Source: an optimization exercise on an open RTL-to-GDS flow (aim: small area). Production flows keep margins and buffers that such runs may drop.
RTL that was checked went through simulation tests only; none was proved equivalent to the original.
The series may have gaps, and a smaller design here may also do less where the tests do not look.
Only the layout flow was run in runs 2, 3, 7 to 12 and 15; the RTL was not checked for function there.

`flow/design.v`:
```
`timescale 1ns/1ps
module mac_mult (
	input logic [15:0] a,
	input logic [23:0] b,
	input logic [39:0] acc,
	output logic [39:0] p
);
	wire one0 = a[0] ^ 1'b0;
	wire two0 = (a[1] & ~a[0] & ~1'b0) | (~a[1] & a[0] & 1'b0);
	wire neg0 = a[1];
	wire pp0_0;
	booth_sel u_pp0_0 (one0, two0, neg0, b[0], 1'b0, pp0_0);
	wire pp0_1;
	booth_sel u_pp0_1 (one0, two0, neg0, b[1], b[0], pp0_1);
	wire pp0_2;
	booth_sel u_pp0_2 (one0, two0, neg0, b[2], b[1], pp0_2);
	wire pp0_3;
	booth_sel u_pp0_3 (one0, two0, neg0, b[3], b[2], pp0_3);
	wire pp0_4;
	booth_sel u_pp0_4 (one0, two0, neg0, b[4], b[3], pp0_4);
	wire pp0_5;
	booth_sel u_pp0_5 (one0, two0, neg0, b[5], b[4], pp0_5);
	wire pp0_6;
	booth_sel u_pp0_6 (one0, two0, neg0, b[6], b[5], pp0_6);
	wire pp0_7;
	booth_sel u_pp0_7 (one0, two0, neg0, b[7], b[6], pp0_7);
	wire pp0_8;
	booth_sel u_pp0_8 (one0, two0, neg0, b[8], b[7], pp0_8);
	wire pp0_9;
	booth_sel u_pp0_9 (one0, two0, neg0, b[9], b[8], pp0_9);
	wire pp0_10;
	booth_sel u_pp0_10 (one0, two0, neg0, b[10], b[9], pp0_10);
	wire pp0_11;
	booth_sel u_pp0_11 (one0, two0, neg0, b[11], b[10], pp0_11);
	wire pp0_12;
	booth_sel u_pp0_12 (one0, two0, neg0, b[12], b[11], pp0_12);
	wire pp0_13;
	booth_sel u_pp0_13 (one0, two0, neg0, b[13], b[12], pp0_13);
	wire pp0_14;
	booth_sel u_pp0_14 (one0, two0, neg0, b[14], b[13], pp0_14);
	wire pp0_15;
	booth_sel u_pp0_15 (one0, two0, neg0, b[15], b[14], pp0_15);
	wire pp0_16;
	booth_sel u_pp0_16 (one0, two0, neg0, b[16], b[15], pp0_16);
	wire pp0_17;
	booth_sel u_pp0_17 (one0, two0, neg0, b[17], b[16], pp0_17);
	wire pp0_18;
	booth_sel u_pp0_18 (one0, two0, neg0, b[18], b[17], pp0_18);
	wire pp0_19;
	booth_sel u_pp0_19 (one0, two0, neg0, b[19], b[18], pp0_19);
	wire pp0_20;
	booth_sel u_pp0_20 (one0, two0, neg0, b[20], b[19], pp0_20);
	wire pp0_21;
	booth_sel u_pp0_21 (one0, two0, neg0, b[21], b[20], pp0_21);
	wire pp0_22;
	booth_sel u_pp0_22 (one0, two0, neg0, b[22], b[21], pp0_22);
	wire pp0_23;
	booth_sel u_pp0_23 (one0, two0, neg0, b[23], b[22], pp0_23);
	wire pp0_24;
	booth_sel_n u_pp0_24 (one0, two0, neg0, b[23], b[23], pp0_24);
	wire one1 = a[2] ^ a[1];
	wire two1 = (a[3] & ~a[2] & ~a[1]) | (~a[3] & a[2] & a[1]);
	wire neg1 = a[3];
	wire pp1_0;
	booth_sel u_pp1_0 (one1, two1, neg1, b[0], 1'b0, pp1_0);
	wire pp1_1;
	booth_sel u_pp1_1 (one1, two1, neg1, b[1], b[0], pp1_1);
	wire pp1_2;
	booth_sel u_pp1_2 (one1, two1, neg1, b[2], b[1], pp1_2);
	wire pp1_3;
	booth_sel u_pp1_3 (one1, two1, neg1, b[3], b[2], pp1_3);
	wire pp1_4;
	booth_sel u_pp1_4 (one1, two1, neg1, b[4], b[3], pp1_4);
	wire pp1_5;
	booth_sel u_pp1_5 (one1, two1, neg1, b[5], b[4], pp1_5);
	wire pp1_6;
	booth_sel u_pp1_6 (one1, two1, neg1, b[6], b[5], pp1_6);
	wire pp1_7;
	booth_sel u_pp1_7 (one1, two1, neg1, b[7], b[6], pp1_7);
	wire pp1_8;
	booth_sel u_pp1_8 (one1, two1, neg1, b[8], b[7], pp1_8);
	wire pp1_9;
	booth_sel u_pp1_9 (one1, two1, neg1, b[9], b[8], pp1_9);
	wire pp1_10;
	booth_sel u_pp1_10 (one1, two1, neg1, b[10], b[9], pp1_10);
	wire pp1_11;
	booth_sel u_pp1_11 (one1, two1, neg1, b[11], b[10], pp1_11);
	wire pp1_12;
	booth_sel u_pp1_12 (one1, two1, neg1, b[12], b[11], pp1_12);
	wire pp1_13;
	booth_sel u_pp1_13 (one1, two1, neg1, b[13], b[12], pp1_13);
	wire pp1_14;
	booth_sel u_pp1_14 (one1, two1, neg1, b[14], b[13], pp1_14);
	wire pp1_15;
	booth_sel u_pp1_15 (one1, two1, neg1, b[15], b[14], pp1_15);
	wire pp1_16;
	booth_sel u_pp1_16 (one1, two1, neg1, b[16], b[15], pp1_16);
	wire pp1_17;
	booth_sel u_pp1_17 (one1, two1, neg1, b[17], b[16], pp1_17);
	wire pp1_18;
	booth_sel u_pp1_18 (one1, two1, neg1, b[18], b[17], pp1_18);
	wire pp1_19;
	booth_sel u_pp1_19 (one1, two1, neg1, b[19], b[18], pp1_19);
	wire pp1_20;
	booth_sel u_pp1_20 (one1, two1, neg1, b[20], b[19], pp1_20);
	wire pp1_21;
	booth_sel u_pp1_21 (one1, two1, neg1, b[21], b[20], pp1_21);
	wire pp1_22;
	booth_sel u_pp1_22 (one1, two1, neg1, b[22], b[21], pp1_22);
	wire pp1_23;
	booth_sel u_pp1_23 (one1, two1, neg1, b[23], b[22], pp1_23);
	wire pp1_24;
	booth_sel_n u_pp1_24 (one1, two1, neg1, b[23], b[23], pp1_24);
	wire one2 = a[4] ^ a[3];
	wire two2 = (a[5] & ~a[4] & ~a[3]) | (~a[5] & a[4] & a[3]);
	wire neg2 = a[5];
	wire pp2_0;
	booth_sel u_pp2_0 (one2, two2, neg2, b[0], 1'b0, pp2_0);
	wire pp2_1;
	booth_sel u_pp2_1 (one2, two2, neg2, b[1], b[0], pp2_1);
	wire pp2_2;
	booth_sel u_pp2_2 (one2, two2, neg2, b[2], b[1], pp2_2);
	wire pp2_3;
	booth_sel u_pp2_3 (one2, two2, neg2, b[3], b[2], pp2_3);
	wire pp2_4;
	booth_sel u_pp2_4 (one2, two2, neg2, b[4], b[3], pp2_4);
	wire pp2_5;
	booth_sel u_pp2_5 (one2, two2, neg2, b[5], b[4], pp2_5);
	wire pp2_6;
	booth_sel u_pp2_6 (one2, two2, neg2, b[6], b[5], pp2_6);
	wire pp2_7;
	booth_sel u_pp2_7 (one2, two2, neg2, b[7], b[6], pp2_7);
	wire pp2_8;
	booth_sel u_pp2_8 (one2, two2, neg2, b[8], b[7], pp2_8);
	wire pp2_9;
	booth_sel u_pp2_9 (one2, two2, neg2, b[9], b[8], pp2_9);
	wire pp2_10;
	booth_sel u_pp2_10 (one2, two2, neg2, b[10], b[9], pp2_10);
	wire pp2_11;
	booth_sel u_pp2_11 (one2, two2, neg2, b[11], b[10], pp2_11);
	wire pp2_12;
	booth_sel u_pp2_12 (one2, two2, neg2, b[12], b[11], pp2_12);
	wire pp2_13;
	booth_sel u_pp2_13 (one2, two2, neg2, b[13], b[12], pp2_13);
	wire pp2_14;
	booth_sel u_pp2_14 (one2, two2, neg2, b[14], b[13], pp2_14);
	wire pp2_15;
	booth_sel u_pp2_15 (one2, two2, neg2, b[15], b[14], pp2_15);
	wire pp2_16;
	booth_sel u_pp2_16 (one2, two2, neg2, b[16], b[15], pp2_16);
	wire pp2_17;
	booth_sel u_pp2_17 (one2, two2, neg2, b[17], b[16], pp2_17);
	wire pp2_18;
	booth_sel u_pp2_18 (one2, two2, neg2, b[18], b[17], pp2_18);
	wire pp2_19;
	booth_sel u_pp2_19 (one2, two2, neg2, b[19], b[18], pp2_19);
	wire pp2_20;
	booth_sel u_pp2_20 (one2, two2, neg2, b[20], b[19], pp2_20);
	wire pp2_21;
	booth_sel u_pp2_21 (one2, two2, neg2, b[21], b[20], pp2_21);
	wire pp2_22;
	booth_sel u_pp2_22 (one2, two2, neg2, b[22], b[21], pp2_22);
	wire pp2_23;
	booth_sel u_pp2_23 (one2, two2, neg2, b[23], b[22], pp2_23);
	wire pp2_24;
	booth_sel_n u_pp2_24 (one2, two2, neg2, b[23], b[23], pp2_24);
	wire one3 = a[6] ^ a[5];
	wire two3 = (a[7] & ~a[6] & ~a[5]) | (~a[7] & a[6] & a[5]);
	wire neg3 = a[7];
	wire pp3_0;
	booth_sel u_pp3_0 (one3, two3, neg3, b[0], 1'b0, pp3_0);
	wire pp3_1;
	booth_sel u_pp3_1 (one3, two3, neg3, b[1], b[0], pp3_1);
	wire pp3_2;
	booth_sel u_pp3_2 (one3, two3, neg3, b[2], b[1], pp3_2);
	wire pp3_3;
	booth_sel u_pp3_3 (one3, two3, neg3, b[3], b[2], pp3_3);
	wire pp3_4;
	booth_sel u_pp3_4 (one3, two3, neg3, b[4], b[3], pp3_4);
	wire pp3_5;
	booth_sel u_pp3_5 (one3, two3, neg3, b[5], b[4], pp3_5);
	wire pp3_6;
	booth_sel u_pp3_6 (one3, two3, neg3, b[6], b[5], pp3_6);
	wire pp3_7;
	booth_sel u_pp3_7 (one3, two3, neg3, b[7], b[6], pp3_7);
	wire pp3_8;
	booth_sel u_pp3_8 (one3, two3, neg3, b[8], b[7], pp3_8);
	wire pp3_9;
	booth_sel u_pp3_9 (one3, two3, neg3, b[9], b[8], pp3_9);
	wire pp3_10;
	booth_sel u_pp3_10 (one3, two3, neg3, b[10], b[9], pp3_10);
	wire pp3_11;
	booth_sel u_pp3_11 (one3, two3, neg3, b[11], b[10], pp3_11);
	wire pp3_12;
	booth_sel u_pp3_12 (one3, two3, neg3, b[12], b[11], pp3_12);
	wire pp3_13;
	booth_sel u_pp3_13 (one3, two3, neg3, b[13], b[12], pp3_13);
	wire pp3_14;
	booth_sel u_pp3_14 (one3, two3, neg3, b[14], b[13], pp3_14);
	wire pp3_15;
	booth_sel u_pp3_15 (one3, two3, neg3, b[15], b[14], pp3_15);
	wire pp3_16;
	booth_sel u_pp3_16 (one3, two3, neg3, b[16], b[15], pp3_16);
	wire pp3_17;
	booth_sel u_pp3_17 (one3, two3, neg3, b[17], b[16], pp3_17);
	wire pp3_18;
	booth_sel u_pp3_18 (one3, two3, neg3, b[18], b[17], pp3_18);
	wire pp3_19;
	booth_sel u_pp3_19 (one3, two3, neg3, b[19], b[18], pp3_19);
	wire pp3_20;
	booth_sel u_pp3_20 (one3, two3, neg3, b[20], b[19], pp3_20);
	wire pp3_21;
	booth_sel u_pp3_21 (one3, two3, neg3, b[21], b[20], pp3_21);
	wire pp3_22;
	booth_sel u_pp3_22 (one3, two3, neg3, b[22], b[21], pp3_22);
	wire pp3_23;
	booth_sel u_pp3_23 (one3, two3, neg3, b[23], b[22], pp3_23);
	wire pp3_24;
	booth_sel_n u_pp3_24 (one3, two3, neg3, b[23], b[23], pp3_24);
	wire one4 = a[8] ^ a[7];
	wire two4 = (a[9] & ~a[8] & ~a[7]) | (~a[9] & a[8] & a[7]);
	wire neg4 = a[9];
	wire pp4_0;
	booth_sel u_pp4_0 (one4, two4, neg4, b[0], 1'b0, pp4_0);
	wire pp4_1;
	booth_sel u_pp4_1 (one4, two4, neg4, b[1], b[0], pp4_1);
	wire pp4_2;
	booth_sel u_pp4_2 (one4, two4, neg4, b[2], b[1], pp4_2);
	wire pp4_3;
	booth_sel u_pp4_3 (one4, two4, neg4, b[3], b[2], pp4_3);
	wire pp4_4;
	booth_sel u_pp4_4 (one4, two4, neg4, b[4], b[3], pp4_4);
	wire pp4_5;
	booth_sel u_pp4_5 (one4, two4, neg4, b[5], b[4], pp4_5);
	wire pp4_6;
	booth_sel u_pp4_6 (one4, two4, neg4, b[6], b[5], pp4_6);
	wire pp4_7;
	booth_sel u_pp4_7 (one4, two4, neg4, b[7], b[6], pp4_7);
	wire pp4_8;
	booth_sel u_pp4_8 (one4, two4, neg4, b[8], b[7], pp4_8);
	wire pp4_9;
	booth_sel u_pp4_9 (one4, two4, neg4, b[9], b[8], pp4_9);
	wire pp4_10;
	booth_sel u_pp4_10 (one4, two4, neg4, b[10], b[9], pp4_10);
	wire pp4_11;
	booth_sel u_pp4_11 (one4, two4, neg4, b[11], b[10], pp4_11);
	wire pp4_12;
	booth_sel u_pp4_12 (one4, two4, neg4, b[12], b[11], pp4_12);
	wire pp4_13;
	booth_sel u_pp4_13 (one4, two4, neg4, b[13], b[12], pp4_13);
	wire pp4_14;
	booth_sel u_pp4_14 (one4, two4, neg4, b[14], b[13], pp4_14);
	wire pp4_15;
	booth_sel u_pp4_15 (one4, two4, neg4, b[15], b[14], pp4_15);
	wire pp4_16;
	booth_sel u_pp4_16 (one4, two4, neg4, b[16], b[15], pp4_16);
	wire pp4_17;
	booth_sel u_pp4_17 (one4, two4, neg4, b[17], b[16], pp4_17);
	wire pp4_18;
	booth_sel u_pp4_18 (one4, two4, neg4, b[18], b[17], pp4_18);
	wire pp4_19;
	booth_sel u_pp4_19 (one4, two4, neg4, b[19], b[18], pp4_19);
	wire pp4_20;
	booth_sel u_pp4_20 (one4, two4, neg4, b[20], b[19], pp4_20);
	wire pp4_21;
	booth_sel u_pp4_21 (one4, two4, neg4, b[21], b[20], pp4_21);
	wire pp4_22;
	booth_sel u_pp4_22 (one4, two4, neg4, b[22], b[21], pp4_22);
	wire pp4_23;
	booth_sel u_pp4_23 (one4, two4, neg4, b[23], b[22], pp4_23);
	wire pp4_24;
	booth_sel_n u_pp4_24 (one4, two4, neg4, b[23], b[23], pp4_24);
	wire one5 = a[10] ^ a[9];
	wire two5 = (a[11] & ~a[10] & ~a[9]) | (~a[11] & a[10] & a[9]);
	wire neg5 = a[11];
	wire pp5_0;
	booth_sel u_pp5_0 (one5, two5, neg5, b[0], 1'b0, pp5_0);
	wire pp5_1;
	booth_sel u_pp5_1 (one5, two5, neg5, b[1], b[0], pp5_1);
	wire pp5_2;
	booth_sel u_pp5_2 (one5, two5, neg5, b[2], b[1], pp5_2);
	wire pp5_3;
	booth_sel u_pp5_3 (one5, two5, neg5, b[3], b[2], pp5_3);
	wire pp5_4;
	booth_sel u_pp5_4 (one5, two5, neg5, b[4], b[3], pp5_4);
	wire pp5_5;
	booth_sel u_pp5_5 (one5, two5, neg5, b[5], b[4], pp5_5);
	wire pp5_6;
	booth_sel u_pp5_6 (one5, two5, neg5, b[6], b[5], pp5_6);
	wire pp5_7;
	booth_sel u_pp5_7 (one5, two5, neg5, b[7], b[6], pp5_7);
	wire pp5_8;
	booth_sel u_pp5_8 (one5, two5, neg5, b[8], b[7], pp5_8);
	wire pp5_9;
	booth_sel u_pp5_9 (one5, two5, neg5, b[9], b[8], pp5_9);
	wire pp5_10;
	booth_sel u_pp5_10 (one5, two5, neg5, b[10], b[9], pp5_10);
	wire pp5_11;
	booth_sel u_pp5_11 (one5, two5, neg5, b[11], b[10], pp5_11);
	wire pp5_12;
	booth_sel u_pp5_12 (one5, two5, neg5, b[12], b[11], pp5_12);
	wire pp5_13;
	booth_sel u_pp5_13 (one5, two5, neg5, b[13], b[12], pp5_13);
	wire pp5_14;
	booth_sel u_pp5_14 (one5, two5, neg5, b[14], b[13], pp5_14);
	wire pp5_15;
	booth_sel u_pp5_15 (one5, two5, neg5, b[15], b[14], pp5_15);
	wire pp5_16;
	booth_sel u_pp5_16 (one5, two5, neg5, b[16], b[15], pp5_16);
	wire pp5_17;
	booth_sel u_pp5_17 (one5, two5, neg5, b[17], b[16], pp5_17);
	wire pp5_18;
	booth_sel u_pp5_18 (one5, two5, neg5, b[18], b[17], pp5_18);
	wire pp5_19;
	booth_sel u_pp5_19 (one5, two5, neg5, b[19], b[18], pp5_19);
	wire pp5_20;
	booth_sel u_pp5_20 (one5, two5, neg5, b[20], b[19], pp5_20);
	wire pp5_21;
	booth_sel u_pp5_21 (one5, two5, neg5, b[21], b[20], pp5_21);
	wire pp5_22;
	booth_sel u_pp5_22 (one5, two5, neg5, b[22], b[21], pp5_22);
	wire pp5_23;
	booth_sel u_pp5_23 (one5, two5, neg5, b[23], b[22], pp5_23);
	wire pp5_24;
	booth_sel_n u_pp5_24 (one5, two5, neg5, b[23], b[23], pp5_24);
	wire one6 = a[12] ^ a[11];
	wire two6 = (a[13] & ~a[12] & ~a[11]) | (~a[13] & a[12] & a[11]);
	wire neg6 = a[13];
	wire pp6_0;
	booth_sel u_pp6_0 (one6, two6, neg6, b[0], 1'b0, pp6_0);
	wire pp6_1;
	booth_sel u_pp6_1 (one6, two6, neg6, b[1], b[0], pp6_1);
	wire pp6_2;
	booth_sel u_pp6_2 (one6, two6, neg6, b[2], b[1], pp6_2);
	wire pp6_3;
	booth_sel u_pp6_3 (one6, two6, neg6, b[3], b[2], pp6_3);
	wire pp6_4;
	booth_sel u_pp6_4 (one6, two6, neg6, b[4], b[3], pp6_4);
	wire pp6_5;
	booth_sel u_pp6_5 (one6, two6, neg6, b[5], b[4], pp6_5);
	wire pp6_6;
	booth_sel u_pp6_6 (one6, two6, neg6, b[6], b[5], pp6_6);
	wire pp6_7;
	booth_sel u_pp6_7 (one6, two6, neg6, b[7], b[6], pp6_7);
	wire pp6_8;
	booth_sel u_pp6_8 (one6, two6, neg6, b[8], b[7], pp6_8);
	wire pp6_9;
	booth_sel u_pp6_9 (one6, two6, neg6, b[9], b[8], pp6_9);
	wire pp6_10;
	booth_sel u_pp6_10 (one6, two6, neg6, b[10], b[9], pp6_10);
	wire pp6_11;
	booth_sel u_pp6_11 (one6, two6, neg6, b[11], b[10], pp6_11);
	wire pp6_12;
	booth_sel u_pp6_12 (one6, two6, neg6, b[12], b[11], pp6_12);
	wire pp6_13;
	booth_sel u_pp6_13 (one6, two6, neg6, b[13], b[12], pp6_13);
	wire pp6_14;
	booth_sel u_pp6_14 (one6, two6, neg6, b[14], b[13], pp6_14);
	wire pp6_15;
	booth_sel u_pp6_15 (one6, two6, neg6, b[15], b[14], pp6_15);
	wire pp6_16;
	booth_sel u_pp6_16 (one6, two6, neg6, b[16], b[15], pp6_16);
	wire pp6_17;
	booth_sel u_pp6_17 (one6, two6, neg6, b[17], b[16], pp6_17);
	wire pp6_18;
	booth_sel u_pp6_18 (one6, two6, neg6, b[18], b[17], pp6_18);
	wire pp6_19;
	booth_sel u_pp6_19 (one6, two6, neg6, b[19], b[18], pp6_19);
	wire pp6_20;
	booth_sel u_pp6_20 (one6, two6, neg6, b[20], b[19], pp6_20);
	wire pp6_21;
	booth_sel u_pp6_21 (one6, two6, neg6, b[21], b[20], pp6_21);
	wire pp6_22;
	booth_sel u_pp6_22 (one6, two6, neg6, b[22], b[21], pp6_22);
	wire pp6_23;
	booth_sel u_pp6_23 (one6, two6, neg6, b[23], b[22], pp6_23);
	wire pp6_24;
	booth_sel_n u_pp6_24 (one6, two6, neg6, b[23], b[23], pp6_24);
	wire one7 = a[14] ^ a[13];
	wire two7 = (a[15] & ~a[14] & ~a[13]) | (~a[15] & a[14] & a[13]);
	wire neg7 = a[15];
	wire pp7_0;
	booth_sel u_pp7_0 (one7, two7, neg7, b[0], 1'b0, pp7_0);
	wire pp7_1;
	booth_sel u_pp7_1 (one7, two7, neg7, b[1], b[0], pp7_1);
	wire pp7_2;
	booth_sel u_pp7_2 (one7, two7, neg7, b[2], b[1], pp7_2);
	wire pp7_3;
	booth_sel u_pp7_3 (one7, two7, neg7, b[3], b[2], pp7_3);
	wire pp7_4;
	booth_sel u_pp7_4 (one7, two7, neg7, b[4], b[3], pp7_4);
	wire pp7_5;
	booth_sel u_pp7_5 (one7, two7, neg7, b[5], b[4], pp7_5);
	wire pp7_6;
	booth_sel u_pp7_6 (one7, two7, neg7, b[6], b[5], pp7_6);
	wire pp7_7;
	booth_sel u_pp7_7 (one7, two7, neg7, b[7], b[6], pp7_7);
	wire pp7_8;
	booth_sel u_pp7_8 (one7, two7, neg7, b[8], b[7], pp7_8);
	wire pp7_9;
	booth_sel u_pp7_9 (one7, two7, neg7, b[9], b[8], pp7_9);
	wire pp7_10;
	booth_sel u_pp7_10 (one7, two7, neg7, b[10], b[9], pp7_10);
	wire pp7_11;
	booth_sel u_pp7_11 (one7, two7, neg7, b[11], b[10], pp7_11);
	wire pp7_12;
	booth_sel u_pp7_12 (one7, two7, neg7, b[12], b[11], pp7_12);
	wire pp7_13;
	booth_sel u_pp7_13 (one7, two7, neg7, b[13], b[12], pp7_13);
	wire pp7_14;
	booth_sel u_pp7_14 (one7, two7, neg7, b[14], b[13], pp7_14);
	wire pp7_15;
	booth_sel u_pp7_15 (one7, two7, neg7, b[15], b[14], pp7_15);
	wire pp7_16;
	booth_sel u_pp7_16 (one7, two7, neg7, b[16], b[15], pp7_16);
	wire pp7_17;
	booth_sel u_pp7_17 (one7, two7, neg7, b[17], b[16], pp7_17);
	wire pp7_18;
	booth_sel u_pp7_18 (one7, two7, neg7, b[18], b[17], pp7_18);
	wire pp7_19;
	booth_sel u_pp7_19 (one7, two7, neg7, b[19], b[18], pp7_19);
	wire pp7_20;
	booth_sel u_pp7_20 (one7, two7, neg7, b[20], b[19], pp7_20);
	wire pp7_21;
	booth_sel u_pp7_21 (one7, two7, neg7, b[21], b[20], pp7_21);
	wire pp7_22;
	booth_sel u_pp7_22 (one7, two7, neg7, b[22], b[21], pp7_22);
	wire pp7_23;
	booth_sel u_pp7_23 (one7, two7, neg7, b[23], b[22], pp7_23);
	wire pp7_24;
	booth_sel_n u_pp7_24 (one7, two7, neg7, b[23], b[23], pp7_24);
	wire hs0, hc0;
	ha_cell u_hs0 (acc[14], neg7, hs0, hc0);
	wire hs1, hc1;
	ha_cell u_hs1 (acc[15], pp0_15, hs1, hc1);
	wire hs2, hc2;
	ha_cell u_hs2 (acc[16], pp0_16, hs2, hc2);
	wire hs3, hc3;
	ha_cell u_hs3 (acc[17], pp0_17, hs3, hc3);
	wire hs4, hc4;
	ha_cell u_hs4 (acc[18], pp0_18, hs4, hc4);
	wire hs5, hc5;
	ha_cell u_hs5 (acc[19], pp0_19, hs5, hc5);
	wire hs6, hc6;
	ha_cell u_hs6 (acc[20], pp0_20, hs6, hc6);
	wire hs7, hc7;
	ha_cell u_hs7 (acc[21], pp0_21, hs7, hc7);
	wire hs8, hc8;
	ha_cell u_hs8 (acc[22], pp0_22, hs8, hc8);
	wire hs9, hc9;
	ha_cell u_hs9 (acc[23], pp0_23, hs9, hc9);
	wire s0, c0;
	fa_cell u_s0 (acc[24], 1'b1, pp0_24, s0, c0);
	wire hs10, hc10;
	ha_cell u_hs10 (acc[25], 1'b1, hs10, hc10);
	wire hs11, hc11;
	ha_cell u_hs11 (acc[8], neg4, hs11, hc11);
	wire hs12, hc12;
	ha_cell u_hs12 (acc[9], pp0_9, hs12, hc12);
	wire s1, c1;
	fa_cell u_s1 (acc[10], neg5, pp0_10, s1, c1);
	wire hs13, hc13;
	ha_cell u_hs13 (pp1_8, pp2_6, hs13, hc13);
	wire s2, c2;
	fa_cell u_s2 (acc[11], pp0_11, pp1_9, s2, c2);
	wire hs14, hc14;
	ha_cell u_hs14 (pp2_7, pp3_5, hs14, hc14);
	wire s3, c3;
	fa_cell u_s3 (acc[12], neg6, pp0_12, s3, c3);
	wire s4, c4;
	fa_cell u_s4 (pp1_10, pp2_8, pp3_6, s4, c4);
	wire hs15, hc15;
	ha_cell u_hs15 (pp4_4, pp5_2, hs15, hc15);
	wire s5, c5;
	fa_cell u_s5 (acc[13], pp0_13, pp1_11, s5, c5);
	wire s6, c6;
	fa_cell u_s6 (pp2_9, pp3_7, pp4_5, s6, c6);
	wire hs16, hc16;
	ha_cell u_hs16 (pp5_3, pp6_1, hs16, hc16);
	wire s7, c7;
	fa_cell u_s7 (pp0_14, pp1_12, pp2_10, s7, c7);
	wire s8, c8;
	fa_cell u_s8 (pp3_8, pp4_6, pp5_4, s8, c8);
	wire s9, c9;
	fa_cell u_s9 (pp6_2, pp7_0, hs0, s9, c9);
	wire s10, c10;
	fa_cell u_s10 (pp1_13, pp2_11, pp3_9, s10, c10);
	wire s11, c11;
	fa_cell u_s11 (pp4_7, pp5_5, pp6_3, s11, c11);
	wire s12, c12;
	fa_cell u_s12 (pp7_1, hc0, hs1, s12, c12);
	wire s13, c13;
	fa_cell u_s13 (pp1_14, pp2_12, pp3_10, s13, c13);
	wire s14, c14;
	fa_cell u_s14 (pp4_8, pp5_6, pp6_4, s14, c14);
	wire s15, c15;
	fa_cell u_s15 (pp7_2, hc1, hs2, s15, c15);
	wire s16, c16;
	fa_cell u_s16 (pp1_15, pp2_13, pp3_11, s16, c16);
	wire s17, c17;
	fa_cell u_s17 (pp4_9, pp5_7, pp6_5, s17, c17);
	wire s18, c18;
	fa_cell u_s18 (pp7_3, hc2, hs3, s18, c18);
	wire s19, c19;
	fa_cell u_s19 (pp1_16, pp2_14, pp3_12, s19, c19);
	wire s20, c20;
	fa_cell u_s20 (pp4_10, pp5_8, pp6_6, s20, c20);
	wire s21, c21;
	fa_cell u_s21 (pp7_4, hc3, hs4, s21, c21);
	wire s22, c22;
	fa_cell u_s22 (pp1_17, pp2_15, pp3_13, s22, c22);
	wire s23, c23;
	fa_cell u_s23 (pp4_11, pp5_9, pp6_7, s23, c23);
	wire s24, c24;
	fa_cell u_s24 (pp7_5, hc4, hs5, s24, c24);
	wire s25, c25;
	fa_cell u_s25 (pp1_18, pp2_16, pp3_14, s25, c25);
	wire s26, c26;
	fa_cell u_s26 (pp4_12, pp5_10, pp6_8, s26, c26);
	wire s27, c27;
	fa_cell u_s27 (pp7_6, hc5, hs6, s27, c27);
	wire s28, c28;
	fa_cell u_s28 (pp1_19, pp2_17, pp3_15, s28, c28);
	wire s29, c29;
	fa_cell u_s29 (pp4_13, pp5_11, pp6_9, s29, c29);
	wire s30, c30;
	fa_cell u_s30 (pp7_7, hc6, hs7, s30, c30);
	wire s31, c31;
	fa_cell u_s31 (pp1_20, pp2_18, pp3_16, s31, c31);
	wire s32, c32;
	fa_cell u_s32 (pp4_14, pp5_12, pp6_10, s32, c32);
	wire s33, c33;
	fa_cell u_s33 (pp7_8, hc7, hs8, s33, c33);
	wire s34, c34;
	fa_cell u_s34 (pp1_21, pp2_19, pp3_17, s34, c34);
	wire s35, c35;
	fa_cell u_s35 (pp4_15, pp5_13, pp6_11, s35, c35);
	wire s36, c36;
	fa_cell u_s36 (pp7_9, hc8, hs9, s36, c36);
	wire s37, c37;
	fa_cell u_s37 (pp1_22, pp2_20, pp3_18, s37, c37);
	wire s38, c38;
	fa_cell u_s38 (pp4_16, pp5_14, pp6_12, s38, c38);
	wire s39, c39;
	fa_cell u_s39 (pp7_10, hc9, s0, s39, c39);
	wire s40, c40;
	fa_cell u_s40 (hs10, pp1_23, pp2_21, s40, c40);
	wire s41, c41;
	fa_cell u_s41 (pp3_19, pp4_17, pp5_15, s41, c41);
	wire s42, c42;
	fa_cell u_s42 (pp6_13, pp7_11, c0, s42, c42);
	wire s43, c43;
	fa_cell u_s43 (acc[26], hc10, pp1_24, s43, c43);
	wire s44, c44;
	fa_cell u_s44 (pp2_22, pp3_20, pp4_18, s44, c44);
	wire s45, c45;
	fa_cell u_s45 (pp5_16, pp6_14, pp7_12, s45, c45);
	wire s46, c46;
	fa_cell u_s46 (acc[27], 1'b1, pp2_23, s46, c46);
	wire s47, c47;
	fa_cell u_s47 (pp3_21, pp4_19, pp5_17, s47, c47);
	wire hs17, hc17;
	ha_cell u_hs17 (pp6_15, pp7_13, hs17, hc17);
	wire s48, c48;
	fa_cell u_s48 (acc[28], pp2_24, pp3_22, s48, c48);
	wire s49, c49;
	fa_cell u_s49 (pp4_20, pp5_18, pp6_16, s49, c49);
	wire s50, c50;
	fa_cell u_s50 (acc[29], 1'b1, pp3_23, s50, c50);
	wire hs18, hc18;
	ha_cell u_hs18 (pp4_21, pp5_19, hs18, hc18);
	wire s51, c51;
	fa_cell u_s51 (acc[30], pp3_24, pp4_22, s51, c51);
	wire hs19, hc19;
	ha_cell u_hs19 (acc[31], 1'b1, hs19, hc19);
	wire hs20, hc20;
	ha_cell u_hs20 (acc[4], neg2, hs20, hc20);
	wire hs21, hc21;
	ha_cell u_hs21 (acc[5], pp0_5, hs21, hc21);
	wire s52, c52;
	fa_cell u_s52 (acc[6], neg3, pp0_6, s52, c52);
	wire hs22, hc22;
	ha_cell u_hs22 (pp1_4, pp2_2, hs22, hc22);
	wire s53, c53;
	fa_cell u_s53 (acc[7], pp0_7, pp1_5, s53, c53);
	wire hs23, hc23;
	ha_cell u_hs23 (pp2_3, pp3_1, hs23, hc23);
	wire s54, c54;
	fa_cell u_s54 (pp0_8, pp1_6, pp2_4, s54, c54);
	wire s55, c55;
	fa_cell u_s55 (pp3_2, pp4_0, hs11, s55, c55);
	wire s56, c56;
	fa_cell u_s56 (pp1_7, pp2_5, pp3_3, s56, c56);
	wire s57, c57;
	fa_cell u_s57 (pp4_1, hc11, hs12, s57, c57);
	wire s58, c58;
	fa_cell u_s58 (pp3_4, pp4_2, pp5_0, s58, c58);
	wire s59, c59;
	fa_cell u_s59 (hc12, hs13, s1, s59, c59);
	wire s60, c60;
	fa_cell u_s60 (pp4_3, pp5_1, hc13, s60, c60);
	wire s61, c61;
	fa_cell u_s61 (hs14, c1, s2, s61, c61);
	wire s62, c62;
	fa_cell u_s62 (pp6_0, hc14, hs15, s62, c62);
	wire s63, c63;
	fa_cell u_s63 (c2, s3, s4, s63, c63);
	wire s64, c64;
	fa_cell u_s64 (hc15, hs16, c3, s64, c64);
	wire s65, c65;
	fa_cell u_s65 (c4, s5, s6, s65, c65);
	wire s66, c66;
	fa_cell u_s66 (hc16, c5, c6, s66, c66);
	wire s67, c67;
	fa_cell u_s67 (s7, s8, s9, s67, c67);
	wire s68, c68;
	fa_cell u_s68 (c7, c8, c9, s68, c68);
	wire s69, c69;
	fa_cell u_s69 (s10, s11, s12, s69, c69);
	wire s70, c70;
	fa_cell u_s70 (c10, c11, s13, s70, c70);
	wire s71, c71;
	fa_cell u_s71 (s14, c12, s15, s71, c71);
	wire s72, c72;
	fa_cell u_s72 (c13, c14, s16, s72, c72);
	wire s73, c73;
	fa_cell u_s73 (s17, c15, s18, s73, c73);
	wire s74, c74;
	fa_cell u_s74 (c16, c17, s19, s74, c74);
	wire s75, c75;
	fa_cell u_s75 (s20, c18, s21, s75, c75);
	wire s76, c76;
	fa_cell u_s76 (c19, c20, s22, s76, c76);
	wire s77, c77;
	fa_cell u_s77 (s23, c21, s24, s77, c77);
	wire s78, c78;
	fa_cell u_s78 (c22, c23, s25, s78, c78);
	wire s79, c79;
	fa_cell u_s79 (s26, c24, s27, s79, c79);
	wire s80, c80;
	fa_cell u_s80 (c25, c26, s28, s80, c80);
	wire s81, c81;
	fa_cell u_s81 (s29, c27, s30, s81, c81);
	wire s82, c82;
	fa_cell u_s82 (c28, c29, s31, s82, c82);
	wire s83, c83;
	fa_cell u_s83 (s32, c30, s33, s83, c83);
	wire s84, c84;
	fa_cell u_s84 (c31, c32, s34, s84, c84);
	wire s85, c85;
	fa_cell u_s85 (s35, c33, s36, s85, c85);
	wire s86, c86;
	fa_cell u_s86 (c34, c35, s37, s86, c86);
	wire s87, c87;
	fa_cell u_s87 (s38, c36, s39, s87, c87);
	wire s88, c88;
	fa_cell u_s88 (c37, c38, s40, s88, c88);
	wire s89, c89;
	fa_cell u_s89 (s41, c39, s42, s89, c89);
	wire s90, c90;
	fa_cell u_s90 (c40, c41, s43, s90, c90);
	wire s91, c91;
	fa_cell u_s91 (s44, s45, c42, s91, c91);
	wire s92, c92;
	fa_cell u_s92 (hs17, c43, c44, s92, c92);
	wire s93, c93;
	fa_cell u_s93 (c45, s46, s47, s93, c93);
	wire s94, c94;
	fa_cell u_s94 (pp7_14, hc17, c46, s94, c94);
	wire s95, c95;
	fa_cell u_s95 (c47, s48, s49, s95, c95);
	wire s96, c96;
	fa_cell u_s96 (pp6_17, pp7_15, hs18, s96, c96);
	wire s97, c97;
	fa_cell u_s97 (c48, c49, s50, s97, c97);
	wire s98, c98;
	fa_cell u_s98 (pp5_20, pp6_18, pp7_16, s98, c98);
	wire s99, c99;
	fa_cell u_s99 (hc18, c50, s51, s99, c99);
	wire s100, c100;
	fa_cell u_s100 (hs19, pp4_23, pp5_21, s100, c100);
	wire s101, c101;
	fa_cell u_s101 (pp6_19, pp7_17, c51, s101, c101);
	wire s102, c102;
	fa_cell u_s102 (acc[32], hc19, pp4_24, s102, c102);
	wire s103, c103;
	fa_cell u_s103 (pp5_22, pp6_20, pp7_18, s103, c103);
	wire s104, c104;
	fa_cell u_s104 (acc[33], 1'b1, pp5_23, s104, c104);
	wire hs24, hc24;
	ha_cell u_hs24 (pp6_21, pp7_19, hs24, hc24);
	wire s105, c105;
	fa_cell u_s105 (acc[34], pp5_24, pp6_22, s105, c105);
	wire hs25, hc25;
	ha_cell u_hs25 (acc[35], 1'b1, hs25, hc25);
	wire hs26, hc26;
	ha_cell u_hs26 (acc[2], neg1, hs26, hc26);
	wire hs27, hc27;
	ha_cell u_hs27 (acc[3], pp0_3, hs27, hc27);
	wire s106, c106;
	fa_cell u_s106 (pp0_4, pp1_2, pp2_0, s106, c106);
	wire s107, c107;
	fa_cell u_s107 (pp1_3, pp2_1, hc20, s107, c107);
	wire s108, c108;
	fa_cell u_s108 (pp3_0, hc21, hs22, s108, c108);
	wire s109, c109;
	fa_cell u_s109 (hc22, hs23, c52, s109, c109);
	wire s110, c110;
	fa_cell u_s110 (hc23, c53, s54, s110, c110);
	wire s111, c111;
	fa_cell u_s111 (c54, c55, s56, s111, c111);
	wire s112, c112;
	fa_cell u_s112 (c56, s58, c57, s112, c112);
	wire s113, c113;
	fa_cell u_s113 (c58, s60, c59, s113, c113);
	wire s114, c114;
	fa_cell u_s114 (c60, s62, c61, s114, c114);
	wire s115, c115;
	fa_cell u_s115 (c62, c63, s64, s115, c115);
	wire s116, c116;
	fa_cell u_s116 (c64, c65, s66, s116, c116);
	wire s117, c117;
	fa_cell u_s117 (c66, c67, s68, s117, c117);
	wire s118, c118;
	fa_cell u_s118 (c68, s70, c69, s118, c118);
	wire s119, c119;
	fa_cell u_s119 (c70, s72, c71, s119, c119);
	wire s120, c120;
	fa_cell u_s120 (c72, s74, c73, s120, c120);
	wire s121, c121;
	fa_cell u_s121 (c74, s76, c75, s121, c121);
	wire s122, c122;
	fa_cell u_s122 (c76, s78, c77, s122, c122);
	wire s123, c123;
	fa_cell u_s123 (c78, s80, c79, s123, c123);
	wire s124, c124;
	fa_cell u_s124 (c80, s82, c81, s124, c124);
	wire s125, c125;
	fa_cell u_s125 (c82, s84, c83, s125, c125);
	wire s126, c126;
	fa_cell u_s126 (c84, s86, c85, s126, c126);
	wire s127, c127;
	fa_cell u_s127 (c86, s88, s89, s127, c127);
	wire s128, c128;
	fa_cell u_s128 (c88, s90, c89, s128, c128);
	wire s129, c129;
	fa_cell u_s129 (c90, s92, s93, s129, c129);
	wire s130, c130;
	fa_cell u_s130 (c92, c93, s94, s130, c130);
	wire s131, c131;
	fa_cell u_s131 (c94, s96, c95, s131, c131);
	wire s132, c132;
	fa_cell u_s132 (s98, c96, c97, s132, c132);
	wire s133, c133;
	fa_cell u_s133 (c98, s100, c99, s133, c133);
	wire s134, c134;
	fa_cell u_s134 (c100, s102, s103, s134, c134);
	wire s135, c135;
	fa_cell u_s135 (hs24, c102, c103, s135, c135);
	wire s136, c136;
	fa_cell u_s136 (pp7_20, hc24, c104, s136, c136);
	wire s137, c137;
	fa_cell u_s137 (hs25, pp6_23, pp7_21, s137, c137);
	wire s138, c138;
	fa_cell u_s138 (acc[36], hc25, pp6_24, s138, c138);
	wire hs28, hc28;
	ha_cell u_hs28 (acc[37], 1'b1, hs28, hc28);
	wire hs29, hc29;
	ha_cell u_hs29 (acc[0], neg0, hs29, hc29);
	wire hs30, hc30;
	ha_cell u_hs30 (acc[1], pp0_1, hs30, hc30);
	wire s139, c139;
	fa_cell u_s139 (pp0_2, pp1_0, hs26, s139, c139);
	wire s140, c140;
	fa_cell u_s140 (pp1_1, hc26, hs27, s140, c140);
	wire s141, c141;
	fa_cell u_s141 (hs20, hc27, s106, s141, c141);
	wire s142, c142;
	fa_cell u_s142 (hs21, c106, s107, s142, c142);
	wire s143, c143;
	fa_cell u_s143 (c107, s52, s108, s143, c143);
	wire s144, c144;
	fa_cell u_s144 (s53, c108, s109, s144, c144);
	wire s145, c145;
	fa_cell u_s145 (s55, c109, s110, s145, c145);
	wire s146, c146;
	fa_cell u_s146 (s57, c110, s111, s146, c146);
	wire s147, c147;
	fa_cell u_s147 (c111, s59, s112, s147, c147);
	wire s148, c148;
	fa_cell u_s148 (s61, c112, s113, s148, c148);
	wire s149, c149;
	fa_cell u_s149 (s63, c113, s114, s149, c149);
	wire s150, c150;
	fa_cell u_s150 (s65, c114, s115, s150, c150);
	wire s151, c151;
	fa_cell u_s151 (s67, c115, s116, s151, c151);
	wire s152, c152;
	fa_cell u_s152 (c116, s69, s117, s152, c152);
	wire s153, c153;
	fa_cell u_s153 (s71, c117, s118, s153, c153);
	wire s154, c154;
	fa_cell u_s154 (s73, c118, s119, s154, c154);
	wire s155, c155;
	fa_cell u_s155 (s75, c119, s120, s155, c155);
	wire s156, c156;
	fa_cell u_s156 (s77, c120, s121, s156, c156);
	wire s157, c157;
	fa_cell u_s157 (s79, c121, s122, s157, c157);
	wire s158, c158;
	fa_cell u_s158 (s81, c122, s123, s158, c158);
	wire s159, c159;
	fa_cell u_s159 (s83, c123, s124, s159, c159);
	wire s160, c160;
	fa_cell u_s160 (s85, c124, s125, s160, c160);
	wire s161, c161;
	fa_cell u_s161 (s87, c125, s126, s161, c161);
	wire s162, c162;
	fa_cell u_s162 (c87, c126, s127, s162, c162);
	wire s163, c163;
	fa_cell u_s163 (s91, c127, s128, s163, c163);
	wire s164, c164;
	fa_cell u_s164 (c91, s129, c128, s164, c164);
	wire s165, c165;
	fa_cell u_s165 (s95, s130, c129, s165, c165);
	wire s166, c166;
	fa_cell u_s166 (s97, c130, s131, s166, c166);
	wire s167, c167;
	fa_cell u_s167 (s99, c131, s132, s167, c167);
	wire s168, c168;
	fa_cell u_s168 (s101, c132, s133, s168, c168);
	wire s169, c169;
	fa_cell u_s169 (c101, s134, c133, s169, c169);
	wire s170, c170;
	fa_cell u_s170 (s104, c134, s135, s170, c170);
	wire s171, c171;
	fa_cell u_s171 (s105, c135, s136, s171, c171);
	wire s172, c172;
	fa_cell u_s172 (c105, s137, c136, s172, c172);
	wire s173, c173;
	fa_cell u_s173 (pp7_22, c137, s138, s173, c173);
	wire s174, c174;
	fa_cell u_s174 (hs28, pp7_23, c138, s174, c174);
	wire s175, c175;
	fa_cell u_s175 (acc[38], hc28, pp7_24, s175, c175);
	wire hs31, hc31;
	ha_cell u_hs31 (acc[39], 1'b1, hs31, hc31);
	wire hs32, hc32;
	ha_cell u_hs32 (pp0_0, hs29, hs32, hc32);
	assign p[0] = hs32;
	wire s176, c176;
	fa_cell u_s176 (hc29, hs30, hc32, s176, c176);
	assign p[1] = s176;
	wire s177, c177;
	fa_cell u_s177 (hc30, s139, c176, s177, c177);
	assign p[2] = s177;
	wire s178, c178;
	fa_cell u_s178 (c139, s140, c177, s178, c178);
	assign p[3] = s178;
	wire s179, c179;
	fa_cell u_s179 (c140, s141, c178, s179, c179);
	assign p[4] = s179;
	wire s180, c180;
	fa_cell u_s180 (c141, s142, c179, s180, c180);
	assign p[5] = s180;
	wire s181, c181;
	fa_cell u_s181 (c142, s143, c180, s181, c181);
	assign p[6] = s181;
	wire s182, c182;
	fa_cell u_s182 (c143, s144, c181, s182, c182);
	assign p[7] = s182;
	wire g8, p8;
	assign {g8, p8} = c144 + s145;
	wire g9, p9;
	assign {g9, p9} = c145 + s146;
	wire g10, p10;
	assign {g10, p10} = c146 + s147;
	wire g11, p11;
	assign {g11, p11} = c147 + s148;
	wire g12, p12;
	assign {g12, p12} = c148 + s149;
	wire g13, p13;
	assign {g13, p13} = c149 + s150;
	wire g14, p14;
	assign {g14, p14} = c150 + s151;
	wire g15, p15;
	assign {g15, p15} = c151 + s152;
	wire g16, p16;
	assign {g16, p16} = c152 + s153;
	wire g17, p17;
	assign {g17, p17} = c153 + s154;
	wire g18, p18;
	assign {g18, p18} = c154 + s155;
	wire g19, p19;
	assign {g19, p19} = c155 + s156;
	wire g20, p20;
	assign {g20, p20} = c156 + s157;
	wire g21, p21;
	assign {g21, p21} = c157 + s158;
	wire g22, p22;
	assign {g22, p22} = c158 + s159;
	wire g23, p23;
	assign {g23, p23} = c159 + s160;
	wire g24, p24;
	assign {g24, p24} = c160 + s161;
	wire g25, p25;
	assign {g25, p25} = c161 + s162;
	wire g26, p26;
	assign {g26, p26} = c162 + s163;
	wire g27, p27;
	assign {g27, p27} = c163 + s164;
	wire g28, p28;
	assign {g28, p28} = s165 + c164;
	wire g29, p29;
	assign {g29, p29} = c165 + s166;
	wire g30, p30;
	assign {g30, p30} = c166 + s167;
	wire g31, p31;
	assign {g31, p31} = c167 + s168;
	wire g32, p32;
	assign {g32, p32} = c168 + s169;
	wire g33, p33;
	assign {g33, p33} = s170 + c169;
	wire g34, p34;
	assign {g34, p34} = c170 + s171;
	wire g35, p35;
	assign {g35, p35} = c171 + s172;
	wire g36, p36;
	assign {g36, p36} = s173 + c172;
	wire g37, p37;
	assign {g37, p37} = c173 + s174;
	wire g38, p38;
	assign {g38, p38} = s175 + c174;
	wire g39, p39;
	assign {g39, p39} = hs31 + c175;
	wire G0 = g8 | (p8 & c182);
	wire P0 = p8 & 1'b0;
	wire G1 = g10 | (p10 & g9);
	wire P1 = p10 & p9;
	wire G2 = g12 | (p12 & g11);
	wire P2 = p12 & p11;
	wire G3 = g14 | (p14 & g13);
	wire P3 = p14 & p13;
	wire G4 = g16 | (p16 & g15);
	wire P4 = p16 & p15;
	wire G5 = g18 | (p18 & g17);
	wire P5 = p18 & p17;
	wire G6 = g20 | (p20 & g19);
	wire P6 = p20 & p19;
	wire G7 = g22 | (p22 & g21);
	wire P7 = p22 & p21;
	wire G8 = g24 | (p24 & g23);
	wire P8 = p24 & p23;
	wire G9 = g26 | (p26 & g25);
	wire P9 = p26 & p25;
	wire G10 = g28 | (p28 & g27);
	wire P10 = p28 & p27;
	wire G11 = g30 | (p30 & g29);
	wire P11 = p30 & p29;
	wire G12 = g32 | (p32 & g31);
	wire P12 = p32 & p31;
	wire G13 = g34 | (p34 & g33);
	wire P13 = p34 & p33;
	wire G14 = g36 | (p36 & g35);
	wire P14 = p36 & p35;
	wire G15 = g38 | (p38 & g37);
	wire P15 = p38 & p37;
	wire G16 = G1 | (P1 & G0);
	wire P16 = P1 & P0;
	wire G17 = G3 | (P3 & G2);
	wire P17 = P3 & P2;
	wire G18 = G5 | (P5 & G4);
	wire P18 = P5 & P4;
	wire G19 = G7 | (P7 & G6);
	wire P19 = P7 & P6;
	wire G20 = G9 | (P9 & G8);
	wire P20 = P9 & P8;
	wire G21 = G11 | (P11 & G10);
	wire P21 = P11 & P10;
	wire G22 = G13 | (P13 & G12);
	wire P22 = P13 & P12;
	wire G23 = G15 | (P15 & G14);
	wire P23 = P15 & P14;
	wire G24 = G17 | (P17 & G16);
	wire P24 = P17 & P16;
	wire G25 = G19 | (P19 & G18);
	wire P25 = P19 & P18;
	wire G26 = G21 | (P21 & G20);
	wire P26 = P21 & P20;
	wire G27 = G23 | (P23 & G22);
	wire P27 = P23 & P22;
	wire G28 = G25 | (P25 & G24);
	wire P28 = P25 & P24;
	wire G29 = G27 | (P27 & G26);
	wire P29 = P27 & P26;
	wire G30 = G29 | (P29 & G28);
	wire P30 = P29 & P28;
	wire G31 = G26 | (P26 & G28);
	wire P31 = P26 & P28;
	wire G32 = G18 | (P18 & G24);
	wire P32 = P18 & P24;
	wire G33 = G20 | (P20 & G28);
	wire P33 = P20 & P28;
	wire G34 = G22 | (P22 & G31);
	wire P34 = P22 & P31;
	wire G35 = G2 | (P2 & G16);
	wire P35 = P2 & P16;
	wire G36 = G4 | (P4 & G24);
	wire P36 = P4 & P24;
	wire G37 = G6 | (P6 & G32);
	wire P37 = P6 & P32;
	wire G38 = G8 | (P8 & G28);
	wire P38 = P8 & P28;
	wire G39 = G10 | (P10 & G33);
	wire P39 = P10 & P33;
	wire G40 = G12 | (P12 & G31);
	wire P40 = P12 & P31;
	wire G41 = G14 | (P14 & G34);
	wire P41 = P14 & P34;
	wire G42 = g9 | (p9 & G0);
	wire P42 = p9 & P0;
	wire G43 = g11 | (p11 & G16);
	wire P43 = p11 & P16;
	wire G44 = g13 | (p13 & G35);
	wire P44 = p13 & P35;
	wire G45 = g15 | (p15 & G24);
	wire P45 = p15 & P24;
	wire G46 = g17 | (p17 & G36);
	wire P46 = p17 & P36;
	wire G47 = g19 | (p19 & G32);
	wire P47 = p19 & P32;
	wire G48 = g21 | (p21 & G37);
	wire P48 = p21 & P37;
	wire G49 = g23 | (p23 & G28);
	wire P49 = p23 & P28;
	wire G50 = g25 | (p25 & G38);
	wire P50 = p25 & P38;
	wire G51 = g27 | (p27 & G33);
	wire P51 = p27 & P33;
	wire G52 = g29 | (p29 & G39);
	wire P52 = p29 & P39;
	wire G53 = g31 | (p31 & G31);
	wire P53 = p31 & P31;
	wire G54 = g33 | (p33 & G40);
	wire P54 = p33 & P40;
	wire G55 = g35 | (p35 & G34);
	wire P55 = p35 & P34;
	wire G56 = g37 | (p37 & G41);
	wire P56 = p37 & P41;
	wire G57 = g39 | (p39 & G30);
	wire P57 = p39 & P30;
	assign p[8] = p8 ^ c182;
	assign p[9] = p9 ^ G0;
	assign p[10] = p10 ^ G42;
	assign p[11] = p11 ^ G16;
	assign p[12] = p12 ^ G43;
	assign p[13] = p13 ^ G35;
	assign p[14] = p14 ^ G44;
	assign p[15] = p15 ^ G24;
	assign p[16] = p16 ^ G45;
	assign p[17] = p17 ^ G36;
	assign p[18] = p18 ^ G46;
	assign p[19] = p19 ^ G32;
	assign p[20] = p20 ^ G47;
	assign p[21] = p21 ^ G37;
	assign p[22] = p22 ^ G48;
	assign p[23] = p23 ^ G28;
	assign p[24] = p24 ^ G49;
	assign p[25] = p25 ^ G38;
	assign p[26] = p26 ^ G50;
	assign p[27] = p27 ^ G33;
	assign p[28] = p28 ^ G51;
	assign p[29] = p29 ^ G39;
	assign p[30] = p30 ^ G52;
	assign p[31] = p31 ^ G31;
	assign p[32] = p32 ^ G53;
	assign p[33] = p33 ^ G40;
	assign p[34] = p34 ^ G54;
	assign p[35] = p35 ^ G34;
	assign p[36] = p36 ^ G55;
	assign p[37] = p37 ^ G41;
	assign p[38] = p38 ^ G56;
	assign p[39] = p39 ^ G30;
endmodule
`timescale 1ns/1ps
module fa_cell (
	input logic a,
	input logic b,
	input logic c,
	output logic s,
	output logic co
);
	assign {co, s} = a + b + c;
endmodule
module ha_cell (
	input logic a,
	input logic b,
	output logic s,
	output logic co
);
	assign {co, s} = a + b;
endmodule
module booth_sel (
	input logic one,
	input logic two,
	input logic neg,
	input logic b0,
	input logic b1,
	output logic p
);
	assign p = ((one & b0) | (two & b1)) ^ neg;
endmodule
module booth_sel_n (
	input logic one,
	input logic two,
	input logic neg,
	input logic b0,
	input logic b1,
	output logic p
);
	assign p = ~(((one & b0) | (two & b1)) ^ neg);
endmodule
`timescale 1ns/1ps
module FIR_filter #(parameter order = 10)(
	input logic clk,
	input logic reset,
	input logic x_valid,
	input logic signed [23:0] x,
	input logic [16*order - 1:0] h,
	output logic signed [39:0] y
);
	logic [23:0] ring [0:order - 1];	 
	logic [23:0] hold;			 
	logic [3:0] age;			 
	logic pend;				 
	logic [3:0] left;			 
	logic [3:0] nvalid;			 
	logic [15:0] tap;			 
	logic [39:0] acc;
	wire ins = pend & (age == order - 1);
	wire [23:0] smp = ins ? hold : ring[order - 1];
	logic [3:0] age_n, left_n, nvalid_n, k_n;
	logic pend_n, use_n;
	always_comb begin
		if (reset) begin
			pend_n = 1'b0;
			left_n = '0;
			nvalid_n = '0;
			age_n = order - 1;
		end else begin
			age_n = (ins || age == 0) ? order - 1 : age - 4'd1;
			if (x_valid) begin
				pend_n = 1'b1;
				left_n = order;
				nvalid_n = (nvalid == order) ? nvalid : nvalid + 4'd1;
			end else begin
				pend_n = pend & ~ins;
				left_n = (left != 0) ? left - 4'd1 : left;
				nvalid_n = nvalid;
			end
		end
		k_n = (pend_n && age_n == order - 1) ? 4'd0 : pend_n ? age_n + 4'd1 : age_n;
		use_n = (left_n != 0) && (k_n < nvalid_n);
	end
	logic [15:0] tap_n;
	always_comb begin
		tap_n = '0;
		for (int j = 0; j < order; j++)
			if (use_n && k_n == j) tap_n = tap_n | h[16*j +: 16];
	end
	logic [39:0] sum;
	mac_mult u_mult (.a(tap), .b(smp), .acc(acc), .p(sum));
	always_ff @(posedge clk) begin
		ring[0] <= smp;
		for (int i = 1; i < order; i++) ring[i] <= ring[i - 1];
		if (x_valid) hold <= x;
		acc <= x_valid ? 40'd0 : sum;
		tap <= tap_n;
		pend <= pend_n;
		left <= left_n;
		nvalid <= nvalid_n;
		age <= age_n;
	end
	assign y = acc;
endmodule
```
`flow/standard.sh`:
```
#!/bin/bash
# synth_recipe.tcl (not shown) runs the flow's synth.tcl, then flattens the netlist and writes it again
# the make line also repeats each setting of config.mk as NAME=value (left out here)
make -C /OpenROAD-flow-scripts/flow DESIGN_CONFIG=/design/flow/config.mk WORK_HOME=/design/flow/orfs CLKGATE_MAP_FILE= SYNTH_SCRIPT=/design/flow/synth_recipe.tcl "${@:-finish}"
```
`flow/flow/downsize.tcl`:
```
# Set every combinational cell that is not a buffer, delay or clock cell to the smallest
# size of its kind (for example a22oi_2 -> a22oi_1). Sequential cells are left alone.
set db [ord::get_db]
set n 0
foreach inst [[ord::get_db_block] getInsts] {
  set master [$inst getMaster]
  set name [$master getName]
  if { ![regexp {^sky130_fd_sc_hd__([a-z0-9]+)_([0-9]+)$} $name -> base drive] } { continue }
  if { [regexp {^(df|edf|sdf|sedf|dl|clk|buf|dly|conb|tap|fill|decap|diode|probe|lpflow)} $base] } { continue }
  set best $master
  foreach d {0 1 2} {
    set cand [$db findMaster "sky130_fd_sc_hd__${base}_$d"]
    if { $cand ne "NULL" && [$cand getWidth] < [[set best] getWidth] } { set best $cand }
  }
  if { $best ne $master } {
    replace_cell [$inst getName] [$best getName]
    incr n
  }
}
puts "downsize.tcl: resized $n instances"
```
`flow/config.mk`:
```
export PLATFORM = sky130hd
export DESIGN_NAME = FIR_filter
export DESIGN_NICKNAME = FIR_filter
export VERILOG_FILES = /design/flow/design.v
export SDC_FILE = /design/flow/constraint.sdc
export NUM_CORES = 4
export LEC_CHECK = 0
export CAP_MARGIN = 20
export CORE_MARGIN = 2
export CORE_UTILIZATION = 40
export CTS_BUF_LIST = sky130_fd_sc_hd__clkbuf_16 sky130_fd_sc_hd__clkbuf_8 sky130_fd_sc_hd__clkbuf_4
export CTS_CLUSTER_DIAMETER = 60
export CTS_CLUSTER_SIZE = 24
export SLEW_MARGIN = 20
export SYNTH_HIERARCHICAL = 1
```
`flow/constraint.sdc`:
```
create_clock -name core_clock -period 10.0 [get_ports {clk}]
set_input_delay 2.0000 -clock core_clock [delete_from_list [all_inputs] [get_ports {clk}]]
set_output_delay 2.0000 -clock core_clock [all_outputs]
set_load 0.01 [all_outputs]
```
`flow/flow/run.sh`:
```
#!/bin/bash
# The standard layout, with two changes to how it is made:
#  - ports are buffered with the smallest buffer (buf_1) instead of the default choice;
#  - before floorplanning, combinational cells that synthesis upsized are set back to their
#    smallest size (downsize.tcl); the flow's timing repair upsizes again where needed.
# make's full output goes to flow_make.log; each step's log is under orfs/logs/.
set -euo pipefail
here=$(pwd)
bash standard.sh \
  "BUFFER_PORTS_ARGS=-buffer_cell sky130_fd_sc_hd__buf_1" \
  "PRE_FLOORPLAN_TCL=$here/flow/downsize.tcl" \
  finish > "$here/flow_make.log" 2>&1
```
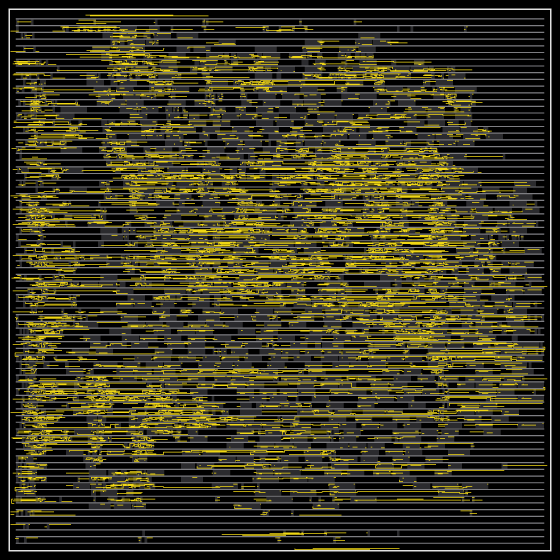
run_1/layer_met1.png
Supply wires on this layer in grey.
2,046 nets have wire on it. The layer carries 20.8 mm of wire. The wires run mostly horizontal.
Post-Route WL: 53.6 mm
GR Layer Usage met1: 0.273
routed vias: 13,400

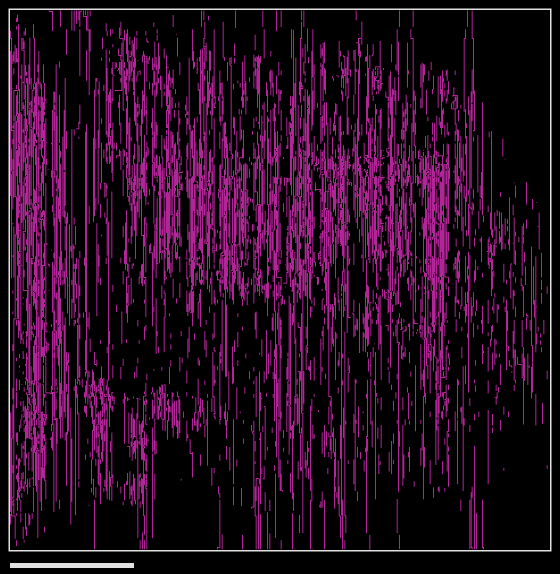
run_1/layer_met2.png
Scale bar: 50 µm.
The wires run mostly vertical. The longest straight run is 101 µm. The layer carries 26.6 mm of wire. 1,934 nets have wire on it. The layer holds 50% of the routed length.
met2 Usage GRT: 0.399

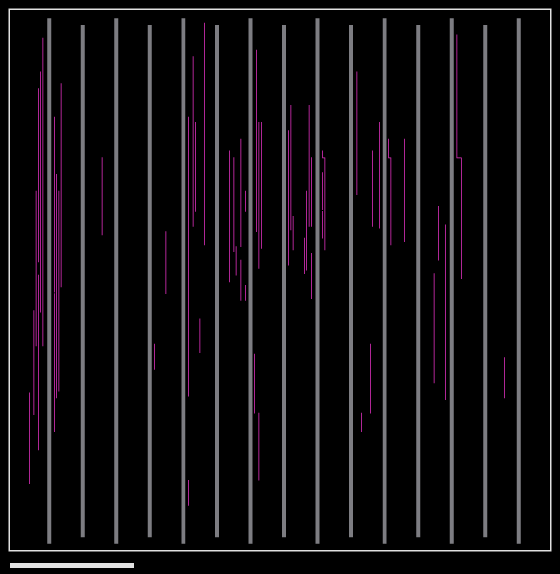
run_1/layer_met4.png
Scale bar: 50 µm. Supply wires on this layer in grey.
The longest straight run is 124 µm. The layer carries 2,520 µm of wire. The wires run mostly vertical.

==> results.cfg, run 1 <==
[layout]
seq_area_mm2 = 0.00692
regMostFlops = ring
largest_register_ffs = 240
area_share_nonclk_buffers = 0.0507
design_area_mm2 = 0.0212
fin_cells = 2477
multi_input_gates = 1198
reg_top3 = ring x240, acc x40, hold x24
multi_input_area_share = 0.530
clock_area_frac = 0.0521
n_clock_buffer = 33
nets = 2316
largest_class = multi-input combinational cells
flops_and_latches = 333
n_fill_cell = 4267
drive_above_1_share = 0.0581
diodes = 0
multi_input_area_mm2 = 0.0112
final_util = 0.468
nNonClkInverters = 38

[critical_path]
cp_max_fo = 17
crit_arrival_ns = 8.63
max_stage_delay_ns = 0.57
reg2reg_setup_slack_ns = 1.84
worstPathRequired_ns = 10.47
crit_buf_inv = 0
end_kind = register
path_cells = ha_1 > nand4b_1 > nand2_1 > nand2_1 > a22oi_1 > xnor2_1 > ha_1 > fa_1 > fa_1 > fa_1 > fa_1 > fa_1 > fa_1 > fa_1 > fa_1 > a211oi_1 > o21ai_1 > o211ai_1 > a21oi_1 > o21ai_0 > a32oi_1 > fa_1 > xor2_1 > nor2b_1
reg2reg_depth = 24
path_delay_family = adder cells
critPathLaunch = age[0]
start_kind = register
r2r_end = acc[38]
cp-endpoint = acc[38]
cp.depth = 24
r2r-start = age[0]
crit_slowest_cell = nand4b_1
path_common_cell = fa_1

[cts]
cts_buffers = 29
clk_latency_ns = 0.59
clk_path_buf_depth = 3
cts_tree = built
htreeDepth = 1
cts_sinks = 333
cts.clk_slew.worst_paths_ns = 0.08
post_cts_buffers = 0
cts-hold-fix-buffers = 0

[sta]
slew_viol_final = 0
setup_viol = 0
fmaxAchievable_ghz = 0.123
max-slew-margin-rel = 0.275
worst_slew_pin_slew_ns = 1.09
hold_slack_ns = 0.308
timing.final.ws_setup_ns = 1.84
fin_crit_ns = 8.16
fin_worst_skew_ns = 0.0283
rsz0062_at_grt = false

[die]
io_pins = 227
taps = 600
core_region_area_mm2 = 0.0454
die_y_um = 218
die_w_um = 218
dieArea_mm2 = 0.0477
start_util = 0.405

[detailed_routing]
drtIter0Drc = 1005
wl_met2_mm = 26.6
drc = 0
ant_nets = 0
routedWlPerCell_um = 21.6
met1Wirelength_mm = 20.8
first_pass_iters = 6
vias_per_cell = 5.40

[placed_design]
dp.cells = 2425
place_ws_ns = 1.88
dp_hpwl_mm = 39.1
globalplace.congestion = 0.896

[global_route]
overflow = 0
met3_usage = 0.0379
grt_use_total = 0.228

[status]
status = complete, no violations

[hold_path]
worstHoldEndpoint = ring[9][20]
holdCritStartpoint = ring[8][20]
hp-class = reg -> reg

[synth]
yosys_warnings = 8

[run]
drv_cap = 0
run_1/chip.png
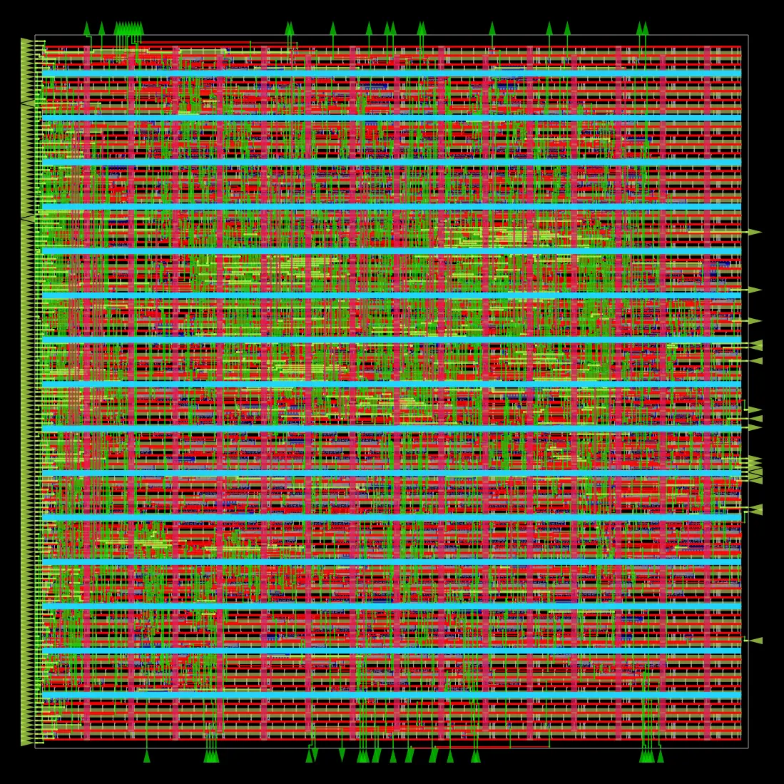

## Run 2: what changed since run 1
--- a/flow/design.v
+++ b/flow/design.v
@@ -451,7 +451,9 @@
 	ha_cell u_hs9 (acc[23], pp0_23, hs9, hc9);
 	wire s0, c0;
-	fa_cell u_s0 (acc[24], 1'b1, pp0_24, s0, c0);
+	assign s0 = ~(acc[24] ^ pp0_24);
+	assign c0 = acc[24] | pp0_24;
 	wire hs10, hc10;
-	ha_cell u_hs10 (acc[25], 1'b1, hs10, hc10);
+	assign hs10 = ~acc[25];
+	assign hc10 = acc[25];
 	wire hs11, hc11;
 	ha_cell u_hs11 (acc[8], neg4, hs11, hc11);
@@ -557,5 +559,6 @@
 	fa_cell u_s45 (pp5_16, pp6_14, pp7_12, s45, c45);
 	wire s46, c46;
-	fa_cell u_s46 (acc[27], 1'b1, pp2_23, s46, c46);
+	assign s46 = ~(acc[27] ^ pp2_23);
+	assign c46 = acc[27] | pp2_23;
 	wire s47, c47;
 	fa_cell u_s47 (pp3_21, pp4_19, pp5_17, s47, c47);
@@ -567,5 +570,6 @@
 	fa_cell u_s49 (pp4_20, pp5_18, pp6_16, s49, c49);
 	wire s50, c50;
-	fa_cell u_s50 (acc[29], 1'b1, pp3_23, s50, c50);
+	assign s50 = ~(acc[29] ^ pp3_23);
+	assign c50 = acc[29] | pp3_23;
 	wire hs18, hc18;
 	ha_cell u_hs18 (pp4_21, pp5_19, hs18, hc18);
@@ -573,5 +577,6 @@
 	fa_cell u_s51 (acc[30], pp3_24, pp4_22, s51, c51);
 	wire hs19, hc19;
-	ha_cell u_hs19 (acc[31], 1'b1, hs19, hc19);
+	assign hs19 = ~acc[31];
+	assign hc19 = acc[31];
 	wire hs20, hc20;
 	ha_cell u_hs20 (acc[4], neg2, hs20, hc20);
@@ -687,5 +692,6 @@
 	fa_cell u_s103 (pp5_22, pp6_20, pp7_18, s103, c103);
 	wire s104, c104;
-	fa_cell u_s104 (acc[33], 1'b1, pp5_23, s104, c104);
+	assign s104 = ~(acc[33] ^ pp5_23);
+	assign c104 = acc[33] | pp5_23;
 	wire hs24, hc24;
 	ha_cell u_hs24 (pp6_21, pp7_19, hs24, hc24);
@@ -693,5 +699,6 @@
 	fa_cell u_s105 (acc[34], pp5_24, pp6_22, s105, c105);
 	wire hs25, hc25;
-	ha_cell u_hs25 (acc[35], 1'b1, hs25, hc25);
+	assign hs25 = ~acc[35];
+	assign hc25 = acc[35];
 	wire hs26, hc26;
 	ha_cell u_hs26 (acc[2], neg1, hs26, hc26);
@@ -765,5 +772,6 @@
 	fa_cell u_s138 (acc[36], hc25, pp6_24, s138, c138);
 	wire hs28, hc28;
-	ha_cell u_hs28 (acc[37], 1'b1, hs28, hc28);
+	assign hs28 = ~acc[37];
+	assign hc28 = acc[37];
 	wire hs29, hc29;
 	ha_cell u_hs29 (acc[0], neg0, hs29, hc29);
@@ -845,5 +853,6 @@
 	fa_cell u_s175 (acc[38], hc28, pp7_24, s175, c175);
 	wire hs31, hc31;
-	ha_cell u_hs31 (acc[39], 1'b1, hs31, hc31);
+	assign hs31 = ~acc[39];
+	assign hc31 = acc[39];
 	wire hs32, hc32;
 	ha_cell u_hs32 (pp0_0, hs29, hs32, hc32);
@@ -1130,14 +1139,17 @@
 	output logic signed [39:0] y
 );
-	logic [23:0] ring [0:order - 1];	 
+	localparam int R = order - 1;		 
+	logic [23:0] ring [0:R - 1];		 
 	logic [23:0] hold;			 
 	logic [3:0] age;			 
 	logic pend;				 
+	logic ins;				 
+	logic last;				 
 	logic [3:0] left;			 
 	logic [3:0] nvalid;			 
 	logic [15:0] tap;			 
 	logic [39:0] acc;
-	wire ins = pend & (age == order - 1);
-	wire [23:0] smp = ins ? hold : ring[order - 1];
+	wire [23:0] tail = ring[R - 1];
+	wire [23:0] smp = last ? hold : tail;
 	logic [3:0] age_n, left_n, nvalid_n, k_n;
 	logic pend_n, use_n;
@@ -1147,18 +1159,20 @@
 			left_n = '0;
 			nvalid_n = '0;
-			age_n = order - 1;
+			age_n = R - 1;
+		end else if (x_valid) begin
+			pend_n = 1'b1;
+			left_n = order;
+			nvalid_n = (nvalid == order) ? nvalid : nvalid + 4'd1;
+			age_n = (age == 0) ? R : age;
 		end else begin
-			age_n = (ins || age == 0) ? order - 1 : age - 4'd1;
-			if (x_valid) begin
-				pend_n = 1'b1;
-				left_n = order;
-				nvalid_n = (nvalid == order) ? nvalid : nvalid + 4'd1;
-			end else begin
-				pend_n = pend & ~ins;
-				left_n = (left != 0) ? left - 4'd1 : left;
-				nvalid_n = nvalid;
-			end
+			pend_n = pend & ~ins;
+			left_n = (left != 0) ? left - 4'd1 : left;
+			nvalid_n = nvalid;
+			if (pend && !ins)
+				age_n = (age == 1) ? R : age - 4'd1;	 
+			else
+				age_n = (age == 0) ? R - 1 : age - 4'd1;	 
 		end
-		k_n = (pend_n && age_n == order - 1) ? 4'd0 : pend_n ? age_n + 4'd1 : age_n;
+		k_n = (left_n == 1) ? 4'd0 : age_n;
 		use_n = (left_n != 0) && (k_n < nvalid_n);
 	end
@@ -1172,10 +1186,12 @@
 	mac_mult u_mult (.a(tap), .b(smp), .acc(acc), .p(sum));
 	always_ff @(posedge clk) begin
-		ring[0] <= smp;
-		for (int i = 1; i < order; i++) ring[i] <= ring[i - 1];
+		ring[0] <= ins ? hold : tail;
+		for (int i = 1; i < R; i++) ring[i] <= ring[i - 1];
 		if (x_valid) hold <= x;
 		acc <= x_valid ? 40'd0 : sum;
 		tap <= tap_n;
 		pend <= pend_n;
+		ins <= pend_n && age_n == R;
+		last <= left_n == 1;
 		left <= left_n;
 		nvalid <= nvalid_n;
--- a/flow/config.mk
+++ b/flow/config.mk
@@ -9,7 +9,7 @@
 export CORE_MARGIN = 2
 export CORE_UTILIZATION = 40
-export CTS_BUF_LIST = sky130_fd_sc_hd__clkbuf_16 sky130_fd_sc_hd__clkbuf_8 sky130_fd_sc_hd__clkbuf_4
-export CTS_CLUSTER_DIAMETER = 60
-export CTS_CLUSTER_SIZE = 24
+export CTS_BUF_LIST = sky130_fd_sc_hd__clkbuf_8
+export CTS_CLUSTER_DIAMETER = 50
+export CTS_CLUSTER_SIZE = 16
 export SLEW_MARGIN = 20
 export SYNTH_HIERARCHICAL = 1
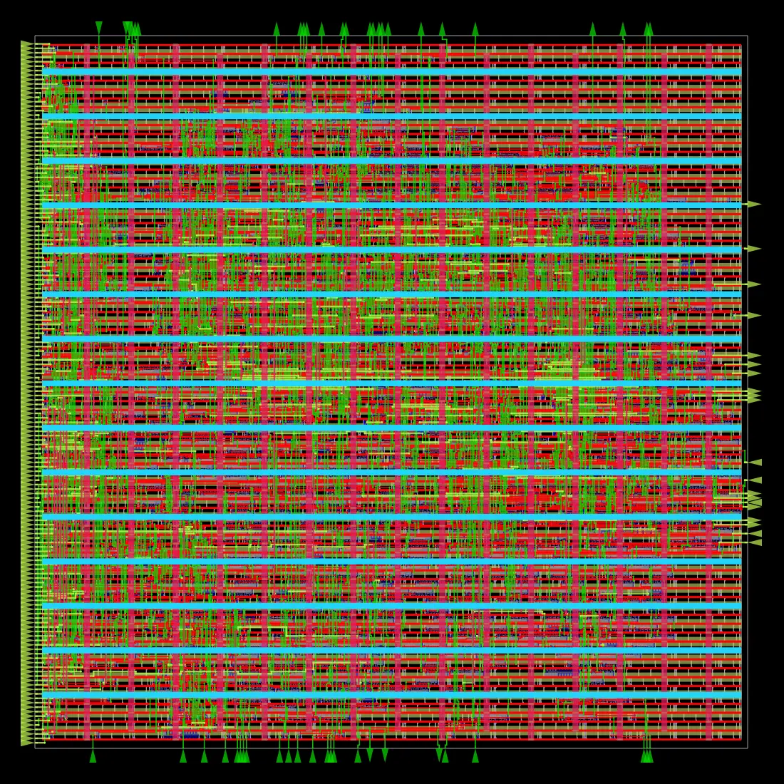
run_2/chip.png
I/O pin count: 227
# rows: 78
post-route cell area: 0.0208 mm²
fin util: 0.460

==> run 2 against run 1 <==
Effect of this change:
- cell count fell by 0.77%
- critical path type unchanged
- critical endpoint is now acc[30]
- wire length fell by 4.2%
- highest routed layer unchanged
- via count fell by 0.60%
- worst setup slack improved by 0.47 ns
==> results.cfg, run 2 <==
[layout]
n_clock_buffer = 38
drive_above_1_share = 0.0920
diodes = 0
fin_cells = 2458
reg_top3 = ring x216, acc x40, hold x24
layout_commonest_cell = dfxtp_1
nNonClkBuffers = 259
largest_class = multi-input combinational cells
clock_area_frac = 0.0420
n_fill_cell = 4314
flops_and_latches = 311
seq_area_mm2 = 0.00647
area_share_nonclk_buffers = 0.0528
final_cell_mix = 280 x dfxtp_1, 232 x a22oi_1, 225 x buf_1, 202 x xnor2_1, 195 x fa_1
largest_register_ffs = 216
multi_input_area_mm2 = 0.0114
multi_input_gates = 1165
multi_input_area_share = 0.549
nets = 2281
nNonClkInverters = 54
seq-cell-share = 0.311
regMostFlops = ring

[placed_design]
globalplace.congestion = 0.936
dp.cells = 2389
dp_hpwl_mm = 38.5
place_area_mm2 = 0.0200
place_ws_ns = 2.42
io_buffers = 226

[hold_path]
hp-class = reg -> reg
min_path_cells = 0
holdCritStartpoint = ring[6][2]
worstHoldEndpoint = ring[7][2]

[status]
status = complete, no violations

[run]
drv_cap = 0

[global_route]
overflow = 0
grt_antenna_before_repair = 0
busiest_layer = met2
met1_usage = 0.271
met3_usage = 0.0384
grt_pass1_vias = 14200
grt_pass1_wl_mm = 80.4
grt_use_total = 0.221
grt_max_degree = 48

[detailed_routing]
first_pass_iters = 6
ant_nets = 0
drtIter0Drc = 967
top_layer = met4
met1Wirelength_mm = 20.8
drc = 0
routedWlPerCell_um = 20.9
wl_met3_mm = 3.48
dr_total_vias = 13300
vias_per_cell = 5.41
wl_met2_mm = 24.6

[sta]
worst_slew_pin_slew_ns = 1.15
fin_worst_skew_ns = 0.0524
fin_crit_ns = 7.68
tns_ns = 0
hold_viol_final = 0
rsz0062_at_grt = false
fmaxAchievable_ghz = 0.130
hold_slack_ns = 0.299
max-slew-margin-rel = 0.229
timing.final.crit_share = 0.768
setup_viol = 0
timing.final.ws_setup_ns = 2.32
slew_viol_final = 0

[cts]
htreeDepth = 2
ctsResizeCount = 0
cts-hold-fix-buffers = 0
cts_tree = built
clk_latency_ns = 0.63
cts.clk_slew.worst_paths_ns = 0.09
post_cts_buffers = 0
cts_buffers = 38
cts_sinks = 311
cts-root-buf = clkbuf_8
clk_path_buf_depth = 3

[critical_path]
cp-endpoint = acc[30]
path_delay_family = adder cells
critPathLaunch = last
start_kind = register
path_cells = buf_4 > mux2_2 > a22oi_1 > xnor2_1 > ha_1 > fa_1 > fa_1 > fa_1 > fa_1 > fa_1 > fa_1 > fa_1 > fa_1 > a211oi_1 > o21ai_0 > buf_4 > o211ai_1 > nand2_1 > a21oi_1 > o21ai_0 > fa_1 > xor2_1 > nor2b_1
r2r_end = acc[30]
end_kind = register
worstPathRequired_ns = 10.50
crit_buf_inv = 2
crit_type = reg -> reg
path_common_cell = fa_1
max_stage_delay_ns = 0.54
cp.depth = 23
crit_slowest_cell = mux2_2
crit_arrival_ns = 8.18
cp_max_fo = 24
r2r-start = last
reg2reg_depth = 23
reg2reg_setup_slack_ns = 2.32

[die]
taps = 600
core_region_area_mm2 = 0.0453
dieArea_mm2 = 0.0474
die_y_um = 218
die_w_um = 218
start_util = 0.404

[synth]
syn_inst = 1567
yosys_warnings = 8
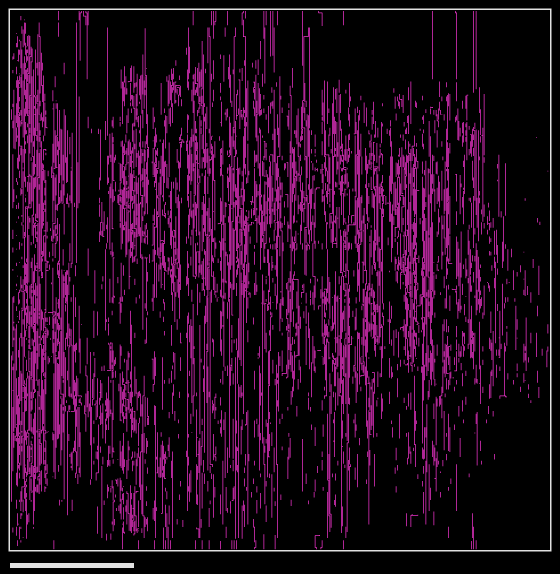
run_2/layer_met2.png
Scale bar: 50 µm.
1,930 nets have wire on it. The longest straight run is 96.9 µm. The wires run mostly vertical.
met2 Usage GRT: 0.376
Post-Route WL: 51.3 mm

## Run 3: what changed since run 2
--- a/flow/config.mk
+++ b/flow/config.mk
@@ -6,5 +6,5 @@
 export NUM_CORES = 4
 export LEC_CHECK = 0
-export CAP_MARGIN = 20
+export CAP_MARGIN = 0
 export CORE_MARGIN = 2
 export CORE_UTILIZATION = 40
@@ -12,4 +12,4 @@
 export CTS_CLUSTER_DIAMETER = 50
 export CTS_CLUSTER_SIZE = 16
-export SLEW_MARGIN = 20
+export SLEW_MARGIN = 0
 export SYNTH_HIERARCHICAL = 1
==> run 3 against run 2 <==
Effect of this change:
- utilization is 0.14 points lower
- non-clock buffer count unchanged
- synthesized cell count is the same
- first-iteration DRC count decreased by 0.41%
- worst hold slack better by 0.0078 ns
- register-to-register slack improved by 0.03 ns
- cell count is essentially flat
- highest routed layer unchanged
==> results.cfg, run 3 <==
[layout]
largest_class = multi-input combinational cells
nNonClkInverters = 54
area_share_nonclk_buffers = 0.0530
clock_area_frac = 0.0396
nNonClkBuffers = 259
largest_register_ffs = 216
seq-cell-share = 0.312
flops_and_latches = 311
layout_commonest_cell = dfxtp_1
multi_input_gates = 1165
diodes = 0
nets = 2280
multi_input_area_share = 0.550
n_fill_cell = 4269
drive_above_1_share = 0.0899
reg_top3 = ring x216, acc x40, hold x24
multi_input_area_mm2 = 0.0114
regMostFlops = ring
final_cell_mix = 280 x dfxtp_1, 232 x a22oi_1, 225 x buf_1, 202 x xnor2_1, 195 x fa_1

[sta]
worst_slew_pin_slew_ns = 1.19
hold_slack_ns = 0.306
max-slew-margin-rel = 0.206
timing.final.crit_share = 0.765
fin_crit_ns = 7.65
tns_ns = 0
fin_worst_skew_ns = 0.0469
fmaxAchievable_ghz = 0.131
setup_viol = 0
timing.final.ws_setup_ns = 2.35
hold_viol_final = 0

[synth]
syn_inst = 1567
yosys_warnings = 8

[cts]
cts_tree = built
ctsResizeCount = 0
clk_path_buf_depth = 3
cts-hold-fix-buffers = 0
cts-root-buf = clkbuf_8
post_cts_buffers = 0
cts.clk_slew.worst_paths_ns = 0.10
cts_sinks = 311
htreeDepth = 2

[critical_path]
cp-endpoint = acc[30]
cp.depth = 22
max_stage_delay_ns = 0.91
crit_arrival_ns = 8.12
critPathLaunch = tap[0]
crit_slowest_cell = dfxtp_1
r2r_end = acc[30]
end_kind = register
reg2reg_depth = 22
crit_type = reg -> reg
path_cells = nor2b_1 > buf_4 > a22oi_1 > xnor2_1 > fa_1 > fa_1 > fa_1 > fa_1 > fa_1 > fa_1 > fa_1 > fa_1 > a211oi_1 > o21ai_0 > buf_4 > o211ai_1 > nand2_1 > a21oi_1 > o21ai_0 > fa_1 > xor2_1 > nor2b_1
cp_max_fo = 26
worstPathRequired_ns = 10.47
path_delay_family = adder cells

[global_route]
grt_use_total = 0.220
grt_antenna_before_repair = 0
met3_usage = 0.0391
met2_usage = 0.383
grt_pass1_vias = 14100
grt_max_degree = 48
busiest_layer = met2
met1_usage = 0.273

[detailed_routing]
routedWlPerCell_um = 20.9
wl_met2_mm = 25.1
first_pass_iters = 6
drc = 0
drt-total-wl_mm = 51.4
drtIter0Drc = 963
wl_met3_mm = 3.32
dr_total_vias = 13200
ant_nets = 0
top_layer = met4
met1Wirelength_mm = 21.2

[placed_design]
place_ws_ns = 2.43
dp.cells = 2389
globalplace.congestion = 0.936
dp_hpwl_mm = 38.5

[hold_path]
holdCritStartpoint = ring[3][3]
min_path_cells = 0

[die]
die_w_um = 218
dieArea_mm2 = 0.0474
taps = 600
core_region_area_mm2 = 0.0453
rows = 78

[run]
drv_cap = 0

[status]
status = complete, no violations
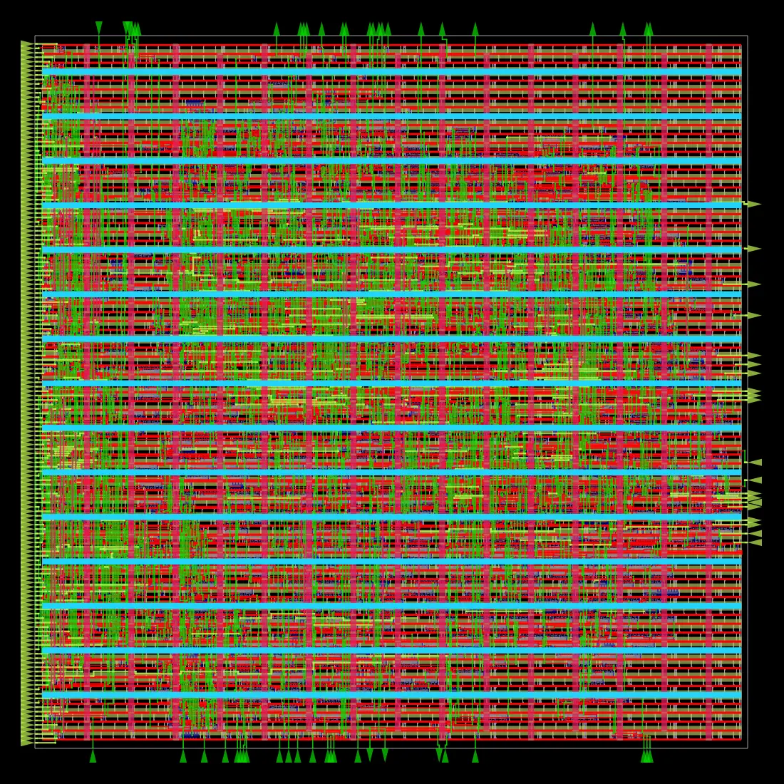
run_3/chip.png
Post-Layout Cell Count: 2,457
fin util: 0.459
post-route cell area: 0.0208 mm²
Die Y: 218 µm

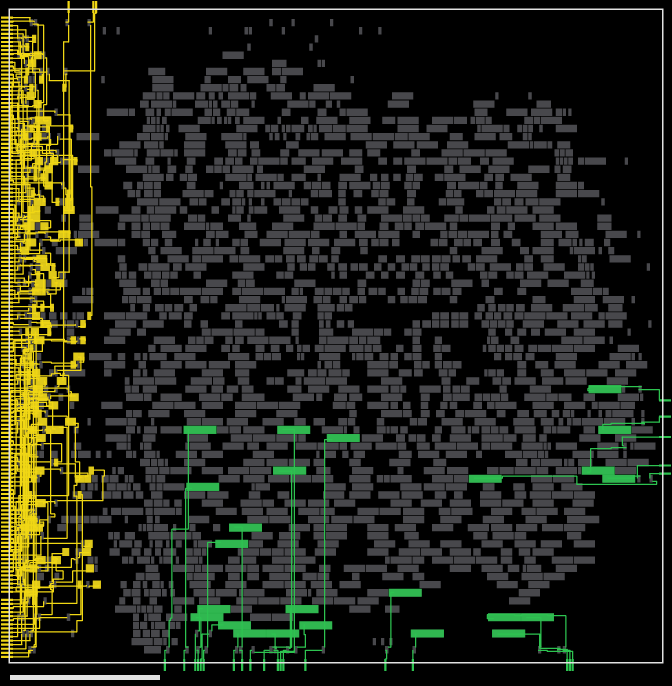
run_3/io_fan.png
Scale bar: 50 µm.
Green shows `x`, bits 24, direction input, edge 19 bottom, 5 right, end cells 24, buffers 24, wire 929 µm. Yellow shows `h`, bits 160, direction input, edge 157 left, 3 top, end cells 117, buffers 160, wire 4,590 µm.
IO Port Bufs: 226

## Run 4: what changed since run 3
--- a/flow/design.v
+++ b/flow/design.v
@@ -1148,5 +1148,6 @@
 	logic [3:0] left;			 
 	logic [3:0] nvalid;			 
-	logic [15:0] tap;			 
+	logic [3:0] k;				 
+	logic use_k;				 
 	logic [39:0] acc;
 	wire [23:0] tail = ring[R - 1];
@@ -1177,9 +1178,9 @@
 		use_n = (left_n != 0) && (k_n < nvalid_n);
 	end
-	logic [15:0] tap_n;
+	logic [15:0] tap;
 	always_comb begin
-		tap_n = '0;
+		tap = '0;
 		for (int j = 0; j < order; j++)
-			if (use_n && k_n == j) tap_n = tap_n | h[16*j +: 16];
+			if (use_k && k == j) tap = tap | h[16*j +: 16];
 	end
 	logic [39:0] sum;
@@ -1190,5 +1191,6 @@
 		if (x_valid) hold <= x;
 		acc <= x_valid ? 40'd0 : sum;
-		tap <= tap_n;
+		k <= k_n;
+		use_k <= use_n;
 		pend <= pend_n;
 		ins <= pend_n && age_n == R;
--- a/flow/config.mk
+++ b/flow/config.mk
@@ -6,5 +6,5 @@
 export NUM_CORES = 4
 export LEC_CHECK = 0
-export CAP_MARGIN = 0
+export CAP_MARGIN = 20
 export CORE_MARGIN = 2
 export CORE_UTILIZATION = 40
@@ -12,4 +12,4 @@
 export CTS_CLUSTER_DIAMETER = 50
 export CTS_CLUSTER_SIZE = 16
-export SLEW_MARGIN = 0
+export SLEW_MARGIN = 20
 export SYNTH_HIERARCHICAL = 1
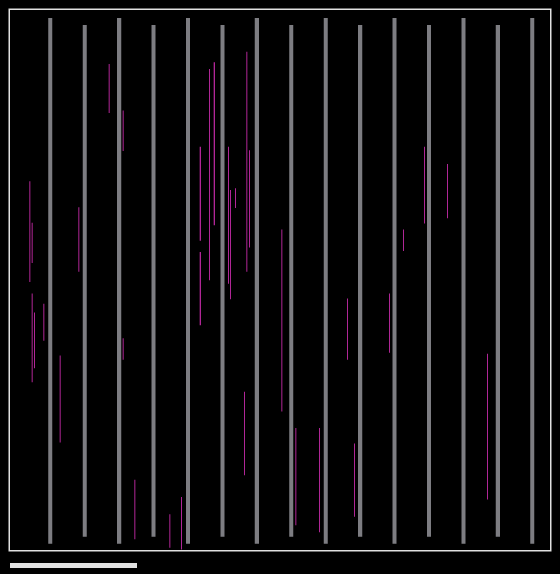
run_4/layer_met4.png
Scale bar: 50 µm. Supply wires on this layer in grey.
23 nets have wire on it. The longest straight run is 86.4 µm.
routed vias: 12,500
Post-Route WL: 48.2 mm

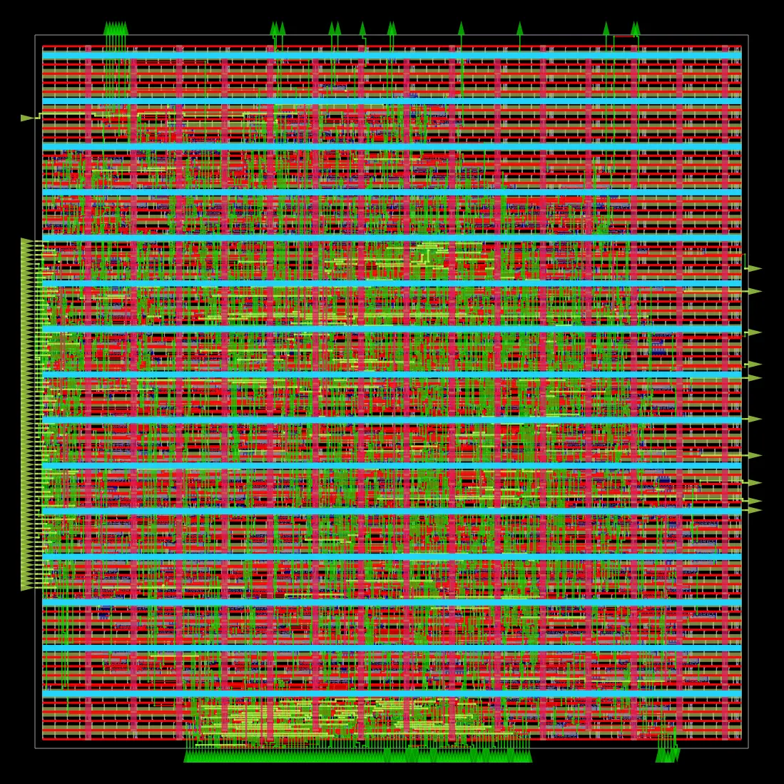
run_4/chip.png
post-route cell area: 0.0201 mm²
die area: 0.0453 mm²
# rows: 76
fin util: 0.467
Post-Layout Cell Count: 2,330

==> run 4 against run 3 <==
Effect of this change:
- still clean
- non-clock buffer count increased by 14
- count of clock-buffer cells in the layout down 10
- first-iteration DRC count shrank 4.5%
- largest cell class unchanged
==> results.cfg, run 4 <==
[critical_path]
start_kind = primary input
cp_max_fo = 15
crit_buf_inv = 2
worstPathRequired_ns = 10.53
path_delay_family = adder cells
crit_slowest_cell = o211ai_1
end_kind = register
cp.depth = 26
r2r_end = acc[26]
max_stage_delay_ns = 0.51
critPathLaunch = h[128]
reg2reg_setup_slack_ns = 1.73
crit_type = in -> reg
cp-endpoint = acc[26]
r2r-start = k[1]
crit_arrival_ns = 9.11
path_common_cell = fa_2
reg2reg_depth = 28

[layout]
seq-cell-share = 0.311
regMostFlops = ring
drive_above_1_share = 0.104
multi_input_gates = 1062
nNonClkBuffers = 273
largest_register_ffs = 216
nets = 2173
multi_input_area_share = 0.548
diodes = 0
nNonClkInverters = 53
seq_area_mm2 = 0.00625
layout_commonest_cell = dfxtp_1
reg_top3 = ring x216, acc x40, hold x24
final_cell_mix = 276 x dfxtp_1, 244 x a22oi_1, 225 x buf_1, 202 x xnor2_1, 186 x fa_1
largest_class = multi-input combinational cells
clock_area_frac = 0.0353
n_fill_cell = 3957
n_clock_buffer = 31
area_share_nonclk_buffers = 0.0600
flops_and_latches = 300
multi_input_area_mm2 = 0.0110

[global_route]
met1_usage = 0.287
grt_antenna_before_repair = 0
busiest_layer = met2
overflow = 0
grt_pass1_vias = 13200
met3_usage = 0.0279
met2_usage = 0.375
grt_max_degree = 46
grt_pass1_wl_mm = 75.6
grt_use_total = 0.217

[sta]
setup_viol = 0
max-slew-margin-rel = 0.266
rsz0062_at_grt = false
hold_slack_ns = 0.274
worst_slew_pin_slew_ns = 1.09
timing.final.crit_share = 0.857
tns_ns = 0
timing.final.ws_setup_ns = 1.43
hold_viol_final = 0
fmaxAchievable_ghz = 0.117
fin_worst_skew_ns = 0.0698
fin_crit_ns = 8.57
slew_viol_final = 0

[cts]
htreeDepth = 1
cts.clk_slew.worst_paths_ns = 0.10
cts-hold-fix-buffers = 0
post_cts_buffers = 0
clk_path_buf_depth = 3
cts_buffers = 31
cts-root-buf = clkbuf_8
ctsResizeCount = 0
cts_tree = built
cts_sinks = 300
clk_latency_ns = 0.66

[run]
drv_cap = 0

[die]
io_pins = 227
die_w_um = 213
taps = 585
die_y_um = 213
start_util = 0.405
core_region_area_mm2 = 0.0431

[placed_design]
dp_hpwl_mm = 36.3
io_buffers = 226
dp.cells = 2273
globalplace.congestion = 0.914
place_area_mm2 = 0.0194
place_ws_ns = 0.758

[detailed_routing]
ant_nets = 0
top_layer = met4
drc = 0
met1Wirelength_mm = 20.4
wl_met2_mm = 23.9
first_pass_iters = 8
wl_met3_mm = 2.77
routedWlPerCell_um = 20.7
vias_per_cell = 5.37
drtIter0Drc = 920

[synth]
yosys_warnings = 8
syn_inst = 1441

[status]
status = complete, no violations

[hold_path]
holdCritStartpoint = ring[3][16]
min_path_cells = 0
worstHoldEndpoint = ring[4][16]
hp-class = reg -> reg
## Run 5: what changed since run 4
--- a/flow/design.v
+++ b/flow/design.v
@@ -10,5 +10,5 @@
 	wire neg0 = a[1];
 	wire pp0_0;
-	booth_sel u_pp0_0 (one0, two0, neg0, b[0], 1'b0, pp0_0);
+	booth_sel0 u_pp0_0 (one0, neg0, b[0], pp0_0);
 	wire pp0_1;
 	booth_sel u_pp0_1 (one0, two0, neg0, b[1], b[0], pp0_1);
@@ -63,5 +63,5 @@
 	wire neg1 = a[3];
 	wire pp1_0;
-	booth_sel u_pp1_0 (one1, two1, neg1, b[0], 1'b0, pp1_0);
+	booth_sel0 u_pp1_0 (one1, neg1, b[0], pp1_0);
 	wire pp1_1;
 	booth_sel u_pp1_1 (one1, two1, neg1, b[1], b[0], pp1_1);
@@ -116,5 +116,5 @@
 	wire neg2 = a[5];
 	wire pp2_0;
-	booth_sel u_pp2_0 (one2, two2, neg2, b[0], 1'b0, pp2_0);
+	booth_sel0 u_pp2_0 (one2, neg2, b[0], pp2_0);
 	wire pp2_1;
 	booth_sel u_pp2_1 (one2, two2, neg2, b[1], b[0], pp2_1);
@@ -169,5 +169,5 @@
 	wire neg3 = a[7];
 	wire pp3_0;
-	booth_sel u_pp3_0 (one3, two3, neg3, b[0], 1'b0, pp3_0);
+	booth_sel0 u_pp3_0 (one3, neg3, b[0], pp3_0);
 	wire pp3_1;
 	booth_sel u_pp3_1 (one3, two3, neg3, b[1], b[0], pp3_1);
@@ -222,5 +222,5 @@
 	wire neg4 = a[9];
 	wire pp4_0;
-	booth_sel u_pp4_0 (one4, two4, neg4, b[0], 1'b0, pp4_0);
+	booth_sel0 u_pp4_0 (one4, neg4, b[0], pp4_0);
 	wire pp4_1;
 	booth_sel u_pp4_1 (one4, two4, neg4, b[1], b[0], pp4_1);
@@ -275,5 +275,5 @@
 	wire neg5 = a[11];
 	wire pp5_0;
-	booth_sel u_pp5_0 (one5, two5, neg5, b[0], 1'b0, pp5_0);
+	booth_sel0 u_pp5_0 (one5, neg5, b[0], pp5_0);
 	wire pp5_1;
 	booth_sel u_pp5_1 (one5, two5, neg5, b[1], b[0], pp5_1);
@@ -328,5 +328,5 @@
 	wire neg6 = a[13];
 	wire pp6_0;
-	booth_sel u_pp6_0 (one6, two6, neg6, b[0], 1'b0, pp6_0);
+	booth_sel0 u_pp6_0 (one6, neg6, b[0], pp6_0);
 	wire pp6_1;
 	booth_sel u_pp6_1 (one6, two6, neg6, b[1], b[0], pp6_1);
@@ -381,5 +381,5 @@
 	wire neg7 = a[15];
 	wire pp7_0;
-	booth_sel u_pp7_0 (one7, two7, neg7, b[0], 1'b0, pp7_0);
+	booth_sel0 u_pp7_0 (one7, neg7, b[0], pp7_0);
 	wire pp7_1;
 	booth_sel u_pp7_1 (one7, two7, neg7, b[1], b[0], pp7_1);
@@ -1130,4 +1130,12 @@
 	assign p = ~(((one & b0) | (two & b1)) ^ neg);
 endmodule
+module booth_sel0 (
+	input logic one,
+	input logic neg,
+	input logic b0,
+	output logic p
+);
+	assign p = (one & b0) ^ neg;
+endmodule
 `timescale 1ns/1ps
 module FIR_filter #(parameter order = 10)(
--- a/flow/config.mk
+++ b/flow/config.mk
@@ -6,5 +6,5 @@
 export NUM_CORES = 4
 export LEC_CHECK = 0
-export CAP_MARGIN = 20
+export CAP_MARGIN = 0
 export CORE_MARGIN = 2
 export CORE_UTILIZATION = 40
@@ -12,4 +12,4 @@
 export CTS_CLUSTER_DIAMETER = 50
 export CTS_CLUSTER_SIZE = 16
-export SLEW_MARGIN = 20
+export SLEW_MARGIN = 0
 export SYNTH_HIERARCHICAL = 1
==> run 5 against run 4 <==
Effect of this change:
- die area decreased by 0.17%
- via count fell by 1.0%
- design area down 1.1%
- critical path depth rose by 1
- clock skew is 0.021 ns lower
- worst setup slack lost 0.0073 ns
- first-iteration DRC count fell by 1.8%
- synthesized cell count shrank 0.21%
==> results.cfg, run 5 <==
[status]
status = complete, no violations

[die]
rows = 76
die_y_um = 213
taps = 585
start_util = 0.405
die_w_um = 213

[detailed_routing]
vias_per_cell = 5.36
routedWlPerCell_um = 20.3
ant_nets = 0
top_layer = met4

[cts]
cts_buffers = 28
cts.clk_slew.worst_paths_ns = 0.10
post_cts_buffers = 0
clk_path_buf_depth = 3
cts_sinks = 300
cts-root-buf = clkbuf_8
cts-hold-fix-buffers = 0
cts_tree = built
ctsResizeCount = 0

[sta]
hold_viol_final = 0
setup_viol = 0
rsz0062_at_grt = false
max-slew-margin-rel = 0.109
timing.final.ws_setup_ns = 1.42
timing.final.crit_share = 0.858
slew_viol_final = 0
fin_crit_ns = 8.58

[layout]
area_share_nonclk_buffers = 0.0591
drive_above_1_share = 0.0963
multi_input_area_share = 0.550
multi_input_area_mm2 = 0.0109
final_util = 0.462
seq_area_mm2 = 0.00625
fin_cells = 2310
n_fill_cell = 4059
flops_and_latches = 300
layout_commonest_cell = dfxtp_1
nNonClkInverters = 52
seq-cell-share = 0.314
nNonClkBuffers = 269
multi_input_gates = 1053
nets = 2156
clock_area_frac = 0.0297
diodes = 1

[run]
drv_cap = 0

[placed_design]
place_area_mm2 = 0.0193
dp.cells = 2259
globalplace.congestion = 0.911
io_buffers = 226

[global_route]
met3_usage = 0.0287
overflow = 0
met2_usage = 0.368
grt_pass1_vias = 13000
busiest_layer = met2

[critical_path]
crit_type = in -> reg
path_common_cell = fa_2
crit_slowest_cell = o2111ai_2
r2r-start = k[1]
cp-endpoint = acc[36]
reg2reg_setup_slack_ns = 1.77
start_kind = primary input
worstPathRequired_ns = 10.48
max_stage_delay_ns = 0.45

[hold_path]
hp-class = reg -> reg
holdCritStartpoint = ring[2][21]
min_path_cells = 0

[synth]
yosys_warnings = 8
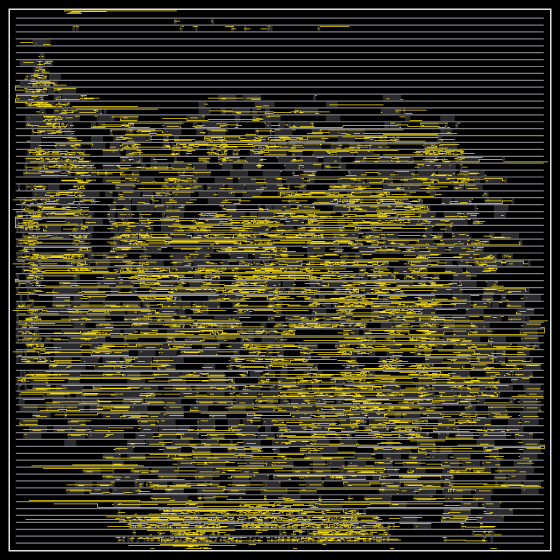
run_5/layer_met1.png
Supply wires on this layer in grey.
The longest straight run is 79.6 µm. 1,935 nets have wire on it. The layer carries 20.0 mm of wire. The wires run mostly horizontal. The layer holds 43% of the routed length.
routed vias: 12,400
Post-Route WL: 46.9 mm
GR Layer Usage met1: 0.277

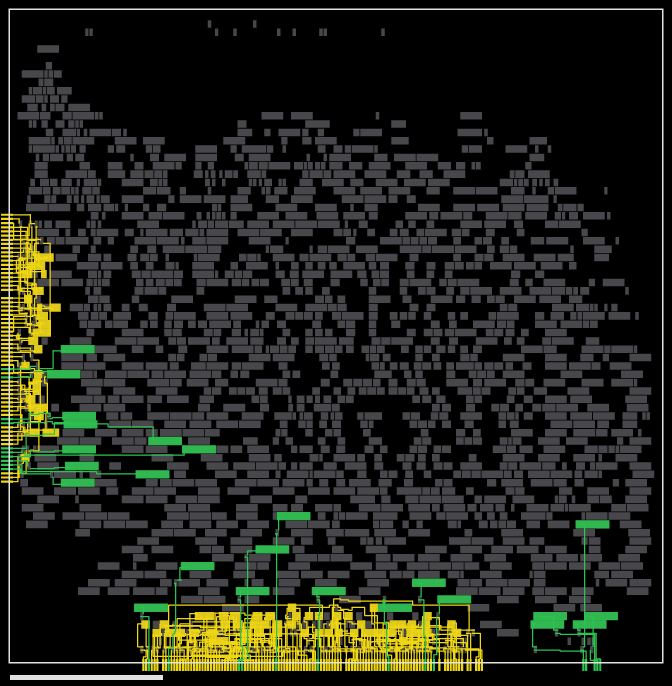
run_5/io_fan.png
Scale bar: 50 µm.
Green shows `x`, bits 24, direction input, edge 14 bottom, 10 left, end cells 24, buffers 24, wire 721 µm. Yellow shows `h`, bits 160, direction input, edge 106 bottom, 54 left, end cells 80, buffers 160, wire 3,170 µm.

## Run 6: what changed since run 5
==> flow/flow/run.sh (replaced) <==
#!/bin/bash
# The standard layout, with three changes to how it is made:
#  - ports are buffered with the smallest buffer (buf_1) instead of the default choice;
#  - before floorplanning, combinational cells that synthesis upsized are set back to their
#    smallest size (downsize.tcl); the flow's timing repair upsizes again where needed;
#  - clock tree synthesis adds no dummy load cells.
# make's full output goes to flow_make.log; each step's log is under orfs/logs/.
set -euo pipefail
here=$(pwd)
bash standard.sh \
  "BUFFER_PORTS_ARGS=-buffer_cell sky130_fd_sc_hd__buf_1" \
  "PRE_FLOORPLAN_TCL=$here/flow/downsize.tcl" \
  "CTS_ARGS=-sink_clustering_enable -repair_clock_nets -sink_clustering_size 16 -sink_clustering_max_diameter 50 -buf_list sky130_fd_sc_hd__clkbuf_8 -dont_use_dummy_load" \
  finish > "$here/flow_make.log" 2>&1
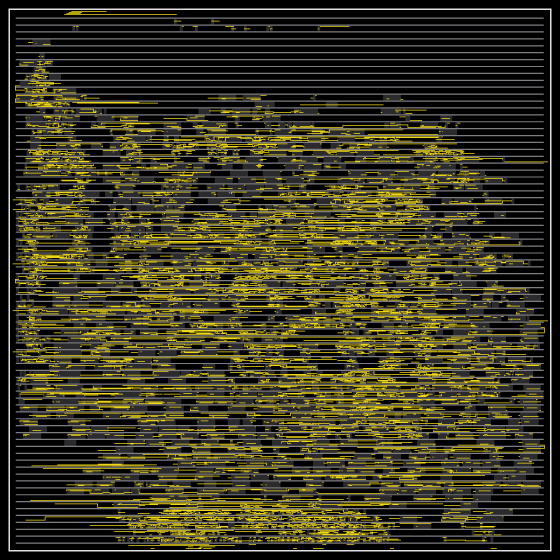
run_6/layer_met1.png
Supply wires on this layer in grey.
The layer carries 20,000 µm of wire. The longest straight run is 82.3 µm. The wires run mostly horizontal.
Post-Route WL: 46.8 mm
routed vias: 12,300
GR Layer Usage met1: 0.277

==> run 6 against run 5 <==
Effect of this change:
- still clean
- sequential share of layout area increased by 0.33 points
- clock skew rose by 0.066 ns
- worst setup slack got worse by 0.045 ns
- register-to-register slack got worse by 0.02 ns
- global-route usage about the same
- critical path depth did not move
- worst hold slack got worse by 0.034 ns
- via count shrank 0.43%
- highest routed layer unchanged
==> results.cfg, run 6 <==
[global_route]
met2_usage = 0.367
met3_usage = 0.0287
busiest_layer = met2
grt_pass1_wl_mm = 73.1
grt_pass1_vias = 13000
grt_max_degree = 72
grt_antenna_before_repair = 0
overflow = 0
grt_use_total = 0.212

[sta]
fin_worst_skew_ns = 0.115
slew_viol_final = 0
fin_crit_ns = 8.62
setup_viol = 0
timing.final.ws_setup_ns = 1.38
hold_slack_ns = 0.292
fmaxAchievable_ghz = 0.116
max-slew-margin-rel = 0.119
worst_slew_pin_slew_ns = 1.31
hold_viol_final = 0
rsz0062_at_grt = false
tns_ns = 0
timing.final.crit_share = 0.862

[layout]
fin_cells = 2288
layout_commonest_cell = dfxtp_1
diodes = 1
largest_register_ffs = 216
n_clock_buffer = 28
seq_area_mm2 = 0.00625
final_cell_mix = 275 x dfxtp_1, 236 x a22oi_1, 225 x buf_1, 202 x xnor2_1, 186 x fa_1
multi_input_gates = 1053
clock_area_frac = 0.0196
design_area_mm2 = 0.0197
flops_and_latches = 300
area_share_nonclk_buffers = 0.0597
drive_above_1_share = 0.0905
multi_input_area_mm2 = 0.0109
nNonClkInverters = 52
seq-cell-share = 0.318
regMostFlops = ring
nNonClkBuffers = 269
multi_input_area_share = 0.556
final_util = 0.458
n_fill_cell = 4086
nets = 2156
largest_class = multi-input combinational cells
reg_top3 = ring x216, acc x40, hold x24

[hold_path]
holdCritStartpoint = ring[2][21]
min_path_cells = 0
worstHoldEndpoint = ring[3][21]
hp-class = reg -> reg

[cts]
cts_buffers = 28
cts.clk_slew.worst_paths_ns = 0.09
cts-hold-fix-buffers = 0
htreeDepth = 1
clk_path_buf_depth = 3
clk_latency_ns = 0.63
post_cts_buffers = 0
cts-root-buf = clkbuf_8
cts_tree = built
cts_sinks = 300
ctsResizeCount = 0

[synth]
yosys_warnings = 8
syn_inst = 1438

[detailed_routing]
first_pass_iters = 8
routedWlPerCell_um = 20.5
drtIter0Drc = 893
ant_nets = 0
wl_met3_mm = 2.60
met1Wirelength_mm = 20.0
top_layer = met4
vias_per_cell = 5.39
drc = 0
wl_met2_mm = 23.1

[critical_path]
path_delay_family = adder cells
path_common_cell = fa_2
crit_slowest_cell = o2111ai_2
cp_max_fo = 25
crit_arrival_ns = 9.06
crit_type = in -> reg
r2r-start = k[1]
start_kind = primary input
cp.depth = 27
reg2reg_depth = 27
max_stage_delay_ns = 0.45
r2r_end = acc[36]
end_kind = register
critPathLaunch = h[32]
worstPathRequired_ns = 10.44
crit_buf_inv = 2
cp-endpoint = acc[36]
reg2reg_setup_slack_ns = 1.75

[placed_design]
globalplace.congestion = 0.911
place_ws_ns = 0.826
dp_hpwl_mm = 35.5
place_area_mm2 = 0.0193
io_buffers = 226
dp.cells = 2259

[die]
core_region_area_mm2 = 0.0430
start_util = 0.405
taps = 585
die_w_um = 213
dieArea_mm2 = 0.0452
io_pins = 227
die_y_um = 213
rows = 76

[status]
status = complete, no violations

[run]
drv_cap = 0
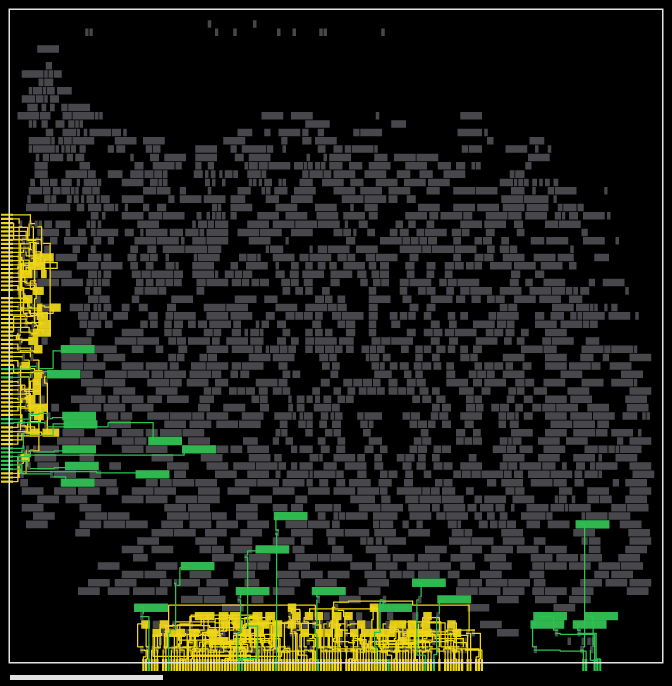
run_6/io_fan.png
Scale bar: 50 µm.
Yellow shows `h`, bits 160, direction input, edge 106 bottom, 54 left, end cells 80, buffers 160, wire 3,140 µm. Green shows `x`, bits 24, direction input, edge 14 bottom, 10 left, end cells 24, buffers 24, wire 734 µm.

## Run 7: what changed since run 6
--- a/flow/design.v
+++ b/flow/design.v
@@ -1156,11 +1156,9 @@
 	logic [3:0] left;			 
 	logic [3:0] nvalid;			 
-	logic [3:0] k;				 
-	logic use_k;				 
 	logic [39:0] acc;
 	wire [23:0] tail = ring[R - 1];
 	wire [23:0] smp = last ? hold : tail;
-	logic [3:0] age_n, left_n, nvalid_n, k_n;
-	logic pend_n, use_n;
+	logic [3:0] age_n, left_n, nvalid_n;
+	logic pend_n;
 	always_comb begin
 		if (reset) begin
@@ -1183,7 +1181,7 @@
 				age_n = (age == 0) ? R - 1 : age - 4'd1;	 
 		end
-		k_n = (left_n == 1) ? 4'd0 : age_n;
-		use_n = (left_n != 0) && (k_n < nvalid_n);
 	end
+	wire [3:0] k = last ? 4'd0 : age;
+	wire use_k = (left != 0) && (k < nvalid);
 	logic [15:0] tap;
 	always_comb begin
@@ -1199,6 +1197,4 @@
 		if (x_valid) hold <= x;
 		acc <= x_valid ? 40'd0 : sum;
-		k <= k_n;
-		use_k <= use_n;
 		pend <= pend_n;
 		ins <= pend_n && age_n == R;
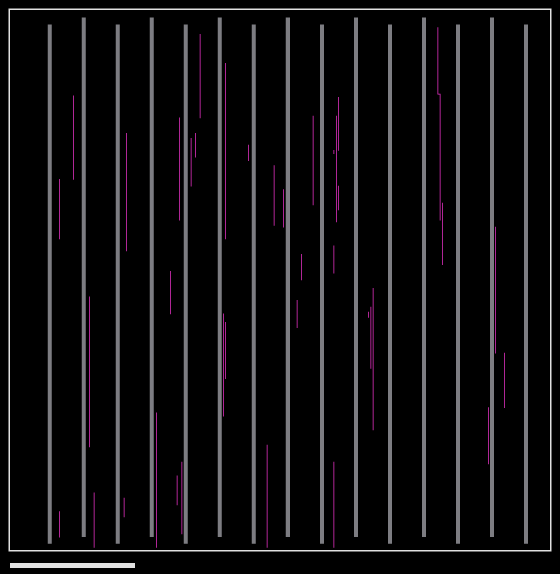
run_7/layer_met4.png
Scale bar: 50 µm. Supply wires on this layer in grey.
The wires run mostly vertical. The layer holds 2.1% of the routed length.
routed vias: 13,100
Post-Route WL: 51.5 mm

==> run 7 against run 6 <==
Effect of this change:
- still clean
- design area up 2.5%
- synthesized cell count up 6.1%
- sequential share of layout area down 1.3 points
- largest cell class unchanged
==> results.cfg, run 7 <==
[sta]
hold_viol_final = 0
tns_ns = 0
timing.final.ws_setup_ns = 1.14
timing.final.crit_share = 0.886
worst_slew_pin_slew_ns = 1.21
rsz0062_at_grt = false
slew_viol_final = 0
fmaxAchievable_ghz = 0.113
fin_worst_skew_ns = 0.0633
fin_crit_ns = 8.86
hold_slack_ns = 0.297
max-slew-margin-rel = 0.193

[detailed_routing]
routedWlPerCell_um = 21.6
drc = 0
ant_nets = 0
wl_met3_mm = 3.43
wl_met2_mm = 24.2
top_layer = met4
drtIter0Drc = 981
vias_per_cell = 5.49
first_pass_iters = 7

[placed_design]
dp.cells = 2352
dp_hpwl_mm = 38.8
place_area_mm2 = 0.0197
place_ws_ns = 0.983
io_buffers = 226

[layout]
multi_input_area_mm2 = 0.0114
diodes = 2
flops_and_latches = 295
multi_input_gates = 1135
layout_commonest_cell = dfxtp_1
n_fill_cell = 4300
final_util = 0.457
regMostFlops = ring
drive_above_1_share = 0.0893
reg_top3 = ring x216, acc x40, hold x24
seq_area_mm2 = 0.00615
nets = 2244
n_clock_buffer = 31
nNonClkInverters = 53
area_share_nonclk_buffers = 0.0612
largest_register_ffs = 216
seq-cell-share = 0.305
nNonClkBuffers = 277

[die]
io_pins = 227
start_util = 0.405
dieArea_mm2 = 0.0464

[cts]
cts-hold-fix-buffers = 0
cts_tree = built
cts_buffers = 31
clk_path_buf_depth = 3
ctsResizeCount = 0
post_cts_buffers = 0
cts.clk_slew.worst_paths_ns = 0.09

[critical_path]
worstPathRequired_ns = 10.47
crit_arrival_ns = 9.32
critPathLaunch = age[3]
crit_slowest_cell = or4b_1
crit_buf_inv = 2
cp-endpoint = acc[30]
end_kind = register
r2r-start = age[3]
max_stage_delay_ns = 0.60
path_common_cell = fa_2
start_kind = register
r2r_end = acc[30]
reg2reg_setup_slack_ns = 1.14
reg2reg_depth = 29
cp_max_fo = 29

[synth]
syn_inst = 1525

[global_route]
busiest_layer = met2
grt_antenna_before_repair = 2
met3_usage = 0.0397
met1_usage = 0.311
grt_max_degree = 59
grt_use_total = 0.223
overflow = 0

[status]
status = complete, no violations

[hold_path]
holdCritStartpoint = ring[4][17]
hp-class = reg -> reg
worstHoldEndpoint = ring[5][17]
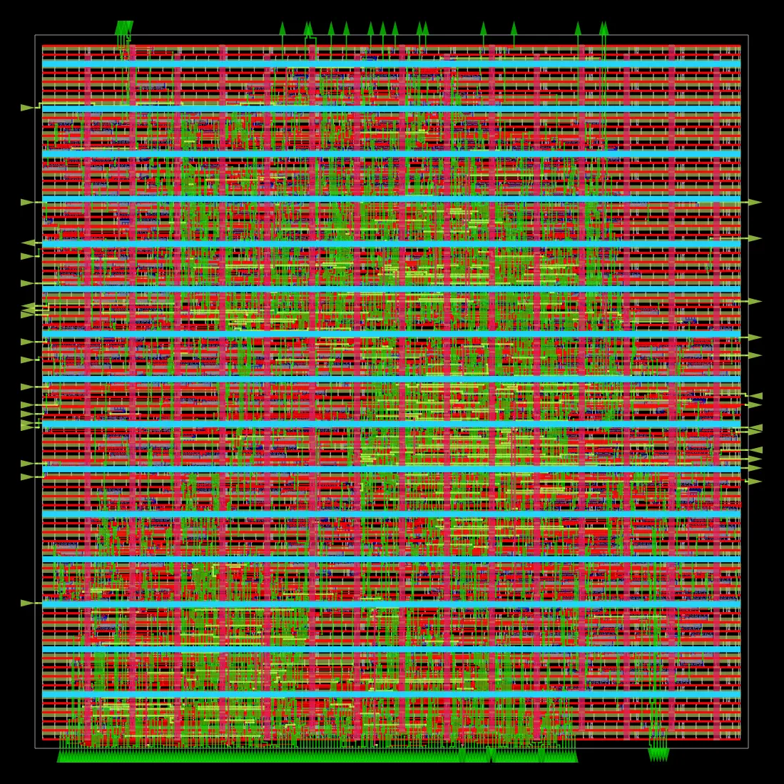
run_7/chip.png
# rows: 77
Die X: 215 µm
post-route cell area: 0.0202 mm²
Post-Layout Cell Count: 2,385
Die Y: 215 µm

run_7/layer_met1.png
Supply wires on this layer in grey.
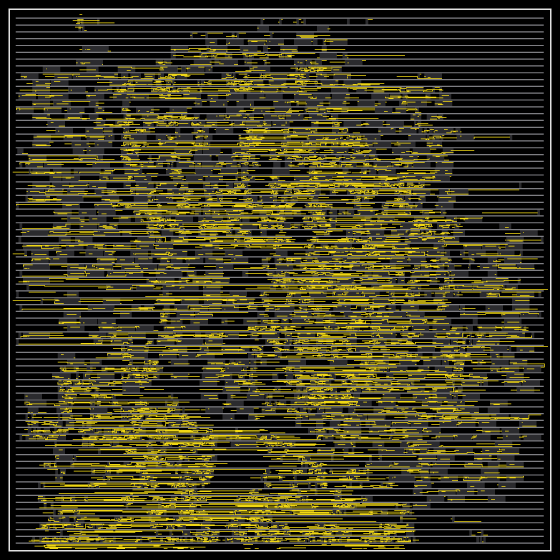

## Run 8: files that changed since run 7, shown whole
==> flow/design.v <==
`timescale 1ns/1ps
module mac_mult (
	input logic [15:0] a,
	input logic [23:0] bn,
	input logic [39:0] acc,
	output logic [39:0] p
);
	wire one0 = ~(a[0] ^ 1'b0);
	wire two0 = ~((a[1] & ~a[0] & ~1'b0) | (~a[1] & a[0] & 1'b0));
	wire neg0 = a[1];
	wire pp0_0;
	booth_sel0 u_pp0_0 (one0, neg0, bn[0], pp0_0);
	wire pp0_1;
	booth_sel u_pp0_1 (one0, two0, neg0, bn[1], bn[0], pp0_1);
	wire pp0_2;
	booth_sel u_pp0_2 (one0, two0, neg0, bn[2], bn[1], pp0_2);
	wire pp0_3;
	booth_sel u_pp0_3 (one0, two0, neg0, bn[3], bn[2], pp0_3);
	wire pp0_4;
	booth_sel u_pp0_4 (one0, two0, neg0, bn[4], bn[3], pp0_4);
	wire pp0_5;
	booth_sel u_pp0_5 (one0, two0, neg0, bn[5], bn[4], pp0_5);
	wire pp0_6;
	booth_sel u_pp0_6 (one0, two0, neg0, bn[6], bn[5], pp0_6);
	wire pp0_7;
	booth_sel u_pp0_7 (one0, two0, neg0, bn[7], bn[6], pp0_7);
	wire pp0_8;
	booth_sel u_pp0_8 (one0, two0, neg0, bn[8], bn[7], pp0_8);
	wire pp0_9;
	booth_sel u_pp0_9 (one0, two0, neg0, bn[9], bn[8], pp0_9);
	wire pp0_10;
	booth_sel u_pp0_10 (one0, two0, neg0, bn[10], bn[9], pp0_10);
	wire pp0_11;
	booth_sel u_pp0_11 (one0, two0, neg0, bn[11], bn[10], pp0_11);
	wire pp0_12;
	booth_sel u_pp0_12 (one0, two0, neg0, bn[12], bn[11], pp0_12);
	wire pp0_13;
	booth_sel u_pp0_13 (one0, two0, neg0, bn[13], bn[12], pp0_13);
	wire pp0_14;
	booth_sel u_pp0_14 (one0, two0, neg0, bn[14], bn[13], pp0_14);
	wire pp0_15;
	booth_sel u_pp0_15 (one0, two0, neg0, bn[15], bn[14], pp0_15);
	wire pp0_16;
	booth_sel u_pp0_16 (one0, two0, neg0, bn[16], bn[15], pp0_16);
	wire pp0_17;
	booth_sel u_pp0_17 (one0, two0, neg0, bn[17], bn[16], pp0_17);
	wire pp0_18;
	booth_sel u_pp0_18 (one0, two0, neg0, bn[18], bn[17], pp0_18);
	wire pp0_19;
	booth_sel u_pp0_19 (one0, two0, neg0, bn[19], bn[18], pp0_19);
	wire pp0_20;
	booth_sel u_pp0_20 (one0, two0, neg0, bn[20], bn[19], pp0_20);
	wire pp0_21;
	booth_sel u_pp0_21 (one0, two0, neg0, bn[21], bn[20], pp0_21);
	wire pp0_22;
	booth_sel u_pp0_22 (one0, two0, neg0, bn[22], bn[21], pp0_22);
	wire pp0_23;
	booth_sel u_pp0_23 (one0, two0, neg0, bn[23], bn[22], pp0_23);
	wire pp0_24;
	booth_sel_n u_pp0_24 (one0, two0, neg0, bn[23], bn[23], pp0_24);
	wire one1 = ~(a[2] ^ a[1]);
	wire two1 = ~((a[3] & ~a[2] & ~a[1]) | (~a[3] & a[2] & a[1]));
	wire neg1 = a[3];
	wire pp1_0;
	booth_sel0 u_pp1_0 (one1, neg1, bn[0], pp1_0);
	wire pp1_1;
	booth_sel u_pp1_1 (one1, two1, neg1, bn[1], bn[0], pp1_1);
	wire pp1_2;
	booth_sel u_pp1_2 (one1, two1, neg1, bn[2], bn[1], pp1_2);
	wire pp1_3;
	booth_sel u_pp1_3 (one1, two1, neg1, bn[3], bn[2], pp1_3);
	wire pp1_4;
	booth_sel u_pp1_4 (one1, two1, neg1, bn[4], bn[3], pp1_4);
	wire pp1_5;
	booth_sel u_pp1_5 (one1, two1, neg1, bn[5], bn[4], pp1_5);
	wire pp1_6;
	booth_sel u_pp1_6 (one1, two1, neg1, bn[6], bn[5], pp1_6);
	wire pp1_7;
	booth_sel u_pp1_7 (one1, two1, neg1, bn[7], bn[6], pp1_7);
	wire pp1_8;
	booth_sel u_pp1_8 (one1, two1, neg1, bn[8], bn[7], pp1_8);
	wire pp1_9;
	booth_sel u_pp1_9 (one1, two1, neg1, bn[9], bn[8], pp1_9);
	wire pp1_10;
	booth_sel u_pp1_10 (one1, two1, neg1, bn[10], bn[9], pp1_10);
	wire pp1_11;
	booth_sel u_pp1_11 (one1, two1, neg1, bn[11], bn[10], pp1_11);
	wire pp1_12;
	booth_sel u_pp1_12 (one1, two1, neg1, bn[12], bn[11], pp1_12);
	wire pp1_13;
	booth_sel u_pp1_13 (one1, two1, neg1, bn[13], bn[12], pp1_13);
	wire pp1_14;
	booth_sel u_pp1_14 (one1, two1, neg1, bn[14], bn[13], pp1_14);
	wire pp1_15;
	booth_sel u_pp1_15 (one1, two1, neg1, bn[15], bn[14], pp1_15);
	wire pp1_16;
	booth_sel u_pp1_16 (one1, two1, neg1, bn[16], bn[15], pp1_16);
	wire pp1_17;
	booth_sel u_pp1_17 (one1, two1, neg1, bn[17], bn[16], pp1_17);
	wire pp1_18;
	booth_sel u_pp1_18 (one1, two1, neg1, bn[18], bn[17], pp1_18);
	wire pp1_19;
	booth_sel u_pp1_19 (one1, two1, neg1, bn[19], bn[18], pp1_19);
	wire pp1_20;
	booth_sel u_pp1_20 (one1, two1, neg1, bn[20], bn[19], pp1_20);
	wire pp1_21;
	booth_sel u_pp1_21 (one1, two1, neg1, bn[21], bn[20], pp1_21);
	wire pp1_22;
	booth_sel u_pp1_22 (one1, two1, neg1, bn[22], bn[21], pp1_22);
	wire pp1_23;
	booth_sel u_pp1_23 (one1, two1, neg1, bn[23], bn[22], pp1_23);
	wire pp1_24;
	booth_sel_n u_pp1_24 (one1, two1, neg1, bn[23], bn[23], pp1_24);
	wire one2 = ~(a[4] ^ a[3]);
	wire two2 = ~((a[5] & ~a[4] & ~a[3]) | (~a[5] & a[4] & a[3]));
	wire neg2 = a[5];
	wire pp2_0;
	booth_sel0 u_pp2_0 (one2, neg2, bn[0], pp2_0);
	wire pp2_1;
	booth_sel u_pp2_1 (one2, two2, neg2, bn[1], bn[0], pp2_1);
	wire pp2_2;
	booth_sel u_pp2_2 (one2, two2, neg2, bn[2], bn[1], pp2_2);
	wire pp2_3;
	booth_sel u_pp2_3 (one2, two2, neg2, bn[3], bn[2], pp2_3);
	wire pp2_4;
	booth_sel u_pp2_4 (one2, two2, neg2, bn[4], bn[3], pp2_4);
	wire pp2_5;
	booth_sel u_pp2_5 (one2, two2, neg2, bn[5], bn[4], pp2_5);
	wire pp2_6;
	booth_sel u_pp2_6 (one2, two2, neg2, bn[6], bn[5], pp2_6);
	wire pp2_7;
	booth_sel u_pp2_7 (one2, two2, neg2, bn[7], bn[6], pp2_7);
	wire pp2_8;
	booth_sel u_pp2_8 (one2, two2, neg2, bn[8], bn[7], pp2_8);
	wire pp2_9;
	booth_sel u_pp2_9 (one2, two2, neg2, bn[9], bn[8], pp2_9);
	wire pp2_10;
	booth_sel u_pp2_10 (one2, two2, neg2, bn[10], bn[9], pp2_10);
	wire pp2_11;
	booth_sel u_pp2_11 (one2, two2, neg2, bn[11], bn[10], pp2_11);
	wire pp2_12;
	booth_sel u_pp2_12 (one2, two2, neg2, bn[12], bn[11], pp2_12);
	wire pp2_13;
	booth_sel u_pp2_13 (one2, two2, neg2, bn[13], bn[12], pp2_13);
	wire pp2_14;
	booth_sel u_pp2_14 (one2, two2, neg2, bn[14], bn[13], pp2_14);
	wire pp2_15;
	booth_sel u_pp2_15 (one2, two2, neg2, bn[15], bn[14], pp2_15);
	wire pp2_16;
	booth_sel u_pp2_16 (one2, two2, neg2, bn[16], bn[15], pp2_16);
	wire pp2_17;
	booth_sel u_pp2_17 (one2, two2, neg2, bn[17], bn[16], pp2_17);
	wire pp2_18;
	booth_sel u_pp2_18 (one2, two2, neg2, bn[18], bn[17], pp2_18);
	wire pp2_19;
	booth_sel u_pp2_19 (one2, two2, neg2, bn[19], bn[18], pp2_19);
	wire pp2_20;
	booth_sel u_pp2_20 (one2, two2, neg2, bn[20], bn[19], pp2_20);
	wire pp2_21;
	booth_sel u_pp2_21 (one2, two2, neg2, bn[21], bn[20], pp2_21);
	wire pp2_22;
	booth_sel u_pp2_22 (one2, two2, neg2, bn[22], bn[21], pp2_22);
	wire pp2_23;
	booth_sel u_pp2_23 (one2, two2, neg2, bn[23], bn[22], pp2_23);
	wire pp2_24;
	booth_sel_n u_pp2_24 (one2, two2, neg2, bn[23], bn[23], pp2_24);
	wire one3 = ~(a[6] ^ a[5]);
	wire two3 = ~((a[7] & ~a[6] & ~a[5]) | (~a[7] & a[6] & a[5]));
	wire neg3 = a[7];
	wire pp3_0;
	booth_sel0 u_pp3_0 (one3, neg3, bn[0], pp3_0);
	wire pp3_1;
	booth_sel u_pp3_1 (one3, two3, neg3, bn[1], bn[0], pp3_1);
	wire pp3_2;
	booth_sel u_pp3_2 (one3, two3, neg3, bn[2], bn[1], pp3_2);
	wire pp3_3;
	booth_sel u_pp3_3 (one3, two3, neg3, bn[3], bn[2], pp3_3);
	wire pp3_4;
	booth_sel u_pp3_4 (one3, two3, neg3, bn[4], bn[3], pp3_4);
	wire pp3_5;
	booth_sel u_pp3_5 (one3, two3, neg3, bn[5], bn[4], pp3_5);
	wire pp3_6;
	booth_sel u_pp3_6 (one3, two3, neg3, bn[6], bn[5], pp3_6);
	wire pp3_7;
	booth_sel u_pp3_7 (one3, two3, neg3, bn[7], bn[6], pp3_7);
	wire pp3_8;
	booth_sel u_pp3_8 (one3, two3, neg3, bn[8], bn[7], pp3_8);
	wire pp3_9;
	booth_sel u_pp3_9 (one3, two3, neg3, bn[9], bn[8], pp3_9);
	wire pp3_10;
	booth_sel u_pp3_10 (one3, two3, neg3, bn[10], bn[9], pp3_10);
	wire pp3_11;
	booth_sel u_pp3_11 (one3, two3, neg3, bn[11], bn[10], pp3_11);
	wire pp3_12;
	booth_sel u_pp3_12 (one3, two3, neg3, bn[12], bn[11], pp3_12);
	wire pp3_13;
	booth_sel u_pp3_13 (one3, two3, neg3, bn[13], bn[12], pp3_13);
	wire pp3_14;
	booth_sel u_pp3_14 (one3, two3, neg3, bn[14], bn[13], pp3_14);
	wire pp3_15;
	booth_sel u_pp3_15 (one3, two3, neg3, bn[15], bn[14], pp3_15);
	wire pp3_16;
	booth_sel u_pp3_16 (one3, two3, neg3, bn[16], bn[15], pp3_16);
	wire pp3_17;
	booth_sel u_pp3_17 (one3, two3, neg3, bn[17], bn[16], pp3_17);
	wire pp3_18;
	booth_sel u_pp3_18 (one3, two3, neg3, bn[18], bn[17], pp3_18);
	wire pp3_19;
	booth_sel u_pp3_19 (one3, two3, neg3, bn[19], bn[18], pp3_19);
	wire pp3_20;
	booth_sel u_pp3_20 (one3, two3, neg3, bn[20], bn[19], pp3_20);
	wire pp3_21;
	booth_sel u_pp3_21 (one3, two3, neg3, bn[21], bn[20], pp3_21);
	wire pp3_22;
	booth_sel u_pp3_22 (one3, two3, neg3, bn[22], bn[21], pp3_22);
	wire pp3_23;
	booth_sel u_pp3_23 (one3, two3, neg3, bn[23], bn[22], pp3_23);
	wire pp3_24;
	booth_sel_n u_pp3_24 (one3, two3, neg3, bn[23], bn[23], pp3_24);
	wire one4 = ~(a[8] ^ a[7]);
	wire two4 = ~((a[9] & ~a[8] & ~a[7]) | (~a[9] & a[8] & a[7]));
	wire neg4 = a[9];
	wire pp4_0;
	booth_sel0 u_pp4_0 (one4, neg4, bn[0], pp4_0);
	wire pp4_1;
	booth_sel u_pp4_1 (one4, two4, neg4, bn[1], bn[0], pp4_1);
	wire pp4_2;
	booth_sel u_pp4_2 (one4, two4, neg4, bn[2], bn[1], pp4_2);
	wire pp4_3;
	booth_sel u_pp4_3 (one4, two4, neg4, bn[3], bn[2], pp4_3);
	wire pp4_4;
	booth_sel u_pp4_4 (one4, two4, neg4, bn[4], bn[3], pp4_4);
	wire pp4_5;
	booth_sel u_pp4_5 (one4, two4, neg4, bn[5], bn[4], pp4_5);
	wire pp4_6;
	booth_sel u_pp4_6 (one4, two4, neg4, bn[6], bn[5], pp4_6);
	wire pp4_7;
	booth_sel u_pp4_7 (one4, two4, neg4, bn[7], bn[6], pp4_7);
	wire pp4_8;
	booth_sel u_pp4_8 (one4, two4, neg4, bn[8], bn[7], pp4_8);
	wire pp4_9;
	booth_sel u_pp4_9 (one4, two4, neg4, bn[9], bn[8], pp4_9);
	wire pp4_10;
	booth_sel u_pp4_10 (one4, two4, neg4, bn[10], bn[9], pp4_10);
	wire pp4_11;
	booth_sel u_pp4_11 (one4, two4, neg4, bn[11], bn[10], pp4_11);
	wire pp4_12;
	booth_sel u_pp4_12 (one4, two4, neg4, bn[12], bn[11], pp4_12);
	wire pp4_13;
	booth_sel u_pp4_13 (one4, two4, neg4, bn[13], bn[12], pp4_13);
	wire pp4_14;
	booth_sel u_pp4_14 (one4, two4, neg4, bn[14], bn[13], pp4_14);
	wire pp4_15;
	booth_sel u_pp4_15 (one4, two4, neg4, bn[15], bn[14], pp4_15);
	wire pp4_16;
	booth_sel u_pp4_16 (one4, two4, neg4, bn[16], bn[15], pp4_16);
	wire pp4_17;
	booth_sel u_pp4_17 (one4, two4, neg4, bn[17], bn[16], pp4_17);
	wire pp4_18;
	booth_sel u_pp4_18 (one4, two4, neg4, bn[18], bn[17], pp4_18);
	wire pp4_19;
	booth_sel u_pp4_19 (one4, two4, neg4, bn[19], bn[18], pp4_19);
	wire pp4_20;
	booth_sel u_pp4_20 (one4, two4, neg4, bn[20], bn[19], pp4_20);
	wire pp4_21;
	booth_sel u_pp4_21 (one4, two4, neg4, bn[21], bn[20], pp4_21);
	wire pp4_22;
	booth_sel u_pp4_22 (one4, two4, neg4, bn[22], bn[21], pp4_22);
	wire pp4_23;
	booth_sel u_pp4_23 (one4, two4, neg4, bn[23], bn[22], pp4_23);
	wire pp4_24;
	booth_sel_n u_pp4_24 (one4, two4, neg4, bn[23], bn[23], pp4_24);
	wire one5 = ~(a[10] ^ a[9]);
	wire two5 = ~((a[11] & ~a[10] & ~a[9]) | (~a[11] & a[10] & a[9]));
	wire neg5 = a[11];
	wire pp5_0;
	booth_sel0 u_pp5_0 (one5, neg5, bn[0], pp5_0);
	wire pp5_1;
	booth_sel u_pp5_1 (one5, two5, neg5, bn[1], bn[0], pp5_1);
	wire pp5_2;
	booth_sel u_pp5_2 (one5, two5, neg5, bn[2], bn[1], pp5_2);
	wire pp5_3;
	booth_sel u_pp5_3 (one5, two5, neg5, bn[3], bn[2], pp5_3);
	wire pp5_4;
	booth_sel u_pp5_4 (one5, two5, neg5, bn[4], bn[3], pp5_4);
	wire pp5_5;
	booth_sel u_pp5_5 (one5, two5, neg5, bn[5], bn[4], pp5_5);
	wire pp5_6;
	booth_sel u_pp5_6 (one5, two5, neg5, bn[6], bn[5], pp5_6);
	wire pp5_7;
	booth_sel u_pp5_7 (one5, two5, neg5, bn[7], bn[6], pp5_7);
	wire pp5_8;
	booth_sel u_pp5_8 (one5, two5, neg5, bn[8], bn[7], pp5_8);
	wire pp5_9;
	booth_sel u_pp5_9 (one5, two5, neg5, bn[9], bn[8], pp5_9);
	wire pp5_10;
	booth_sel u_pp5_10 (one5, two5, neg5, bn[10], bn[9], pp5_10);
	wire pp5_11;
	booth_sel u_pp5_11 (one5, two5, neg5, bn[11], bn[10], pp5_11);
	wire pp5_12;
	booth_sel u_pp5_12 (one5, two5, neg5, bn[12], bn[11], pp5_12);
	wire pp5_13;
	booth_sel u_pp5_13 (one5, two5, neg5, bn[13], bn[12], pp5_13);
	wire pp5_14;
	booth_sel u_pp5_14 (one5, two5, neg5, bn[14], bn[13], pp5_14);
	wire pp5_15;
	booth_sel u_pp5_15 (one5, two5, neg5, bn[15], bn[14], pp5_15);
	wire pp5_16;
	booth_sel u_pp5_16 (one5, two5, neg5, bn[16], bn[15], pp5_16);
	wire pp5_17;
	booth_sel u_pp5_17 (one5, two5, neg5, bn[17], bn[16], pp5_17);
	wire pp5_18;
	booth_sel u_pp5_18 (one5, two5, neg5, bn[18], bn[17], pp5_18);
	wire pp5_19;
	booth_sel u_pp5_19 (one5, two5, neg5, bn[19], bn[18], pp5_19);
	wire pp5_20;
	booth_sel u_pp5_20 (one5, two5, neg5, bn[20], bn[19], pp5_20);
	wire pp5_21;
	booth_sel u_pp5_21 (one5, two5, neg5, bn[21], bn[20], pp5_21);
	wire pp5_22;
	booth_sel u_pp5_22 (one5, two5, neg5, bn[22], bn[21], pp5_22);
	wire pp5_23;
	booth_sel u_pp5_23 (one5, two5, neg5, bn[23], bn[22], pp5_23);
	wire pp5_24;
	booth_sel_n u_pp5_24 (one5, two5, neg5, bn[23], bn[23], pp5_24);
	wire one6 = ~(a[12] ^ a[11]);
	wire two6 = ~((a[13] & ~a[12] & ~a[11]) | (~a[13] & a[12] & a[11]));
	wire neg6 = a[13];
	wire pp6_0;
	booth_sel0 u_pp6_0 (one6, neg6, bn[0], pp6_0);
	wire pp6_1;
	booth_sel u_pp6_1 (one6, two6, neg6, bn[1], bn[0], pp6_1);
	wire pp6_2;
	booth_sel u_pp6_2 (one6, two6, neg6, bn[2], bn[1], pp6_2);
	wire pp6_3;
	booth_sel u_pp6_3 (one6, two6, neg6, bn[3], bn[2], pp6_3);
	wire pp6_4;
	booth_sel u_pp6_4 (one6, two6, neg6, bn[4], bn[3], pp6_4);
	wire pp6_5;
	booth_sel u_pp6_5 (one6, two6, neg6, bn[5], bn[4], pp6_5);
	wire pp6_6;
	booth_sel u_pp6_6 (one6, two6, neg6, bn[6], bn[5], pp6_6);
	wire pp6_7;
	booth_sel u_pp6_7 (one6, two6, neg6, bn[7], bn[6], pp6_7);
	wire pp6_8;
	booth_sel u_pp6_8 (one6, two6, neg6, bn[8], bn[7], pp6_8);
	wire pp6_9;
	booth_sel u_pp6_9 (one6, two6, neg6, bn[9], bn[8], pp6_9);
	wire pp6_10;
	booth_sel u_pp6_10 (one6, two6, neg6, bn[10], bn[9], pp6_10);
	wire pp6_11;
	booth_sel u_pp6_11 (one6, two6, neg6, bn[11], bn[10], pp6_11);
	wire pp6_12;
	booth_sel u_pp6_12 (one6, two6, neg6, bn[12], bn[11], pp6_12);
	wire pp6_13;
	booth_sel u_pp6_13 (one6, two6, neg6, bn[13], bn[12], pp6_13);
	wire pp6_14;
	booth_sel u_pp6_14 (one6, two6, neg6, bn[14], bn[13], pp6_14);
	wire pp6_15;
	booth_sel u_pp6_15 (one6, two6, neg6, bn[15], bn[14], pp6_15);
	wire pp6_16;
	booth_sel u_pp6_16 (one6, two6, neg6, bn[16], bn[15], pp6_16);
	wire pp6_17;
	booth_sel u_pp6_17 (one6, two6, neg6, bn[17], bn[16], pp6_17);
	wire pp6_18;
	booth_sel u_pp6_18 (one6, two6, neg6, bn[18], bn[17], pp6_18);
	wire pp6_19;
	booth_sel u_pp6_19 (one6, two6, neg6, bn[19], bn[18], pp6_19);
	wire pp6_20;
	booth_sel u_pp6_20 (one6, two6, neg6, bn[20], bn[19], pp6_20);
	wire pp6_21;
	booth_sel u_pp6_21 (one6, two6, neg6, bn[21], bn[20], pp6_21);
	wire pp6_22;
	booth_sel u_pp6_22 (one6, two6, neg6, bn[22], bn[21], pp6_22);
	wire pp6_23;
	booth_sel u_pp6_23 (one6, two6, neg6, bn[23], bn[22], pp6_23);
	wire pp6_24;
	booth_sel_n u_pp6_24 (one6, two6, neg6, bn[23], bn[23], pp6_24);
	wire one7 = ~(a[14] ^ a[13]);
	wire two7 = ~((a[15] & ~a[14] & ~a[13]) | (~a[15] & a[14] & a[13]));
	wire neg7 = a[15];
	wire pp7_0;
	booth_sel0 u_pp7_0 (one7, neg7, bn[0], pp7_0);
	wire pp7_1;
	booth_sel u_pp7_1 (one7, two7, neg7, bn[1], bn[0], pp7_1);
	wire pp7_2;
	booth_sel u_pp7_2 (one7, two7, neg7, bn[2], bn[1], pp7_2);
	wire pp7_3;
	booth_sel u_pp7_3 (one7, two7, neg7, bn[3], bn[2], pp7_3);
	wire pp7_4;
	booth_sel u_pp7_4 (one7, two7, neg7, bn[4], bn[3], pp7_4);
	wire pp7_5;
	booth_sel u_pp7_5 (one7, two7, neg7, bn[5], bn[4], pp7_5);
	wire pp7_6;
	booth_sel u_pp7_6 (one7, two7, neg7, bn[6], bn[5], pp7_6);
	wire pp7_7;
	booth_sel u_pp7_7 (one7, two7, neg7, bn[7], bn[6], pp7_7);
	wire pp7_8;
	booth_sel u_pp7_8 (one7, two7, neg7, bn[8], bn[7], pp7_8);
	wire pp7_9;
	booth_sel u_pp7_9 (one7, two7, neg7, bn[9], bn[8], pp7_9);
	wire pp7_10;
	booth_sel u_pp7_10 (one7, two7, neg7, bn[10], bn[9], pp7_10);
	wire pp7_11;
	booth_sel u_pp7_11 (one7, two7, neg7, bn[11], bn[10], pp7_11);
	wire pp7_12;
	booth_sel u_pp7_12 (one7, two7, neg7, bn[12], bn[11], pp7_12);
	wire pp7_13;
	booth_sel u_pp7_13 (one7, two7, neg7, bn[13], bn[12], pp7_13);
	wire pp7_14;
	booth_sel u_pp7_14 (one7, two7, neg7, bn[14], bn[13], pp7_14);
	wire pp7_15;
	booth_sel u_pp7_15 (one7, two7, neg7, bn[15], bn[14], pp7_15);
	wire pp7_16;
	booth_sel u_pp7_16 (one7, two7, neg7, bn[16], bn[15], pp7_16);
	wire pp7_17;
	booth_sel u_pp7_17 (one7, two7, neg7, bn[17], bn[16], pp7_17);
	wire pp7_18;
	booth_sel u_pp7_18 (one7, two7, neg7, bn[18], bn[17], pp7_18);
	wire pp7_19;
	booth_sel u_pp7_19 (one7, two7, neg7, bn[19], bn[18], pp7_19);
	wire pp7_20;
	booth_sel u_pp7_20 (one7, two7, neg7, bn[20], bn[19], pp7_20);
	wire pp7_21;
	booth_sel u_pp7_21 (one7, two7, neg7, bn[21], bn[20], pp7_21);
	wire pp7_22;
	booth_sel u_pp7_22 (one7, two7, neg7, bn[22], bn[21], pp7_22);
	wire pp7_23;
	booth_sel u_pp7_23 (one7, two7, neg7, bn[23], bn[22], pp7_23);
	wire pp7_24;
	booth_sel_n u_pp7_24 (one7, two7, neg7, bn[23], bn[23], pp7_24);
	wire hs0, hc0;
	ha_cell u_hs0 (acc[14], neg7, hs0, hc0);
	wire hs1, hc1;
	ha_cell u_hs1 (acc[15], pp0_15, hs1, hc1);
	wire hs2, hc2;
	ha_cell u_hs2 (acc[16], pp0_16, hs2, hc2);
	wire hs3, hc3;
	ha_cell u_hs3 (acc[17], pp0_17, hs3, hc3);
	wire hs4, hc4;
	ha_cell u_hs4 (acc[18], pp0_18, hs4, hc4);
	wire hs5, hc5;
	ha_cell u_hs5 (acc[19], pp0_19, hs5, hc5);
	wire hs6, hc6;
	ha_cell u_hs6 (acc[20], pp0_20, hs6, hc6);
	wire hs7, hc7;
	ha_cell u_hs7 (acc[21], pp0_21, hs7, hc7);
	wire hs8, hc8;
	ha_cell u_hs8 (acc[22], pp0_22, hs8, hc8);
	wire hs9, hc9;
	ha_cell u_hs9 (acc[23], pp0_23, hs9, hc9);
	wire s0, c0;
	assign s0 = ~(acc[24] ^ pp0_24);
	assign c0 = acc[24] | pp0_24;
	wire hs10, hc10;
	assign hs10 = ~acc[25];
	assign hc10 = acc[25];
	wire hs11, hc11;
	ha_cell u_hs11 (acc[8], neg4, hs11, hc11);
	wire hs12, hc12;
	ha_cell u_hs12 (acc[9], pp0_9, hs12, hc12);
	wire s1, c1;
	fa_cell u_s1 (acc[10], neg5, pp0_10, s1, c1);
	wire hs13, hc13;
	ha_cell u_hs13 (pp1_8, pp2_6, hs13, hc13);
	wire s2, c2;
	fa_cell u_s2 (acc[11], pp0_11, pp1_9, s2, c2);
	wire hs14, hc14;
	ha_cell u_hs14 (pp2_7, pp3_5, hs14, hc14);
	wire s3, c3;
	fa_cell u_s3 (acc[12], neg6, pp0_12, s3, c3);
	wire s4, c4;
	fa_cell u_s4 (pp1_10, pp2_8, pp3_6, s4, c4);
	wire hs15, hc15;
	ha_cell u_hs15 (pp4_4, pp5_2, hs15, hc15);
	wire s5, c5;
	fa_cell u_s5 (acc[13], pp0_13, pp1_11, s5, c5);
	wire s6, c6;
	fa_cell u_s6 (pp2_9, pp3_7, pp4_5, s6, c6);
	wire hs16, hc16;
	ha_cell u_hs16 (pp5_3, pp6_1, hs16, hc16);
	wire s7, c7;
	fa_cell u_s7 (pp0_14, pp1_12, pp2_10, s7, c7);
	wire s8, c8;
	fa_cell u_s8 (pp3_8, pp4_6, pp5_4, s8, c8);
	wire s9, c9;
	fa_cell u_s9 (pp6_2, pp7_0, hs0, s9, c9);
	wire s10, c10;
	fa_cell u_s10 (pp1_13, pp2_11, pp3_9, s10, c10);
	wire s11, c11;
	fa_cell u_s11 (pp4_7, pp5_5, pp6_3, s11, c11);
	wire s12, c12;
	fa_cell u_s12 (pp7_1, hc0, hs1, s12, c12);
	wire s13, c13;
	fa_cell u_s13 (pp1_14, pp2_12, pp3_10, s13, c13);
	wire s14, c14;
	fa_cell u_s14 (pp4_8, pp5_6, pp6_4, s14, c14);
	wire s15, c15;
	fa_cell u_s15 (pp7_2, hc1, hs2, s15, c15);
	wire s16, c16;
	fa_cell u_s16 (pp1_15, pp2_13, pp3_11, s16, c16);
	wire s17, c17;
	fa_cell u_s17 (pp4_9, pp5_7, pp6_5, s17, c17);
	wire s18, c18;
	fa_cell u_s18 (pp7_3, hc2, hs3, s18, c18);
	wire s19, c19;
	fa_cell u_s19 (pp1_16, pp2_14, pp3_12, s19, c19);
	wire s20, c20;
	fa_cell u_s20 (pp4_10, pp5_8, pp6_6, s20, c20);
	wire s21, c21;
	fa_cell u_s21 (pp7_4, hc3, hs4, s21, c21);
	wire s22, c22;
	fa_cell u_s22 (pp1_17, pp2_15, pp3_13, s22, c22);
	wire s23, c23;
	fa_cell u_s23 (pp4_11, pp5_9, pp6_7, s23, c23);
	wire s24, c24;
	fa_cell u_s24 (pp7_5, hc4, hs5, s24, c24);
	wire s25, c25;
	fa_cell u_s25 (pp1_18, pp2_16, pp3_14, s25, c25);
	wire s26, c26;
	fa_cell u_s26 (pp4_12, pp5_10, pp6_8, s26, c26);
	wire s27, c27;
	fa_cell u_s27 (pp7_6, hc5, hs6, s27, c27);
	wire s28, c28;
	fa_cell u_s28 (pp1_19, pp2_17, pp3_15, s28, c28);
	wire s29, c29;
	fa_cell u_s29 (pp4_13, pp5_11, pp6_9, s29, c29);
	wire s30, c30;
	fa_cell u_s30 (pp7_7, hc6, hs7, s30, c30);
	wire s31, c31;
	fa_cell u_s31 (pp1_20, pp2_18, pp3_16, s31, c31);
	wire s32, c32;
	fa_cell u_s32 (pp4_14, pp5_12, pp6_10, s32, c32);
	wire s33, c33;
	fa_cell u_s33 (pp7_8, hc7, hs8, s33, c33);
	wire s34, c34;
	fa_cell u_s34 (pp1_21, pp2_19, pp3_17, s34, c34);
	wire s35, c35;
	fa_cell u_s35 (pp4_15, pp5_13, pp6_11, s35, c35);
	wire s36, c36;
	fa_cell u_s36 (pp7_9, hc8, hs9, s36, c36);
	wire s37, c37;
	fa_cell u_s37 (pp1_22, pp2_20, pp3_18, s37, c37);
	wire s38, c38;
	fa_cell u_s38 (pp4_16, pp5_14, pp6_12, s38, c38);
	wire s39, c39;
	fa_cell u_s39 (pp7_10, hc9, s0, s39, c39);
	wire s40, c40;
	fa_cell u_s40 (hs10, pp1_23, pp2_21, s40, c40);
	wire s41, c41;
	fa_cell u_s41 (pp3_19, pp4_17, pp5_15, s41, c41);
	wire s42, c42;
	fa_cell u_s42 (pp6_13, pp7_11, c0, s42, c42);
	wire s43, c43;
	fa_cell u_s43 (acc[26], hc10, pp1_24, s43, c43);
	wire s44, c44;
	fa_cell u_s44 (pp2_22, pp3_20, pp4_18, s44, c44);
	wire s45, c45;
	fa_cell u_s45 (pp5_16, pp6_14, pp7_12, s45, c45);
	wire s46, c46;
	assign s46 = ~(acc[27] ^ pp2_23);
	assign c46 = acc[27] | pp2_23;
	wire s47, c47;
	fa_cell u_s47 (pp3_21, pp4_19, pp5_17, s47, c47);
	wire hs17, hc17;
	ha_cell u_hs17 (pp6_15, pp7_13, hs17, hc17);
	wire s48, c48;
	fa_cell u_s48 (acc[28], pp2_24, pp3_22, s48, c48);
	wire s49, c49;
	fa_cell u_s49 (pp4_20, pp5_18, pp6_16, s49, c49);
	wire s50, c50;
	assign s50 = ~(acc[29] ^ pp3_23);
	assign c50 = acc[29] | pp3_23;
	wire hs18, hc18;
	ha_cell u_hs18 (pp4_21, pp5_19, hs18, hc18);
	wire s51, c51;
	fa_cell u_s51 (acc[30], pp3_24, pp4_22, s51, c51);
	wire hs19, hc19;
	assign hs19 = ~acc[31];
	assign hc19 = acc[31];
	wire hs20, hc20;
	ha_cell u_hs20 (acc[4], neg2, hs20, hc20);
	wire hs21, hc21;
	ha_cell u_hs21 (acc[5], pp0_5, hs21, hc21);
	wire s52, c52;
	fa_cell u_s52 (acc[6], neg3, pp0_6, s52, c52);
	wire hs22, hc22;
	ha_cell u_hs22 (pp1_4, pp2_2, hs22, hc22);
	wire s53, c53;
	fa_cell u_s53 (acc[7], pp0_7, pp1_5, s53, c53);
	wire hs23, hc23;
	ha_cell u_hs23 (pp2_3, pp3_1, hs23, hc23);
	wire s54, c54;
	fa_cell u_s54 (pp0_8, pp1_6, pp2_4, s54, c54);
	wire s55, c55;
	fa_cell u_s55 (pp3_2, pp4_0, hs11, s55, c55);
	wire s56, c56;
	fa_cell u_s56 (pp1_7, pp2_5, pp3_3, s56, c56);
	wire s57, c57;
	fa_cell u_s57 (pp4_1, hc11, hs12, s57, c57);
	wire s58, c58;
	fa_cell u_s58 (pp3_4, pp4_2, pp5_0, s58, c58);
	wire s59, c59;
	fa_cell u_s59 (hc12, hs13, s1, s59, c59);
	wire s60, c60;
	fa_cell u_s60 (pp4_3, pp5_1, hc13, s60, c60);
	wire s61, c61;
	fa_cell u_s61 (hs14, c1, s2, s61, c61);
	wire s62, c62;
	fa_cell u_s62 (pp6_0, hc14, hs15, s62, c62);
	wire s63, c63;
	fa_cell u_s63 (c2, s3, s4, s63, c63);
	wire s64, c64;
	fa_cell u_s64 (hc15, hs16, c3, s64, c64);
	wire s65, c65;
	fa_cell u_s65 (c4, s5, s6, s65, c65);
	wire s66, c66;
	fa_cell u_s66 (hc16, c5, c6, s66, c66);
	wire s67, c67;
	fa_cell u_s67 (s7, s8, s9, s67, c67);
	wire s68, c68;
	fa_cell u_s68 (c7, c8, c9, s68, c68);
	wire s69, c69;
	fa_cell u_s69 (s10, s11, s12, s69, c69);
	wire s70, c70;
	fa_cell u_s70 (c10, c11, s13, s70, c70);
	wire s71, c71;
	fa_cell u_s71 (s14, c12, s15, s71, c71);
	wire s72, c72;
	fa_cell u_s72 (c13, c14, s16, s72, c72);
	wire s73, c73;
	fa_cell u_s73 (s17, c15, s18, s73, c73);
	wire s74, c74;
	fa_cell u_s74 (c16, c17, s19, s74, c74);
	wire s75, c75;
	fa_cell u_s75 (s20, c18, s21, s75, c75);
	wire s76, c76;
	fa_cell u_s76 (c19, c20, s22, s76, c76);
	wire s77, c77;
	fa_cell u_s77 (s23, c21, s24, s77, c77);
	wire s78, c78;
	fa_cell u_s78 (c22, c23, s25, s78, c78);
	wire s79, c79;
	fa_cell u_s79 (s26, c24, s27, s79, c79);
	wire s80, c80;
	fa_cell u_s80 (c25, c26, s28, s80, c80);
	wire s81, c81;
	fa_cell u_s81 (s29, c27, s30, s81, c81);
	wire s82, c82;
	fa_cell u_s82 (c28, c29, s31, s82, c82);
	wire s83, c83;
	fa_cell u_s83 (s32, c30, s33, s83, c83);
	wire s84, c84;
	fa_cell u_s84 (c31, c32, s34, s84, c84);
	wire s85, c85;
	fa_cell u_s85 (s35, c33, s36, s85, c85);
	wire s86, c86;
	fa_cell u_s86 (c34, c35, s37, s86, c86);
	wire s87, c87;
	fa_cell u_s87 (s38, c36, s39, s87, c87);
	wire s88, c88;
	fa_cell u_s88 (c37, c38, s40, s88, c88);
	wire s89, c89;
	fa_cell u_s89 (s41, c39, s42, s89, c89);
	wire s90, c90;
	fa_cell u_s90 (c40, c41, s43, s90, c90);
	wire s91, c91;
	fa_cell u_s91 (s44, s45, c42, s91, c91);
	wire s92, c92;
	fa_cell u_s92 (hs17, c43, c44, s92, c92);
	wire s93, c93;
	fa_cell u_s93 (c45, s46, s47, s93, c93);
	wire s94, c94;
	fa_cell u_s94 (pp7_14, hc17, c46, s94, c94);
	wire s95, c95;
	fa_cell u_s95 (c47, s48, s49, s95, c95);
	wire s96, c96;
	fa_cell u_s96 (pp6_17, pp7_15, hs18, s96, c96);
	wire s97, c97;
	fa_cell u_s97 (c48, c49, s50, s97, c97);
	wire s98, c98;
	fa_cell u_s98 (pp5_20, pp6_18, pp7_16, s98, c98);
	wire s99, c99;
	fa_cell u_s99 (hc18, c50, s51, s99, c99);
	wire s100, c100;
	fa_cell u_s100 (hs19, pp4_23, pp5_21, s100, c100);
	wire s101, c101;
	fa_cell u_s101 (pp6_19, pp7_17, c51, s101, c101);
	wire s102, c102;
	fa_cell u_s102 (acc[32], hc19, pp4_24, s102, c102);
	wire s103, c103;
	fa_cell u_s103 (pp5_22, pp6_20, pp7_18, s103, c103);
	wire s104, c104;
	assign s104 = ~(acc[33] ^ pp5_23);
	assign c104 = acc[33] | pp5_23;
	wire hs24, hc24;
	ha_cell u_hs24 (pp6_21, pp7_19, hs24, hc24);
	wire s105, c105;
	fa_cell u_s105 (acc[34], pp5_24, pp6_22, s105, c105);
	wire hs25, hc25;
	assign hs25 = ~acc[35];
	assign hc25 = acc[35];
	wire hs26, hc26;
	ha_cell u_hs26 (acc[2], neg1, hs26, hc26);
	wire hs27, hc27;
	ha_cell u_hs27 (acc[3], pp0_3, hs27, hc27);
	wire s106, c106;
	fa_cell u_s106 (pp0_4, pp1_2, pp2_0, s106, c106);
	wire s107, c107;
	fa_cell u_s107 (pp1_3, pp2_1, hc20, s107, c107);
	wire s108, c108;
	fa_cell u_s108 (pp3_0, hc21, hs22, s108, c108);
	wire s109, c109;
	fa_cell u_s109 (hc22, hs23, c52, s109, c109);
	wire s110, c110;
	fa_cell u_s110 (hc23, c53, s54, s110, c110);
	wire s111, c111;
	fa_cell u_s111 (c54, c55, s56, s111, c111);
	wire s112, c112;
	fa_cell u_s112 (c56, s58, c57, s112, c112);
	wire s113, c113;
	fa_cell u_s113 (c58, s60, c59, s113, c113);
	wire s114, c114;
	fa_cell u_s114 (c60, s62, c61, s114, c114);
	wire s115, c115;
	fa_cell u_s115 (c62, c63, s64, s115, c115);
	wire s116, c116;
	fa_cell u_s116 (c64, c65, s66, s116, c116);
	wire s117, c117;
	fa_cell u_s117 (c66, c67, s68, s117, c117);
	wire s118, c118;
	fa_cell u_s118 (c68, s70, c69, s118, c118);
	wire s119, c119;
	fa_cell u_s119 (c70, s72, c71, s119, c119);
	wire s120, c120;
	fa_cell u_s120 (c72, s74, c73, s120, c120);
	wire s121, c121;
	fa_cell u_s121 (c74, s76, c75, s121, c121);
	wire s122, c122;
	fa_cell u_s122 (c76, s78, c77, s122, c122);
	wire s123, c123;
	fa_cell u_s123 (c78, s80, c79, s123, c123);
	wire s124, c124;
	fa_cell u_s124 (c80, s82, c81, s124, c124);
	wire s125, c125;
	fa_cell u_s125 (c82, s84, c83, s125, c125);
	wire s126, c126;
	fa_cell u_s126 (c84, s86, c85, s126, c126);
	wire s127, c127;
	fa_cell u_s127 (c86, s88, s89, s127, c127);
	wire s128, c128;
	fa_cell u_s128 (c88, s90, c89, s128, c128);
	wire s129, c129;
	fa_cell u_s129 (c90, s92, s93, s129, c129);
	wire s130, c130;
	fa_cell u_s130 (c92, c93, s94, s130, c130);
	wire s131, c131;
	fa_cell u_s131 (c94, s96, c95, s131, c131);
	wire s132, c132;
	fa_cell u_s132 (s98, c96, c97, s132, c132);
	wire s133, c133;
	fa_cell u_s133 (c98, s100, c99, s133, c133);
	wire s134, c134;
	fa_cell u_s134 (c100, s102, s103, s134, c134);
	wire s135, c135;
	fa_cell u_s135 (hs24, c102, c103, s135, c135);
	wire s136, c136;
	fa_cell u_s136 (pp7_20, hc24, c104, s136, c136);
	wire s137, c137;
	fa_cell u_s137 (hs25, pp6_23, pp7_21, s137, c137);
	wire s138, c138;
	fa_cell u_s138 (acc[36], hc25, pp6_24, s138, c138);
	wire hs28, hc28;
	assign hs28 = ~acc[37];
	assign hc28 = acc[37];
	wire hs29, hc29;
	ha_cell u_hs29 (acc[0], neg0, hs29, hc29);
	wire hs30, hc30;
	ha_cell u_hs30 (acc[1], pp0_1, hs30, hc30);
	wire s139, c139;
	fa_cell u_s139 (pp0_2, pp1_0, hs26, s139, c139);
	wire s140, c140;
	fa_cell u_s140 (pp1_1, hc26, hs27, s140, c140);
	wire s141, c141;
	fa_cell u_s141 (hs20, hc27, s106, s141, c141);
	wire s142, c142;
	fa_cell u_s142 (hs21, c106, s107, s142, c142);
	wire s143, c143;
	fa_cell u_s143 (c107, s52, s108, s143, c143);
	wire s144, c144;
	fa_cell u_s144 (s53, c108, s109, s144, c144);
	wire s145, c145;
	fa_cell u_s145 (s55, c109, s110, s145, c145);
	wire s146, c146;
	fa_cell u_s146 (s57, c110, s111, s146, c146);
	wire s147, c147;
	fa_cell u_s147 (c111, s59, s112, s147, c147);
	wire s148, c148;
	fa_cell u_s148 (s61, c112, s113, s148, c148);
	wire s149, c149;
	fa_cell u_s149 (s63, c113, s114, s149, c149);
	wire s150, c150;
	fa_cell u_s150 (s65, c114, s115, s150, c150);
	wire s151, c151;
	fa_cell u_s151 (s67, c115, s116, s151, c151);
	wire s152, c152;
	fa_cell u_s152 (c116, s69, s117, s152, c152);
	wire s153, c153;
	fa_cell u_s153 (s71, c117, s118, s153, c153);
	wire s154, c154;
	fa_cell u_s154 (s73, c118, s119, s154, c154);
	wire s155, c155;
	fa_cell u_s155 (s75, c119, s120, s155, c155);
	wire s156, c156;
	fa_cell u_s156 (s77, c120, s121, s156, c156);
	wire s157, c157;
	fa_cell u_s157 (s79, c121, s122, s157, c157);
	wire s158, c158;
	fa_cell u_s158 (s81, c122, s123, s158, c158);
	wire s159, c159;
	fa_cell u_s159 (s83, c123, s124, s159, c159);
	wire s160, c160;
	fa_cell u_s160 (s85, c124, s125, s160, c160);
	wire s161, c161;
	fa_cell u_s161 (s87, c125, s126, s161, c161);
	wire s162, c162;
	fa_cell u_s162 (c87, c126, s127, s162, c162);
	wire s163, c163;
	fa_cell u_s163 (s91, c127, s128, s163, c163);
	wire s164, c164;
	fa_cell u_s164 (c91, s129, c128, s164, c164);
	wire s165, c165;
	fa_cell u_s165 (s95, s130, c129, s165, c165);
	wire s166, c166;
	fa_cell u_s166 (s97, c130, s131, s166, c166);
	wire s167, c167;
	fa_cell u_s167 (s99, c131, s132, s167, c167);
	wire s168, c168;
	fa_cell u_s168 (s101, c132, s133, s168, c168);
	wire s169, c169;
	fa_cell u_s169 (c101, s134, c133, s169, c169);
	wire s170, c170;
	fa_cell u_s170 (s104, c134, s135, s170, c170);
	wire s171, c171;
	fa_cell u_s171 (s105, c135, s136, s171, c171);
	wire s172, c172;
	fa_cell u_s172 (c105, s137, c136, s172, c172);
	wire s173, c173;
	fa_cell u_s173 (pp7_22, c137, s138, s173, c173);
	wire s174, c174;
	fa_cell u_s174 (hs28, pp7_23, c138, s174, c174);
	wire s175, c175;
	fa_cell u_s175 (acc[38], hc28, pp7_24, s175, c175);
	wire hs31, hc31;
	assign hs31 = ~acc[39];
	assign hc31 = acc[39];
	wire hs32, hc32;
	ha_cell u_hs32 (pp0_0, hs29, hs32, hc32);
	assign p[0] = hs32;
	wire s176, c176;
	fa_cell u_s176 (hc29, hs30, hc32, s176, c176);
	assign p[1] = s176;
	wire s177, c177;
	fa_cell u_s177 (hc30, s139, c176, s177, c177);
	assign p[2] = s177;
	wire s178, c178;
	fa_cell u_s178 (c139, s140, c177, s178, c178);
	assign p[3] = s178;
	wire s179, c179;
	fa_cell u_s179 (c140, s141, c178, s179, c179);
	assign p[4] = s179;
	wire s180, c180;
	fa_cell u_s180 (c141, s142, c179, s180, c180);
	assign p[5] = s180;
	wire s181, c181;
	fa_cell u_s181 (c142, s143, c180, s181, c181);
	assign p[6] = s181;
	wire s182, c182;
	fa_cell u_s182 (c143, s144, c181, s182, c182);
	assign p[7] = s182;
	wire g8, p8;
	assign {g8, p8} = c144 + s145;
	wire g9, p9;
	assign {g9, p9} = c145 + s146;
	wire g10, p10;
	assign {g10, p10} = c146 + s147;
	wire g11, p11;
	assign {g11, p11} = c147 + s148;
	wire g12, p12;
	assign {g12, p12} = c148 + s149;
	wire g13, p13;
	assign {g13, p13} = c149 + s150;
	wire g14, p14;
	assign {g14, p14} = c150 + s151;
	wire g15, p15;
	assign {g15, p15} = c151 + s152;
	wire g16, p16;
	assign {g16, p16} = c152 + s153;
	wire g17, p17;
	assign {g17, p17} = c153 + s154;
	wire g18, p18;
	assign {g18, p18} = c154 + s155;
	wire g19, p19;
	assign {g19, p19} = c155 + s156;
	wire g20, p20;
	assign {g20, p20} = c156 + s157;
	wire g21, p21;
	assign {g21, p21} = c157 + s158;
	wire g22, p22;
	assign {g22, p22} = c158 + s159;
	wire g23, p23;
	assign {g23, p23} = c159 + s160;
	wire g24, p24;
	assign {g24, p24} = c160 + s161;
	wire g25, p25;
	assign {g25, p25} = c161 + s162;
	wire g26, p26;
	assign {g26, p26} = c162 + s163;
	wire g27, p27;
	assign {g27, p27} = c163 + s164;
	wire g28, p28;
	assign {g28, p28} = s165 + c164;
	wire g29, p29;
	assign {g29, p29} = c165 + s166;
	wire g30, p30;
	assign {g30, p30} = c166 + s167;
	wire g31, p31;
	assign {g31, p31} = c167 + s168;
	wire g32, p32;
	assign {g32, p32} = c168 + s169;
	wire g33, p33;
	assign {g33, p33} = s170 + c169;
	wire g34, p34;
	assign {g34, p34} = c170 + s171;
	wire g35, p35;
	assign {g35, p35} = c171 + s172;
	wire g36, p36;
	assign {g36, p36} = s173 + c172;
	wire g37, p37;
	assign {g37, p37} = c173 + s174;
	wire g38, p38;
	assign {g38, p38} = s175 + c174;
	wire g39, p39;
	assign {g39, p39} = hs31 + c175;
	wire G0 = g8 | (p8 & c182);
	wire P0 = p8 & 1'b0;
	wire G1 = g10 | (p10 & g9);
	wire P1 = p10 & p9;
	wire G2 = g12 | (p12 & g11);
	wire P2 = p12 & p11;
	wire G3 = g14 | (p14 & g13);
	wire P3 = p14 & p13;
	wire G4 = g16 | (p16 & g15);
	wire P4 = p16 & p15;
	wire G5 = g18 | (p18 & g17);
	wire P5 = p18 & p17;
	wire G6 = g20 | (p20 & g19);
	wire P6 = p20 & p19;
	wire G7 = g22 | (p22 & g21);
	wire P7 = p22 & p21;
	wire G8 = g24 | (p24 & g23);
	wire P8 = p24 & p23;
	wire G9 = g26 | (p26 & g25);
	wire P9 = p26 & p25;
	wire G10 = g28 | (p28 & g27);
	wire P10 = p28 & p27;
	wire G11 = g30 | (p30 & g29);
	wire P11 = p30 & p29;
	wire G12 = g32 | (p32 & g31);
	wire P12 = p32 & p31;
	wire G13 = g34 | (p34 & g33);
	wire P13 = p34 & p33;
	wire G14 = g36 | (p36 & g35);
	wire P14 = p36 & p35;
	wire G15 = g38 | (p38 & g37);
	wire P15 = p38 & p37;
	wire G16 = G1 | (P1 & G0);
	wire P16 = P1 & P0;
	wire G17 = G3 | (P3 & G2);
	wire P17 = P3 & P2;
	wire G18 = G5 | (P5 & G4);
	wire P18 = P5 & P4;
	wire G19 = G7 | (P7 & G6);
	wire P19 = P7 & P6;
	wire G20 = G9 | (P9 & G8);
	wire P20 = P9 & P8;
	wire G21 = G11 | (P11 & G10);
	wire P21 = P11 & P10;
	wire G22 = G13 | (P13 & G12);
	wire P22 = P13 & P12;
	wire G23 = G15 | (P15 & G14);
	wire P23 = P15 & P14;
	wire G24 = G17 | (P17 & G16);
	wire P24 = P17 & P16;
	wire G25 = G19 | (P19 & G18);
	wire P25 = P19 & P18;
	wire G26 = G21 | (P21 & G20);
	wire P26 = P21 & P20;
	wire G27 = G23 | (P23 & G22);
	wire P27 = P23 & P22;
	wire G28 = G25 | (P25 & G24);
	wire P28 = P25 & P24;
	wire G29 = G27 | (P27 & G26);
	wire P29 = P27 & P26;
	wire G30 = G29 | (P29 & G28);
	wire P30 = P29 & P28;
	wire G31 = G26 | (P26 & G28);
	wire P31 = P26 & P28;
	wire G32 = G18 | (P18 & G24);
	wire P32 = P18 & P24;
	wire G33 = G20 | (P20 & G28);
	wire P33 = P20 & P28;
	wire G34 = G22 | (P22 & G31);
	wire P34 = P22 & P31;
	wire G35 = G2 | (P2 & G16);
	wire P35 = P2 & P16;
	wire G36 = G4 | (P4 & G24);
	wire P36 = P4 & P24;
	wire G37 = G6 | (P6 & G32);
	wire P37 = P6 & P32;
	wire G38 = G8 | (P8 & G28);
	wire P38 = P8 & P28;
	wire G39 = G10 | (P10 & G33);
	wire P39 = P10 & P33;
	wire G40 = G12 | (P12 & G31);
	wire P40 = P12 & P31;
	wire G41 = G14 | (P14 & G34);
	wire P41 = P14 & P34;
	wire G42 = g9 | (p9 & G0);
	wire P42 = p9 & P0;
	wire G43 = g11 | (p11 & G16);
	wire P43 = p11 & P16;
	wire G44 = g13 | (p13 & G35);
	wire P44 = p13 & P35;
	wire G45 = g15 | (p15 & G24);
	wire P45 = p15 & P24;
	wire G46 = g17 | (p17 & G36);
	wire P46 = p17 & P36;
	wire G47 = g19 | (p19 & G32);
	wire P47 = p19 & P32;
	wire G48 = g21 | (p21 & G37);
	wire P48 = p21 & P37;
	wire G49 = g23 | (p23 & G28);
	wire P49 = p23 & P28;
	wire G50 = g25 | (p25 & G38);
	wire P50 = p25 & P38;
	wire G51 = g27 | (p27 & G33);
	wire P51 = p27 & P33;
	wire G52 = g29 | (p29 & G39);
	wire P52 = p29 & P39;
	wire G53 = g31 | (p31 & G31);
	wire P53 = p31 & P31;
	wire G54 = g33 | (p33 & G40);
	wire P54 = p33 & P40;
	wire G55 = g35 | (p35 & G34);
	wire P55 = p35 & P34;
	wire G56 = g37 | (p37 & G41);
	wire P56 = p37 & P41;
	wire G57 = g39 | (p39 & G30);
	wire P57 = p39 & P30;
	assign p[8] = p8 ^ c182;
	assign p[9] = p9 ^ G0;
	assign p[10] = p10 ^ G42;
	assign p[11] = p11 ^ G16;
	assign p[12] = p12 ^ G43;
	assign p[13] = p13 ^ G35;
	assign p[14] = p14 ^ G44;
	assign p[15] = p15 ^ G24;
	assign p[16] = p16 ^ G45;
	assign p[17] = p17 ^ G36;
	assign p[18] = p18 ^ G46;
	assign p[19] = p19 ^ G32;
	assign p[20] = p20 ^ G47;
	assign p[21] = p21 ^ G37;
	assign p[22] = p22 ^ G48;
	assign p[23] = p23 ^ G28;
	assign p[24] = p24 ^ G49;
	assign p[25] = p25 ^ G38;
	assign p[26] = p26 ^ G50;
	assign p[27] = p27 ^ G33;
	assign p[28] = p28 ^ G51;
	assign p[29] = p29 ^ G39;
	assign p[30] = p30 ^ G52;
	assign p[31] = p31 ^ G31;
	assign p[32] = p32 ^ G53;
	assign p[33] = p33 ^ G40;
	assign p[34] = p34 ^ G54;
	assign p[35] = p35 ^ G34;
	assign p[36] = p36 ^ G55;
	assign p[37] = p37 ^ G41;
	assign p[38] = p38 ^ G56;
	assign p[39] = p39 ^ G30;
endmodule
`timescale 1ns/1ps
module fa_cell (
	input logic a,
	input logic b,
	input logic c,
	output logic s,
	output logic co
);
	assign {co, s} = a + b + c;
endmodule
module ha_cell (
	input logic a,
	input logic b,
	output logic s,
	output logic co
);
	assign {co, s} = a + b;
endmodule
module booth_sel (
	input logic one_n,
	input logic two_n,
	input logic neg,
	input logic b0_n,
	input logic b1_n,
	output logic p
);
	assign p = ((~one_n & ~b0_n) | (~two_n & ~b1_n)) ^ neg;
endmodule
module booth_sel_n (
	input logic one_n,
	input logic two_n,
	input logic neg,
	input logic b0_n,
	input logic b1_n,
	output logic p
);
	assign p = ~(((~one_n & ~b0_n) | (~two_n & ~b1_n)) ^ neg);
endmodule
module booth_sel0 (
	input logic one_n,
	input logic neg,
	input logic b0_n,
	output logic p
);
	assign p = (~one_n & ~b0_n) ^ neg;
endmodule
`timescale 1ns/1ps
module FIR_filter #(parameter order = 10)(
	input logic clk,
	input logic reset,
	input logic x_valid,
	input logic signed [23:0] x,
	input logic [16*order - 1:0] h,
	output logic signed [39:0] y
);
	localparam int R = order - 1;		 
	logic [23:0] ring [0:R - 1];		 
	logic [23:0] hold;			 
	logic [3:0] age;			 
	logic pend;				 
	logic ins;				 
	logic last;				 
	logic [3:0] left;			 
	logic [3:0] nvalid;			 
	logic [3:0] k;				 
	logic use_k;				 
	logic [39:0] acc;
	wire [23:0] tail = ring[R - 1];
	wire [23:0] smp_n = ~(last ? hold : tail);	 
	logic [3:0] age_n, left_n, nvalid_n, k_n;
	logic pend_n, use_n;
	always_comb begin
		if (reset) begin
			pend_n = 1'b0;
			left_n = '0;
			nvalid_n = '0;
			age_n = R - 1;
		end else if (x_valid) begin
			pend_n = 1'b1;
			left_n = order;
			nvalid_n = (nvalid == order) ? nvalid : nvalid + 4'd1;
			age_n = (age == 0) ? R : age;
		end else begin
			pend_n = pend & ~ins;
			left_n = (left != 0) ? left - 4'd1 : left;
			nvalid_n = nvalid;
			if (pend && !ins)
				age_n = (age == 1) ? R : age - 4'd1;	 
			else
				age_n = (age == 0) ? R - 1 : age - 4'd1;	 
		end
		k_n = (left_n == 1) ? 4'd0 : age_n;
		use_n = (left_n != 0) && (k_n < nvalid_n);
	end
	logic [15:0] tap;
	always_comb begin
		tap = '0;
		for (int j = 0; j < order; j++)
			if (use_k && k == j) tap = tap | h[16*j +: 16];
	end
	logic [39:0] sum;
	mac_mult u_mult (.a(tap), .bn(smp_n), .acc(acc), .p(sum));
	always_ff @(posedge clk) begin
		ring[0] <= ins ? hold : tail;
		for (int i = 1; i < R; i++) ring[i] <= ring[i - 1];
		if (x_valid) hold <= x;
		acc <= x_valid ? 40'd0 : sum;
		k <= k_n;
		use_k <= use_n;
		pend <= pend_n;
		ins <= pend_n && age_n == R;
		last <= left_n == 1;
		left <= left_n;
		nvalid <= nvalid_n;
		age <= age_n;
	end
	assign y = acc;
endmodule
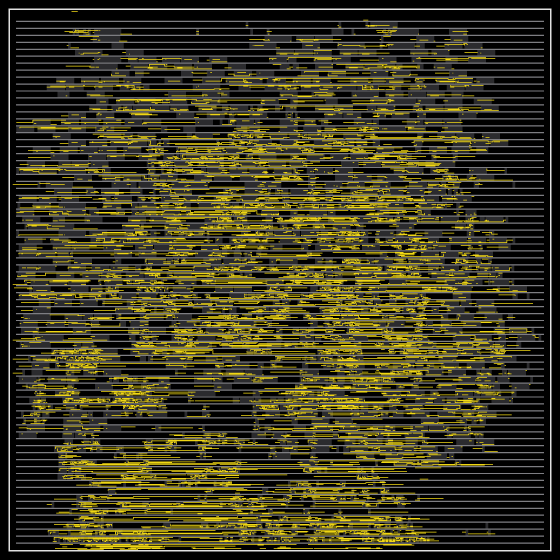
run_8/layer_met1.png
Supply wires on this layer in grey.
The layer carries 22.1 mm of wire. The layer holds 45% of the routed length. The longest straight run is 68.5 µm. The wires run mostly horizontal. 2,016 nets have wire on it.
Post-Route WL: 49.6 mm
GR Layer Usage met1: 0.314
routed vias: 12,700

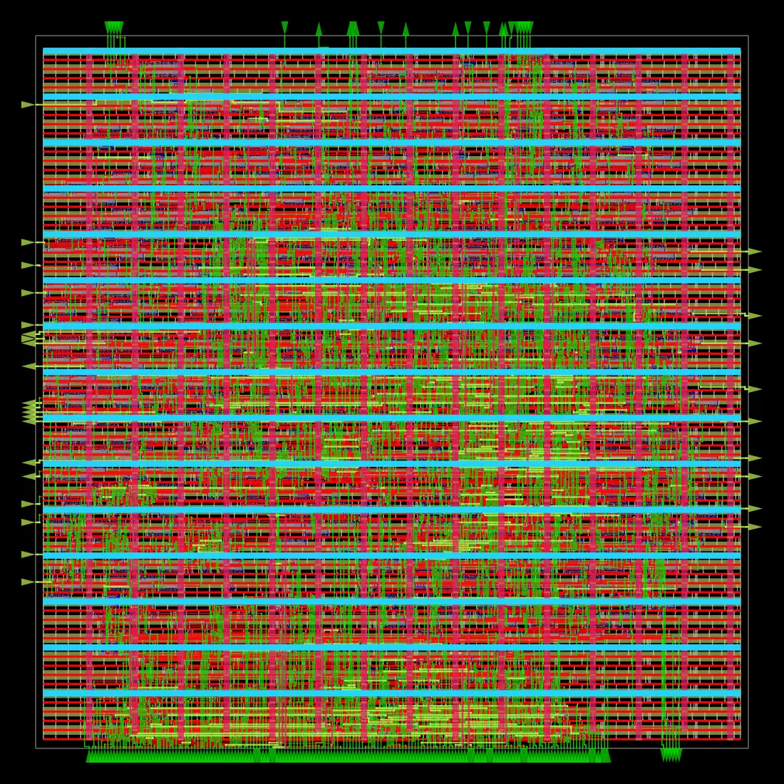
run_8/chip.png
die area: 0.0446 mm²
Die Y: 211 µm
fin util: 0.464

==> run 8 against run 7 <==
Effect of this change:
- synthesized cell count shrank 4.7%
- fmax up 0.19%
- worst hold slack got worse by 0.020 ns
- wire length fell by 3.7%
- first-iteration DRC count shrank 17%
- critical path type is now in -> reg
- global-route usage is 0.19 points higher
- still clean on timing, DRC and antenna
- worst setup slack improved by 0.016 ns
- design area decreased by 3.1%
==> results.cfg, run 8 <==
[cts]
cts.clk_slew.worst_paths_ns = 0.09
htreeDepth = 1
cts_sinks = 300
ctsResizeCount = 0
cts_tree = built
post_cts_buffers = 0
cts-root-buf = clkbuf_8
clk_latency_ns = 0.62
clk_path_buf_depth = 3
cts-hold-fix-buffers = 0
cts_buffers = 28

[sta]
fin_crit_ns = 8.84
hold_slack_ns = 0.278
timing.final.crit_share = 0.884
fmaxAchievable_ghz = 0.113
max-slew-margin-rel = 0.298
rsz0062_at_grt = false
timing.final.ws_setup_ns = 1.16
setup_viol = 0
slew_viol_final = 0
tns_ns = 0
fin_worst_skew_ns = 0.0903
worst_slew_pin_slew_ns = 1.05
hold_viol_final = 0

[layout]
multi_input_area_share = 0.546
layout_commonest_cell = dfxtp_1
clock_area_frac = 0.0197
largest_register_ffs = 216
fin_cells = 2282
largest_class = multi-input combinational cells
area_share_nonclk_buffers = 0.0693
reg_top3 = ring x216, acc x40, hold x24
drive_above_1_share = 0.0874
multi_input_gates = 1065
n_fill_cell = 3923
nNonClkInverters = 54
multi_input_area_mm2 = 0.0107
regMostFlops = ring
flops_and_latches = 300
seq-cell-share = 0.320
n_clock_buffer = 28
final_cell_mix = 276 x dfxtp_1, 225 x buf_1, 204 x xor2_1, 192 x o22ai_1, 188 x fa_1
seq_area_mm2 = 0.00625
nNonClkBuffers = 293
design_area_mm2 = 0.0195
diodes = 3
nets = 2194

[critical_path]
crit_buf_inv = 2
critPathLaunch = h[81]
path_common_cell = fa_2
end_kind = register
max_stage_delay_ns = 0.54
reg2reg_depth = 27
worstPathRequired_ns = 10.49
crit_type = in -> reg
r2r_end = acc[38]
cp_max_fo = 23
cp-endpoint = acc[38]
crit_slowest_cell = nand4_1
cp.depth = 25
reg2reg_setup_slack_ns = 1.57
crit_arrival_ns = 9.33
r2r-start = k[3]
path_delay_family = adder cells
start_kind = primary input

[global_route]
met3_usage = 0.0569
grt_use_total = 0.225
met2_usage = 0.342
grt_pass1_wl_mm = 77.0
overflow = 0
grt_antenna_before_repair = 3
busiest_layer = met2
grt_pass1_vias = 13100
grt_max_degree = 61

[detailed_routing]
vias_per_cell = 5.55
first_pass_iters = 6
wl_met3_mm = 3.81
drtIter0Drc = 818
routedWlPerCell_um = 21.7
wl_met2_mm = 22.2
ant_nets = 0
met1Wirelength_mm = 22.1
drc = 0
top_layer = met4

[placed_design]
place_ws_ns = 0.646
dp_hpwl_mm = 38.0
globalplace.congestion = 0.974
place_area_mm2 = 0.0192
io_buffers = 226
dp.cells = 2251

[synth]
yosys_warnings = 8
syn_inst = 1454

[status]
status = complete, no violations

[die]
rows = 75
io_pins = 227
start_util = 0.408
core_region_area_mm2 = 0.0421
die_w_um = 211
taps = 539

[run]
drv_cap = 0

[hold_path]
min_path_cells = 0
hp-class = reg -> reg
holdCritStartpoint = ring[7][1]
worstHoldEndpoint = ring[8][1]
run_8/layer_met2.png
Scale bar: 50 µm.
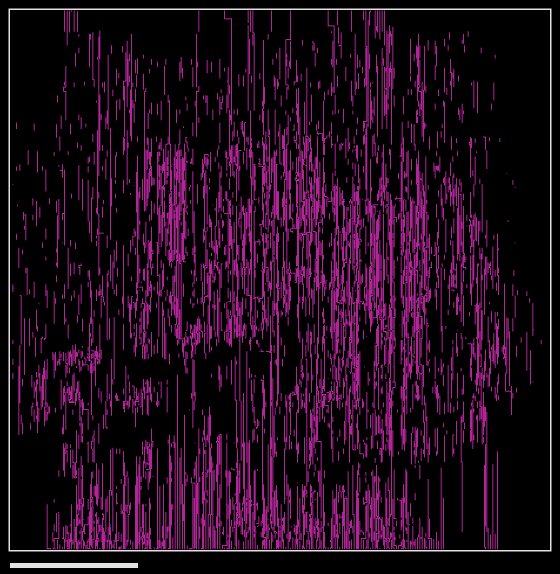

## Run 9: what changed since run 8
--- a/flow/config.mk
+++ b/flow/config.mk
@@ -12,4 +12,5 @@
 export CTS_CLUSTER_DIAMETER = 50
 export CTS_CLUSTER_SIZE = 16
+export GPL_TIMING_DRIVEN = 0
 export SLEW_MARGIN = 0
 export SYNTH_HIERARCHICAL = 1
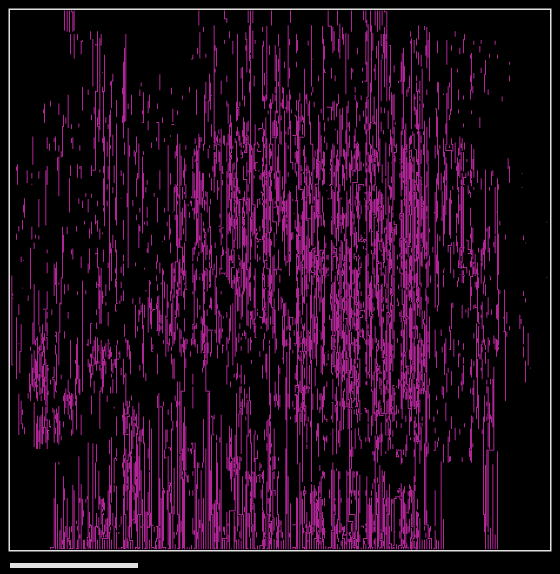
run_9/layer_met2.png
Scale bar: 50 µm.
1,918 nets have wire on it. The wires run mostly vertical. The layer carries 23.7 mm of wire. The layer holds 45% of the routed length. The longest straight run is 68.7 µm.
Post-Route WL: 52.1 mm
routed vias: 12,800

==> run 9 against run 8 <==
Effect of this change:
- still clean on timing, DRC and antenna
- clock skew is 0.0031 ns higher
- worst setup slack worse by 0.94 ns
- first-iteration DRC count is 38% higher
- design area is 3.1% higher
- worst hold slack worse by 0.019 ns
==> results.cfg, run 9 <==
[cts]
cts_tree = built
clk_latency_ns = 0.64
post_cts_buffers = 0
clk_path_buf_depth = 3
cts-hold-fix-buffers = 0
cts_buffers = 30
ctsResizeCount = 0
cts.clk_slew.worst_paths_ns = 0.07

[placed_design]
dp_hpwl_mm = 40.7
globalplace.congestion = 0.950
place_ws_ns = -0.306
place_area_mm2 = 0.0197

[synth]
syn_inst = 1454

[sta]
tns_ns = 0
rsz0062_at_grt = false
slew_viol_final = 0
fin_worst_skew_ns = 0.0934
timing.final.ws_setup_ns = 0.218
timing.final.crit_share = 0.978
hold_slack_ns = 0.258
hold_viol_final = 0
worst_slew_pin_slew_ns = 1.32

[die]
die_w_um = 211
start_util = 0.408
rows = 75
core_region_area_mm2 = 0.0421
taps = 539

[critical_path]
cp-endpoint = acc[34]
max_stage_delay_ns = 0.74
cp.depth = 26
worstPathRequired_ns = 10.48
path_delay_family = adder cells
critPathLaunch = h[81]
cp_max_fo = 24
crit_buf_inv = 2
start_kind = primary input
path_common_cell = fa_2
end_kind = register
reg2reg_setup_slack_ns = 0.65

[layout]
largest_register_ffs = 216
final_util = 0.478
seq-cell-share = 0.310
flops_and_latches = 300
n_clock_buffer = 30
largest_class = multi-input combinational cells
clock_area_frac = 0.0205
fin_cells = 2307
multi_input_area_mm2 = 0.0107
seq_area_mm2 = 0.00625
multi_input_gates = 1065
design_area_mm2 = 0.0201
area_share_nonclk_buffers = 0.0927

[detailed_routing]
drtIter0Drc = 1127
drc = 0
top_layer = met4
routedWlPerCell_um = 22.6
vias_per_cell = 5.57
wl_met2_mm = 23.7
first_pass_iters = 5

[global_route]
grt_pass1_wl_mm = 80.7
met2_usage = 0.367
grt_max_degree = 30
met3_usage = 0.0480
grt_pass1_vias = 13300
grt_use_total = 0.236
grt_antenna_before_repair = 1

[hold_path]
min_path_cells = 0
hp-class = reg -> reg

[run]
drv_cap = 0

[status]
status = complete, no violations
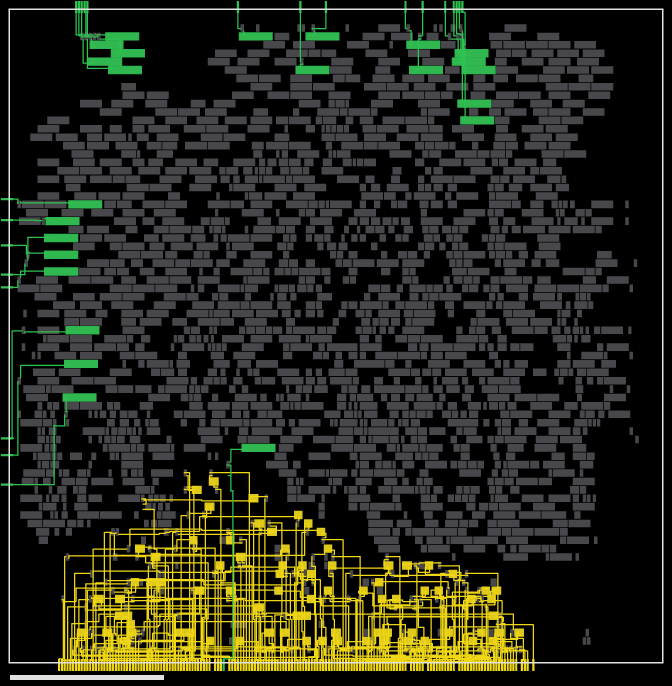
run_9/io_fan.png
Scale bar: 50 µm.
Green shows `x`, bits 24, direction input, edge 15 top, 8 left, 1 bottom, end cells 24, buffers 24, wire 610 µm. Yellow shows `h`, bits 160, direction input, edge bottom, end cells 80, buffers 160, wire 6,500 µm.
IO Port Bufs: 225

## Run 10: what changed since run 9
--- a/flow/config.mk
+++ b/flow/config.mk
@@ -8,9 +8,8 @@
 export CAP_MARGIN = 0
 export CORE_MARGIN = 2
-export CORE_UTILIZATION = 40
+export CORE_UTILIZATION = 60
 export CTS_BUF_LIST = sky130_fd_sc_hd__clkbuf_8
 export CTS_CLUSTER_DIAMETER = 50
 export CTS_CLUSTER_SIZE = 16
-export GPL_TIMING_DRIVEN = 0
 export SLEW_MARGIN = 0
 export SYNTH_HIERARCHICAL = 1
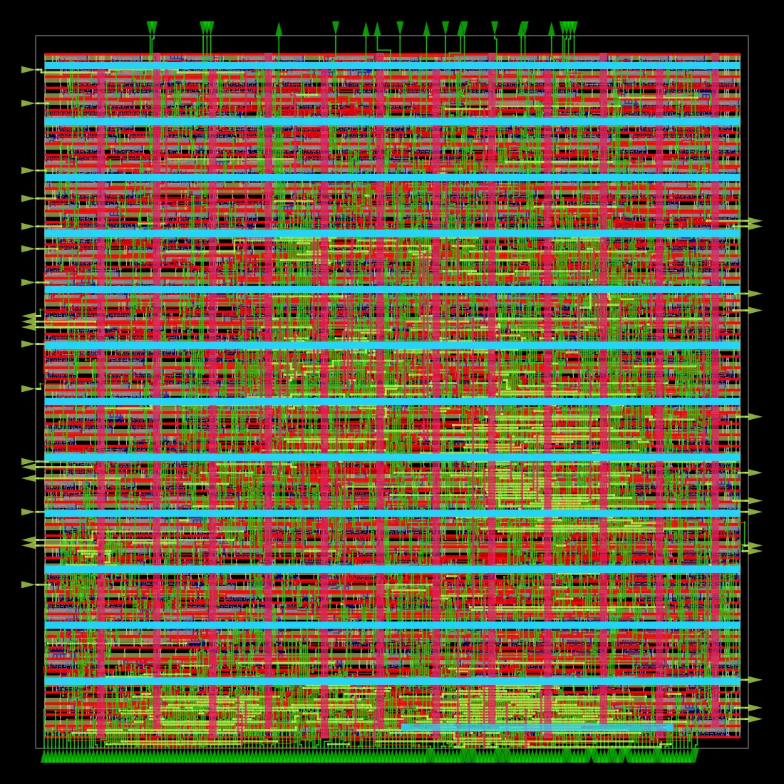
run_10/chip.png
post-route cell area: 0.0193 mm²
Die X: 173 µm

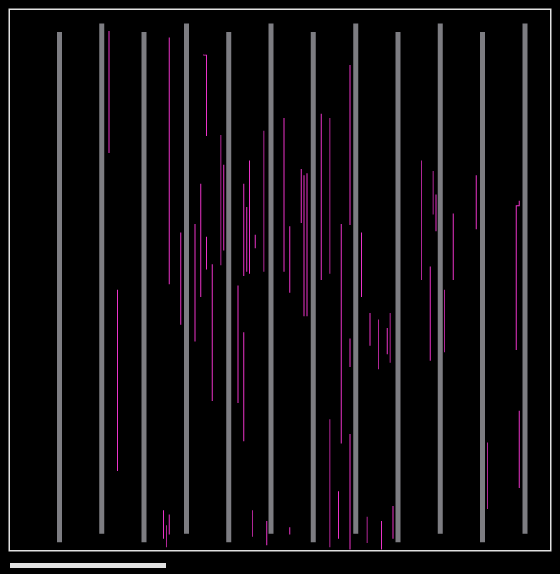
run_10/layer_met4.png
Scale bar: 50 µm. Supply wires on this layer in grey.
The wires run mostly vertical. The longest straight run is 78.9 µm. The layer holds 3.4% of the routed length. 44 nets have wire on it.
Post-Route WL: 45.1 mm
routed vias: 12,700

==> run 10 against run 9 <==
Effect of this change:
- non-clock buffer count down 32
- synthesized cell count stayed put
- worst hold slack improved by 0.015 ns
- sequential cell count unchanged
- still clean
- highest routed layer is now met5
- critical endpoint unchanged
- worst setup slack better by 1.4 ns
==> results.cfg, run 10 <==
[cts]
cts-root-buf = clkbuf_8
cts_sinks = 300
clk_latency_ns = 0.63
cts-hold-fix-buffers = 0
htreeDepth = 1
cts_buffers = 28
cts_tree = built
clk_path_buf_depth = 3
ctsResizeCount = 0
post_cts_buffers = 0
cts.clk_slew.worst_paths_ns = 0.09

[layout]
seq_area_mm2 = 0.00625
nNonClkBuffers = 285
clock_area_frac = 0.0200
area_share_nonclk_buffers = 0.0672
largest_register_ffs = 216
seq-cell-share = 0.324
final_util = 0.688
flops_and_latches = 300
fin_cells = 2110
regMostFlops = ring
reg_top3 = ring x216, acc x40, hold x24
final_cell_mix = 276 x dfxtp_1, 225 x buf_1, 204 x xor2_1, 192 x o22ai_1, 188 x fa_1
drive_above_1_share = 0.0837
multi_input_area_share = 0.554
layout_commonest_cell = dfxtp_1
n_clock_buffer = 28
nNonClkInverters = 54
diodes = 0
largest_class = multi-input combinational cells
multi_input_gates = 1065

[critical_path]
reg2reg_setup_slack_ns = 1.64
start_kind = primary input
crit_arrival_ns = 8.84
cp_max_fo = 24
max_stage_delay_ns = 0.42
worstPathRequired_ns = 10.42
crit_type = in -> reg
end_kind = register
path_common_cell = fa_2
cp.depth = 26
crit_buf_inv = 2
r2r-start = k[2]
crit_slowest_cell = fa_1
reg2reg_depth = 26
r2r_end = acc[34]
cp-endpoint = acc[34]
critPathLaunch = h[81]

[hold_path]
min_path_cells = 0
hp-class = reg -> reg
worstHoldEndpoint = ring[7][15]
holdCritStartpoint = ring[6][15]

[sta]
rsz0062_at_grt = false
hold_slack_ns = 0.273
worst_slew_pin_slew_ns = 1.21
fin_crit_ns = 8.42
timing.final.crit_share = 0.842
fmaxAchievable_ghz = 0.119
hold_viol_final = 0
timing.final.ws_setup_ns = 1.58
slew_viol_final = 0
setup_viol = 0
fin_worst_skew_ns = 0.105
tns_ns = 0

[global_route]
grt_pass1_wl_mm = 71.9
busiest_layer = met2
met3_usage = 0.0844
grt_max_degree = 84
grt_use_total = 0.304
met1_usage = 0.425
overflow = 0
grt_pass1_vias = 13200
met2_usage = 0.460

[placed_design]
io_buffers = 226
dp_hpwl_mm = 33.2
dp.cells = 2082
place_area_mm2 = 0.0189
place_ws_ns = 1.08

[die]
taps = 378
core_region_area_mm2 = 0.0280
dieArea_mm2 = 0.0300
start_util = 0.613
rows = 61

[detailed_routing]
met1Wirelength_mm = 19.1
vias_per_cell = 6.02
ant_nets = 0
drtIter0Drc = 1190
wl_met3_mm = 4.21
drc = 0
routedWlPerCell_um = 21.4
top_layer = met5
wl_met2_mm = 20.2
first_pass_iters = 6

[synth]
yosys_warnings = 8
syn_inst = 1454

[status]
status = complete, no violations

[run]
drv_cap = 0
## Run 11: what changed since run 10
--- a/flow/config.mk
+++ b/flow/config.mk
@@ -8,5 +8,5 @@
 export CAP_MARGIN = 0
 export CORE_MARGIN = 2
-export CORE_UTILIZATION = 60
+export CORE_UTILIZATION = 75
 export CTS_BUF_LIST = sky130_fd_sc_hd__clkbuf_8
 export CTS_CLUSTER_DIAMETER = 50
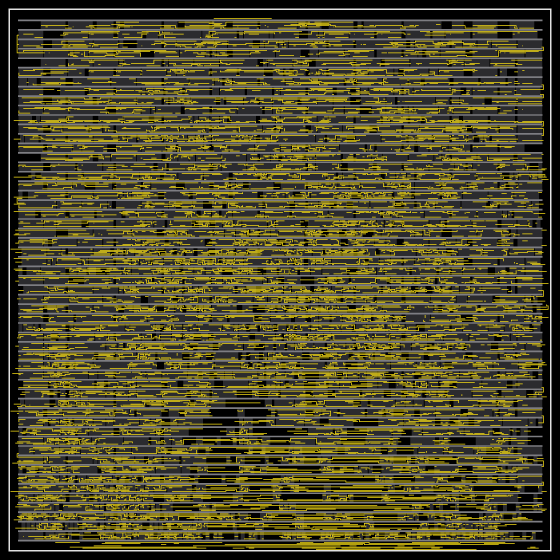
run_11/layer_met1.png
Supply wires on this layer in grey.
The wires run mostly horizontal. The layer carries 20.7 mm of wire. The layer holds 33% of the routed length. The longest straight run is 75.0 µm.
Post-Route WL: 62.3 mm
routed vias: 15,000

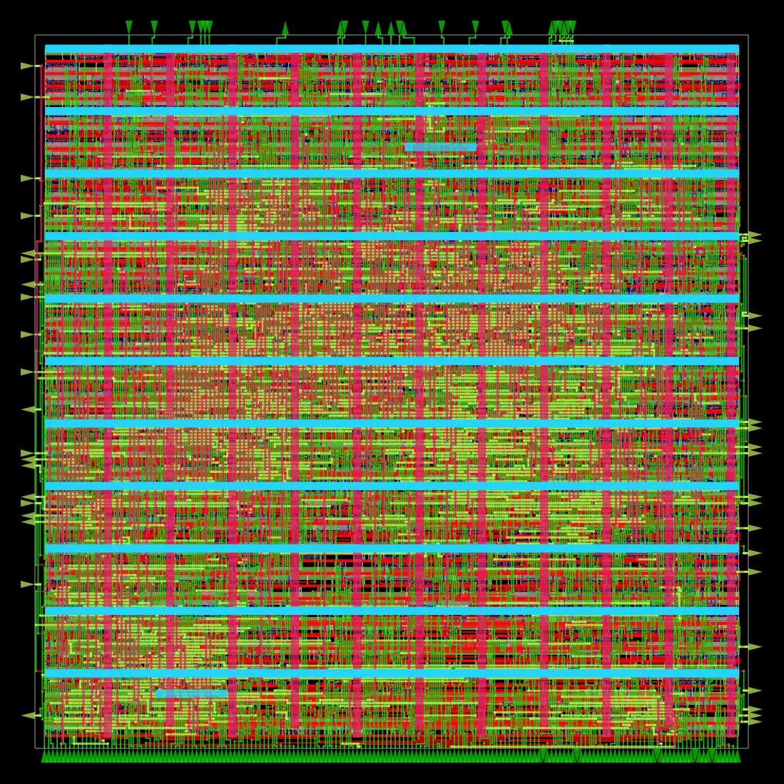
run_11/chip.png
Die Y: 155 µm
Post-Layout Cell Count: 2,023
fin util: 0.849
die area: 0.0241 mm²

==> run 11 against run 10 <==
Effect of this change:
- the layout now fails its checks (negative setup slack)
- non-clock buffer count grew 5
- clock skew shrank 0.016 ns
- via count grew 18%
- sequential cell count is the same
- die area shrank 20%
- register-to-register slack lost 1.3 ns
- critical endpoint is now acc[32]
==> results.cfg, run 11 <==
[status]
status = failed layout checks
so.violations = negative setup slack

[detailed_routing]
vias_per_cell = 7.44
top_layer = met5
wl_met2_mm = 27.6
wl_met3_mm = 8.31
drtIter0Drc = 2483
ant_nets = 0

[critical_path]
end_kind = register
cp-endpoint = acc[32]
reg2reg_setup_slack_ns = 0.30
path_common_cell = fa_1
max_stage_delay_ns = 0.80
r2r_end = acc[32]
crit_slowest_cell = a21boi_1
start_kind = primary input
path_delay_family = adder cells
cp_max_fo = 24
crit_arrival_ns = 10.48
cp.depth = 21
critPathLaunch = h[89]

[global_route]
met1_usage = 0.617
overflow = 0
grt_use_total = 0.521
grt_antenna_before_repair = 3

[sta]
setup_viol = 1
timing.final.crit_share = 1.00
fmaxAchievable_ghz = 0.0998
hold_viol_final = 0
timing.final.ws_setup_ns = -0.0192
rsz0062_at_grt = false
hold_slack_ns = 0.286

[layout]
area_share_nonclk_buffers = 0.0696
nets = 2189
seq_area_mm2 = 0.00625
n_fill_cell = 1037
flops_and_latches = 300
multi_input_area_share = 0.556
multi_input_area_mm2 = 0.0107
diodes = 3
multi_input_gates = 1065
drive_above_1_share = 0.0813
final_cell_mix = 276 x dfxtp_1, 225 x buf_1, 204 x xor2_1, 192 x o22ai_1, 188 x fa_1

[hold_path]
hp-class = reg -> reg
worstHoldEndpoint = ring[7][18]
min_path_cells = 0

[placed_design]
place_area_mm2 = 0.0188
io_buffers = 226
globalplace.congestion = 0.970
dp.cells = 1994
place_ws_ns = 0.590

[cts]
cts_sinks = 300
cts.clk_slew.worst_paths_ns = 0.10
cts-root-buf = clkbuf_8
cts-hold-fix-buffers = 0
htreeDepth = 1
cts_buffers = 26

[synth]
syn_inst = 1454

[die]
die_w_um = 155
core_region_area_mm2 = 0.0226

[run]
drv_cap = 0
## Run 12: what changed since run 11
--- a/flow/flow/run.sh
+++ b/flow/flow/run.sh
@@ -11,4 +11,4 @@
   "BUFFER_PORTS_ARGS=-buffer_cell sky130_fd_sc_hd__buf_1" \
   "PRE_FLOORPLAN_TCL=$here/flow/downsize.tcl" \
-  "CTS_ARGS=-sink_clustering_enable -repair_clock_nets -sink_clustering_size 16 -sink_clustering_max_diameter 50 -buf_list sky130_fd_sc_hd__clkbuf_8 -dont_use_dummy_load" \
+  "CTS_ARGS=-sink_clustering_enable -repair_clock_nets -sink_clustering_size 20 -sink_clustering_max_diameter 70 -buf_list sky130_fd_sc_hd__clkbuf_8 -dont_use_dummy_load" \
   finish > "$here/flow_make.log" 2>&1
--- a/flow/config.mk
+++ b/flow/config.mk
@@ -8,5 +8,5 @@
 export CAP_MARGIN = 0
 export CORE_MARGIN = 2
-export CORE_UTILIZATION = 75
+export CORE_UTILIZATION = 60
 export CTS_BUF_LIST = sky130_fd_sc_hd__clkbuf_8
 export CTS_CLUSTER_DIAMETER = 50
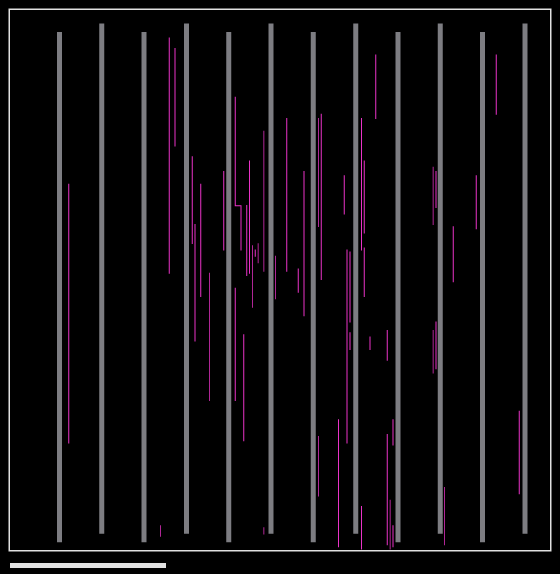
run_12/layer_met4.png
Scale bar: 50 µm. Supply wires on this layer in grey.
The wires run mostly vertical. The longest straight run is 83.0 µm.
Post-Route WL: 45.3 mm
routed vias: 12,700

==> run 12 against run 11 <==
Effect of this change:
- now clean on timing, DRC and antenna
- worst setup slack improved by 1.6 ns
- fmax rose by 18%
- register-to-register slack improved by 1.3 ns
- sequential cell count did not move
- sequential share of layout area fell by 0.076 points
- count of clock-buffer cells in the layout fell by 4
- first-iteration DRC count fell by 55%
==> results.cfg, run 12 <==
[layout]
seq_area_mm2 = 0.00625
largest_register_ffs = 216
multi_input_gates = 1065
design_area_mm2 = 0.0192
n_fill_cell = 2174
multi_input_area_mm2 = 0.0107
nNonClkInverters = 54
layout_commonest_cell = dfxtp_1
area_share_nonclk_buffers = 0.0674
final_cell_mix = 276 x dfxtp_1, 225 x buf_1, 204 x xor2_1, 192 x o22ai_1, 188 x fa_1
diodes = 0
nets = 2180
fin_cells = 2104
seq-cell-share = 0.325
largest_class = multi-input combinational cells
clock_area_frac = 0.0158
reg_top3 = ring x216, acc x40, hold x24
multi_input_area_share = 0.556
nNonClkBuffers = 285
flops_and_latches = 300
final_util = 0.685
n_clock_buffer = 22
drive_above_1_share = 0.0805
regMostFlops = ring

[critical_path]
cp-endpoint = acc[34]
reg2reg_setup_slack_ns = 1.55
start_kind = primary input
end_kind = register
cp.depth = 24
crit_type = in -> reg
reg2reg_depth = 26
r2r-start = k[2]
crit_buf_inv = 2
path_common_cell = fa_2
max_stage_delay_ns = 0.63
path_delay_family = adder cells
path_cells = buf_1 > a22o_1 > a221oi_1 > nand4_1 > nor3b_1 > a21oi_1 > buf_4 > o22ai_1 > xor2_1 > fa_1 > fa_1 > fa_2 > fa_2 > fa_2 > fa_2 > a211oi_2 > o211ai_1 > nand4b_1 > a21boi_0 > nor2_1 > o21ai_1 > fa_1 > xor2_1 > nor2b_1
crit_slowest_cell = nand4_1
critPathLaunch = h[85]
crit_arrival_ns = 8.86
r2r_end = acc[34]
worstPathRequired_ns = 10.40
cp_max_fo = 24

[sta]
setup_viol = 0
fin_worst_skew_ns = 0.0960
slew_viol_final = 0
hold_viol_final = 0
worst_slew_pin_slew_ns = 1.24
max-slew-margin-rel = 0.166
rsz0062_at_grt = false
tns_ns = 0
timing.final.ws_setup_ns = 1.54
fin_crit_ns = 8.46
fmaxAchievable_ghz = 0.118
hold_slack_ns = 0.283
timing.final.crit_share = 0.846

[detailed_routing]
vias_per_cell = 6.05
wl_met3_mm = 3.84
first_pass_iters = 5
top_layer = met5
ant_nets = 0
drc = 0
wl_met2_mm = 20.6
drtIter0Drc = 1107
met1Wirelength_mm = 19.4
routedWlPerCell_um = 21.5

[status]
status = complete, no violations

[die]
die_y_um = 173
core_region_area_mm2 = 0.0280
die_w_um = 173
taps = 378
dieArea_mm2 = 0.0300
rows = 61
start_util = 0.613
io_pins = 227

[placed_design]
globalplace.congestion = 1.07
dp.cells = 2082
place_area_mm2 = 0.0189
place_ws_ns = 1.08
io_buffers = 226
dp_hpwl_mm = 33.2

[global_route]
met2_usage = 0.466
busiest_layer = met2
grt_antenna_before_repair = 0
met3_usage = 0.0655
grt_pass1_vias = 13100
grt_max_degree = 84
grt_use_total = 0.303
overflow = 0
grt_pass1_wl_mm = 72.0

[cts]
cts_sinks = 300
ctsResizeCount = 0
cts.clk_slew.worst_paths_ns = 0.11
cts-hold-fix-buffers = 0
post_cts_buffers = 0
clk_latency_ns = 0.59
htreeDepth = 1
cts_buffers = 22
cts_tree = built
clk_path_buf_depth = 3
cts-root-buf = clkbuf_8

[hold_path]
min_path_cells = 0
holdCritStartpoint = ring[6][1]
worstHoldEndpoint = ring[7][1]
hp-class = reg -> reg

[synth]
syn_inst = 1454
yosys_warnings = 8

[run]
drv_cap = 0
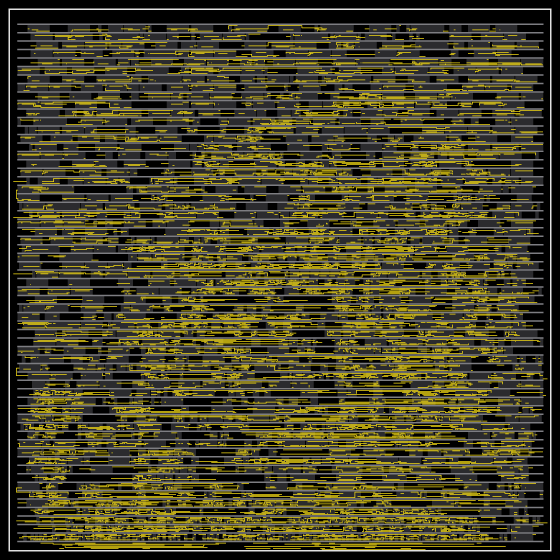
run_12/layer_met1.png
Supply wires on this layer in grey.
2,008 nets have wire on it. The longest straight run is 83.7 µm. The layer holds 43% of the routed length.
GR Layer Usage met1: 0.434

--- run 13: outline of the changes from run 12 ---
flow/design.v: 1211 -> 1188 lines; modules unchanged: 4
  mac_mult: edited, 1092 -> 1068 lines
  booth_sel_n: edited, 10 -> 11 lines
  FIR_filter: edited, 71 -> 71 lines
==> module booth_sel_n as of run 13 <==
module booth_sel_n (
	input logic act,
	input logic one_n,
	input logic two_n,
	input logic neg,
	input logic b0_n,
	input logic b1_n,
	output logic p
);
	assign p = act & ~(((~one_n & ~b0_n) | (~two_n & ~b1_n)) ^ neg);
endmodule
==> module FIR_filter as of run 13 <==
module FIR_filter #(parameter order = 10)(
	input logic clk,
	input logic reset,
	input logic x_valid,
	input logic signed [23:0] x,
	input logic [16*order - 1:0] h,
	output logic signed [39:0] y
);
	localparam int R = order - 1;		 
	logic [23:0] ring [0:R - 1];		 
	logic [23:0] hold;			 
	logic [3:0] age;			 
	logic pend;				 
	logic ins;				 
	logic last;				 
	logic [3:0] left;			 
	logic [3:0] nvalid;			 
	logic [3:0] k;				 
	logic use_k;				 
	logic [39:0] acc;
	wire [23:0] tail = ring[R - 1];
	wire [23:0] smp_n = ~(last ? hold : tail);	 
	logic [3:0] age_n, left_n, nvalid_n, k_n;
	logic pend_n, use_n;
	always_comb begin
		if (reset) begin
			pend_n = 1'b0;
			left_n = '0;
			nvalid_n = '0;
			age_n = R - 1;
		end else if (x_valid) begin
			pend_n = 1'b1;
			left_n = order;
			nvalid_n = (nvalid == order) ? nvalid : nvalid + 4'd1;
			age_n = (age == 0) ? R : age;
		end else begin
			pend_n = pend & ~ins;
			left_n = (left != 0) ? left - 4'd1 : left;
			nvalid_n = nvalid;
			if (pend && !ins)
				age_n = (age == 1) ? R : age - 4'd1;	 
			else
				age_n = (age == 0) ? R - 1 : age - 4'd1;	 
		end
		k_n = (left_n == 1) ? 4'd0 : age_n;
		use_n = (left_n != 0) && (k_n < nvalid_n);
	end
	logic [15:0] tap;
	always_comb begin
		tap = '0;
		for (int j = 0; j < order; j++)
			if (use_k && k == j) tap = tap | h[16*j +: 16];
	end
	logic [39:0] sum;
	mac_mult u_mult (.act(left != 0), .a(tap), .bn(smp_n), .acc(acc), .p(sum));
	always_ff @(posedge clk) begin
		ring[0] <= ins ? hold : tail;
		for (int i = 1; i < R; i++) ring[i] <= ring[i - 1];
		if (x_valid) hold <= x;
		acc <= x_valid ? 40'hAAAE000000 : sum;
		k <= k_n;
		use_k <= use_n;
		pend <= pend_n;
		ins <= pend_n && age_n == R;
		last <= left_n == 1;
		left <= left_n;
		nvalid <= nvalid_n;
		age <= age_n;
	end
	assign y = acc;
endmodule
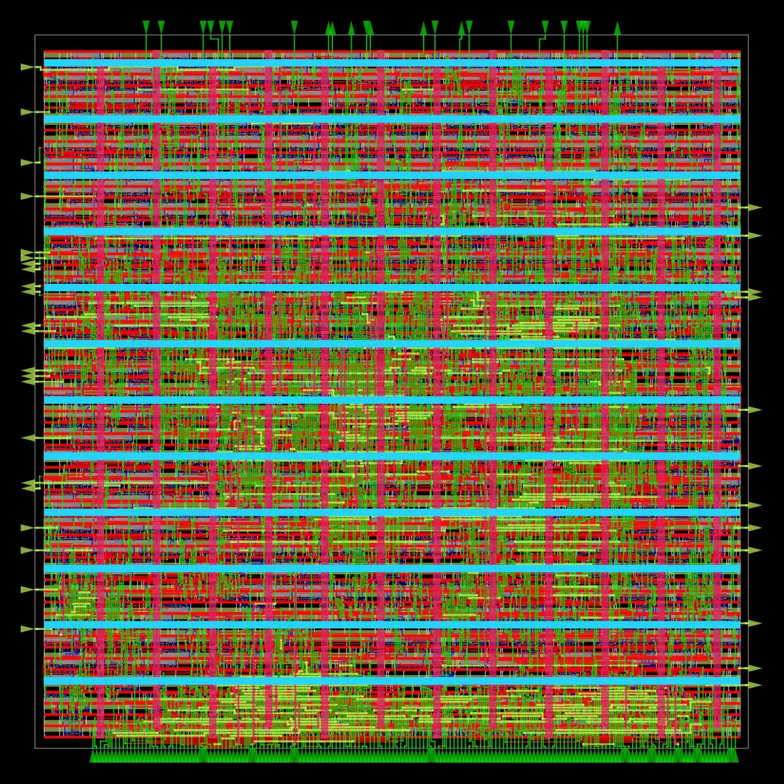
run_13/chip.png
Post-Layout Cell Count: 2,101
Die X: 173 µm
post-route cell area: 0.0192 mm²
# rows: 61
Die Y: 173 µm

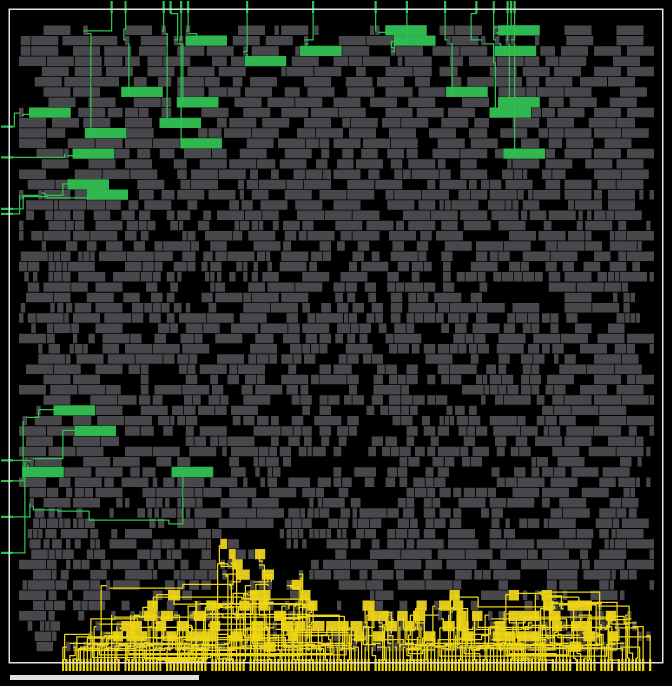
run_13/io_fan.png
Scale bar: 50 µm.
Yellow shows `h`, bits 160, direction input, edge bottom, end cells 82, buffers 160, wire 4,070 µm. Green shows `x`, bits 24, direction input, edge 16 top, 8 left, end cells 24, buffers 24, wire 595 µm.
IO Port Bufs: 226

==> run 13 against run 12 <==
Effect of this change:
- synthesized cell count is 0.76% lower
- cell count down 0.14%
- sequential share of layout area rose by 0.066 points
- wire length decreased by 1.4%
- via count up 0.47%
- global-route usage down 0.12 points
- register-to-register slack better by 0.18 ns
- first-iteration DRC count grew 0.72%
- worst setup slack got worse by 0.31 ns
- critical path type unchanged
- critical endpoint is now acc[26]
- largest cell class unchanged
- highest routed layer is now met4
==> results.cfg, run 13 <==
[layout]
seq_area_mm2 = 0.00625
nets = 2174
area_share_nonclk_buffers = 0.0695
drive_above_1_share = 0.0894
final_util = 0.686
seq-cell-share = 0.326
multi_input_area_mm2 = 0.0107
multi_input_area_share = 0.557
flops_and_latches = 300
nNonClkInverters = 37
regMostFlops = ring
largest_class = multi-input combinational cells
clock_area_frac = 0.0158
n_fill_cell = 2234
layout_commonest_cell = dfxtp_1
final_cell_mix = 276 x dfxtp_1, 225 x buf_1, 204 x xor2_1, 192 x o22ai_1, 184 x fa_1

[sta]
timing.final.crit_share = 0.877
worst_slew_pin_slew_ns = 1.17
slew_viol_final = 0
timing.final.ws_setup_ns = 1.23
max-slew-margin-rel = 0.202
hold_slack_ns = 0.303
tns_ns = 0

[cts]
cts_tree = built
cts.clk_slew.worst_paths_ns = 0.12
post_cts_buffers = 0
clk_path_buf_depth = 3
clk_latency_ns = 0.59
cts_buffers = 22
cts-root-buf = clkbuf_8

[global_route]
grt_antenna_before_repair = 0
grt_use_total = 0.302
met1_usage = 0.442
grt_max_degree = 82
grt_pass1_vias = 13100
busiest_layer = met2
overflow = 0

[placed_design]
place_area_mm2 = 0.0189
dp_hpwl_mm = 33.0
globalplace.congestion = 1.03
dp.cells = 2079
place_ws_ns = 0.766

[critical_path]
max_stage_delay_ns = 0.53
reg2reg_setup_slack_ns = 1.73
r2r-start = k[3]
start_kind = primary input
crit_arrival_ns = 9.22
worstPathRequired_ns = 10.45
crit_slowest_cell = o211ai_1
crit_type = in -> reg
crit_buf_inv = 2
r2r_end = acc[26]
path_delay_family = adder cells
cp-endpoint = acc[26]
reg2reg_depth = 27

[die]
dieArea_mm2 = 0.0298
io_pins = 227
taps = 378
core_region_area_mm2 = 0.0279

[detailed_routing]
wl_met3_mm = 3.62
dr_total_vias = 12800
ant_nets = 0
drtIter0Drc = 1115
drc = 0
top_layer = met4
first_pass_iters = 6
wl_met2_mm = 20.4

[hold_path]
hp-class = reg -> reg
min_path_cells = 0
worstHoldEndpoint = ring[6][20]
holdCritStartpoint = ring[5][20]

[synth]
yosys_warnings = 8

[run]
drv_cap = 0

[status]
status = complete, no violations
## Run 14: what changed since run 13
--- a/flow/config.mk
+++ b/flow/config.mk
@@ -9,7 +9,4 @@
 export CORE_MARGIN = 2
 export CORE_UTILIZATION = 60
-export CTS_BUF_LIST = sky130_fd_sc_hd__clkbuf_8
-export CTS_CLUSTER_DIAMETER = 50
-export CTS_CLUSTER_SIZE = 16
 export SLEW_MARGIN = 0
 export SYNTH_HIERARCHICAL = 1
==> run 14 against run 13 <==
Effect of this change:
- largest cell class unchanged
- critical path depth unchanged
- still clean on timing, DRC and antenna
- clock skew unchanged
- via count unchanged
- cell count unchanged
==> results.cfg, run 14 <==
[global_route]
met1_usage = 0.442
grt_pass1_wl_mm = 71.7
overflow = 0
met3_usage = 0.0512
grt_pass1_vias = 13100
grt_antenna_before_repair = 0
busiest_layer = met2
grt_max_degree = 82
grt_use_total = 0.302

[die]
die_w_um = 173
rows = 61
dieArea_mm2 = 0.0298
core_region_area_mm2 = 0.0279
start_util = 0.611
io_pins = 227
die_y_um = 173
taps = 378

[sta]
fin_worst_skew_ns = 0.103
timing.final.ws_setup_ns = 1.23
hold_viol_final = 0
hold_slack_ns = 0.303
worst_slew_pin_slew_ns = 1.17
fmaxAchievable_ghz = 0.114
fin_crit_ns = 8.77
setup_viol = 0
tns_ns = 0
max-slew-margin-rel = 0.202
slew_viol_final = 0
timing.final.crit_share = 0.877
rsz0062_at_grt = false

[cts]
cts.clk_slew.worst_paths_ns = 0.12
clk_path_buf_depth = 3
ctsResizeCount = 0
cts-root-buf = clkbuf_8
cts-hold-fix-buffers = 0
cts_buffers = 22
clk_latency_ns = 0.59
cts_sinks = 300
cts_tree = built
post_cts_buffers = 0
htreeDepth = 1

[status]
status = complete, no violations

[run]
drv_cap = 0

[hold_path]
hp-class = reg -> reg
min_path_cells = 0
holdCritStartpoint = ring[5][20]
worstHoldEndpoint = ring[6][20]

[layout]
multi_input_area_mm2 = 0.0107
design_area_mm2 = 0.0192
multi_input_gates = 1074
layout_commonest_cell = dfxtp_1
n_clock_buffer = 22
multi_input_area_share = 0.557
clock_area_frac = 0.0158
reg_top3 = ring x216, acc x40, hold x24
nNonClkInverters = 37
area_share_nonclk_buffers = 0.0695
nets = 2174
seq-cell-share = 0.326
seq_area_mm2 = 0.00625
final_util = 0.686
fin_cells = 2101
largest_register_ffs = 216
n_fill_cell = 2234
largest_class = multi-input combinational cells
final_cell_mix = 276 x dfxtp_1, 225 x buf_1, 204 x xor2_1, 192 x o22ai_1, 184 x fa_1
drive_above_1_share = 0.0894
diodes = 0
nNonClkBuffers = 290
flops_and_latches = 300
regMostFlops = ring

[critical_path]
crit_buf_inv = 2
crit_type = in -> reg
critPathLaunch = h[17]
end_kind = register
reg2reg_depth = 27
path_common_cell = fa_2
crit_slowest_cell = o211ai_1
path_delay_family = adder cells
start_kind = primary input
cp.depth = 26
cp-endpoint = acc[26]
reg2reg_setup_slack_ns = 1.73
worstPathRequired_ns = 10.45
r2r-start = k[3]
cp_max_fo = 24
r2r_end = acc[26]
crit_arrival_ns = 9.22
max_stage_delay_ns = 0.53

[detailed_routing]
ant_nets = 0
drc = 0
vias_per_cell = 6.08
wl_met3_mm = 3.62
first_pass_iters = 6
routedWlPerCell_um = 21.2
top_layer = met4
met1Wirelength_mm = 19.5
wl_met2_mm = 20.4
drtIter0Drc = 1115

[synth]
yosys_warnings = 8
syn_inst = 1443

[placed_design]
dp.cells = 2079
place_ws_ns = 0.766
dp_hpwl_mm = 33.0
place_area_mm2 = 0.0189
io_buffers = 226
globalplace.congestion = 1.03
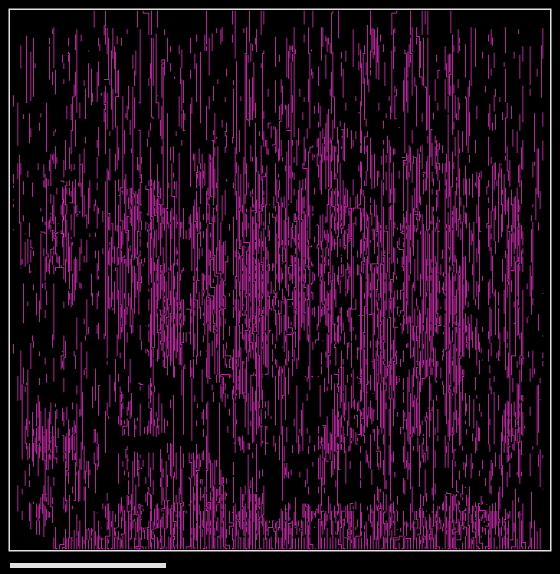
run_14/layer_met2.png
Scale bar: 50 µm.
The longest straight run is 60.5 µm. The layer holds 46% of the routed length.
routed vias: 12,800
met2 Usage GRT: 0.470
Post-Route WL: 44.6 mm

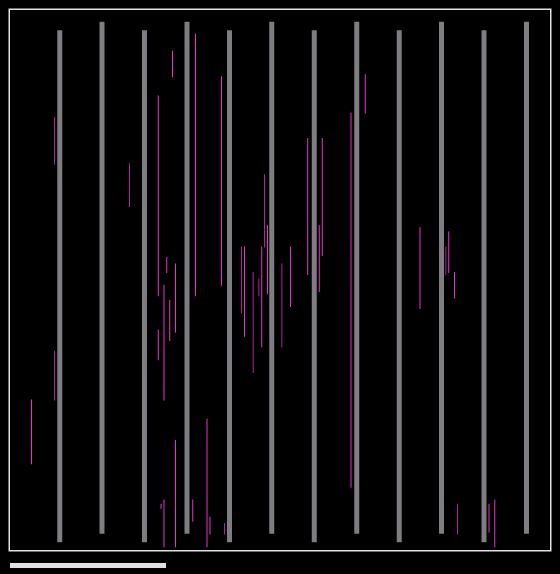
run_14/layer_met4.png
Scale bar: 50 µm. Supply wires on this layer in grey.
The longest straight run is 120 µm. The layer carries 1,010 µm of wire. The layer holds 2.3% of the routed length.

run_14/layer_met1.png
Supply wires on this layer in grey.
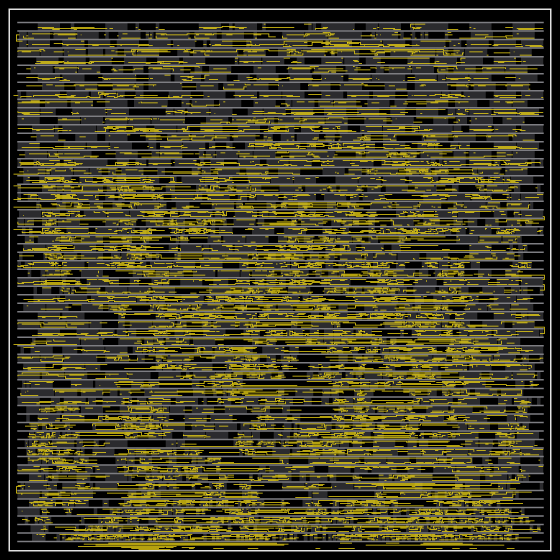

## Run 15: what changed since run 14
--- a/flow/design.v
+++ b/flow/design.v
@@ -1115,4 +1115,27 @@
 	assign p = (~one_n & ~b0_n) ^ neg;
 endmodule
+module sel_or10 (
+	input logic [9:0] sel,
+	input logic [9:0] d,
+	output logic y
+);
+	logic n0, n1, n2, n3;
+	aoi222_cell u_a0 (sel[0], d[0], sel[1], d[1], sel[2], d[2], n0);
+	aoi222_cell u_a1 (sel[3], d[3], sel[4], d[4], sel[5], d[5], n1);
+	aoi222_cell u_a2 (sel[6], d[6], sel[7], d[7], sel[8], d[8], n2);
+	assign n3 = ~(sel[9] & d[9]);
+	assign y = ~(n0 & n1 & n2 & n3);
+endmodule
+module aoi222_cell (
+	input logic a1,
+	input logic a2,
+	input logic b1,
+	input logic b2,
+	input logic c1,
+	input logic c2,
+	output logic y
+);
+	assign y = ~((a1 & a2) | (b1 & b2) | (c1 & c2));
+endmodule
 `timescale 1ns/1ps
 module FIR_filter #(parameter order = 10)(
@@ -1163,10 +1186,15 @@
 		use_n = (left_n != 0) && (k_n < nvalid_n);
 	end
+	logic [order - 1:0] sel;		 
+	always_comb
+		for (int j = 0; j < order; j++) sel[j] = use_k && k == j;
 	logic [15:0] tap;
-	always_comb begin
-		tap = '0;
-		for (int j = 0; j < order; j++)
-			if (use_k && k == j) tap = tap | h[16*j +: 16];
+	genvar b;
+	generate
+	for (b = 0; b < 16; b++) begin : tap_mux
+		sel_or10 u_mux (.sel(sel), .d({h[144 + b], h[128 + b], h[112 + b], h[96 + b], h[80 + b],
+			h[64 + b], h[48 + b], h[32 + b], h[16 + b], h[b]}), .y(tap[b]));
 	end
+	endgenerate
 	logic [39:0] sum;
 	mac_mult u_mult (.act(left != 0), .a(tap), .bn(smp_n), .acc(acc), .p(sum));
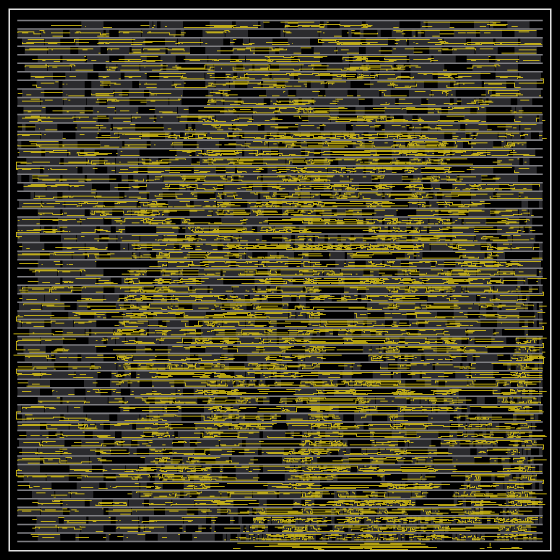
run_15/layer_met1.png
Supply wires on this layer in grey.
The layer holds 44% of the routed length. The layer carries 19,400 µm of wire.
Post-Route WL: 44.3 mm
GR Layer Usage met1: 0.433
routed vias: 12,500

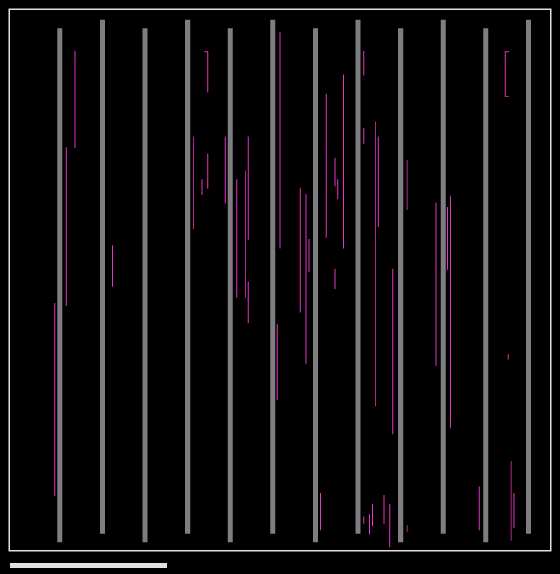
run_15/layer_met4.png
Scale bar: 50 µm. Supply wires on this layer in grey.
The wires run mostly vertical. The longest straight run is 90.4 µm. The layer holds 2.6% of the routed length. 31 nets have wire on it.

==> run 15 against run 14 <==
Effect of this change:
- via count fell by 2.2%
- highest routed layer unchanged
- sequential share of layout area rose by 0.24 points
- clock skew fell by 0.041 ns
- critical endpoint is now acc[35]
- critical path type unchanged
- largest cell class unchanged
- first-iteration DRC count rose by 15%
==> results.cfg, run 15 <==
[detailed_routing]
vias_per_cell = 6.04
drtIter0Drc = 1283
first_pass_iters = 8
met1Wirelength_mm = 19.4
top_layer = met4
routedWlPerCell_um = 21.4
wl_met2_mm = 20.1
ant_nets = 0
wl_met3_mm = 3.63
drc = 0

[critical_path]
start_kind = primary input
r2r_end = acc[35]
path_common_cell = fa_2
critPathLaunch = h[3]
path_delay_family = adder cells
max_stage_delay_ns = 0.48
crit_arrival_ns = 8.95
path_cells = buf_1 > a222oi_1 > nand4_1 > buf_4 > nor2_1 > a21oi_1 > buf_4 > o22ai_1 > xor2_1 > fa_1 > fa_1 > fa_2 > fa_2 > fa_2 > fa_2 > fa_2 > a211oi_2 > o211a_1 > nor3_1 > nor3_2 > o21ai_1 > a21o_1 > fa_1 > or2_2
reg2reg_depth = 26
end_kind = register
r2r-start = use_k
crit_type = in -> reg
cp-endpoint = acc[35]
reg2reg_setup_slack_ns = 1.72
cp_max_fo = 29
crit_slowest_cell = fa_1
crit_buf_inv = 3
cp.depth = 24
worstPathRequired_ns = 10.45

[layout]
seq-cell-share = 0.328
area_share_nonclk_buffers = 0.0683
nNonClkBuffers = 286
regMostFlops = ring
flops_and_latches = 300
multi_input_area_mm2 = 0.0106
fin_cells = 2068
nets = 2141
largest_class = multi-input combinational cells
drive_above_1_share = 0.0882
layout_commonest_cell = dfxtp_1
seq_area_mm2 = 0.00625
design_area_mm2 = 0.0190
n_fill_cell = 2161
multi_input_gates = 1050
multi_input_area_share = 0.557
final_cell_mix = 275 x dfxtp_1, 225 x buf_1, 204 x xor2_1, 193 x o22ai_1, 182 x fa_1
clock_area_frac = 0.0152
largest_register_ffs = 216
diodes = 0
n_clock_buffer = 21
reg_top3 = ring x216, acc x40, hold x24
nNonClkInverters = 33
final_util = 0.685

[sta]
fmaxAchievable_ghz = 0.118
fin_worst_skew_ns = 0.0616
hold_viol_final = 0
slew_viol_final = 0
timing.final.crit_share = 0.850
max-slew-margin-rel = 0.274
worst_slew_pin_slew_ns = 1.07
setup_viol = 0
timing.final.ws_setup_ns = 1.50
hold_slack_ns = 0.253
rsz0062_at_grt = false
fin_crit_ns = 8.50
tns_ns = 0

[cts]
cts-root-buf = clkbuf_8
cts.clk_slew.worst_paths_ns = 0.11
ctsResizeCount = 0
htreeDepth = 1
post_cts_buffers = 0
cts_sinks = 300
cts_tree = built
clk_path_buf_depth = 3
cts_buffers = 21
clk_latency_ns = 0.55
cts-hold-fix-buffers = 0

[die]
taps = 378
dieArea_mm2 = 0.0296
io_pins = 227
rows = 61
core_region_area_mm2 = 0.0278
die_y_um = 172
die_w_um = 172
start_util = 0.610

[placed_design]
io_buffers = 226
dp_hpwl_mm = 32.2
place_ws_ns = 0.977
place_area_mm2 = 0.0187
globalplace.congestion = 0.998
dp.cells = 2047

[status]
status = complete, no violations

[run]
drv_cap = 0

[hold_path]
holdCritStartpoint = ring[1][19]
worstHoldEndpoint = ring[2][19]
hp-class = reg -> reg
min_path_cells = 0

[global_route]
grt_use_total = 0.303
busiest_layer = met2
met3_usage = 0.0602
grt_pass1_wl_mm = 69.2
grt_antenna_before_repair = 0
grt_pass1_vias = 12500
overflow = 0
grt_max_degree = 54
met2_usage = 0.478

[synth]
yosys_warnings = 8
syn_inst = 1406
## Run 16: what changed since run 15
--- a/flow/design.v
+++ b/flow/design.v
@@ -1160,5 +1160,5 @@
 	logic [39:0] acc;
 	wire [23:0] tail = ring[R - 1];
-	wire [23:0] smp_n = ~(last ? hold : tail);	 
+	wire [23:0] smp_n = last ? hold : tail;
 	logic [3:0] age_n, left_n, nvalid_n, k_n;
 	logic pend_n, use_n;
@@ -1202,5 +1202,5 @@
 		ring[0] <= ins ? hold : tail;
 		for (int i = 1; i < R; i++) ring[i] <= ring[i - 1];
-		if (x_valid) hold <= x;
+		if (x_valid) hold <= ~x;
 		acc <= x_valid ? 40'hAAAE000000 : sum;
 		k <= k_n;
--- a/flow/config.mk
+++ b/flow/config.mk
@@ -8,5 +8,5 @@
 export CAP_MARGIN = 0
 export CORE_MARGIN = 2
-export CORE_UTILIZATION = 60
+export CORE_UTILIZATION = 55
 export SLEW_MARGIN = 0
 export SYNTH_HIERARCHICAL = 1
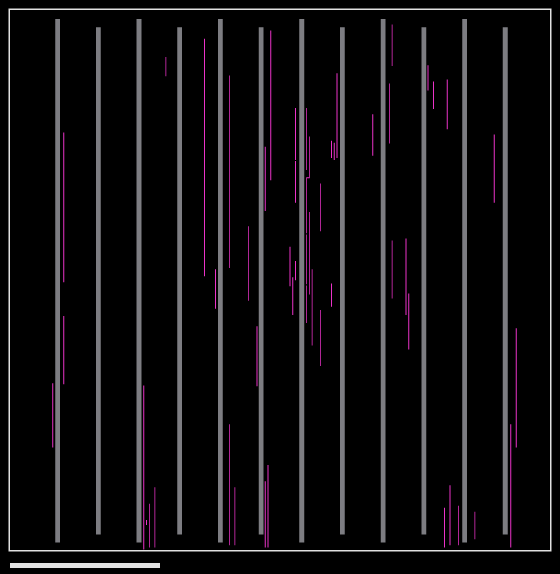
run_16/layer_met4.png
Scale bar: 50 µm. Supply wires on this layer in grey.
The layer carries 1,140 µm of wire. The layer holds 2.4% of the routed length.
routed vias: 12,900
Post-Route WL: 48.2 mm

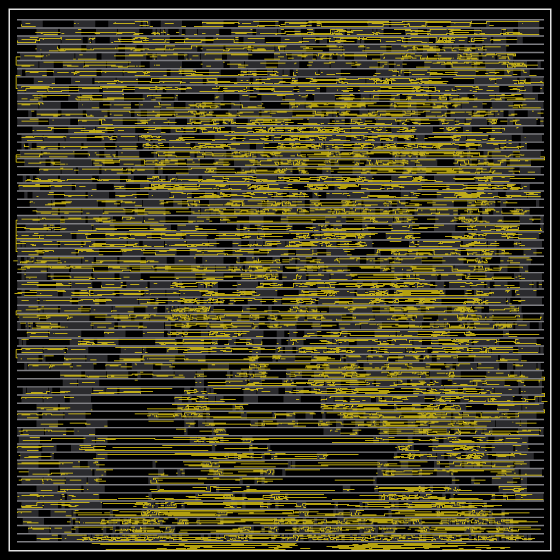
run_16/layer_met1.png
Supply wires on this layer in grey.
1,988 nets have wire on it. The layer holds 44% of the routed length. The layer carries 21.2 mm of wire. The wires run mostly horizontal. The longest straight run is 86.9 µm.
GR Layer Usage met1: 0.435

==> run 16 against run 15 <==
Effect of this change:
- highest routed layer unchanged
- global-route usage shrank 0.54 points
- worst setup slack lost 0.078 ns
- die area grew 9.6%
- critical endpoint is now acc[33]
- design area shrank 0.11%
==> results.cfg, run 16 <==
[sta]
hold_viol_final = 0
worst_slew_pin_slew_ns = 1.16
rsz0062_at_grt = false
fmaxAchievable_ghz = 0.117
timing.final.ws_setup_ns = 1.42
hold_slack_ns = 0.306
max-slew-margin-rel = 0.224
tns_ns = 0
fin_crit_ns = 8.58
slew_viol_final = 0
fin_worst_skew_ns = 0.0872

[synth]
syn_inst = 1434
yosys_warnings = 8

[cts]
cts-root-buf = clkbuf_8
cts_sinks = 300
clk_path_buf_depth = 3
clk_latency_ns = 0.59
ctsResizeCount = 0
cts_tree = built
cts.clk_slew.worst_paths_ns = 0.11
htreeDepth = 1

[layout]
largest_class = multi-input combinational cells
layout_commonest_cell = dfxtp_1
clock_area_frac = 0.0167
seq-cell-share = 0.329
nets = 2153
final_cell_mix = 276 x dfxtp_1, 225 x buf_1, 204 x xor2_1, 192 x o22ai_1, 184 x fa_1
n_fill_cell = 2528
multi_input_area_mm2 = 0.0106
n_clock_buffer = 23
seq_area_mm2 = 0.00625
largest_register_ffs = 216
multi_input_gates = 1053
fin_cells = 2099
final_util = 0.621
multi_input_area_share = 0.556
drive_above_1_share = 0.0858
reg_top3 = ring x216, acc x40, hold x24
area_share_nonclk_buffers = 0.0609

[detailed_routing]
wl_met3_mm = 4.65
vias_per_cell = 6.13
drtIter0Drc = 1499
drc = 0
met1Wirelength_mm = 21.2
wl_met2_mm = 21.2
ant_nets = 0
top_layer = met4

[critical_path]
start_kind = register
crit_type = reg -> reg
r2r-start = use_k
reg2reg_setup_slack_ns = 1.42
reg2reg_depth = 23
end_kind = register
path_cells = or3b_2 > nor2_1 > a222oi_1 > nand4_1 > buf_4 > nor2_1 > a21oi_2 > buf_4 > o22ai_1 > xor2_1 > fa_1 > fa_1 > fa_1 > fa_1 > ha_1 > nand4_1 > a2111oi_0 > nand3_1 > nand3_1 > a21o_1 > a21o_1 > fa_1 > or2_2
path_common_cell = fa_1
max_stage_delay_ns = 0.78
crit_buf_inv = 2
crit_slowest_cell = nor2_1
crit_arrival_ns = 9.00
critPathLaunch = use_k
worstPathRequired_ns = 10.42
cp.depth = 23
cp_max_fo = 31
cp-endpoint = acc[33]

[die]
core_region_area_mm2 = 0.0306
io_pins = 227
die_y_um = 180
start_util = 0.557
taps = 396
dieArea_mm2 = 0.0324
rows = 64

[global_route]
met2_usage = 0.458
grt_pass1_wl_mm = 76.4
grt_use_total = 0.298
grt_antenna_before_repair = 1
met3_usage = 0.0584
busiest_layer = met2
overflow = 0
grt_pass1_vias = 13600

[status]
status = complete, no violations

[placed_design]
io_buffers = 226
globalplace.congestion = 0.973
place_area_mm2 = 0.0187
dp.cells = 2075
place_ws_ns = 1.10

[hold_path]
hp-class = reg -> reg
worstHoldEndpoint = ring[7][3]
holdCritStartpoint = ring[6][3]
min_path_cells = 0

[run]
drv_cap = 0
## Run 17: what changed since run 16
--- a/flow/config.mk
+++ b/flow/config.mk
@@ -8,5 +8,5 @@
 export CAP_MARGIN = 0
 export CORE_MARGIN = 2
-export CORE_UTILIZATION = 55
+export CORE_UTILIZATION = 70
 export SLEW_MARGIN = 0
 export SYNTH_HIERARCHICAL = 1
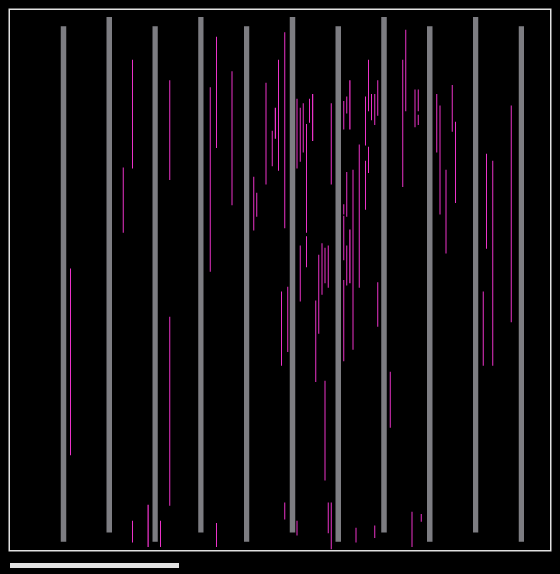
run_17/layer_met4.png
Scale bar: 50 µm. Supply wires on this layer in grey.
The layer holds 3.4% of the routed length. 64 nets have wire on it.
routed vias: 13,000
Post-Route WL: 45.7 mm

==> run 17 against run 16 <==
Effect of this change:
- global-route usage up 5.7 points
- register-to-register slack worse by 0.07 ns
- largest cell class unchanged
- worst hold slack about the same
- first-iteration DRC count up 16%
- highest routed layer unchanged
- sequential share of layout area up 0.26 points
- via count up 1.3%
==> results.cfg, run 17 <==
[layout]
largest_register_ffs = 216
fin_cells = 2023
final_cell_mix = 276 x dfxtp_1, 225 x buf_1, 204 x xor2_1, 192 x o22ai_1, 184 x fa_1
diodes = 2
nNonClkBuffers = 265
reg_top3 = ring x216, acc x40, hold x24
design_area_mm2 = 0.0189
nNonClkInverters = 59
flops_and_latches = 300
regMostFlops = ring
n_fill_cell = 1577
multi_input_area_share = 0.560
multi_input_gates = 1053
n_clock_buffer = 20
final_util = 0.782
largest_class = multi-input combinational cells
area_share_nonclk_buffers = 0.0606
drive_above_1_share = 0.0819
seq_area_mm2 = 0.00625
clock_area_frac = 0.0146
seq-cell-share = 0.331

[global_route]
grt_pass1_wl_mm = 71.4
grt_antenna_before_repair = 2
grt_pass1_vias = 13400
grt_use_total = 0.355
met3_usage = 0.0997
grt_max_degree = 59
overflow = 0
met1_usage = 0.500

[critical_path]
crit_buf_inv = 1
reg2reg_setup_slack_ns = 1.35
cp-endpoint = acc[36]
path_cells = buf_1 > a222oi_1 > nand4_1 > xnor2_2 > nor2_1 > xor2_1 > fa_1 > fa_2 > fa_2 > fa_2 > fa_2 > fa_2 > fa_2 > fa_2 > a211oi_2 > o211ai_1 > nand3_1 > nand3_1 > a21bo_1 > a21o_1 > fa_1 > xor2_1 > nor2b_1
path_common_cell = fa_2
end_kind = register
crit_type = in -> reg
cp_max_fo = 15
r2r_end = acc[36]
start_kind = primary input
cp.depth = 23
r2r-start = use_k
worstPathRequired_ns = 10.44
critPathLaunch = h[49]
max_stage_delay_ns = 0.85
crit_arrival_ns = 9.17
crit_slowest_cell = xnor2_2
path_delay_family = adder cells

[sta]
timing.final.ws_setup_ns = 1.26
fmaxAchievable_ghz = 0.114
rsz0062_at_grt = false
max-slew-margin-rel = 0.156
fin_crit_ns = 8.74
hold_slack_ns = 0.307
slew_viol_final = 0
setup_viol = 0
hold_viol_final = 0
timing.final.crit_share = 0.874

[detailed_routing]
ant_nets = 0
wl_met3_mm = 5.42
top_layer = met4
met1Wirelength_mm = 18.6
vias_per_cell = 6.44
wl_met2_mm = 20.2
drc = 0
drtIter0Drc = 1737

[cts]
cts-hold-fix-buffers = 0
clk_path_buf_depth = 3
cts_tree = built
ctsResizeCount = 0
post_cts_buffers = 0
cts_buffers = 20
cts.clk_slew.worst_paths_ns = 0.11
clk_latency_ns = 0.56
htreeDepth = 1
cts_sinks = 300
cts-root-buf = clkbuf_8

[placed_design]
dp_hpwl_mm = 33.1
io_buffers = 226
globalplace.congestion = 0.993
dp.cells = 2001
place_area_mm2 = 0.0186

[die]
core_region_area_mm2 = 0.0241
taps = 324
start_util = 0.707
die_y_um = 160
io_pins = 227

[synth]
yosys_warnings = 8
syn_inst = 1434

[hold_path]
holdCritStartpoint = ring[0][9]
worstHoldEndpoint = ring[1][9]
hp-class = reg -> reg
min_path_cells = 0

[status]
status = complete, no violations
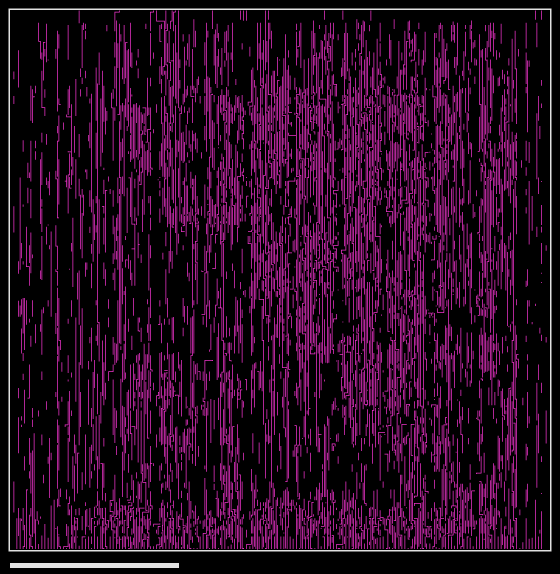
run_17/layer_met2.png
Scale bar: 50 µm.
The layer carries 20.2 mm of wire. The longest straight run is 70.7 µm. The wires run mostly vertical. 1,874 nets have wire on it.
met2 Usage GRT: 0.532

## Run 18: what changed since run 17
--- a/flow/config.mk
+++ b/flow/config.mk
@@ -8,5 +8,5 @@
 export CAP_MARGIN = 0
 export CORE_MARGIN = 2
-export CORE_UTILIZATION = 70
+export CORE_UTILIZATION = 60
 export SLEW_MARGIN = 0
 export SYNTH_HIERARCHICAL = 1
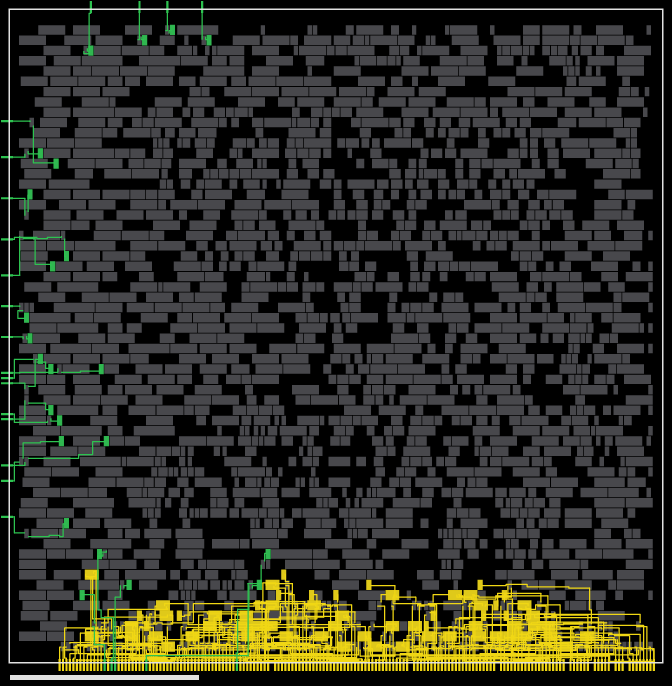
run_18/io_fan.png
Scale bar: 50 µm.
Green shows `x`, bits 24, direction input, edge 15 left, 5 bottom, 4 top, end cells 24, buffers 24, wire 466 µm. Yellow shows `h`, bits 160, direction input, edge bottom, end cells 64, buffers 160, wire 4,270 µm.

==> run 18 against run 17 <==
Effect of this change:
- design area rose by 0.69%
- global-route usage down 5.3 points
- count of clock-buffer cells in the layout up 3
- still clean
- critical endpoint is now acc[33]
==> results.cfg, run 18 <==
[layout]
diodes = 0
nets = 2154
multi_input_gates = 1053
seq_area_mm2 = 0.00625
flops_and_latches = 300
area_share_nonclk_buffers = 0.0614
drive_above_1_share = 0.0857
nNonClkInverters = 59
regMostFlops = ring
final_cell_mix = 276 x dfxtp_1, 225 x buf_1, 204 x xor2_1, 192 x o22ai_1, 184 x fa_1
multi_input_area_mm2 = 0.0106
layout_commonest_cell = dfxtp_1
nNonClkBuffers = 268
n_fill_cell = 2165
reg_top3 = ring x216, acc x40, hold x24
clock_area_frac = 0.0167
n_clock_buffer = 23
multi_input_area_share = 0.556
seq-cell-share = 0.329
largest_class = multi-input combinational cells
fin_cells = 2081

[global_route]
grt_pass1_vias = 13000
grt_max_degree = 62
busiest_layer = met2
met2_usage = 0.449
grt_use_total = 0.302
met3_usage = 0.0820
grt_antenna_before_repair = 0
overflow = 0

[critical_path]
reg2reg_setup_slack_ns = 1.41
max_stage_delay_ns = 1.04
path_delay_family = adder cells
cp.depth = 20
cp-endpoint = acc[33]
r2r-start = k[0]
crit_slowest_cell = a2111oi_0
end_kind = register
start_kind = primary input
worstPathRequired_ns = 10.39
path_cells = buf_1 > a222oi_1 > nand4_1 > xnor2_2 > buf_4 > o22ai_1 > xor2_1 > fa_1 > fa_1 > fa_1 > fa_1 > ha_1 > nand4_1 > a2111oi_0 > nand3_1 > nand3_1 > a21o_1 > a21o_1 > fa_1 > or2_2
crit_arrival_ns = 9.59
crit_buf_inv = 2
reg2reg_depth = 22
crit_type = in -> reg
critPathLaunch = h[101]
path_common_cell = fa_1
r2r_end = acc[33]

[cts]
cts-hold-fix-buffers = 0
cts_sinks = 300
cts-root-buf = clkbuf_8
clk_latency_ns = 0.57
post_cts_buffers = 0
clk_path_buf_depth = 3
htreeDepth = 1
cts_tree = built
ctsResizeCount = 0
cts_buffers = 23
cts.clk_slew.worst_paths_ns = 0.11

[detailed_routing]
drc = 0
wl_met3_mm = 4.74
drtIter0Drc = 1323
wl_met2_mm = 19.6
vias_per_cell = 6.10
top_layer = met4
met1Wirelength_mm = 19.6
first_pass_iters = 12
routedWlPerCell_um = 21.6
ant_nets = 0

[run]
drv_cap = 0

[sta]
slew_viol_final = 0
hold_slack_ns = 0.269
worst_slew_pin_slew_ns = 1.16
fmaxAchievable_ghz = 0.109
fin_crit_ns = 9.20
fin_worst_skew_ns = 0.0670
timing.final.crit_share = 0.920
setup_viol = 0
max-slew-margin-rel = 0.203
hold_viol_final = 0
tns_ns = 0
timing.final.ws_setup_ns = 0.796

[die]
io_pins = 227
rows = 61
start_util = 0.612
die_y_um = 173
core_region_area_mm2 = 0.0279
dieArea_mm2 = 0.0298

[placed_design]
dp.cells = 2058
dp_hpwl_mm = 33.2
place_ws_ns = 0.381
io_buffers = 226
globalplace.congestion = 1.16

[synth]
yosys_warnings = 8
syn_inst = 1434

[status]
status = complete, no violations

[hold_path]
worstHoldEndpoint = ring[6][17]
hp-class = reg -> reg
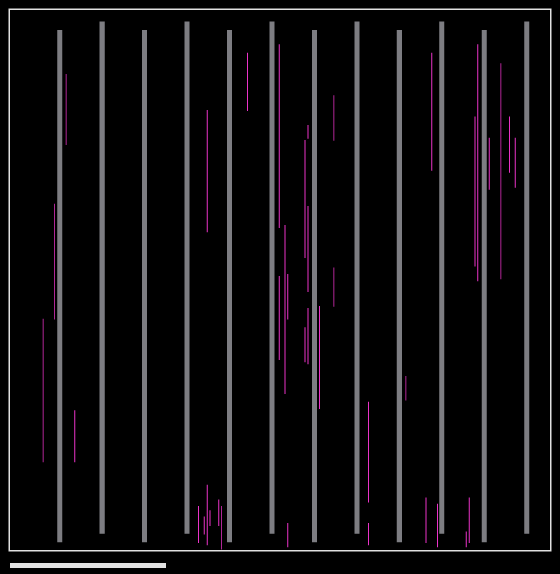
run_18/layer_met4.png
Scale bar: 50 µm. Supply wires on this layer in grey.
The layer carries 930 µm of wire. 31 nets have wire on it. The longest straight run is 75.5 µm. The layer holds 2.1% of the routed length. The wires run mostly vertical.
routed vias: 12,700
Post-Route WL: 44.9 mm

## Run 19: what changed since run 18
--- a/flow/config.mk
+++ b/flow/config.mk
@@ -8,5 +8,5 @@
 export CAP_MARGIN = 0
 export CORE_MARGIN = 2
-export CORE_UTILIZATION = 60
+export CORE_UTILIZATION = 65
 export SLEW_MARGIN = 0
 export SYNTH_HIERARCHICAL = 1
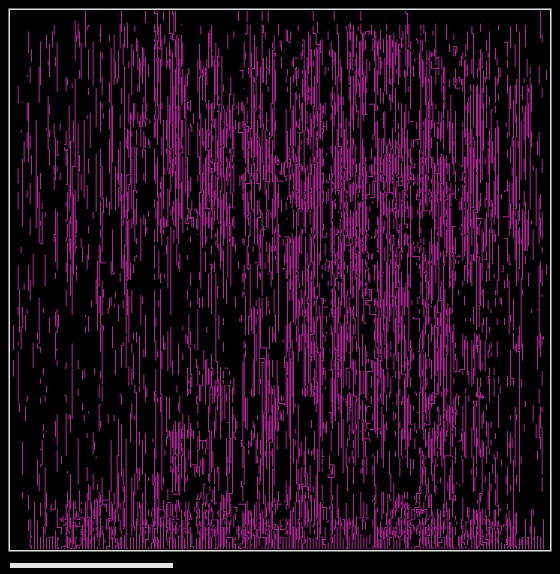
run_19/layer_met2.png
Scale bar: 50 µm.
1,868 nets have wire on it. The wires run mostly vertical.
routed vias: 12,900
Post-Route WL: 45.7 mm
met2 Usage GRT: 0.504

==> run 19 against run 18 <==
Effect of this change:
- die area fell by 7.5%
- sequential share of layout area rose by 0.23 points
- critical path depth did not move
- worst setup slack got worse by 0.11 ns
- synthesized cell count did not move
- highest routed layer unchanged
- count of clock-buffer cells in the layout fell by 2
- utilization rose by 4.6 points
- global-route usage rose by 3.1 points
- first-iteration DRC count rose by 16%
- clock skew rose by 0.0062 ns
==> results.cfg, run 19 <==
[layout]
multi_input_area_mm2 = 0.0106
final_util = 0.728
seq_area_mm2 = 0.00625
area_share_nonclk_buffers = 0.0594
clock_area_frac = 0.0153
drive_above_1_share = 0.0808
nets = 2146
regMostFlops = ring
fin_cells = 2030
multi_input_gates = 1053
nNonClkInverters = 59
nNonClkBuffers = 262
diodes = 0
design_area_mm2 = 0.0189

[sta]
timing.final.crit_share = 0.931
fmaxAchievable_ghz = 0.107
max-slew-margin-rel = 0.0992
rsz0062_at_grt = false
timing.final.ws_setup_ns = 0.686
fin_worst_skew_ns = 0.0732
hold_slack_ns = 0.275
slew_viol_final = 0

[cts]
clk_latency_ns = 0.59
cts_sinks = 300
cts_tree = built
cts.clk_slew.worst_paths_ns = 0.12
clk_path_buf_depth = 3
cts-hold-fix-buffers = 0
post_cts_buffers = 0
cts_buffers = 21

[critical_path]
reg2reg_setup_slack_ns = 0.93
r2r-start = use_k
crit_slowest_cell = xnor2_2
start_kind = primary input
critPathLaunch = h[3]
cp-endpoint = acc[37]
end_kind = register
cp_max_fo = 13
crit_arrival_ns = 9.76
worstPathRequired_ns = 10.45
crit_buf_inv = 2

[global_route]
met1_usage = 0.475
grt_pass1_vias = 13400
met3_usage = 0.0925
grt_max_degree = 52

[status]
status = complete, no violations

[detailed_routing]
routedWlPerCell_um = 22.5
vias_per_cell = 6.36
wl_met2_mm = 20.4
drtIter0Drc = 1535
met1Wirelength_mm = 19.0
drc = 0

[die]
core_region_area_mm2 = 0.0259
die_w_um = 166
rows = 59
taps = 335
start_util = 0.658

[hold_path]
holdCritStartpoint = ring[5][0]
worstHoldEndpoint = ring[6][0]

[synth]
yosys_warnings = 8

[placed_design]
place_ws_ns = 0.498
dp.cells = 2009
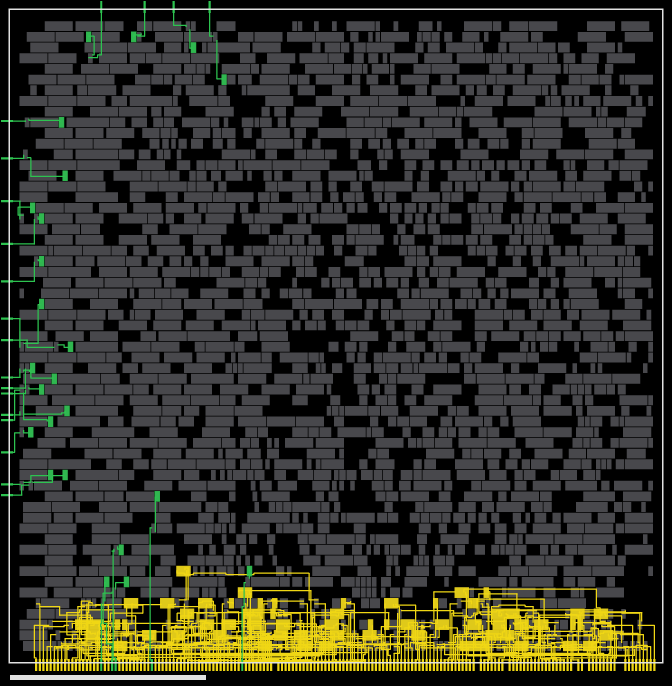
run_19/io_fan.png
Scale bar: 50 µm.
Green shows `x`, bits 24, direction input, edge 15 left, 5 bottom, 4 top, end cells 24, buffers 24, wire 421 µm. Yellow shows `h`, bits 160, direction input, edge bottom, end cells 64, buffers 160, wire 4,110 µm.

## Run 20: what changed since run 19
--- a/flow/config.mk
+++ b/flow/config.mk
@@ -9,4 +9,5 @@
 export CORE_MARGIN = 2
 export CORE_UTILIZATION = 65
+export PLACE_DENSITY = 0.75
 export SLEW_MARGIN = 0
 export SYNTH_HIERARCHICAL = 1
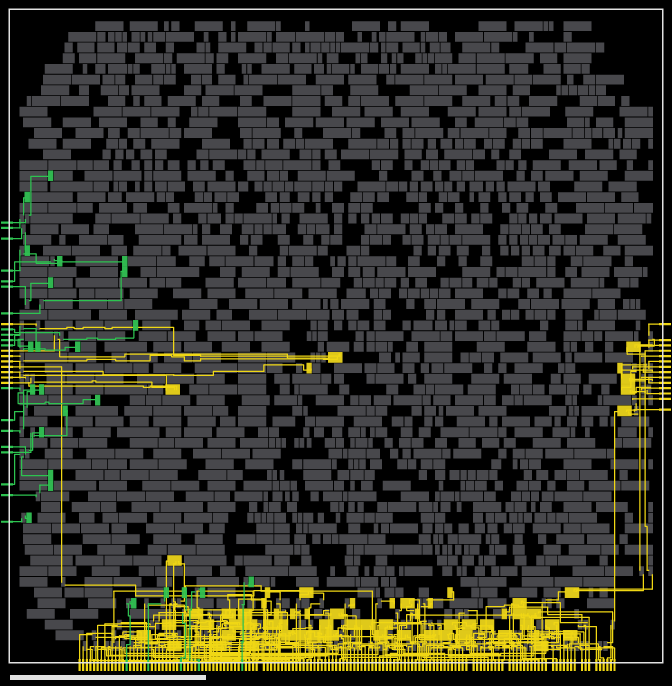
run_20/io_fan.png
Scale bar: 50 µm.
Yellow shows `h`, bits 160, direction input, edge 138 bottom, 14 right, 8 left, end cells 64, buffers 160, wire 4,520 µm. Green shows `x`, bits 24, direction input, edge 19 left, 5 bottom, end cells 24, buffers 24, wire 457 µm.

==> run 20 against run 19 <==
Effect of this change:
- worst hold slack worse by 0.0090 ns
- critical endpoint unchanged
- cell count up 0.34%
- clock skew up 0.0077 ns
- global-route usage up 0.34 points
- largest cell class unchanged
- critical path depth up 3
- sequential share of layout area down 0.11 points
- register-to-register slack worse by 0.20 ns
- highest routed layer unchanged
==> results.cfg, run 20 <==
[status]
status = complete, no violations

[layout]
flops_and_latches = 300
fin_cells = 2037
drive_above_1_share = 0.0846
design_area_mm2 = 0.0189
nNonClkInverters = 59
reg_top3 = ring x216, acc x40, hold x24
largest_register_ffs = 216
clock_area_frac = 0.0167
n_clock_buffer = 23
regMostFlops = ring
n_fill_cell = 1873

[placed_design]
place_area_mm2 = 0.0186
globalplace.congestion = 1.12
dp.cells = 2014
dp_hpwl_mm = 33.4
place_ws_ns = 0.757

[die]
io_pins = 227
start_util = 0.658
rows = 59

[detailed_routing]
routedWlPerCell_um = 22.7
drt-total-wl_mm = 46.2
vias_per_cell = 6.43
dr_total_vias = 13100
wl_met3_mm = 5.15
top_layer = met4
met1Wirelength_mm = 19.2
first_pass_iters = 10

[sta]
tns_ns = 0
timing.final.crit_share = 0.927
timing.final.ws_setup_ns = 0.726
worst_slew_pin_slew_ns = 1.38
fin_crit_ns = 9.27
fmaxAchievable_ghz = 0.108
setup_viol = 0
hold_slack_ns = 0.266
rsz0062_at_grt = false

[cts]
ctsResizeCount = 0
clk_latency_ns = 0.60
post_cts_buffers = 0
cts_buffers = 23
cts-hold-fix-buffers = 0
cts-root-buf = clkbuf_8
clk_path_buf_depth = 3
htreeDepth = 1

[global_route]
met2_usage = 0.497
grt_pass1_wl_mm = 73.6
met3_usage = 0.0794
busiest_layer = met2
met1_usage = 0.490
grt_pass1_vias = 13500
overflow = 0

[critical_path]
r2r-start = use_k
max_stage_delay_ns = 1.05
crit_slowest_cell = nor3_2
r2r_end = acc[37]
crit_type = reg -> reg
cp-endpoint = acc[37]
path_delay_family = simple AND/OR/NAND/NOR gates
worstPathRequired_ns = 10.48
end_kind = register
path_common_cell = fa_1
start_kind = register

[hold_path]
worstHoldEndpoint = ring[7][7]

[synth]
syn_inst = 1434
yosys_warnings = 8
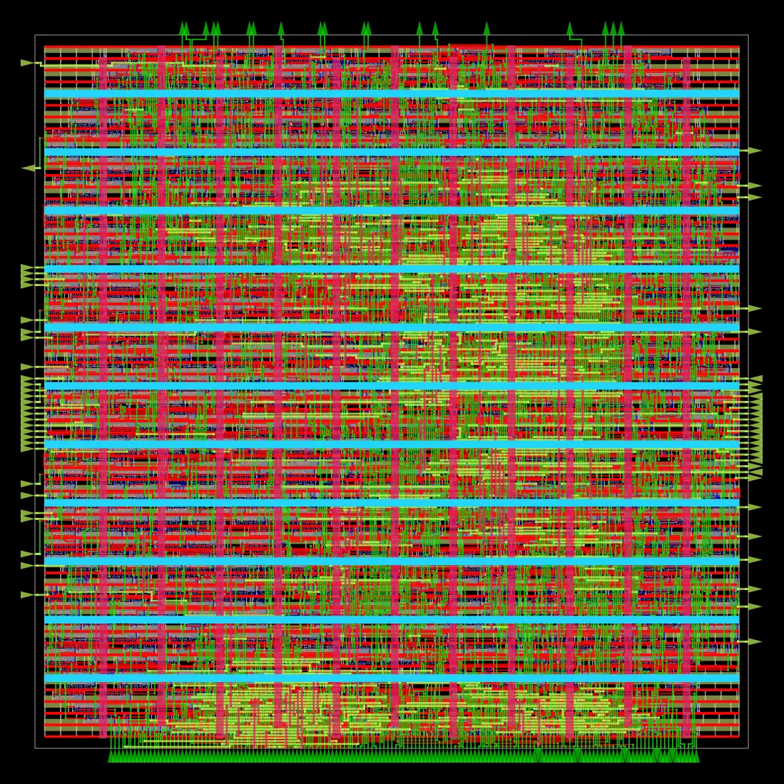
run_20/chip.png
Die Y: 166 µm
fin util: 0.730
die area: 0.0275 mm²
Die X: 166 µm


==> screenshots <==
The whole layout, all layers.
shot_01.png
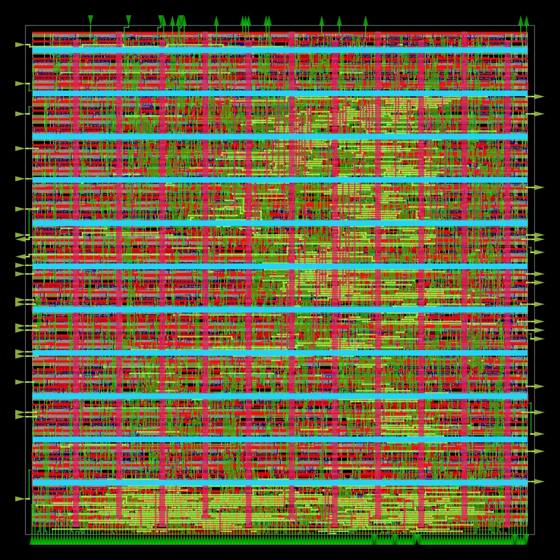
shot_02.png
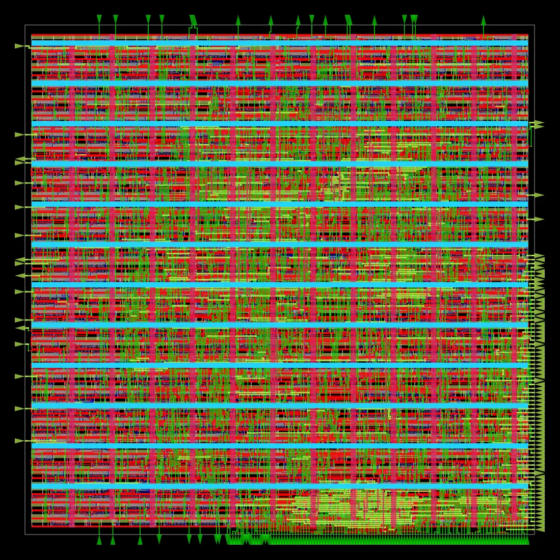
shot_03.png
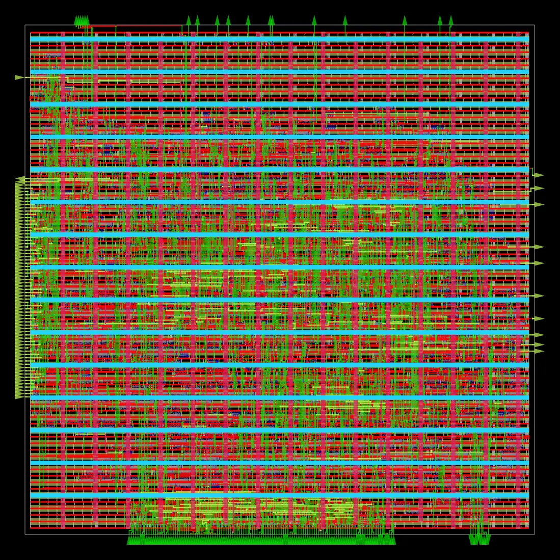
shot_04.png
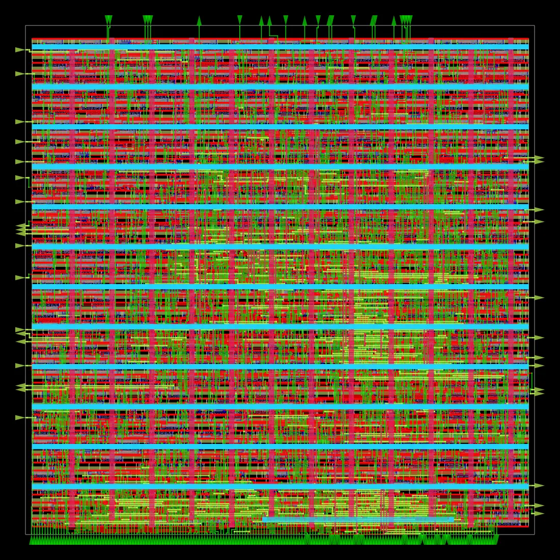
shot_04.png is run 12.
shot_03.png is run 5.
shot_01.png is run 17.
shot_02.png is run 15.


==> gallery <==
Signal wires on met4.
Scale bar: 50 µm. Supply wires on this layer in grey.
Plate I
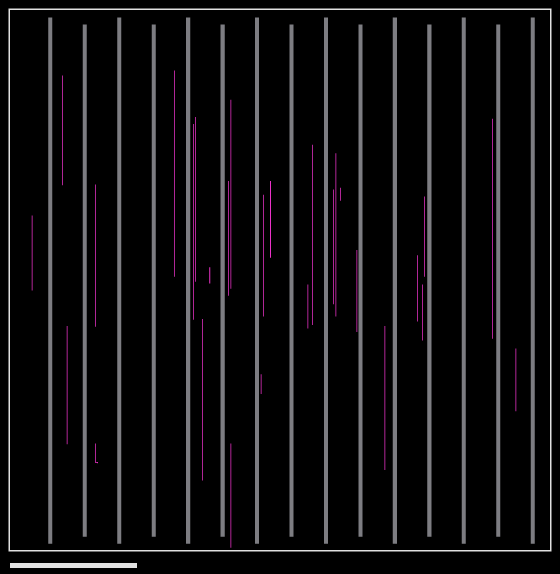
Plate II
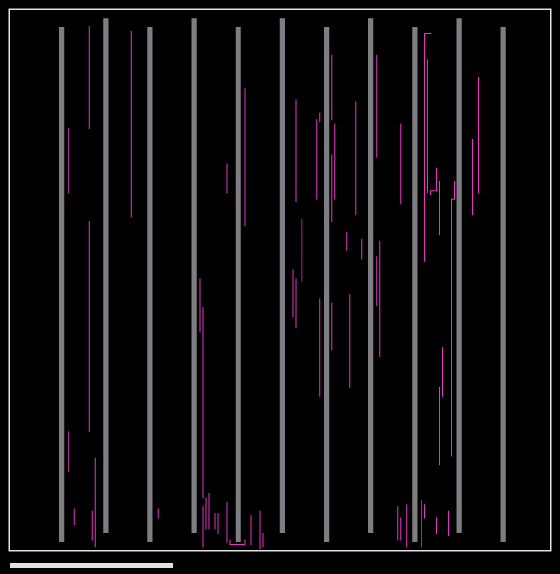
Plate III
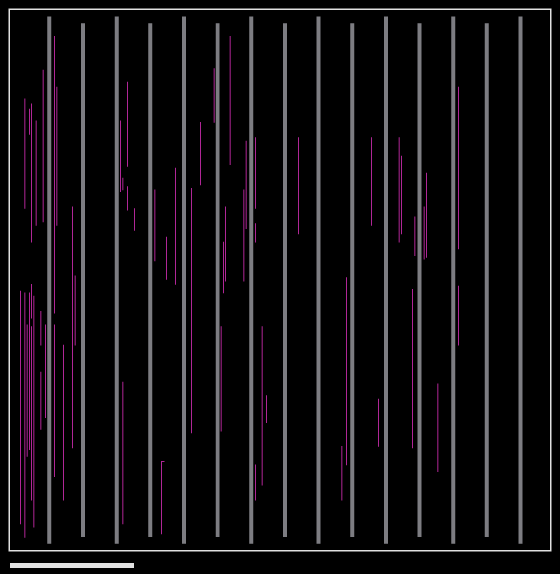
Plate IV
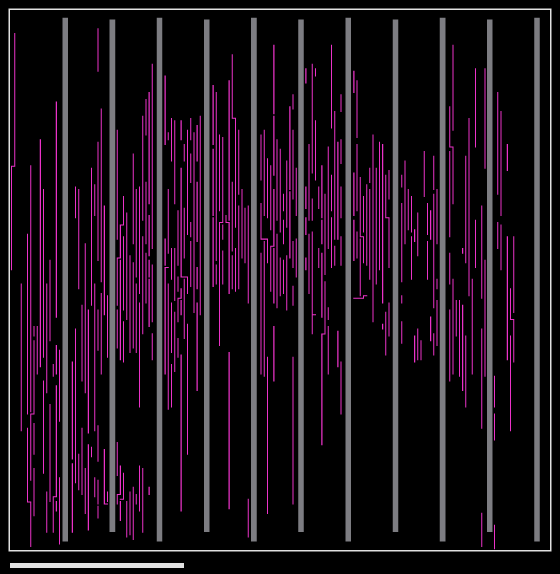
Plate II: run 19
Plate III: run 2
Plate I: run 6
Plate IV: run 11

[re-timing with driven ports]
The results above use ideal ports. As a check the final layouts listed here were re-extracted and re-timed, cells and wires unchanged.
Step 1, drivers: a clkbuf_16 drives clk and a buf_2 each remaining input, both assumed.
Step 2 moves the port delays by t, midway between the first and last clock arrival at a register: inputs arrive t later, outputs are due t later. That takes back most of the time a late clock gives input paths.
Three values: no drivers, after step 1, after step 2; two values: the first two.
| run | t (ns) | setup WS [ns] | worst setup path at the end | pins driven straight from the clock port |
|---|---|---|---|---|
| run 1 | 0.637 | 1.843 / 1.843 / 1.843 | register to register | 1 |
| run 2 | 0.655 | 2.317 / 2.317 / 2.317 | register to register | 1 |
| run 3 | 0.645 | 2.351 / 2.351 / 2.351 | register to register | 1 |
| run 4 | 0.680 | 1.429 / 1.456 / 0.775 | input to register | 1 |
| run 5 | 0.669 | 1.422 / 1.452 / 0.782 | input to register | 1 |
| run 6 | 0.628 | 1.377 / 1.407 / 0.779 | input to register | 1 |
| run 7 | 0.660 | 1.144 / 1.144 / 0.988 | input to register | 1 |
| run 8 | 0.625 | 1.160 / 1.184 / 0.558 | input to register | 1 |
| run 9 | 0.637 | 0.218 / 0.232 / -0.405 | input to register | 1 |
| run 10 | 0.624 | 1.580 / 1.601 / 0.977 | input to register | 1 |
| run 11 | 0.625 | -0.019 / 0.009 / -0.617 | input to register | 1 |
| run 12 | 0.588 | 1.541 / 1.554 / 0.972 | input to register | 1 |
| run 13 | 0.590 | 1.234 / 1.263 / 0.673 | input to register | 1 |
| run 14 | 0.590 | 1.234 / 1.263 / 0.673 | input to register | 1 |
| run 15 | 0.579 | 1.500 / 1.525 / 0.946 | input to register | 1 |
| run 16 | 0.590 | 1.423 / 1.423 / 0.949 | input to register | 1 |
| run 17 | 0.569 | 1.263 / 1.270 / 0.702 | input to register | 1 |
| run 18 | 0.587 | 0.796 / 0.823 / 0.237 | input to register | 1 |
| run 19 | 0.601 | 0.686 / 0.711 / 0.109 | input to register | 1 |
| run 20 | 0.598 | 0.726 / 0.726 / 0.554 | input to register | 1 |
Met with ideal ports but missed after step 2: setup timing in run 9. For run 4, which loses most, drivers alone change the setup slack by +0.027 ns; drivers and shift together by -0.654 ns.
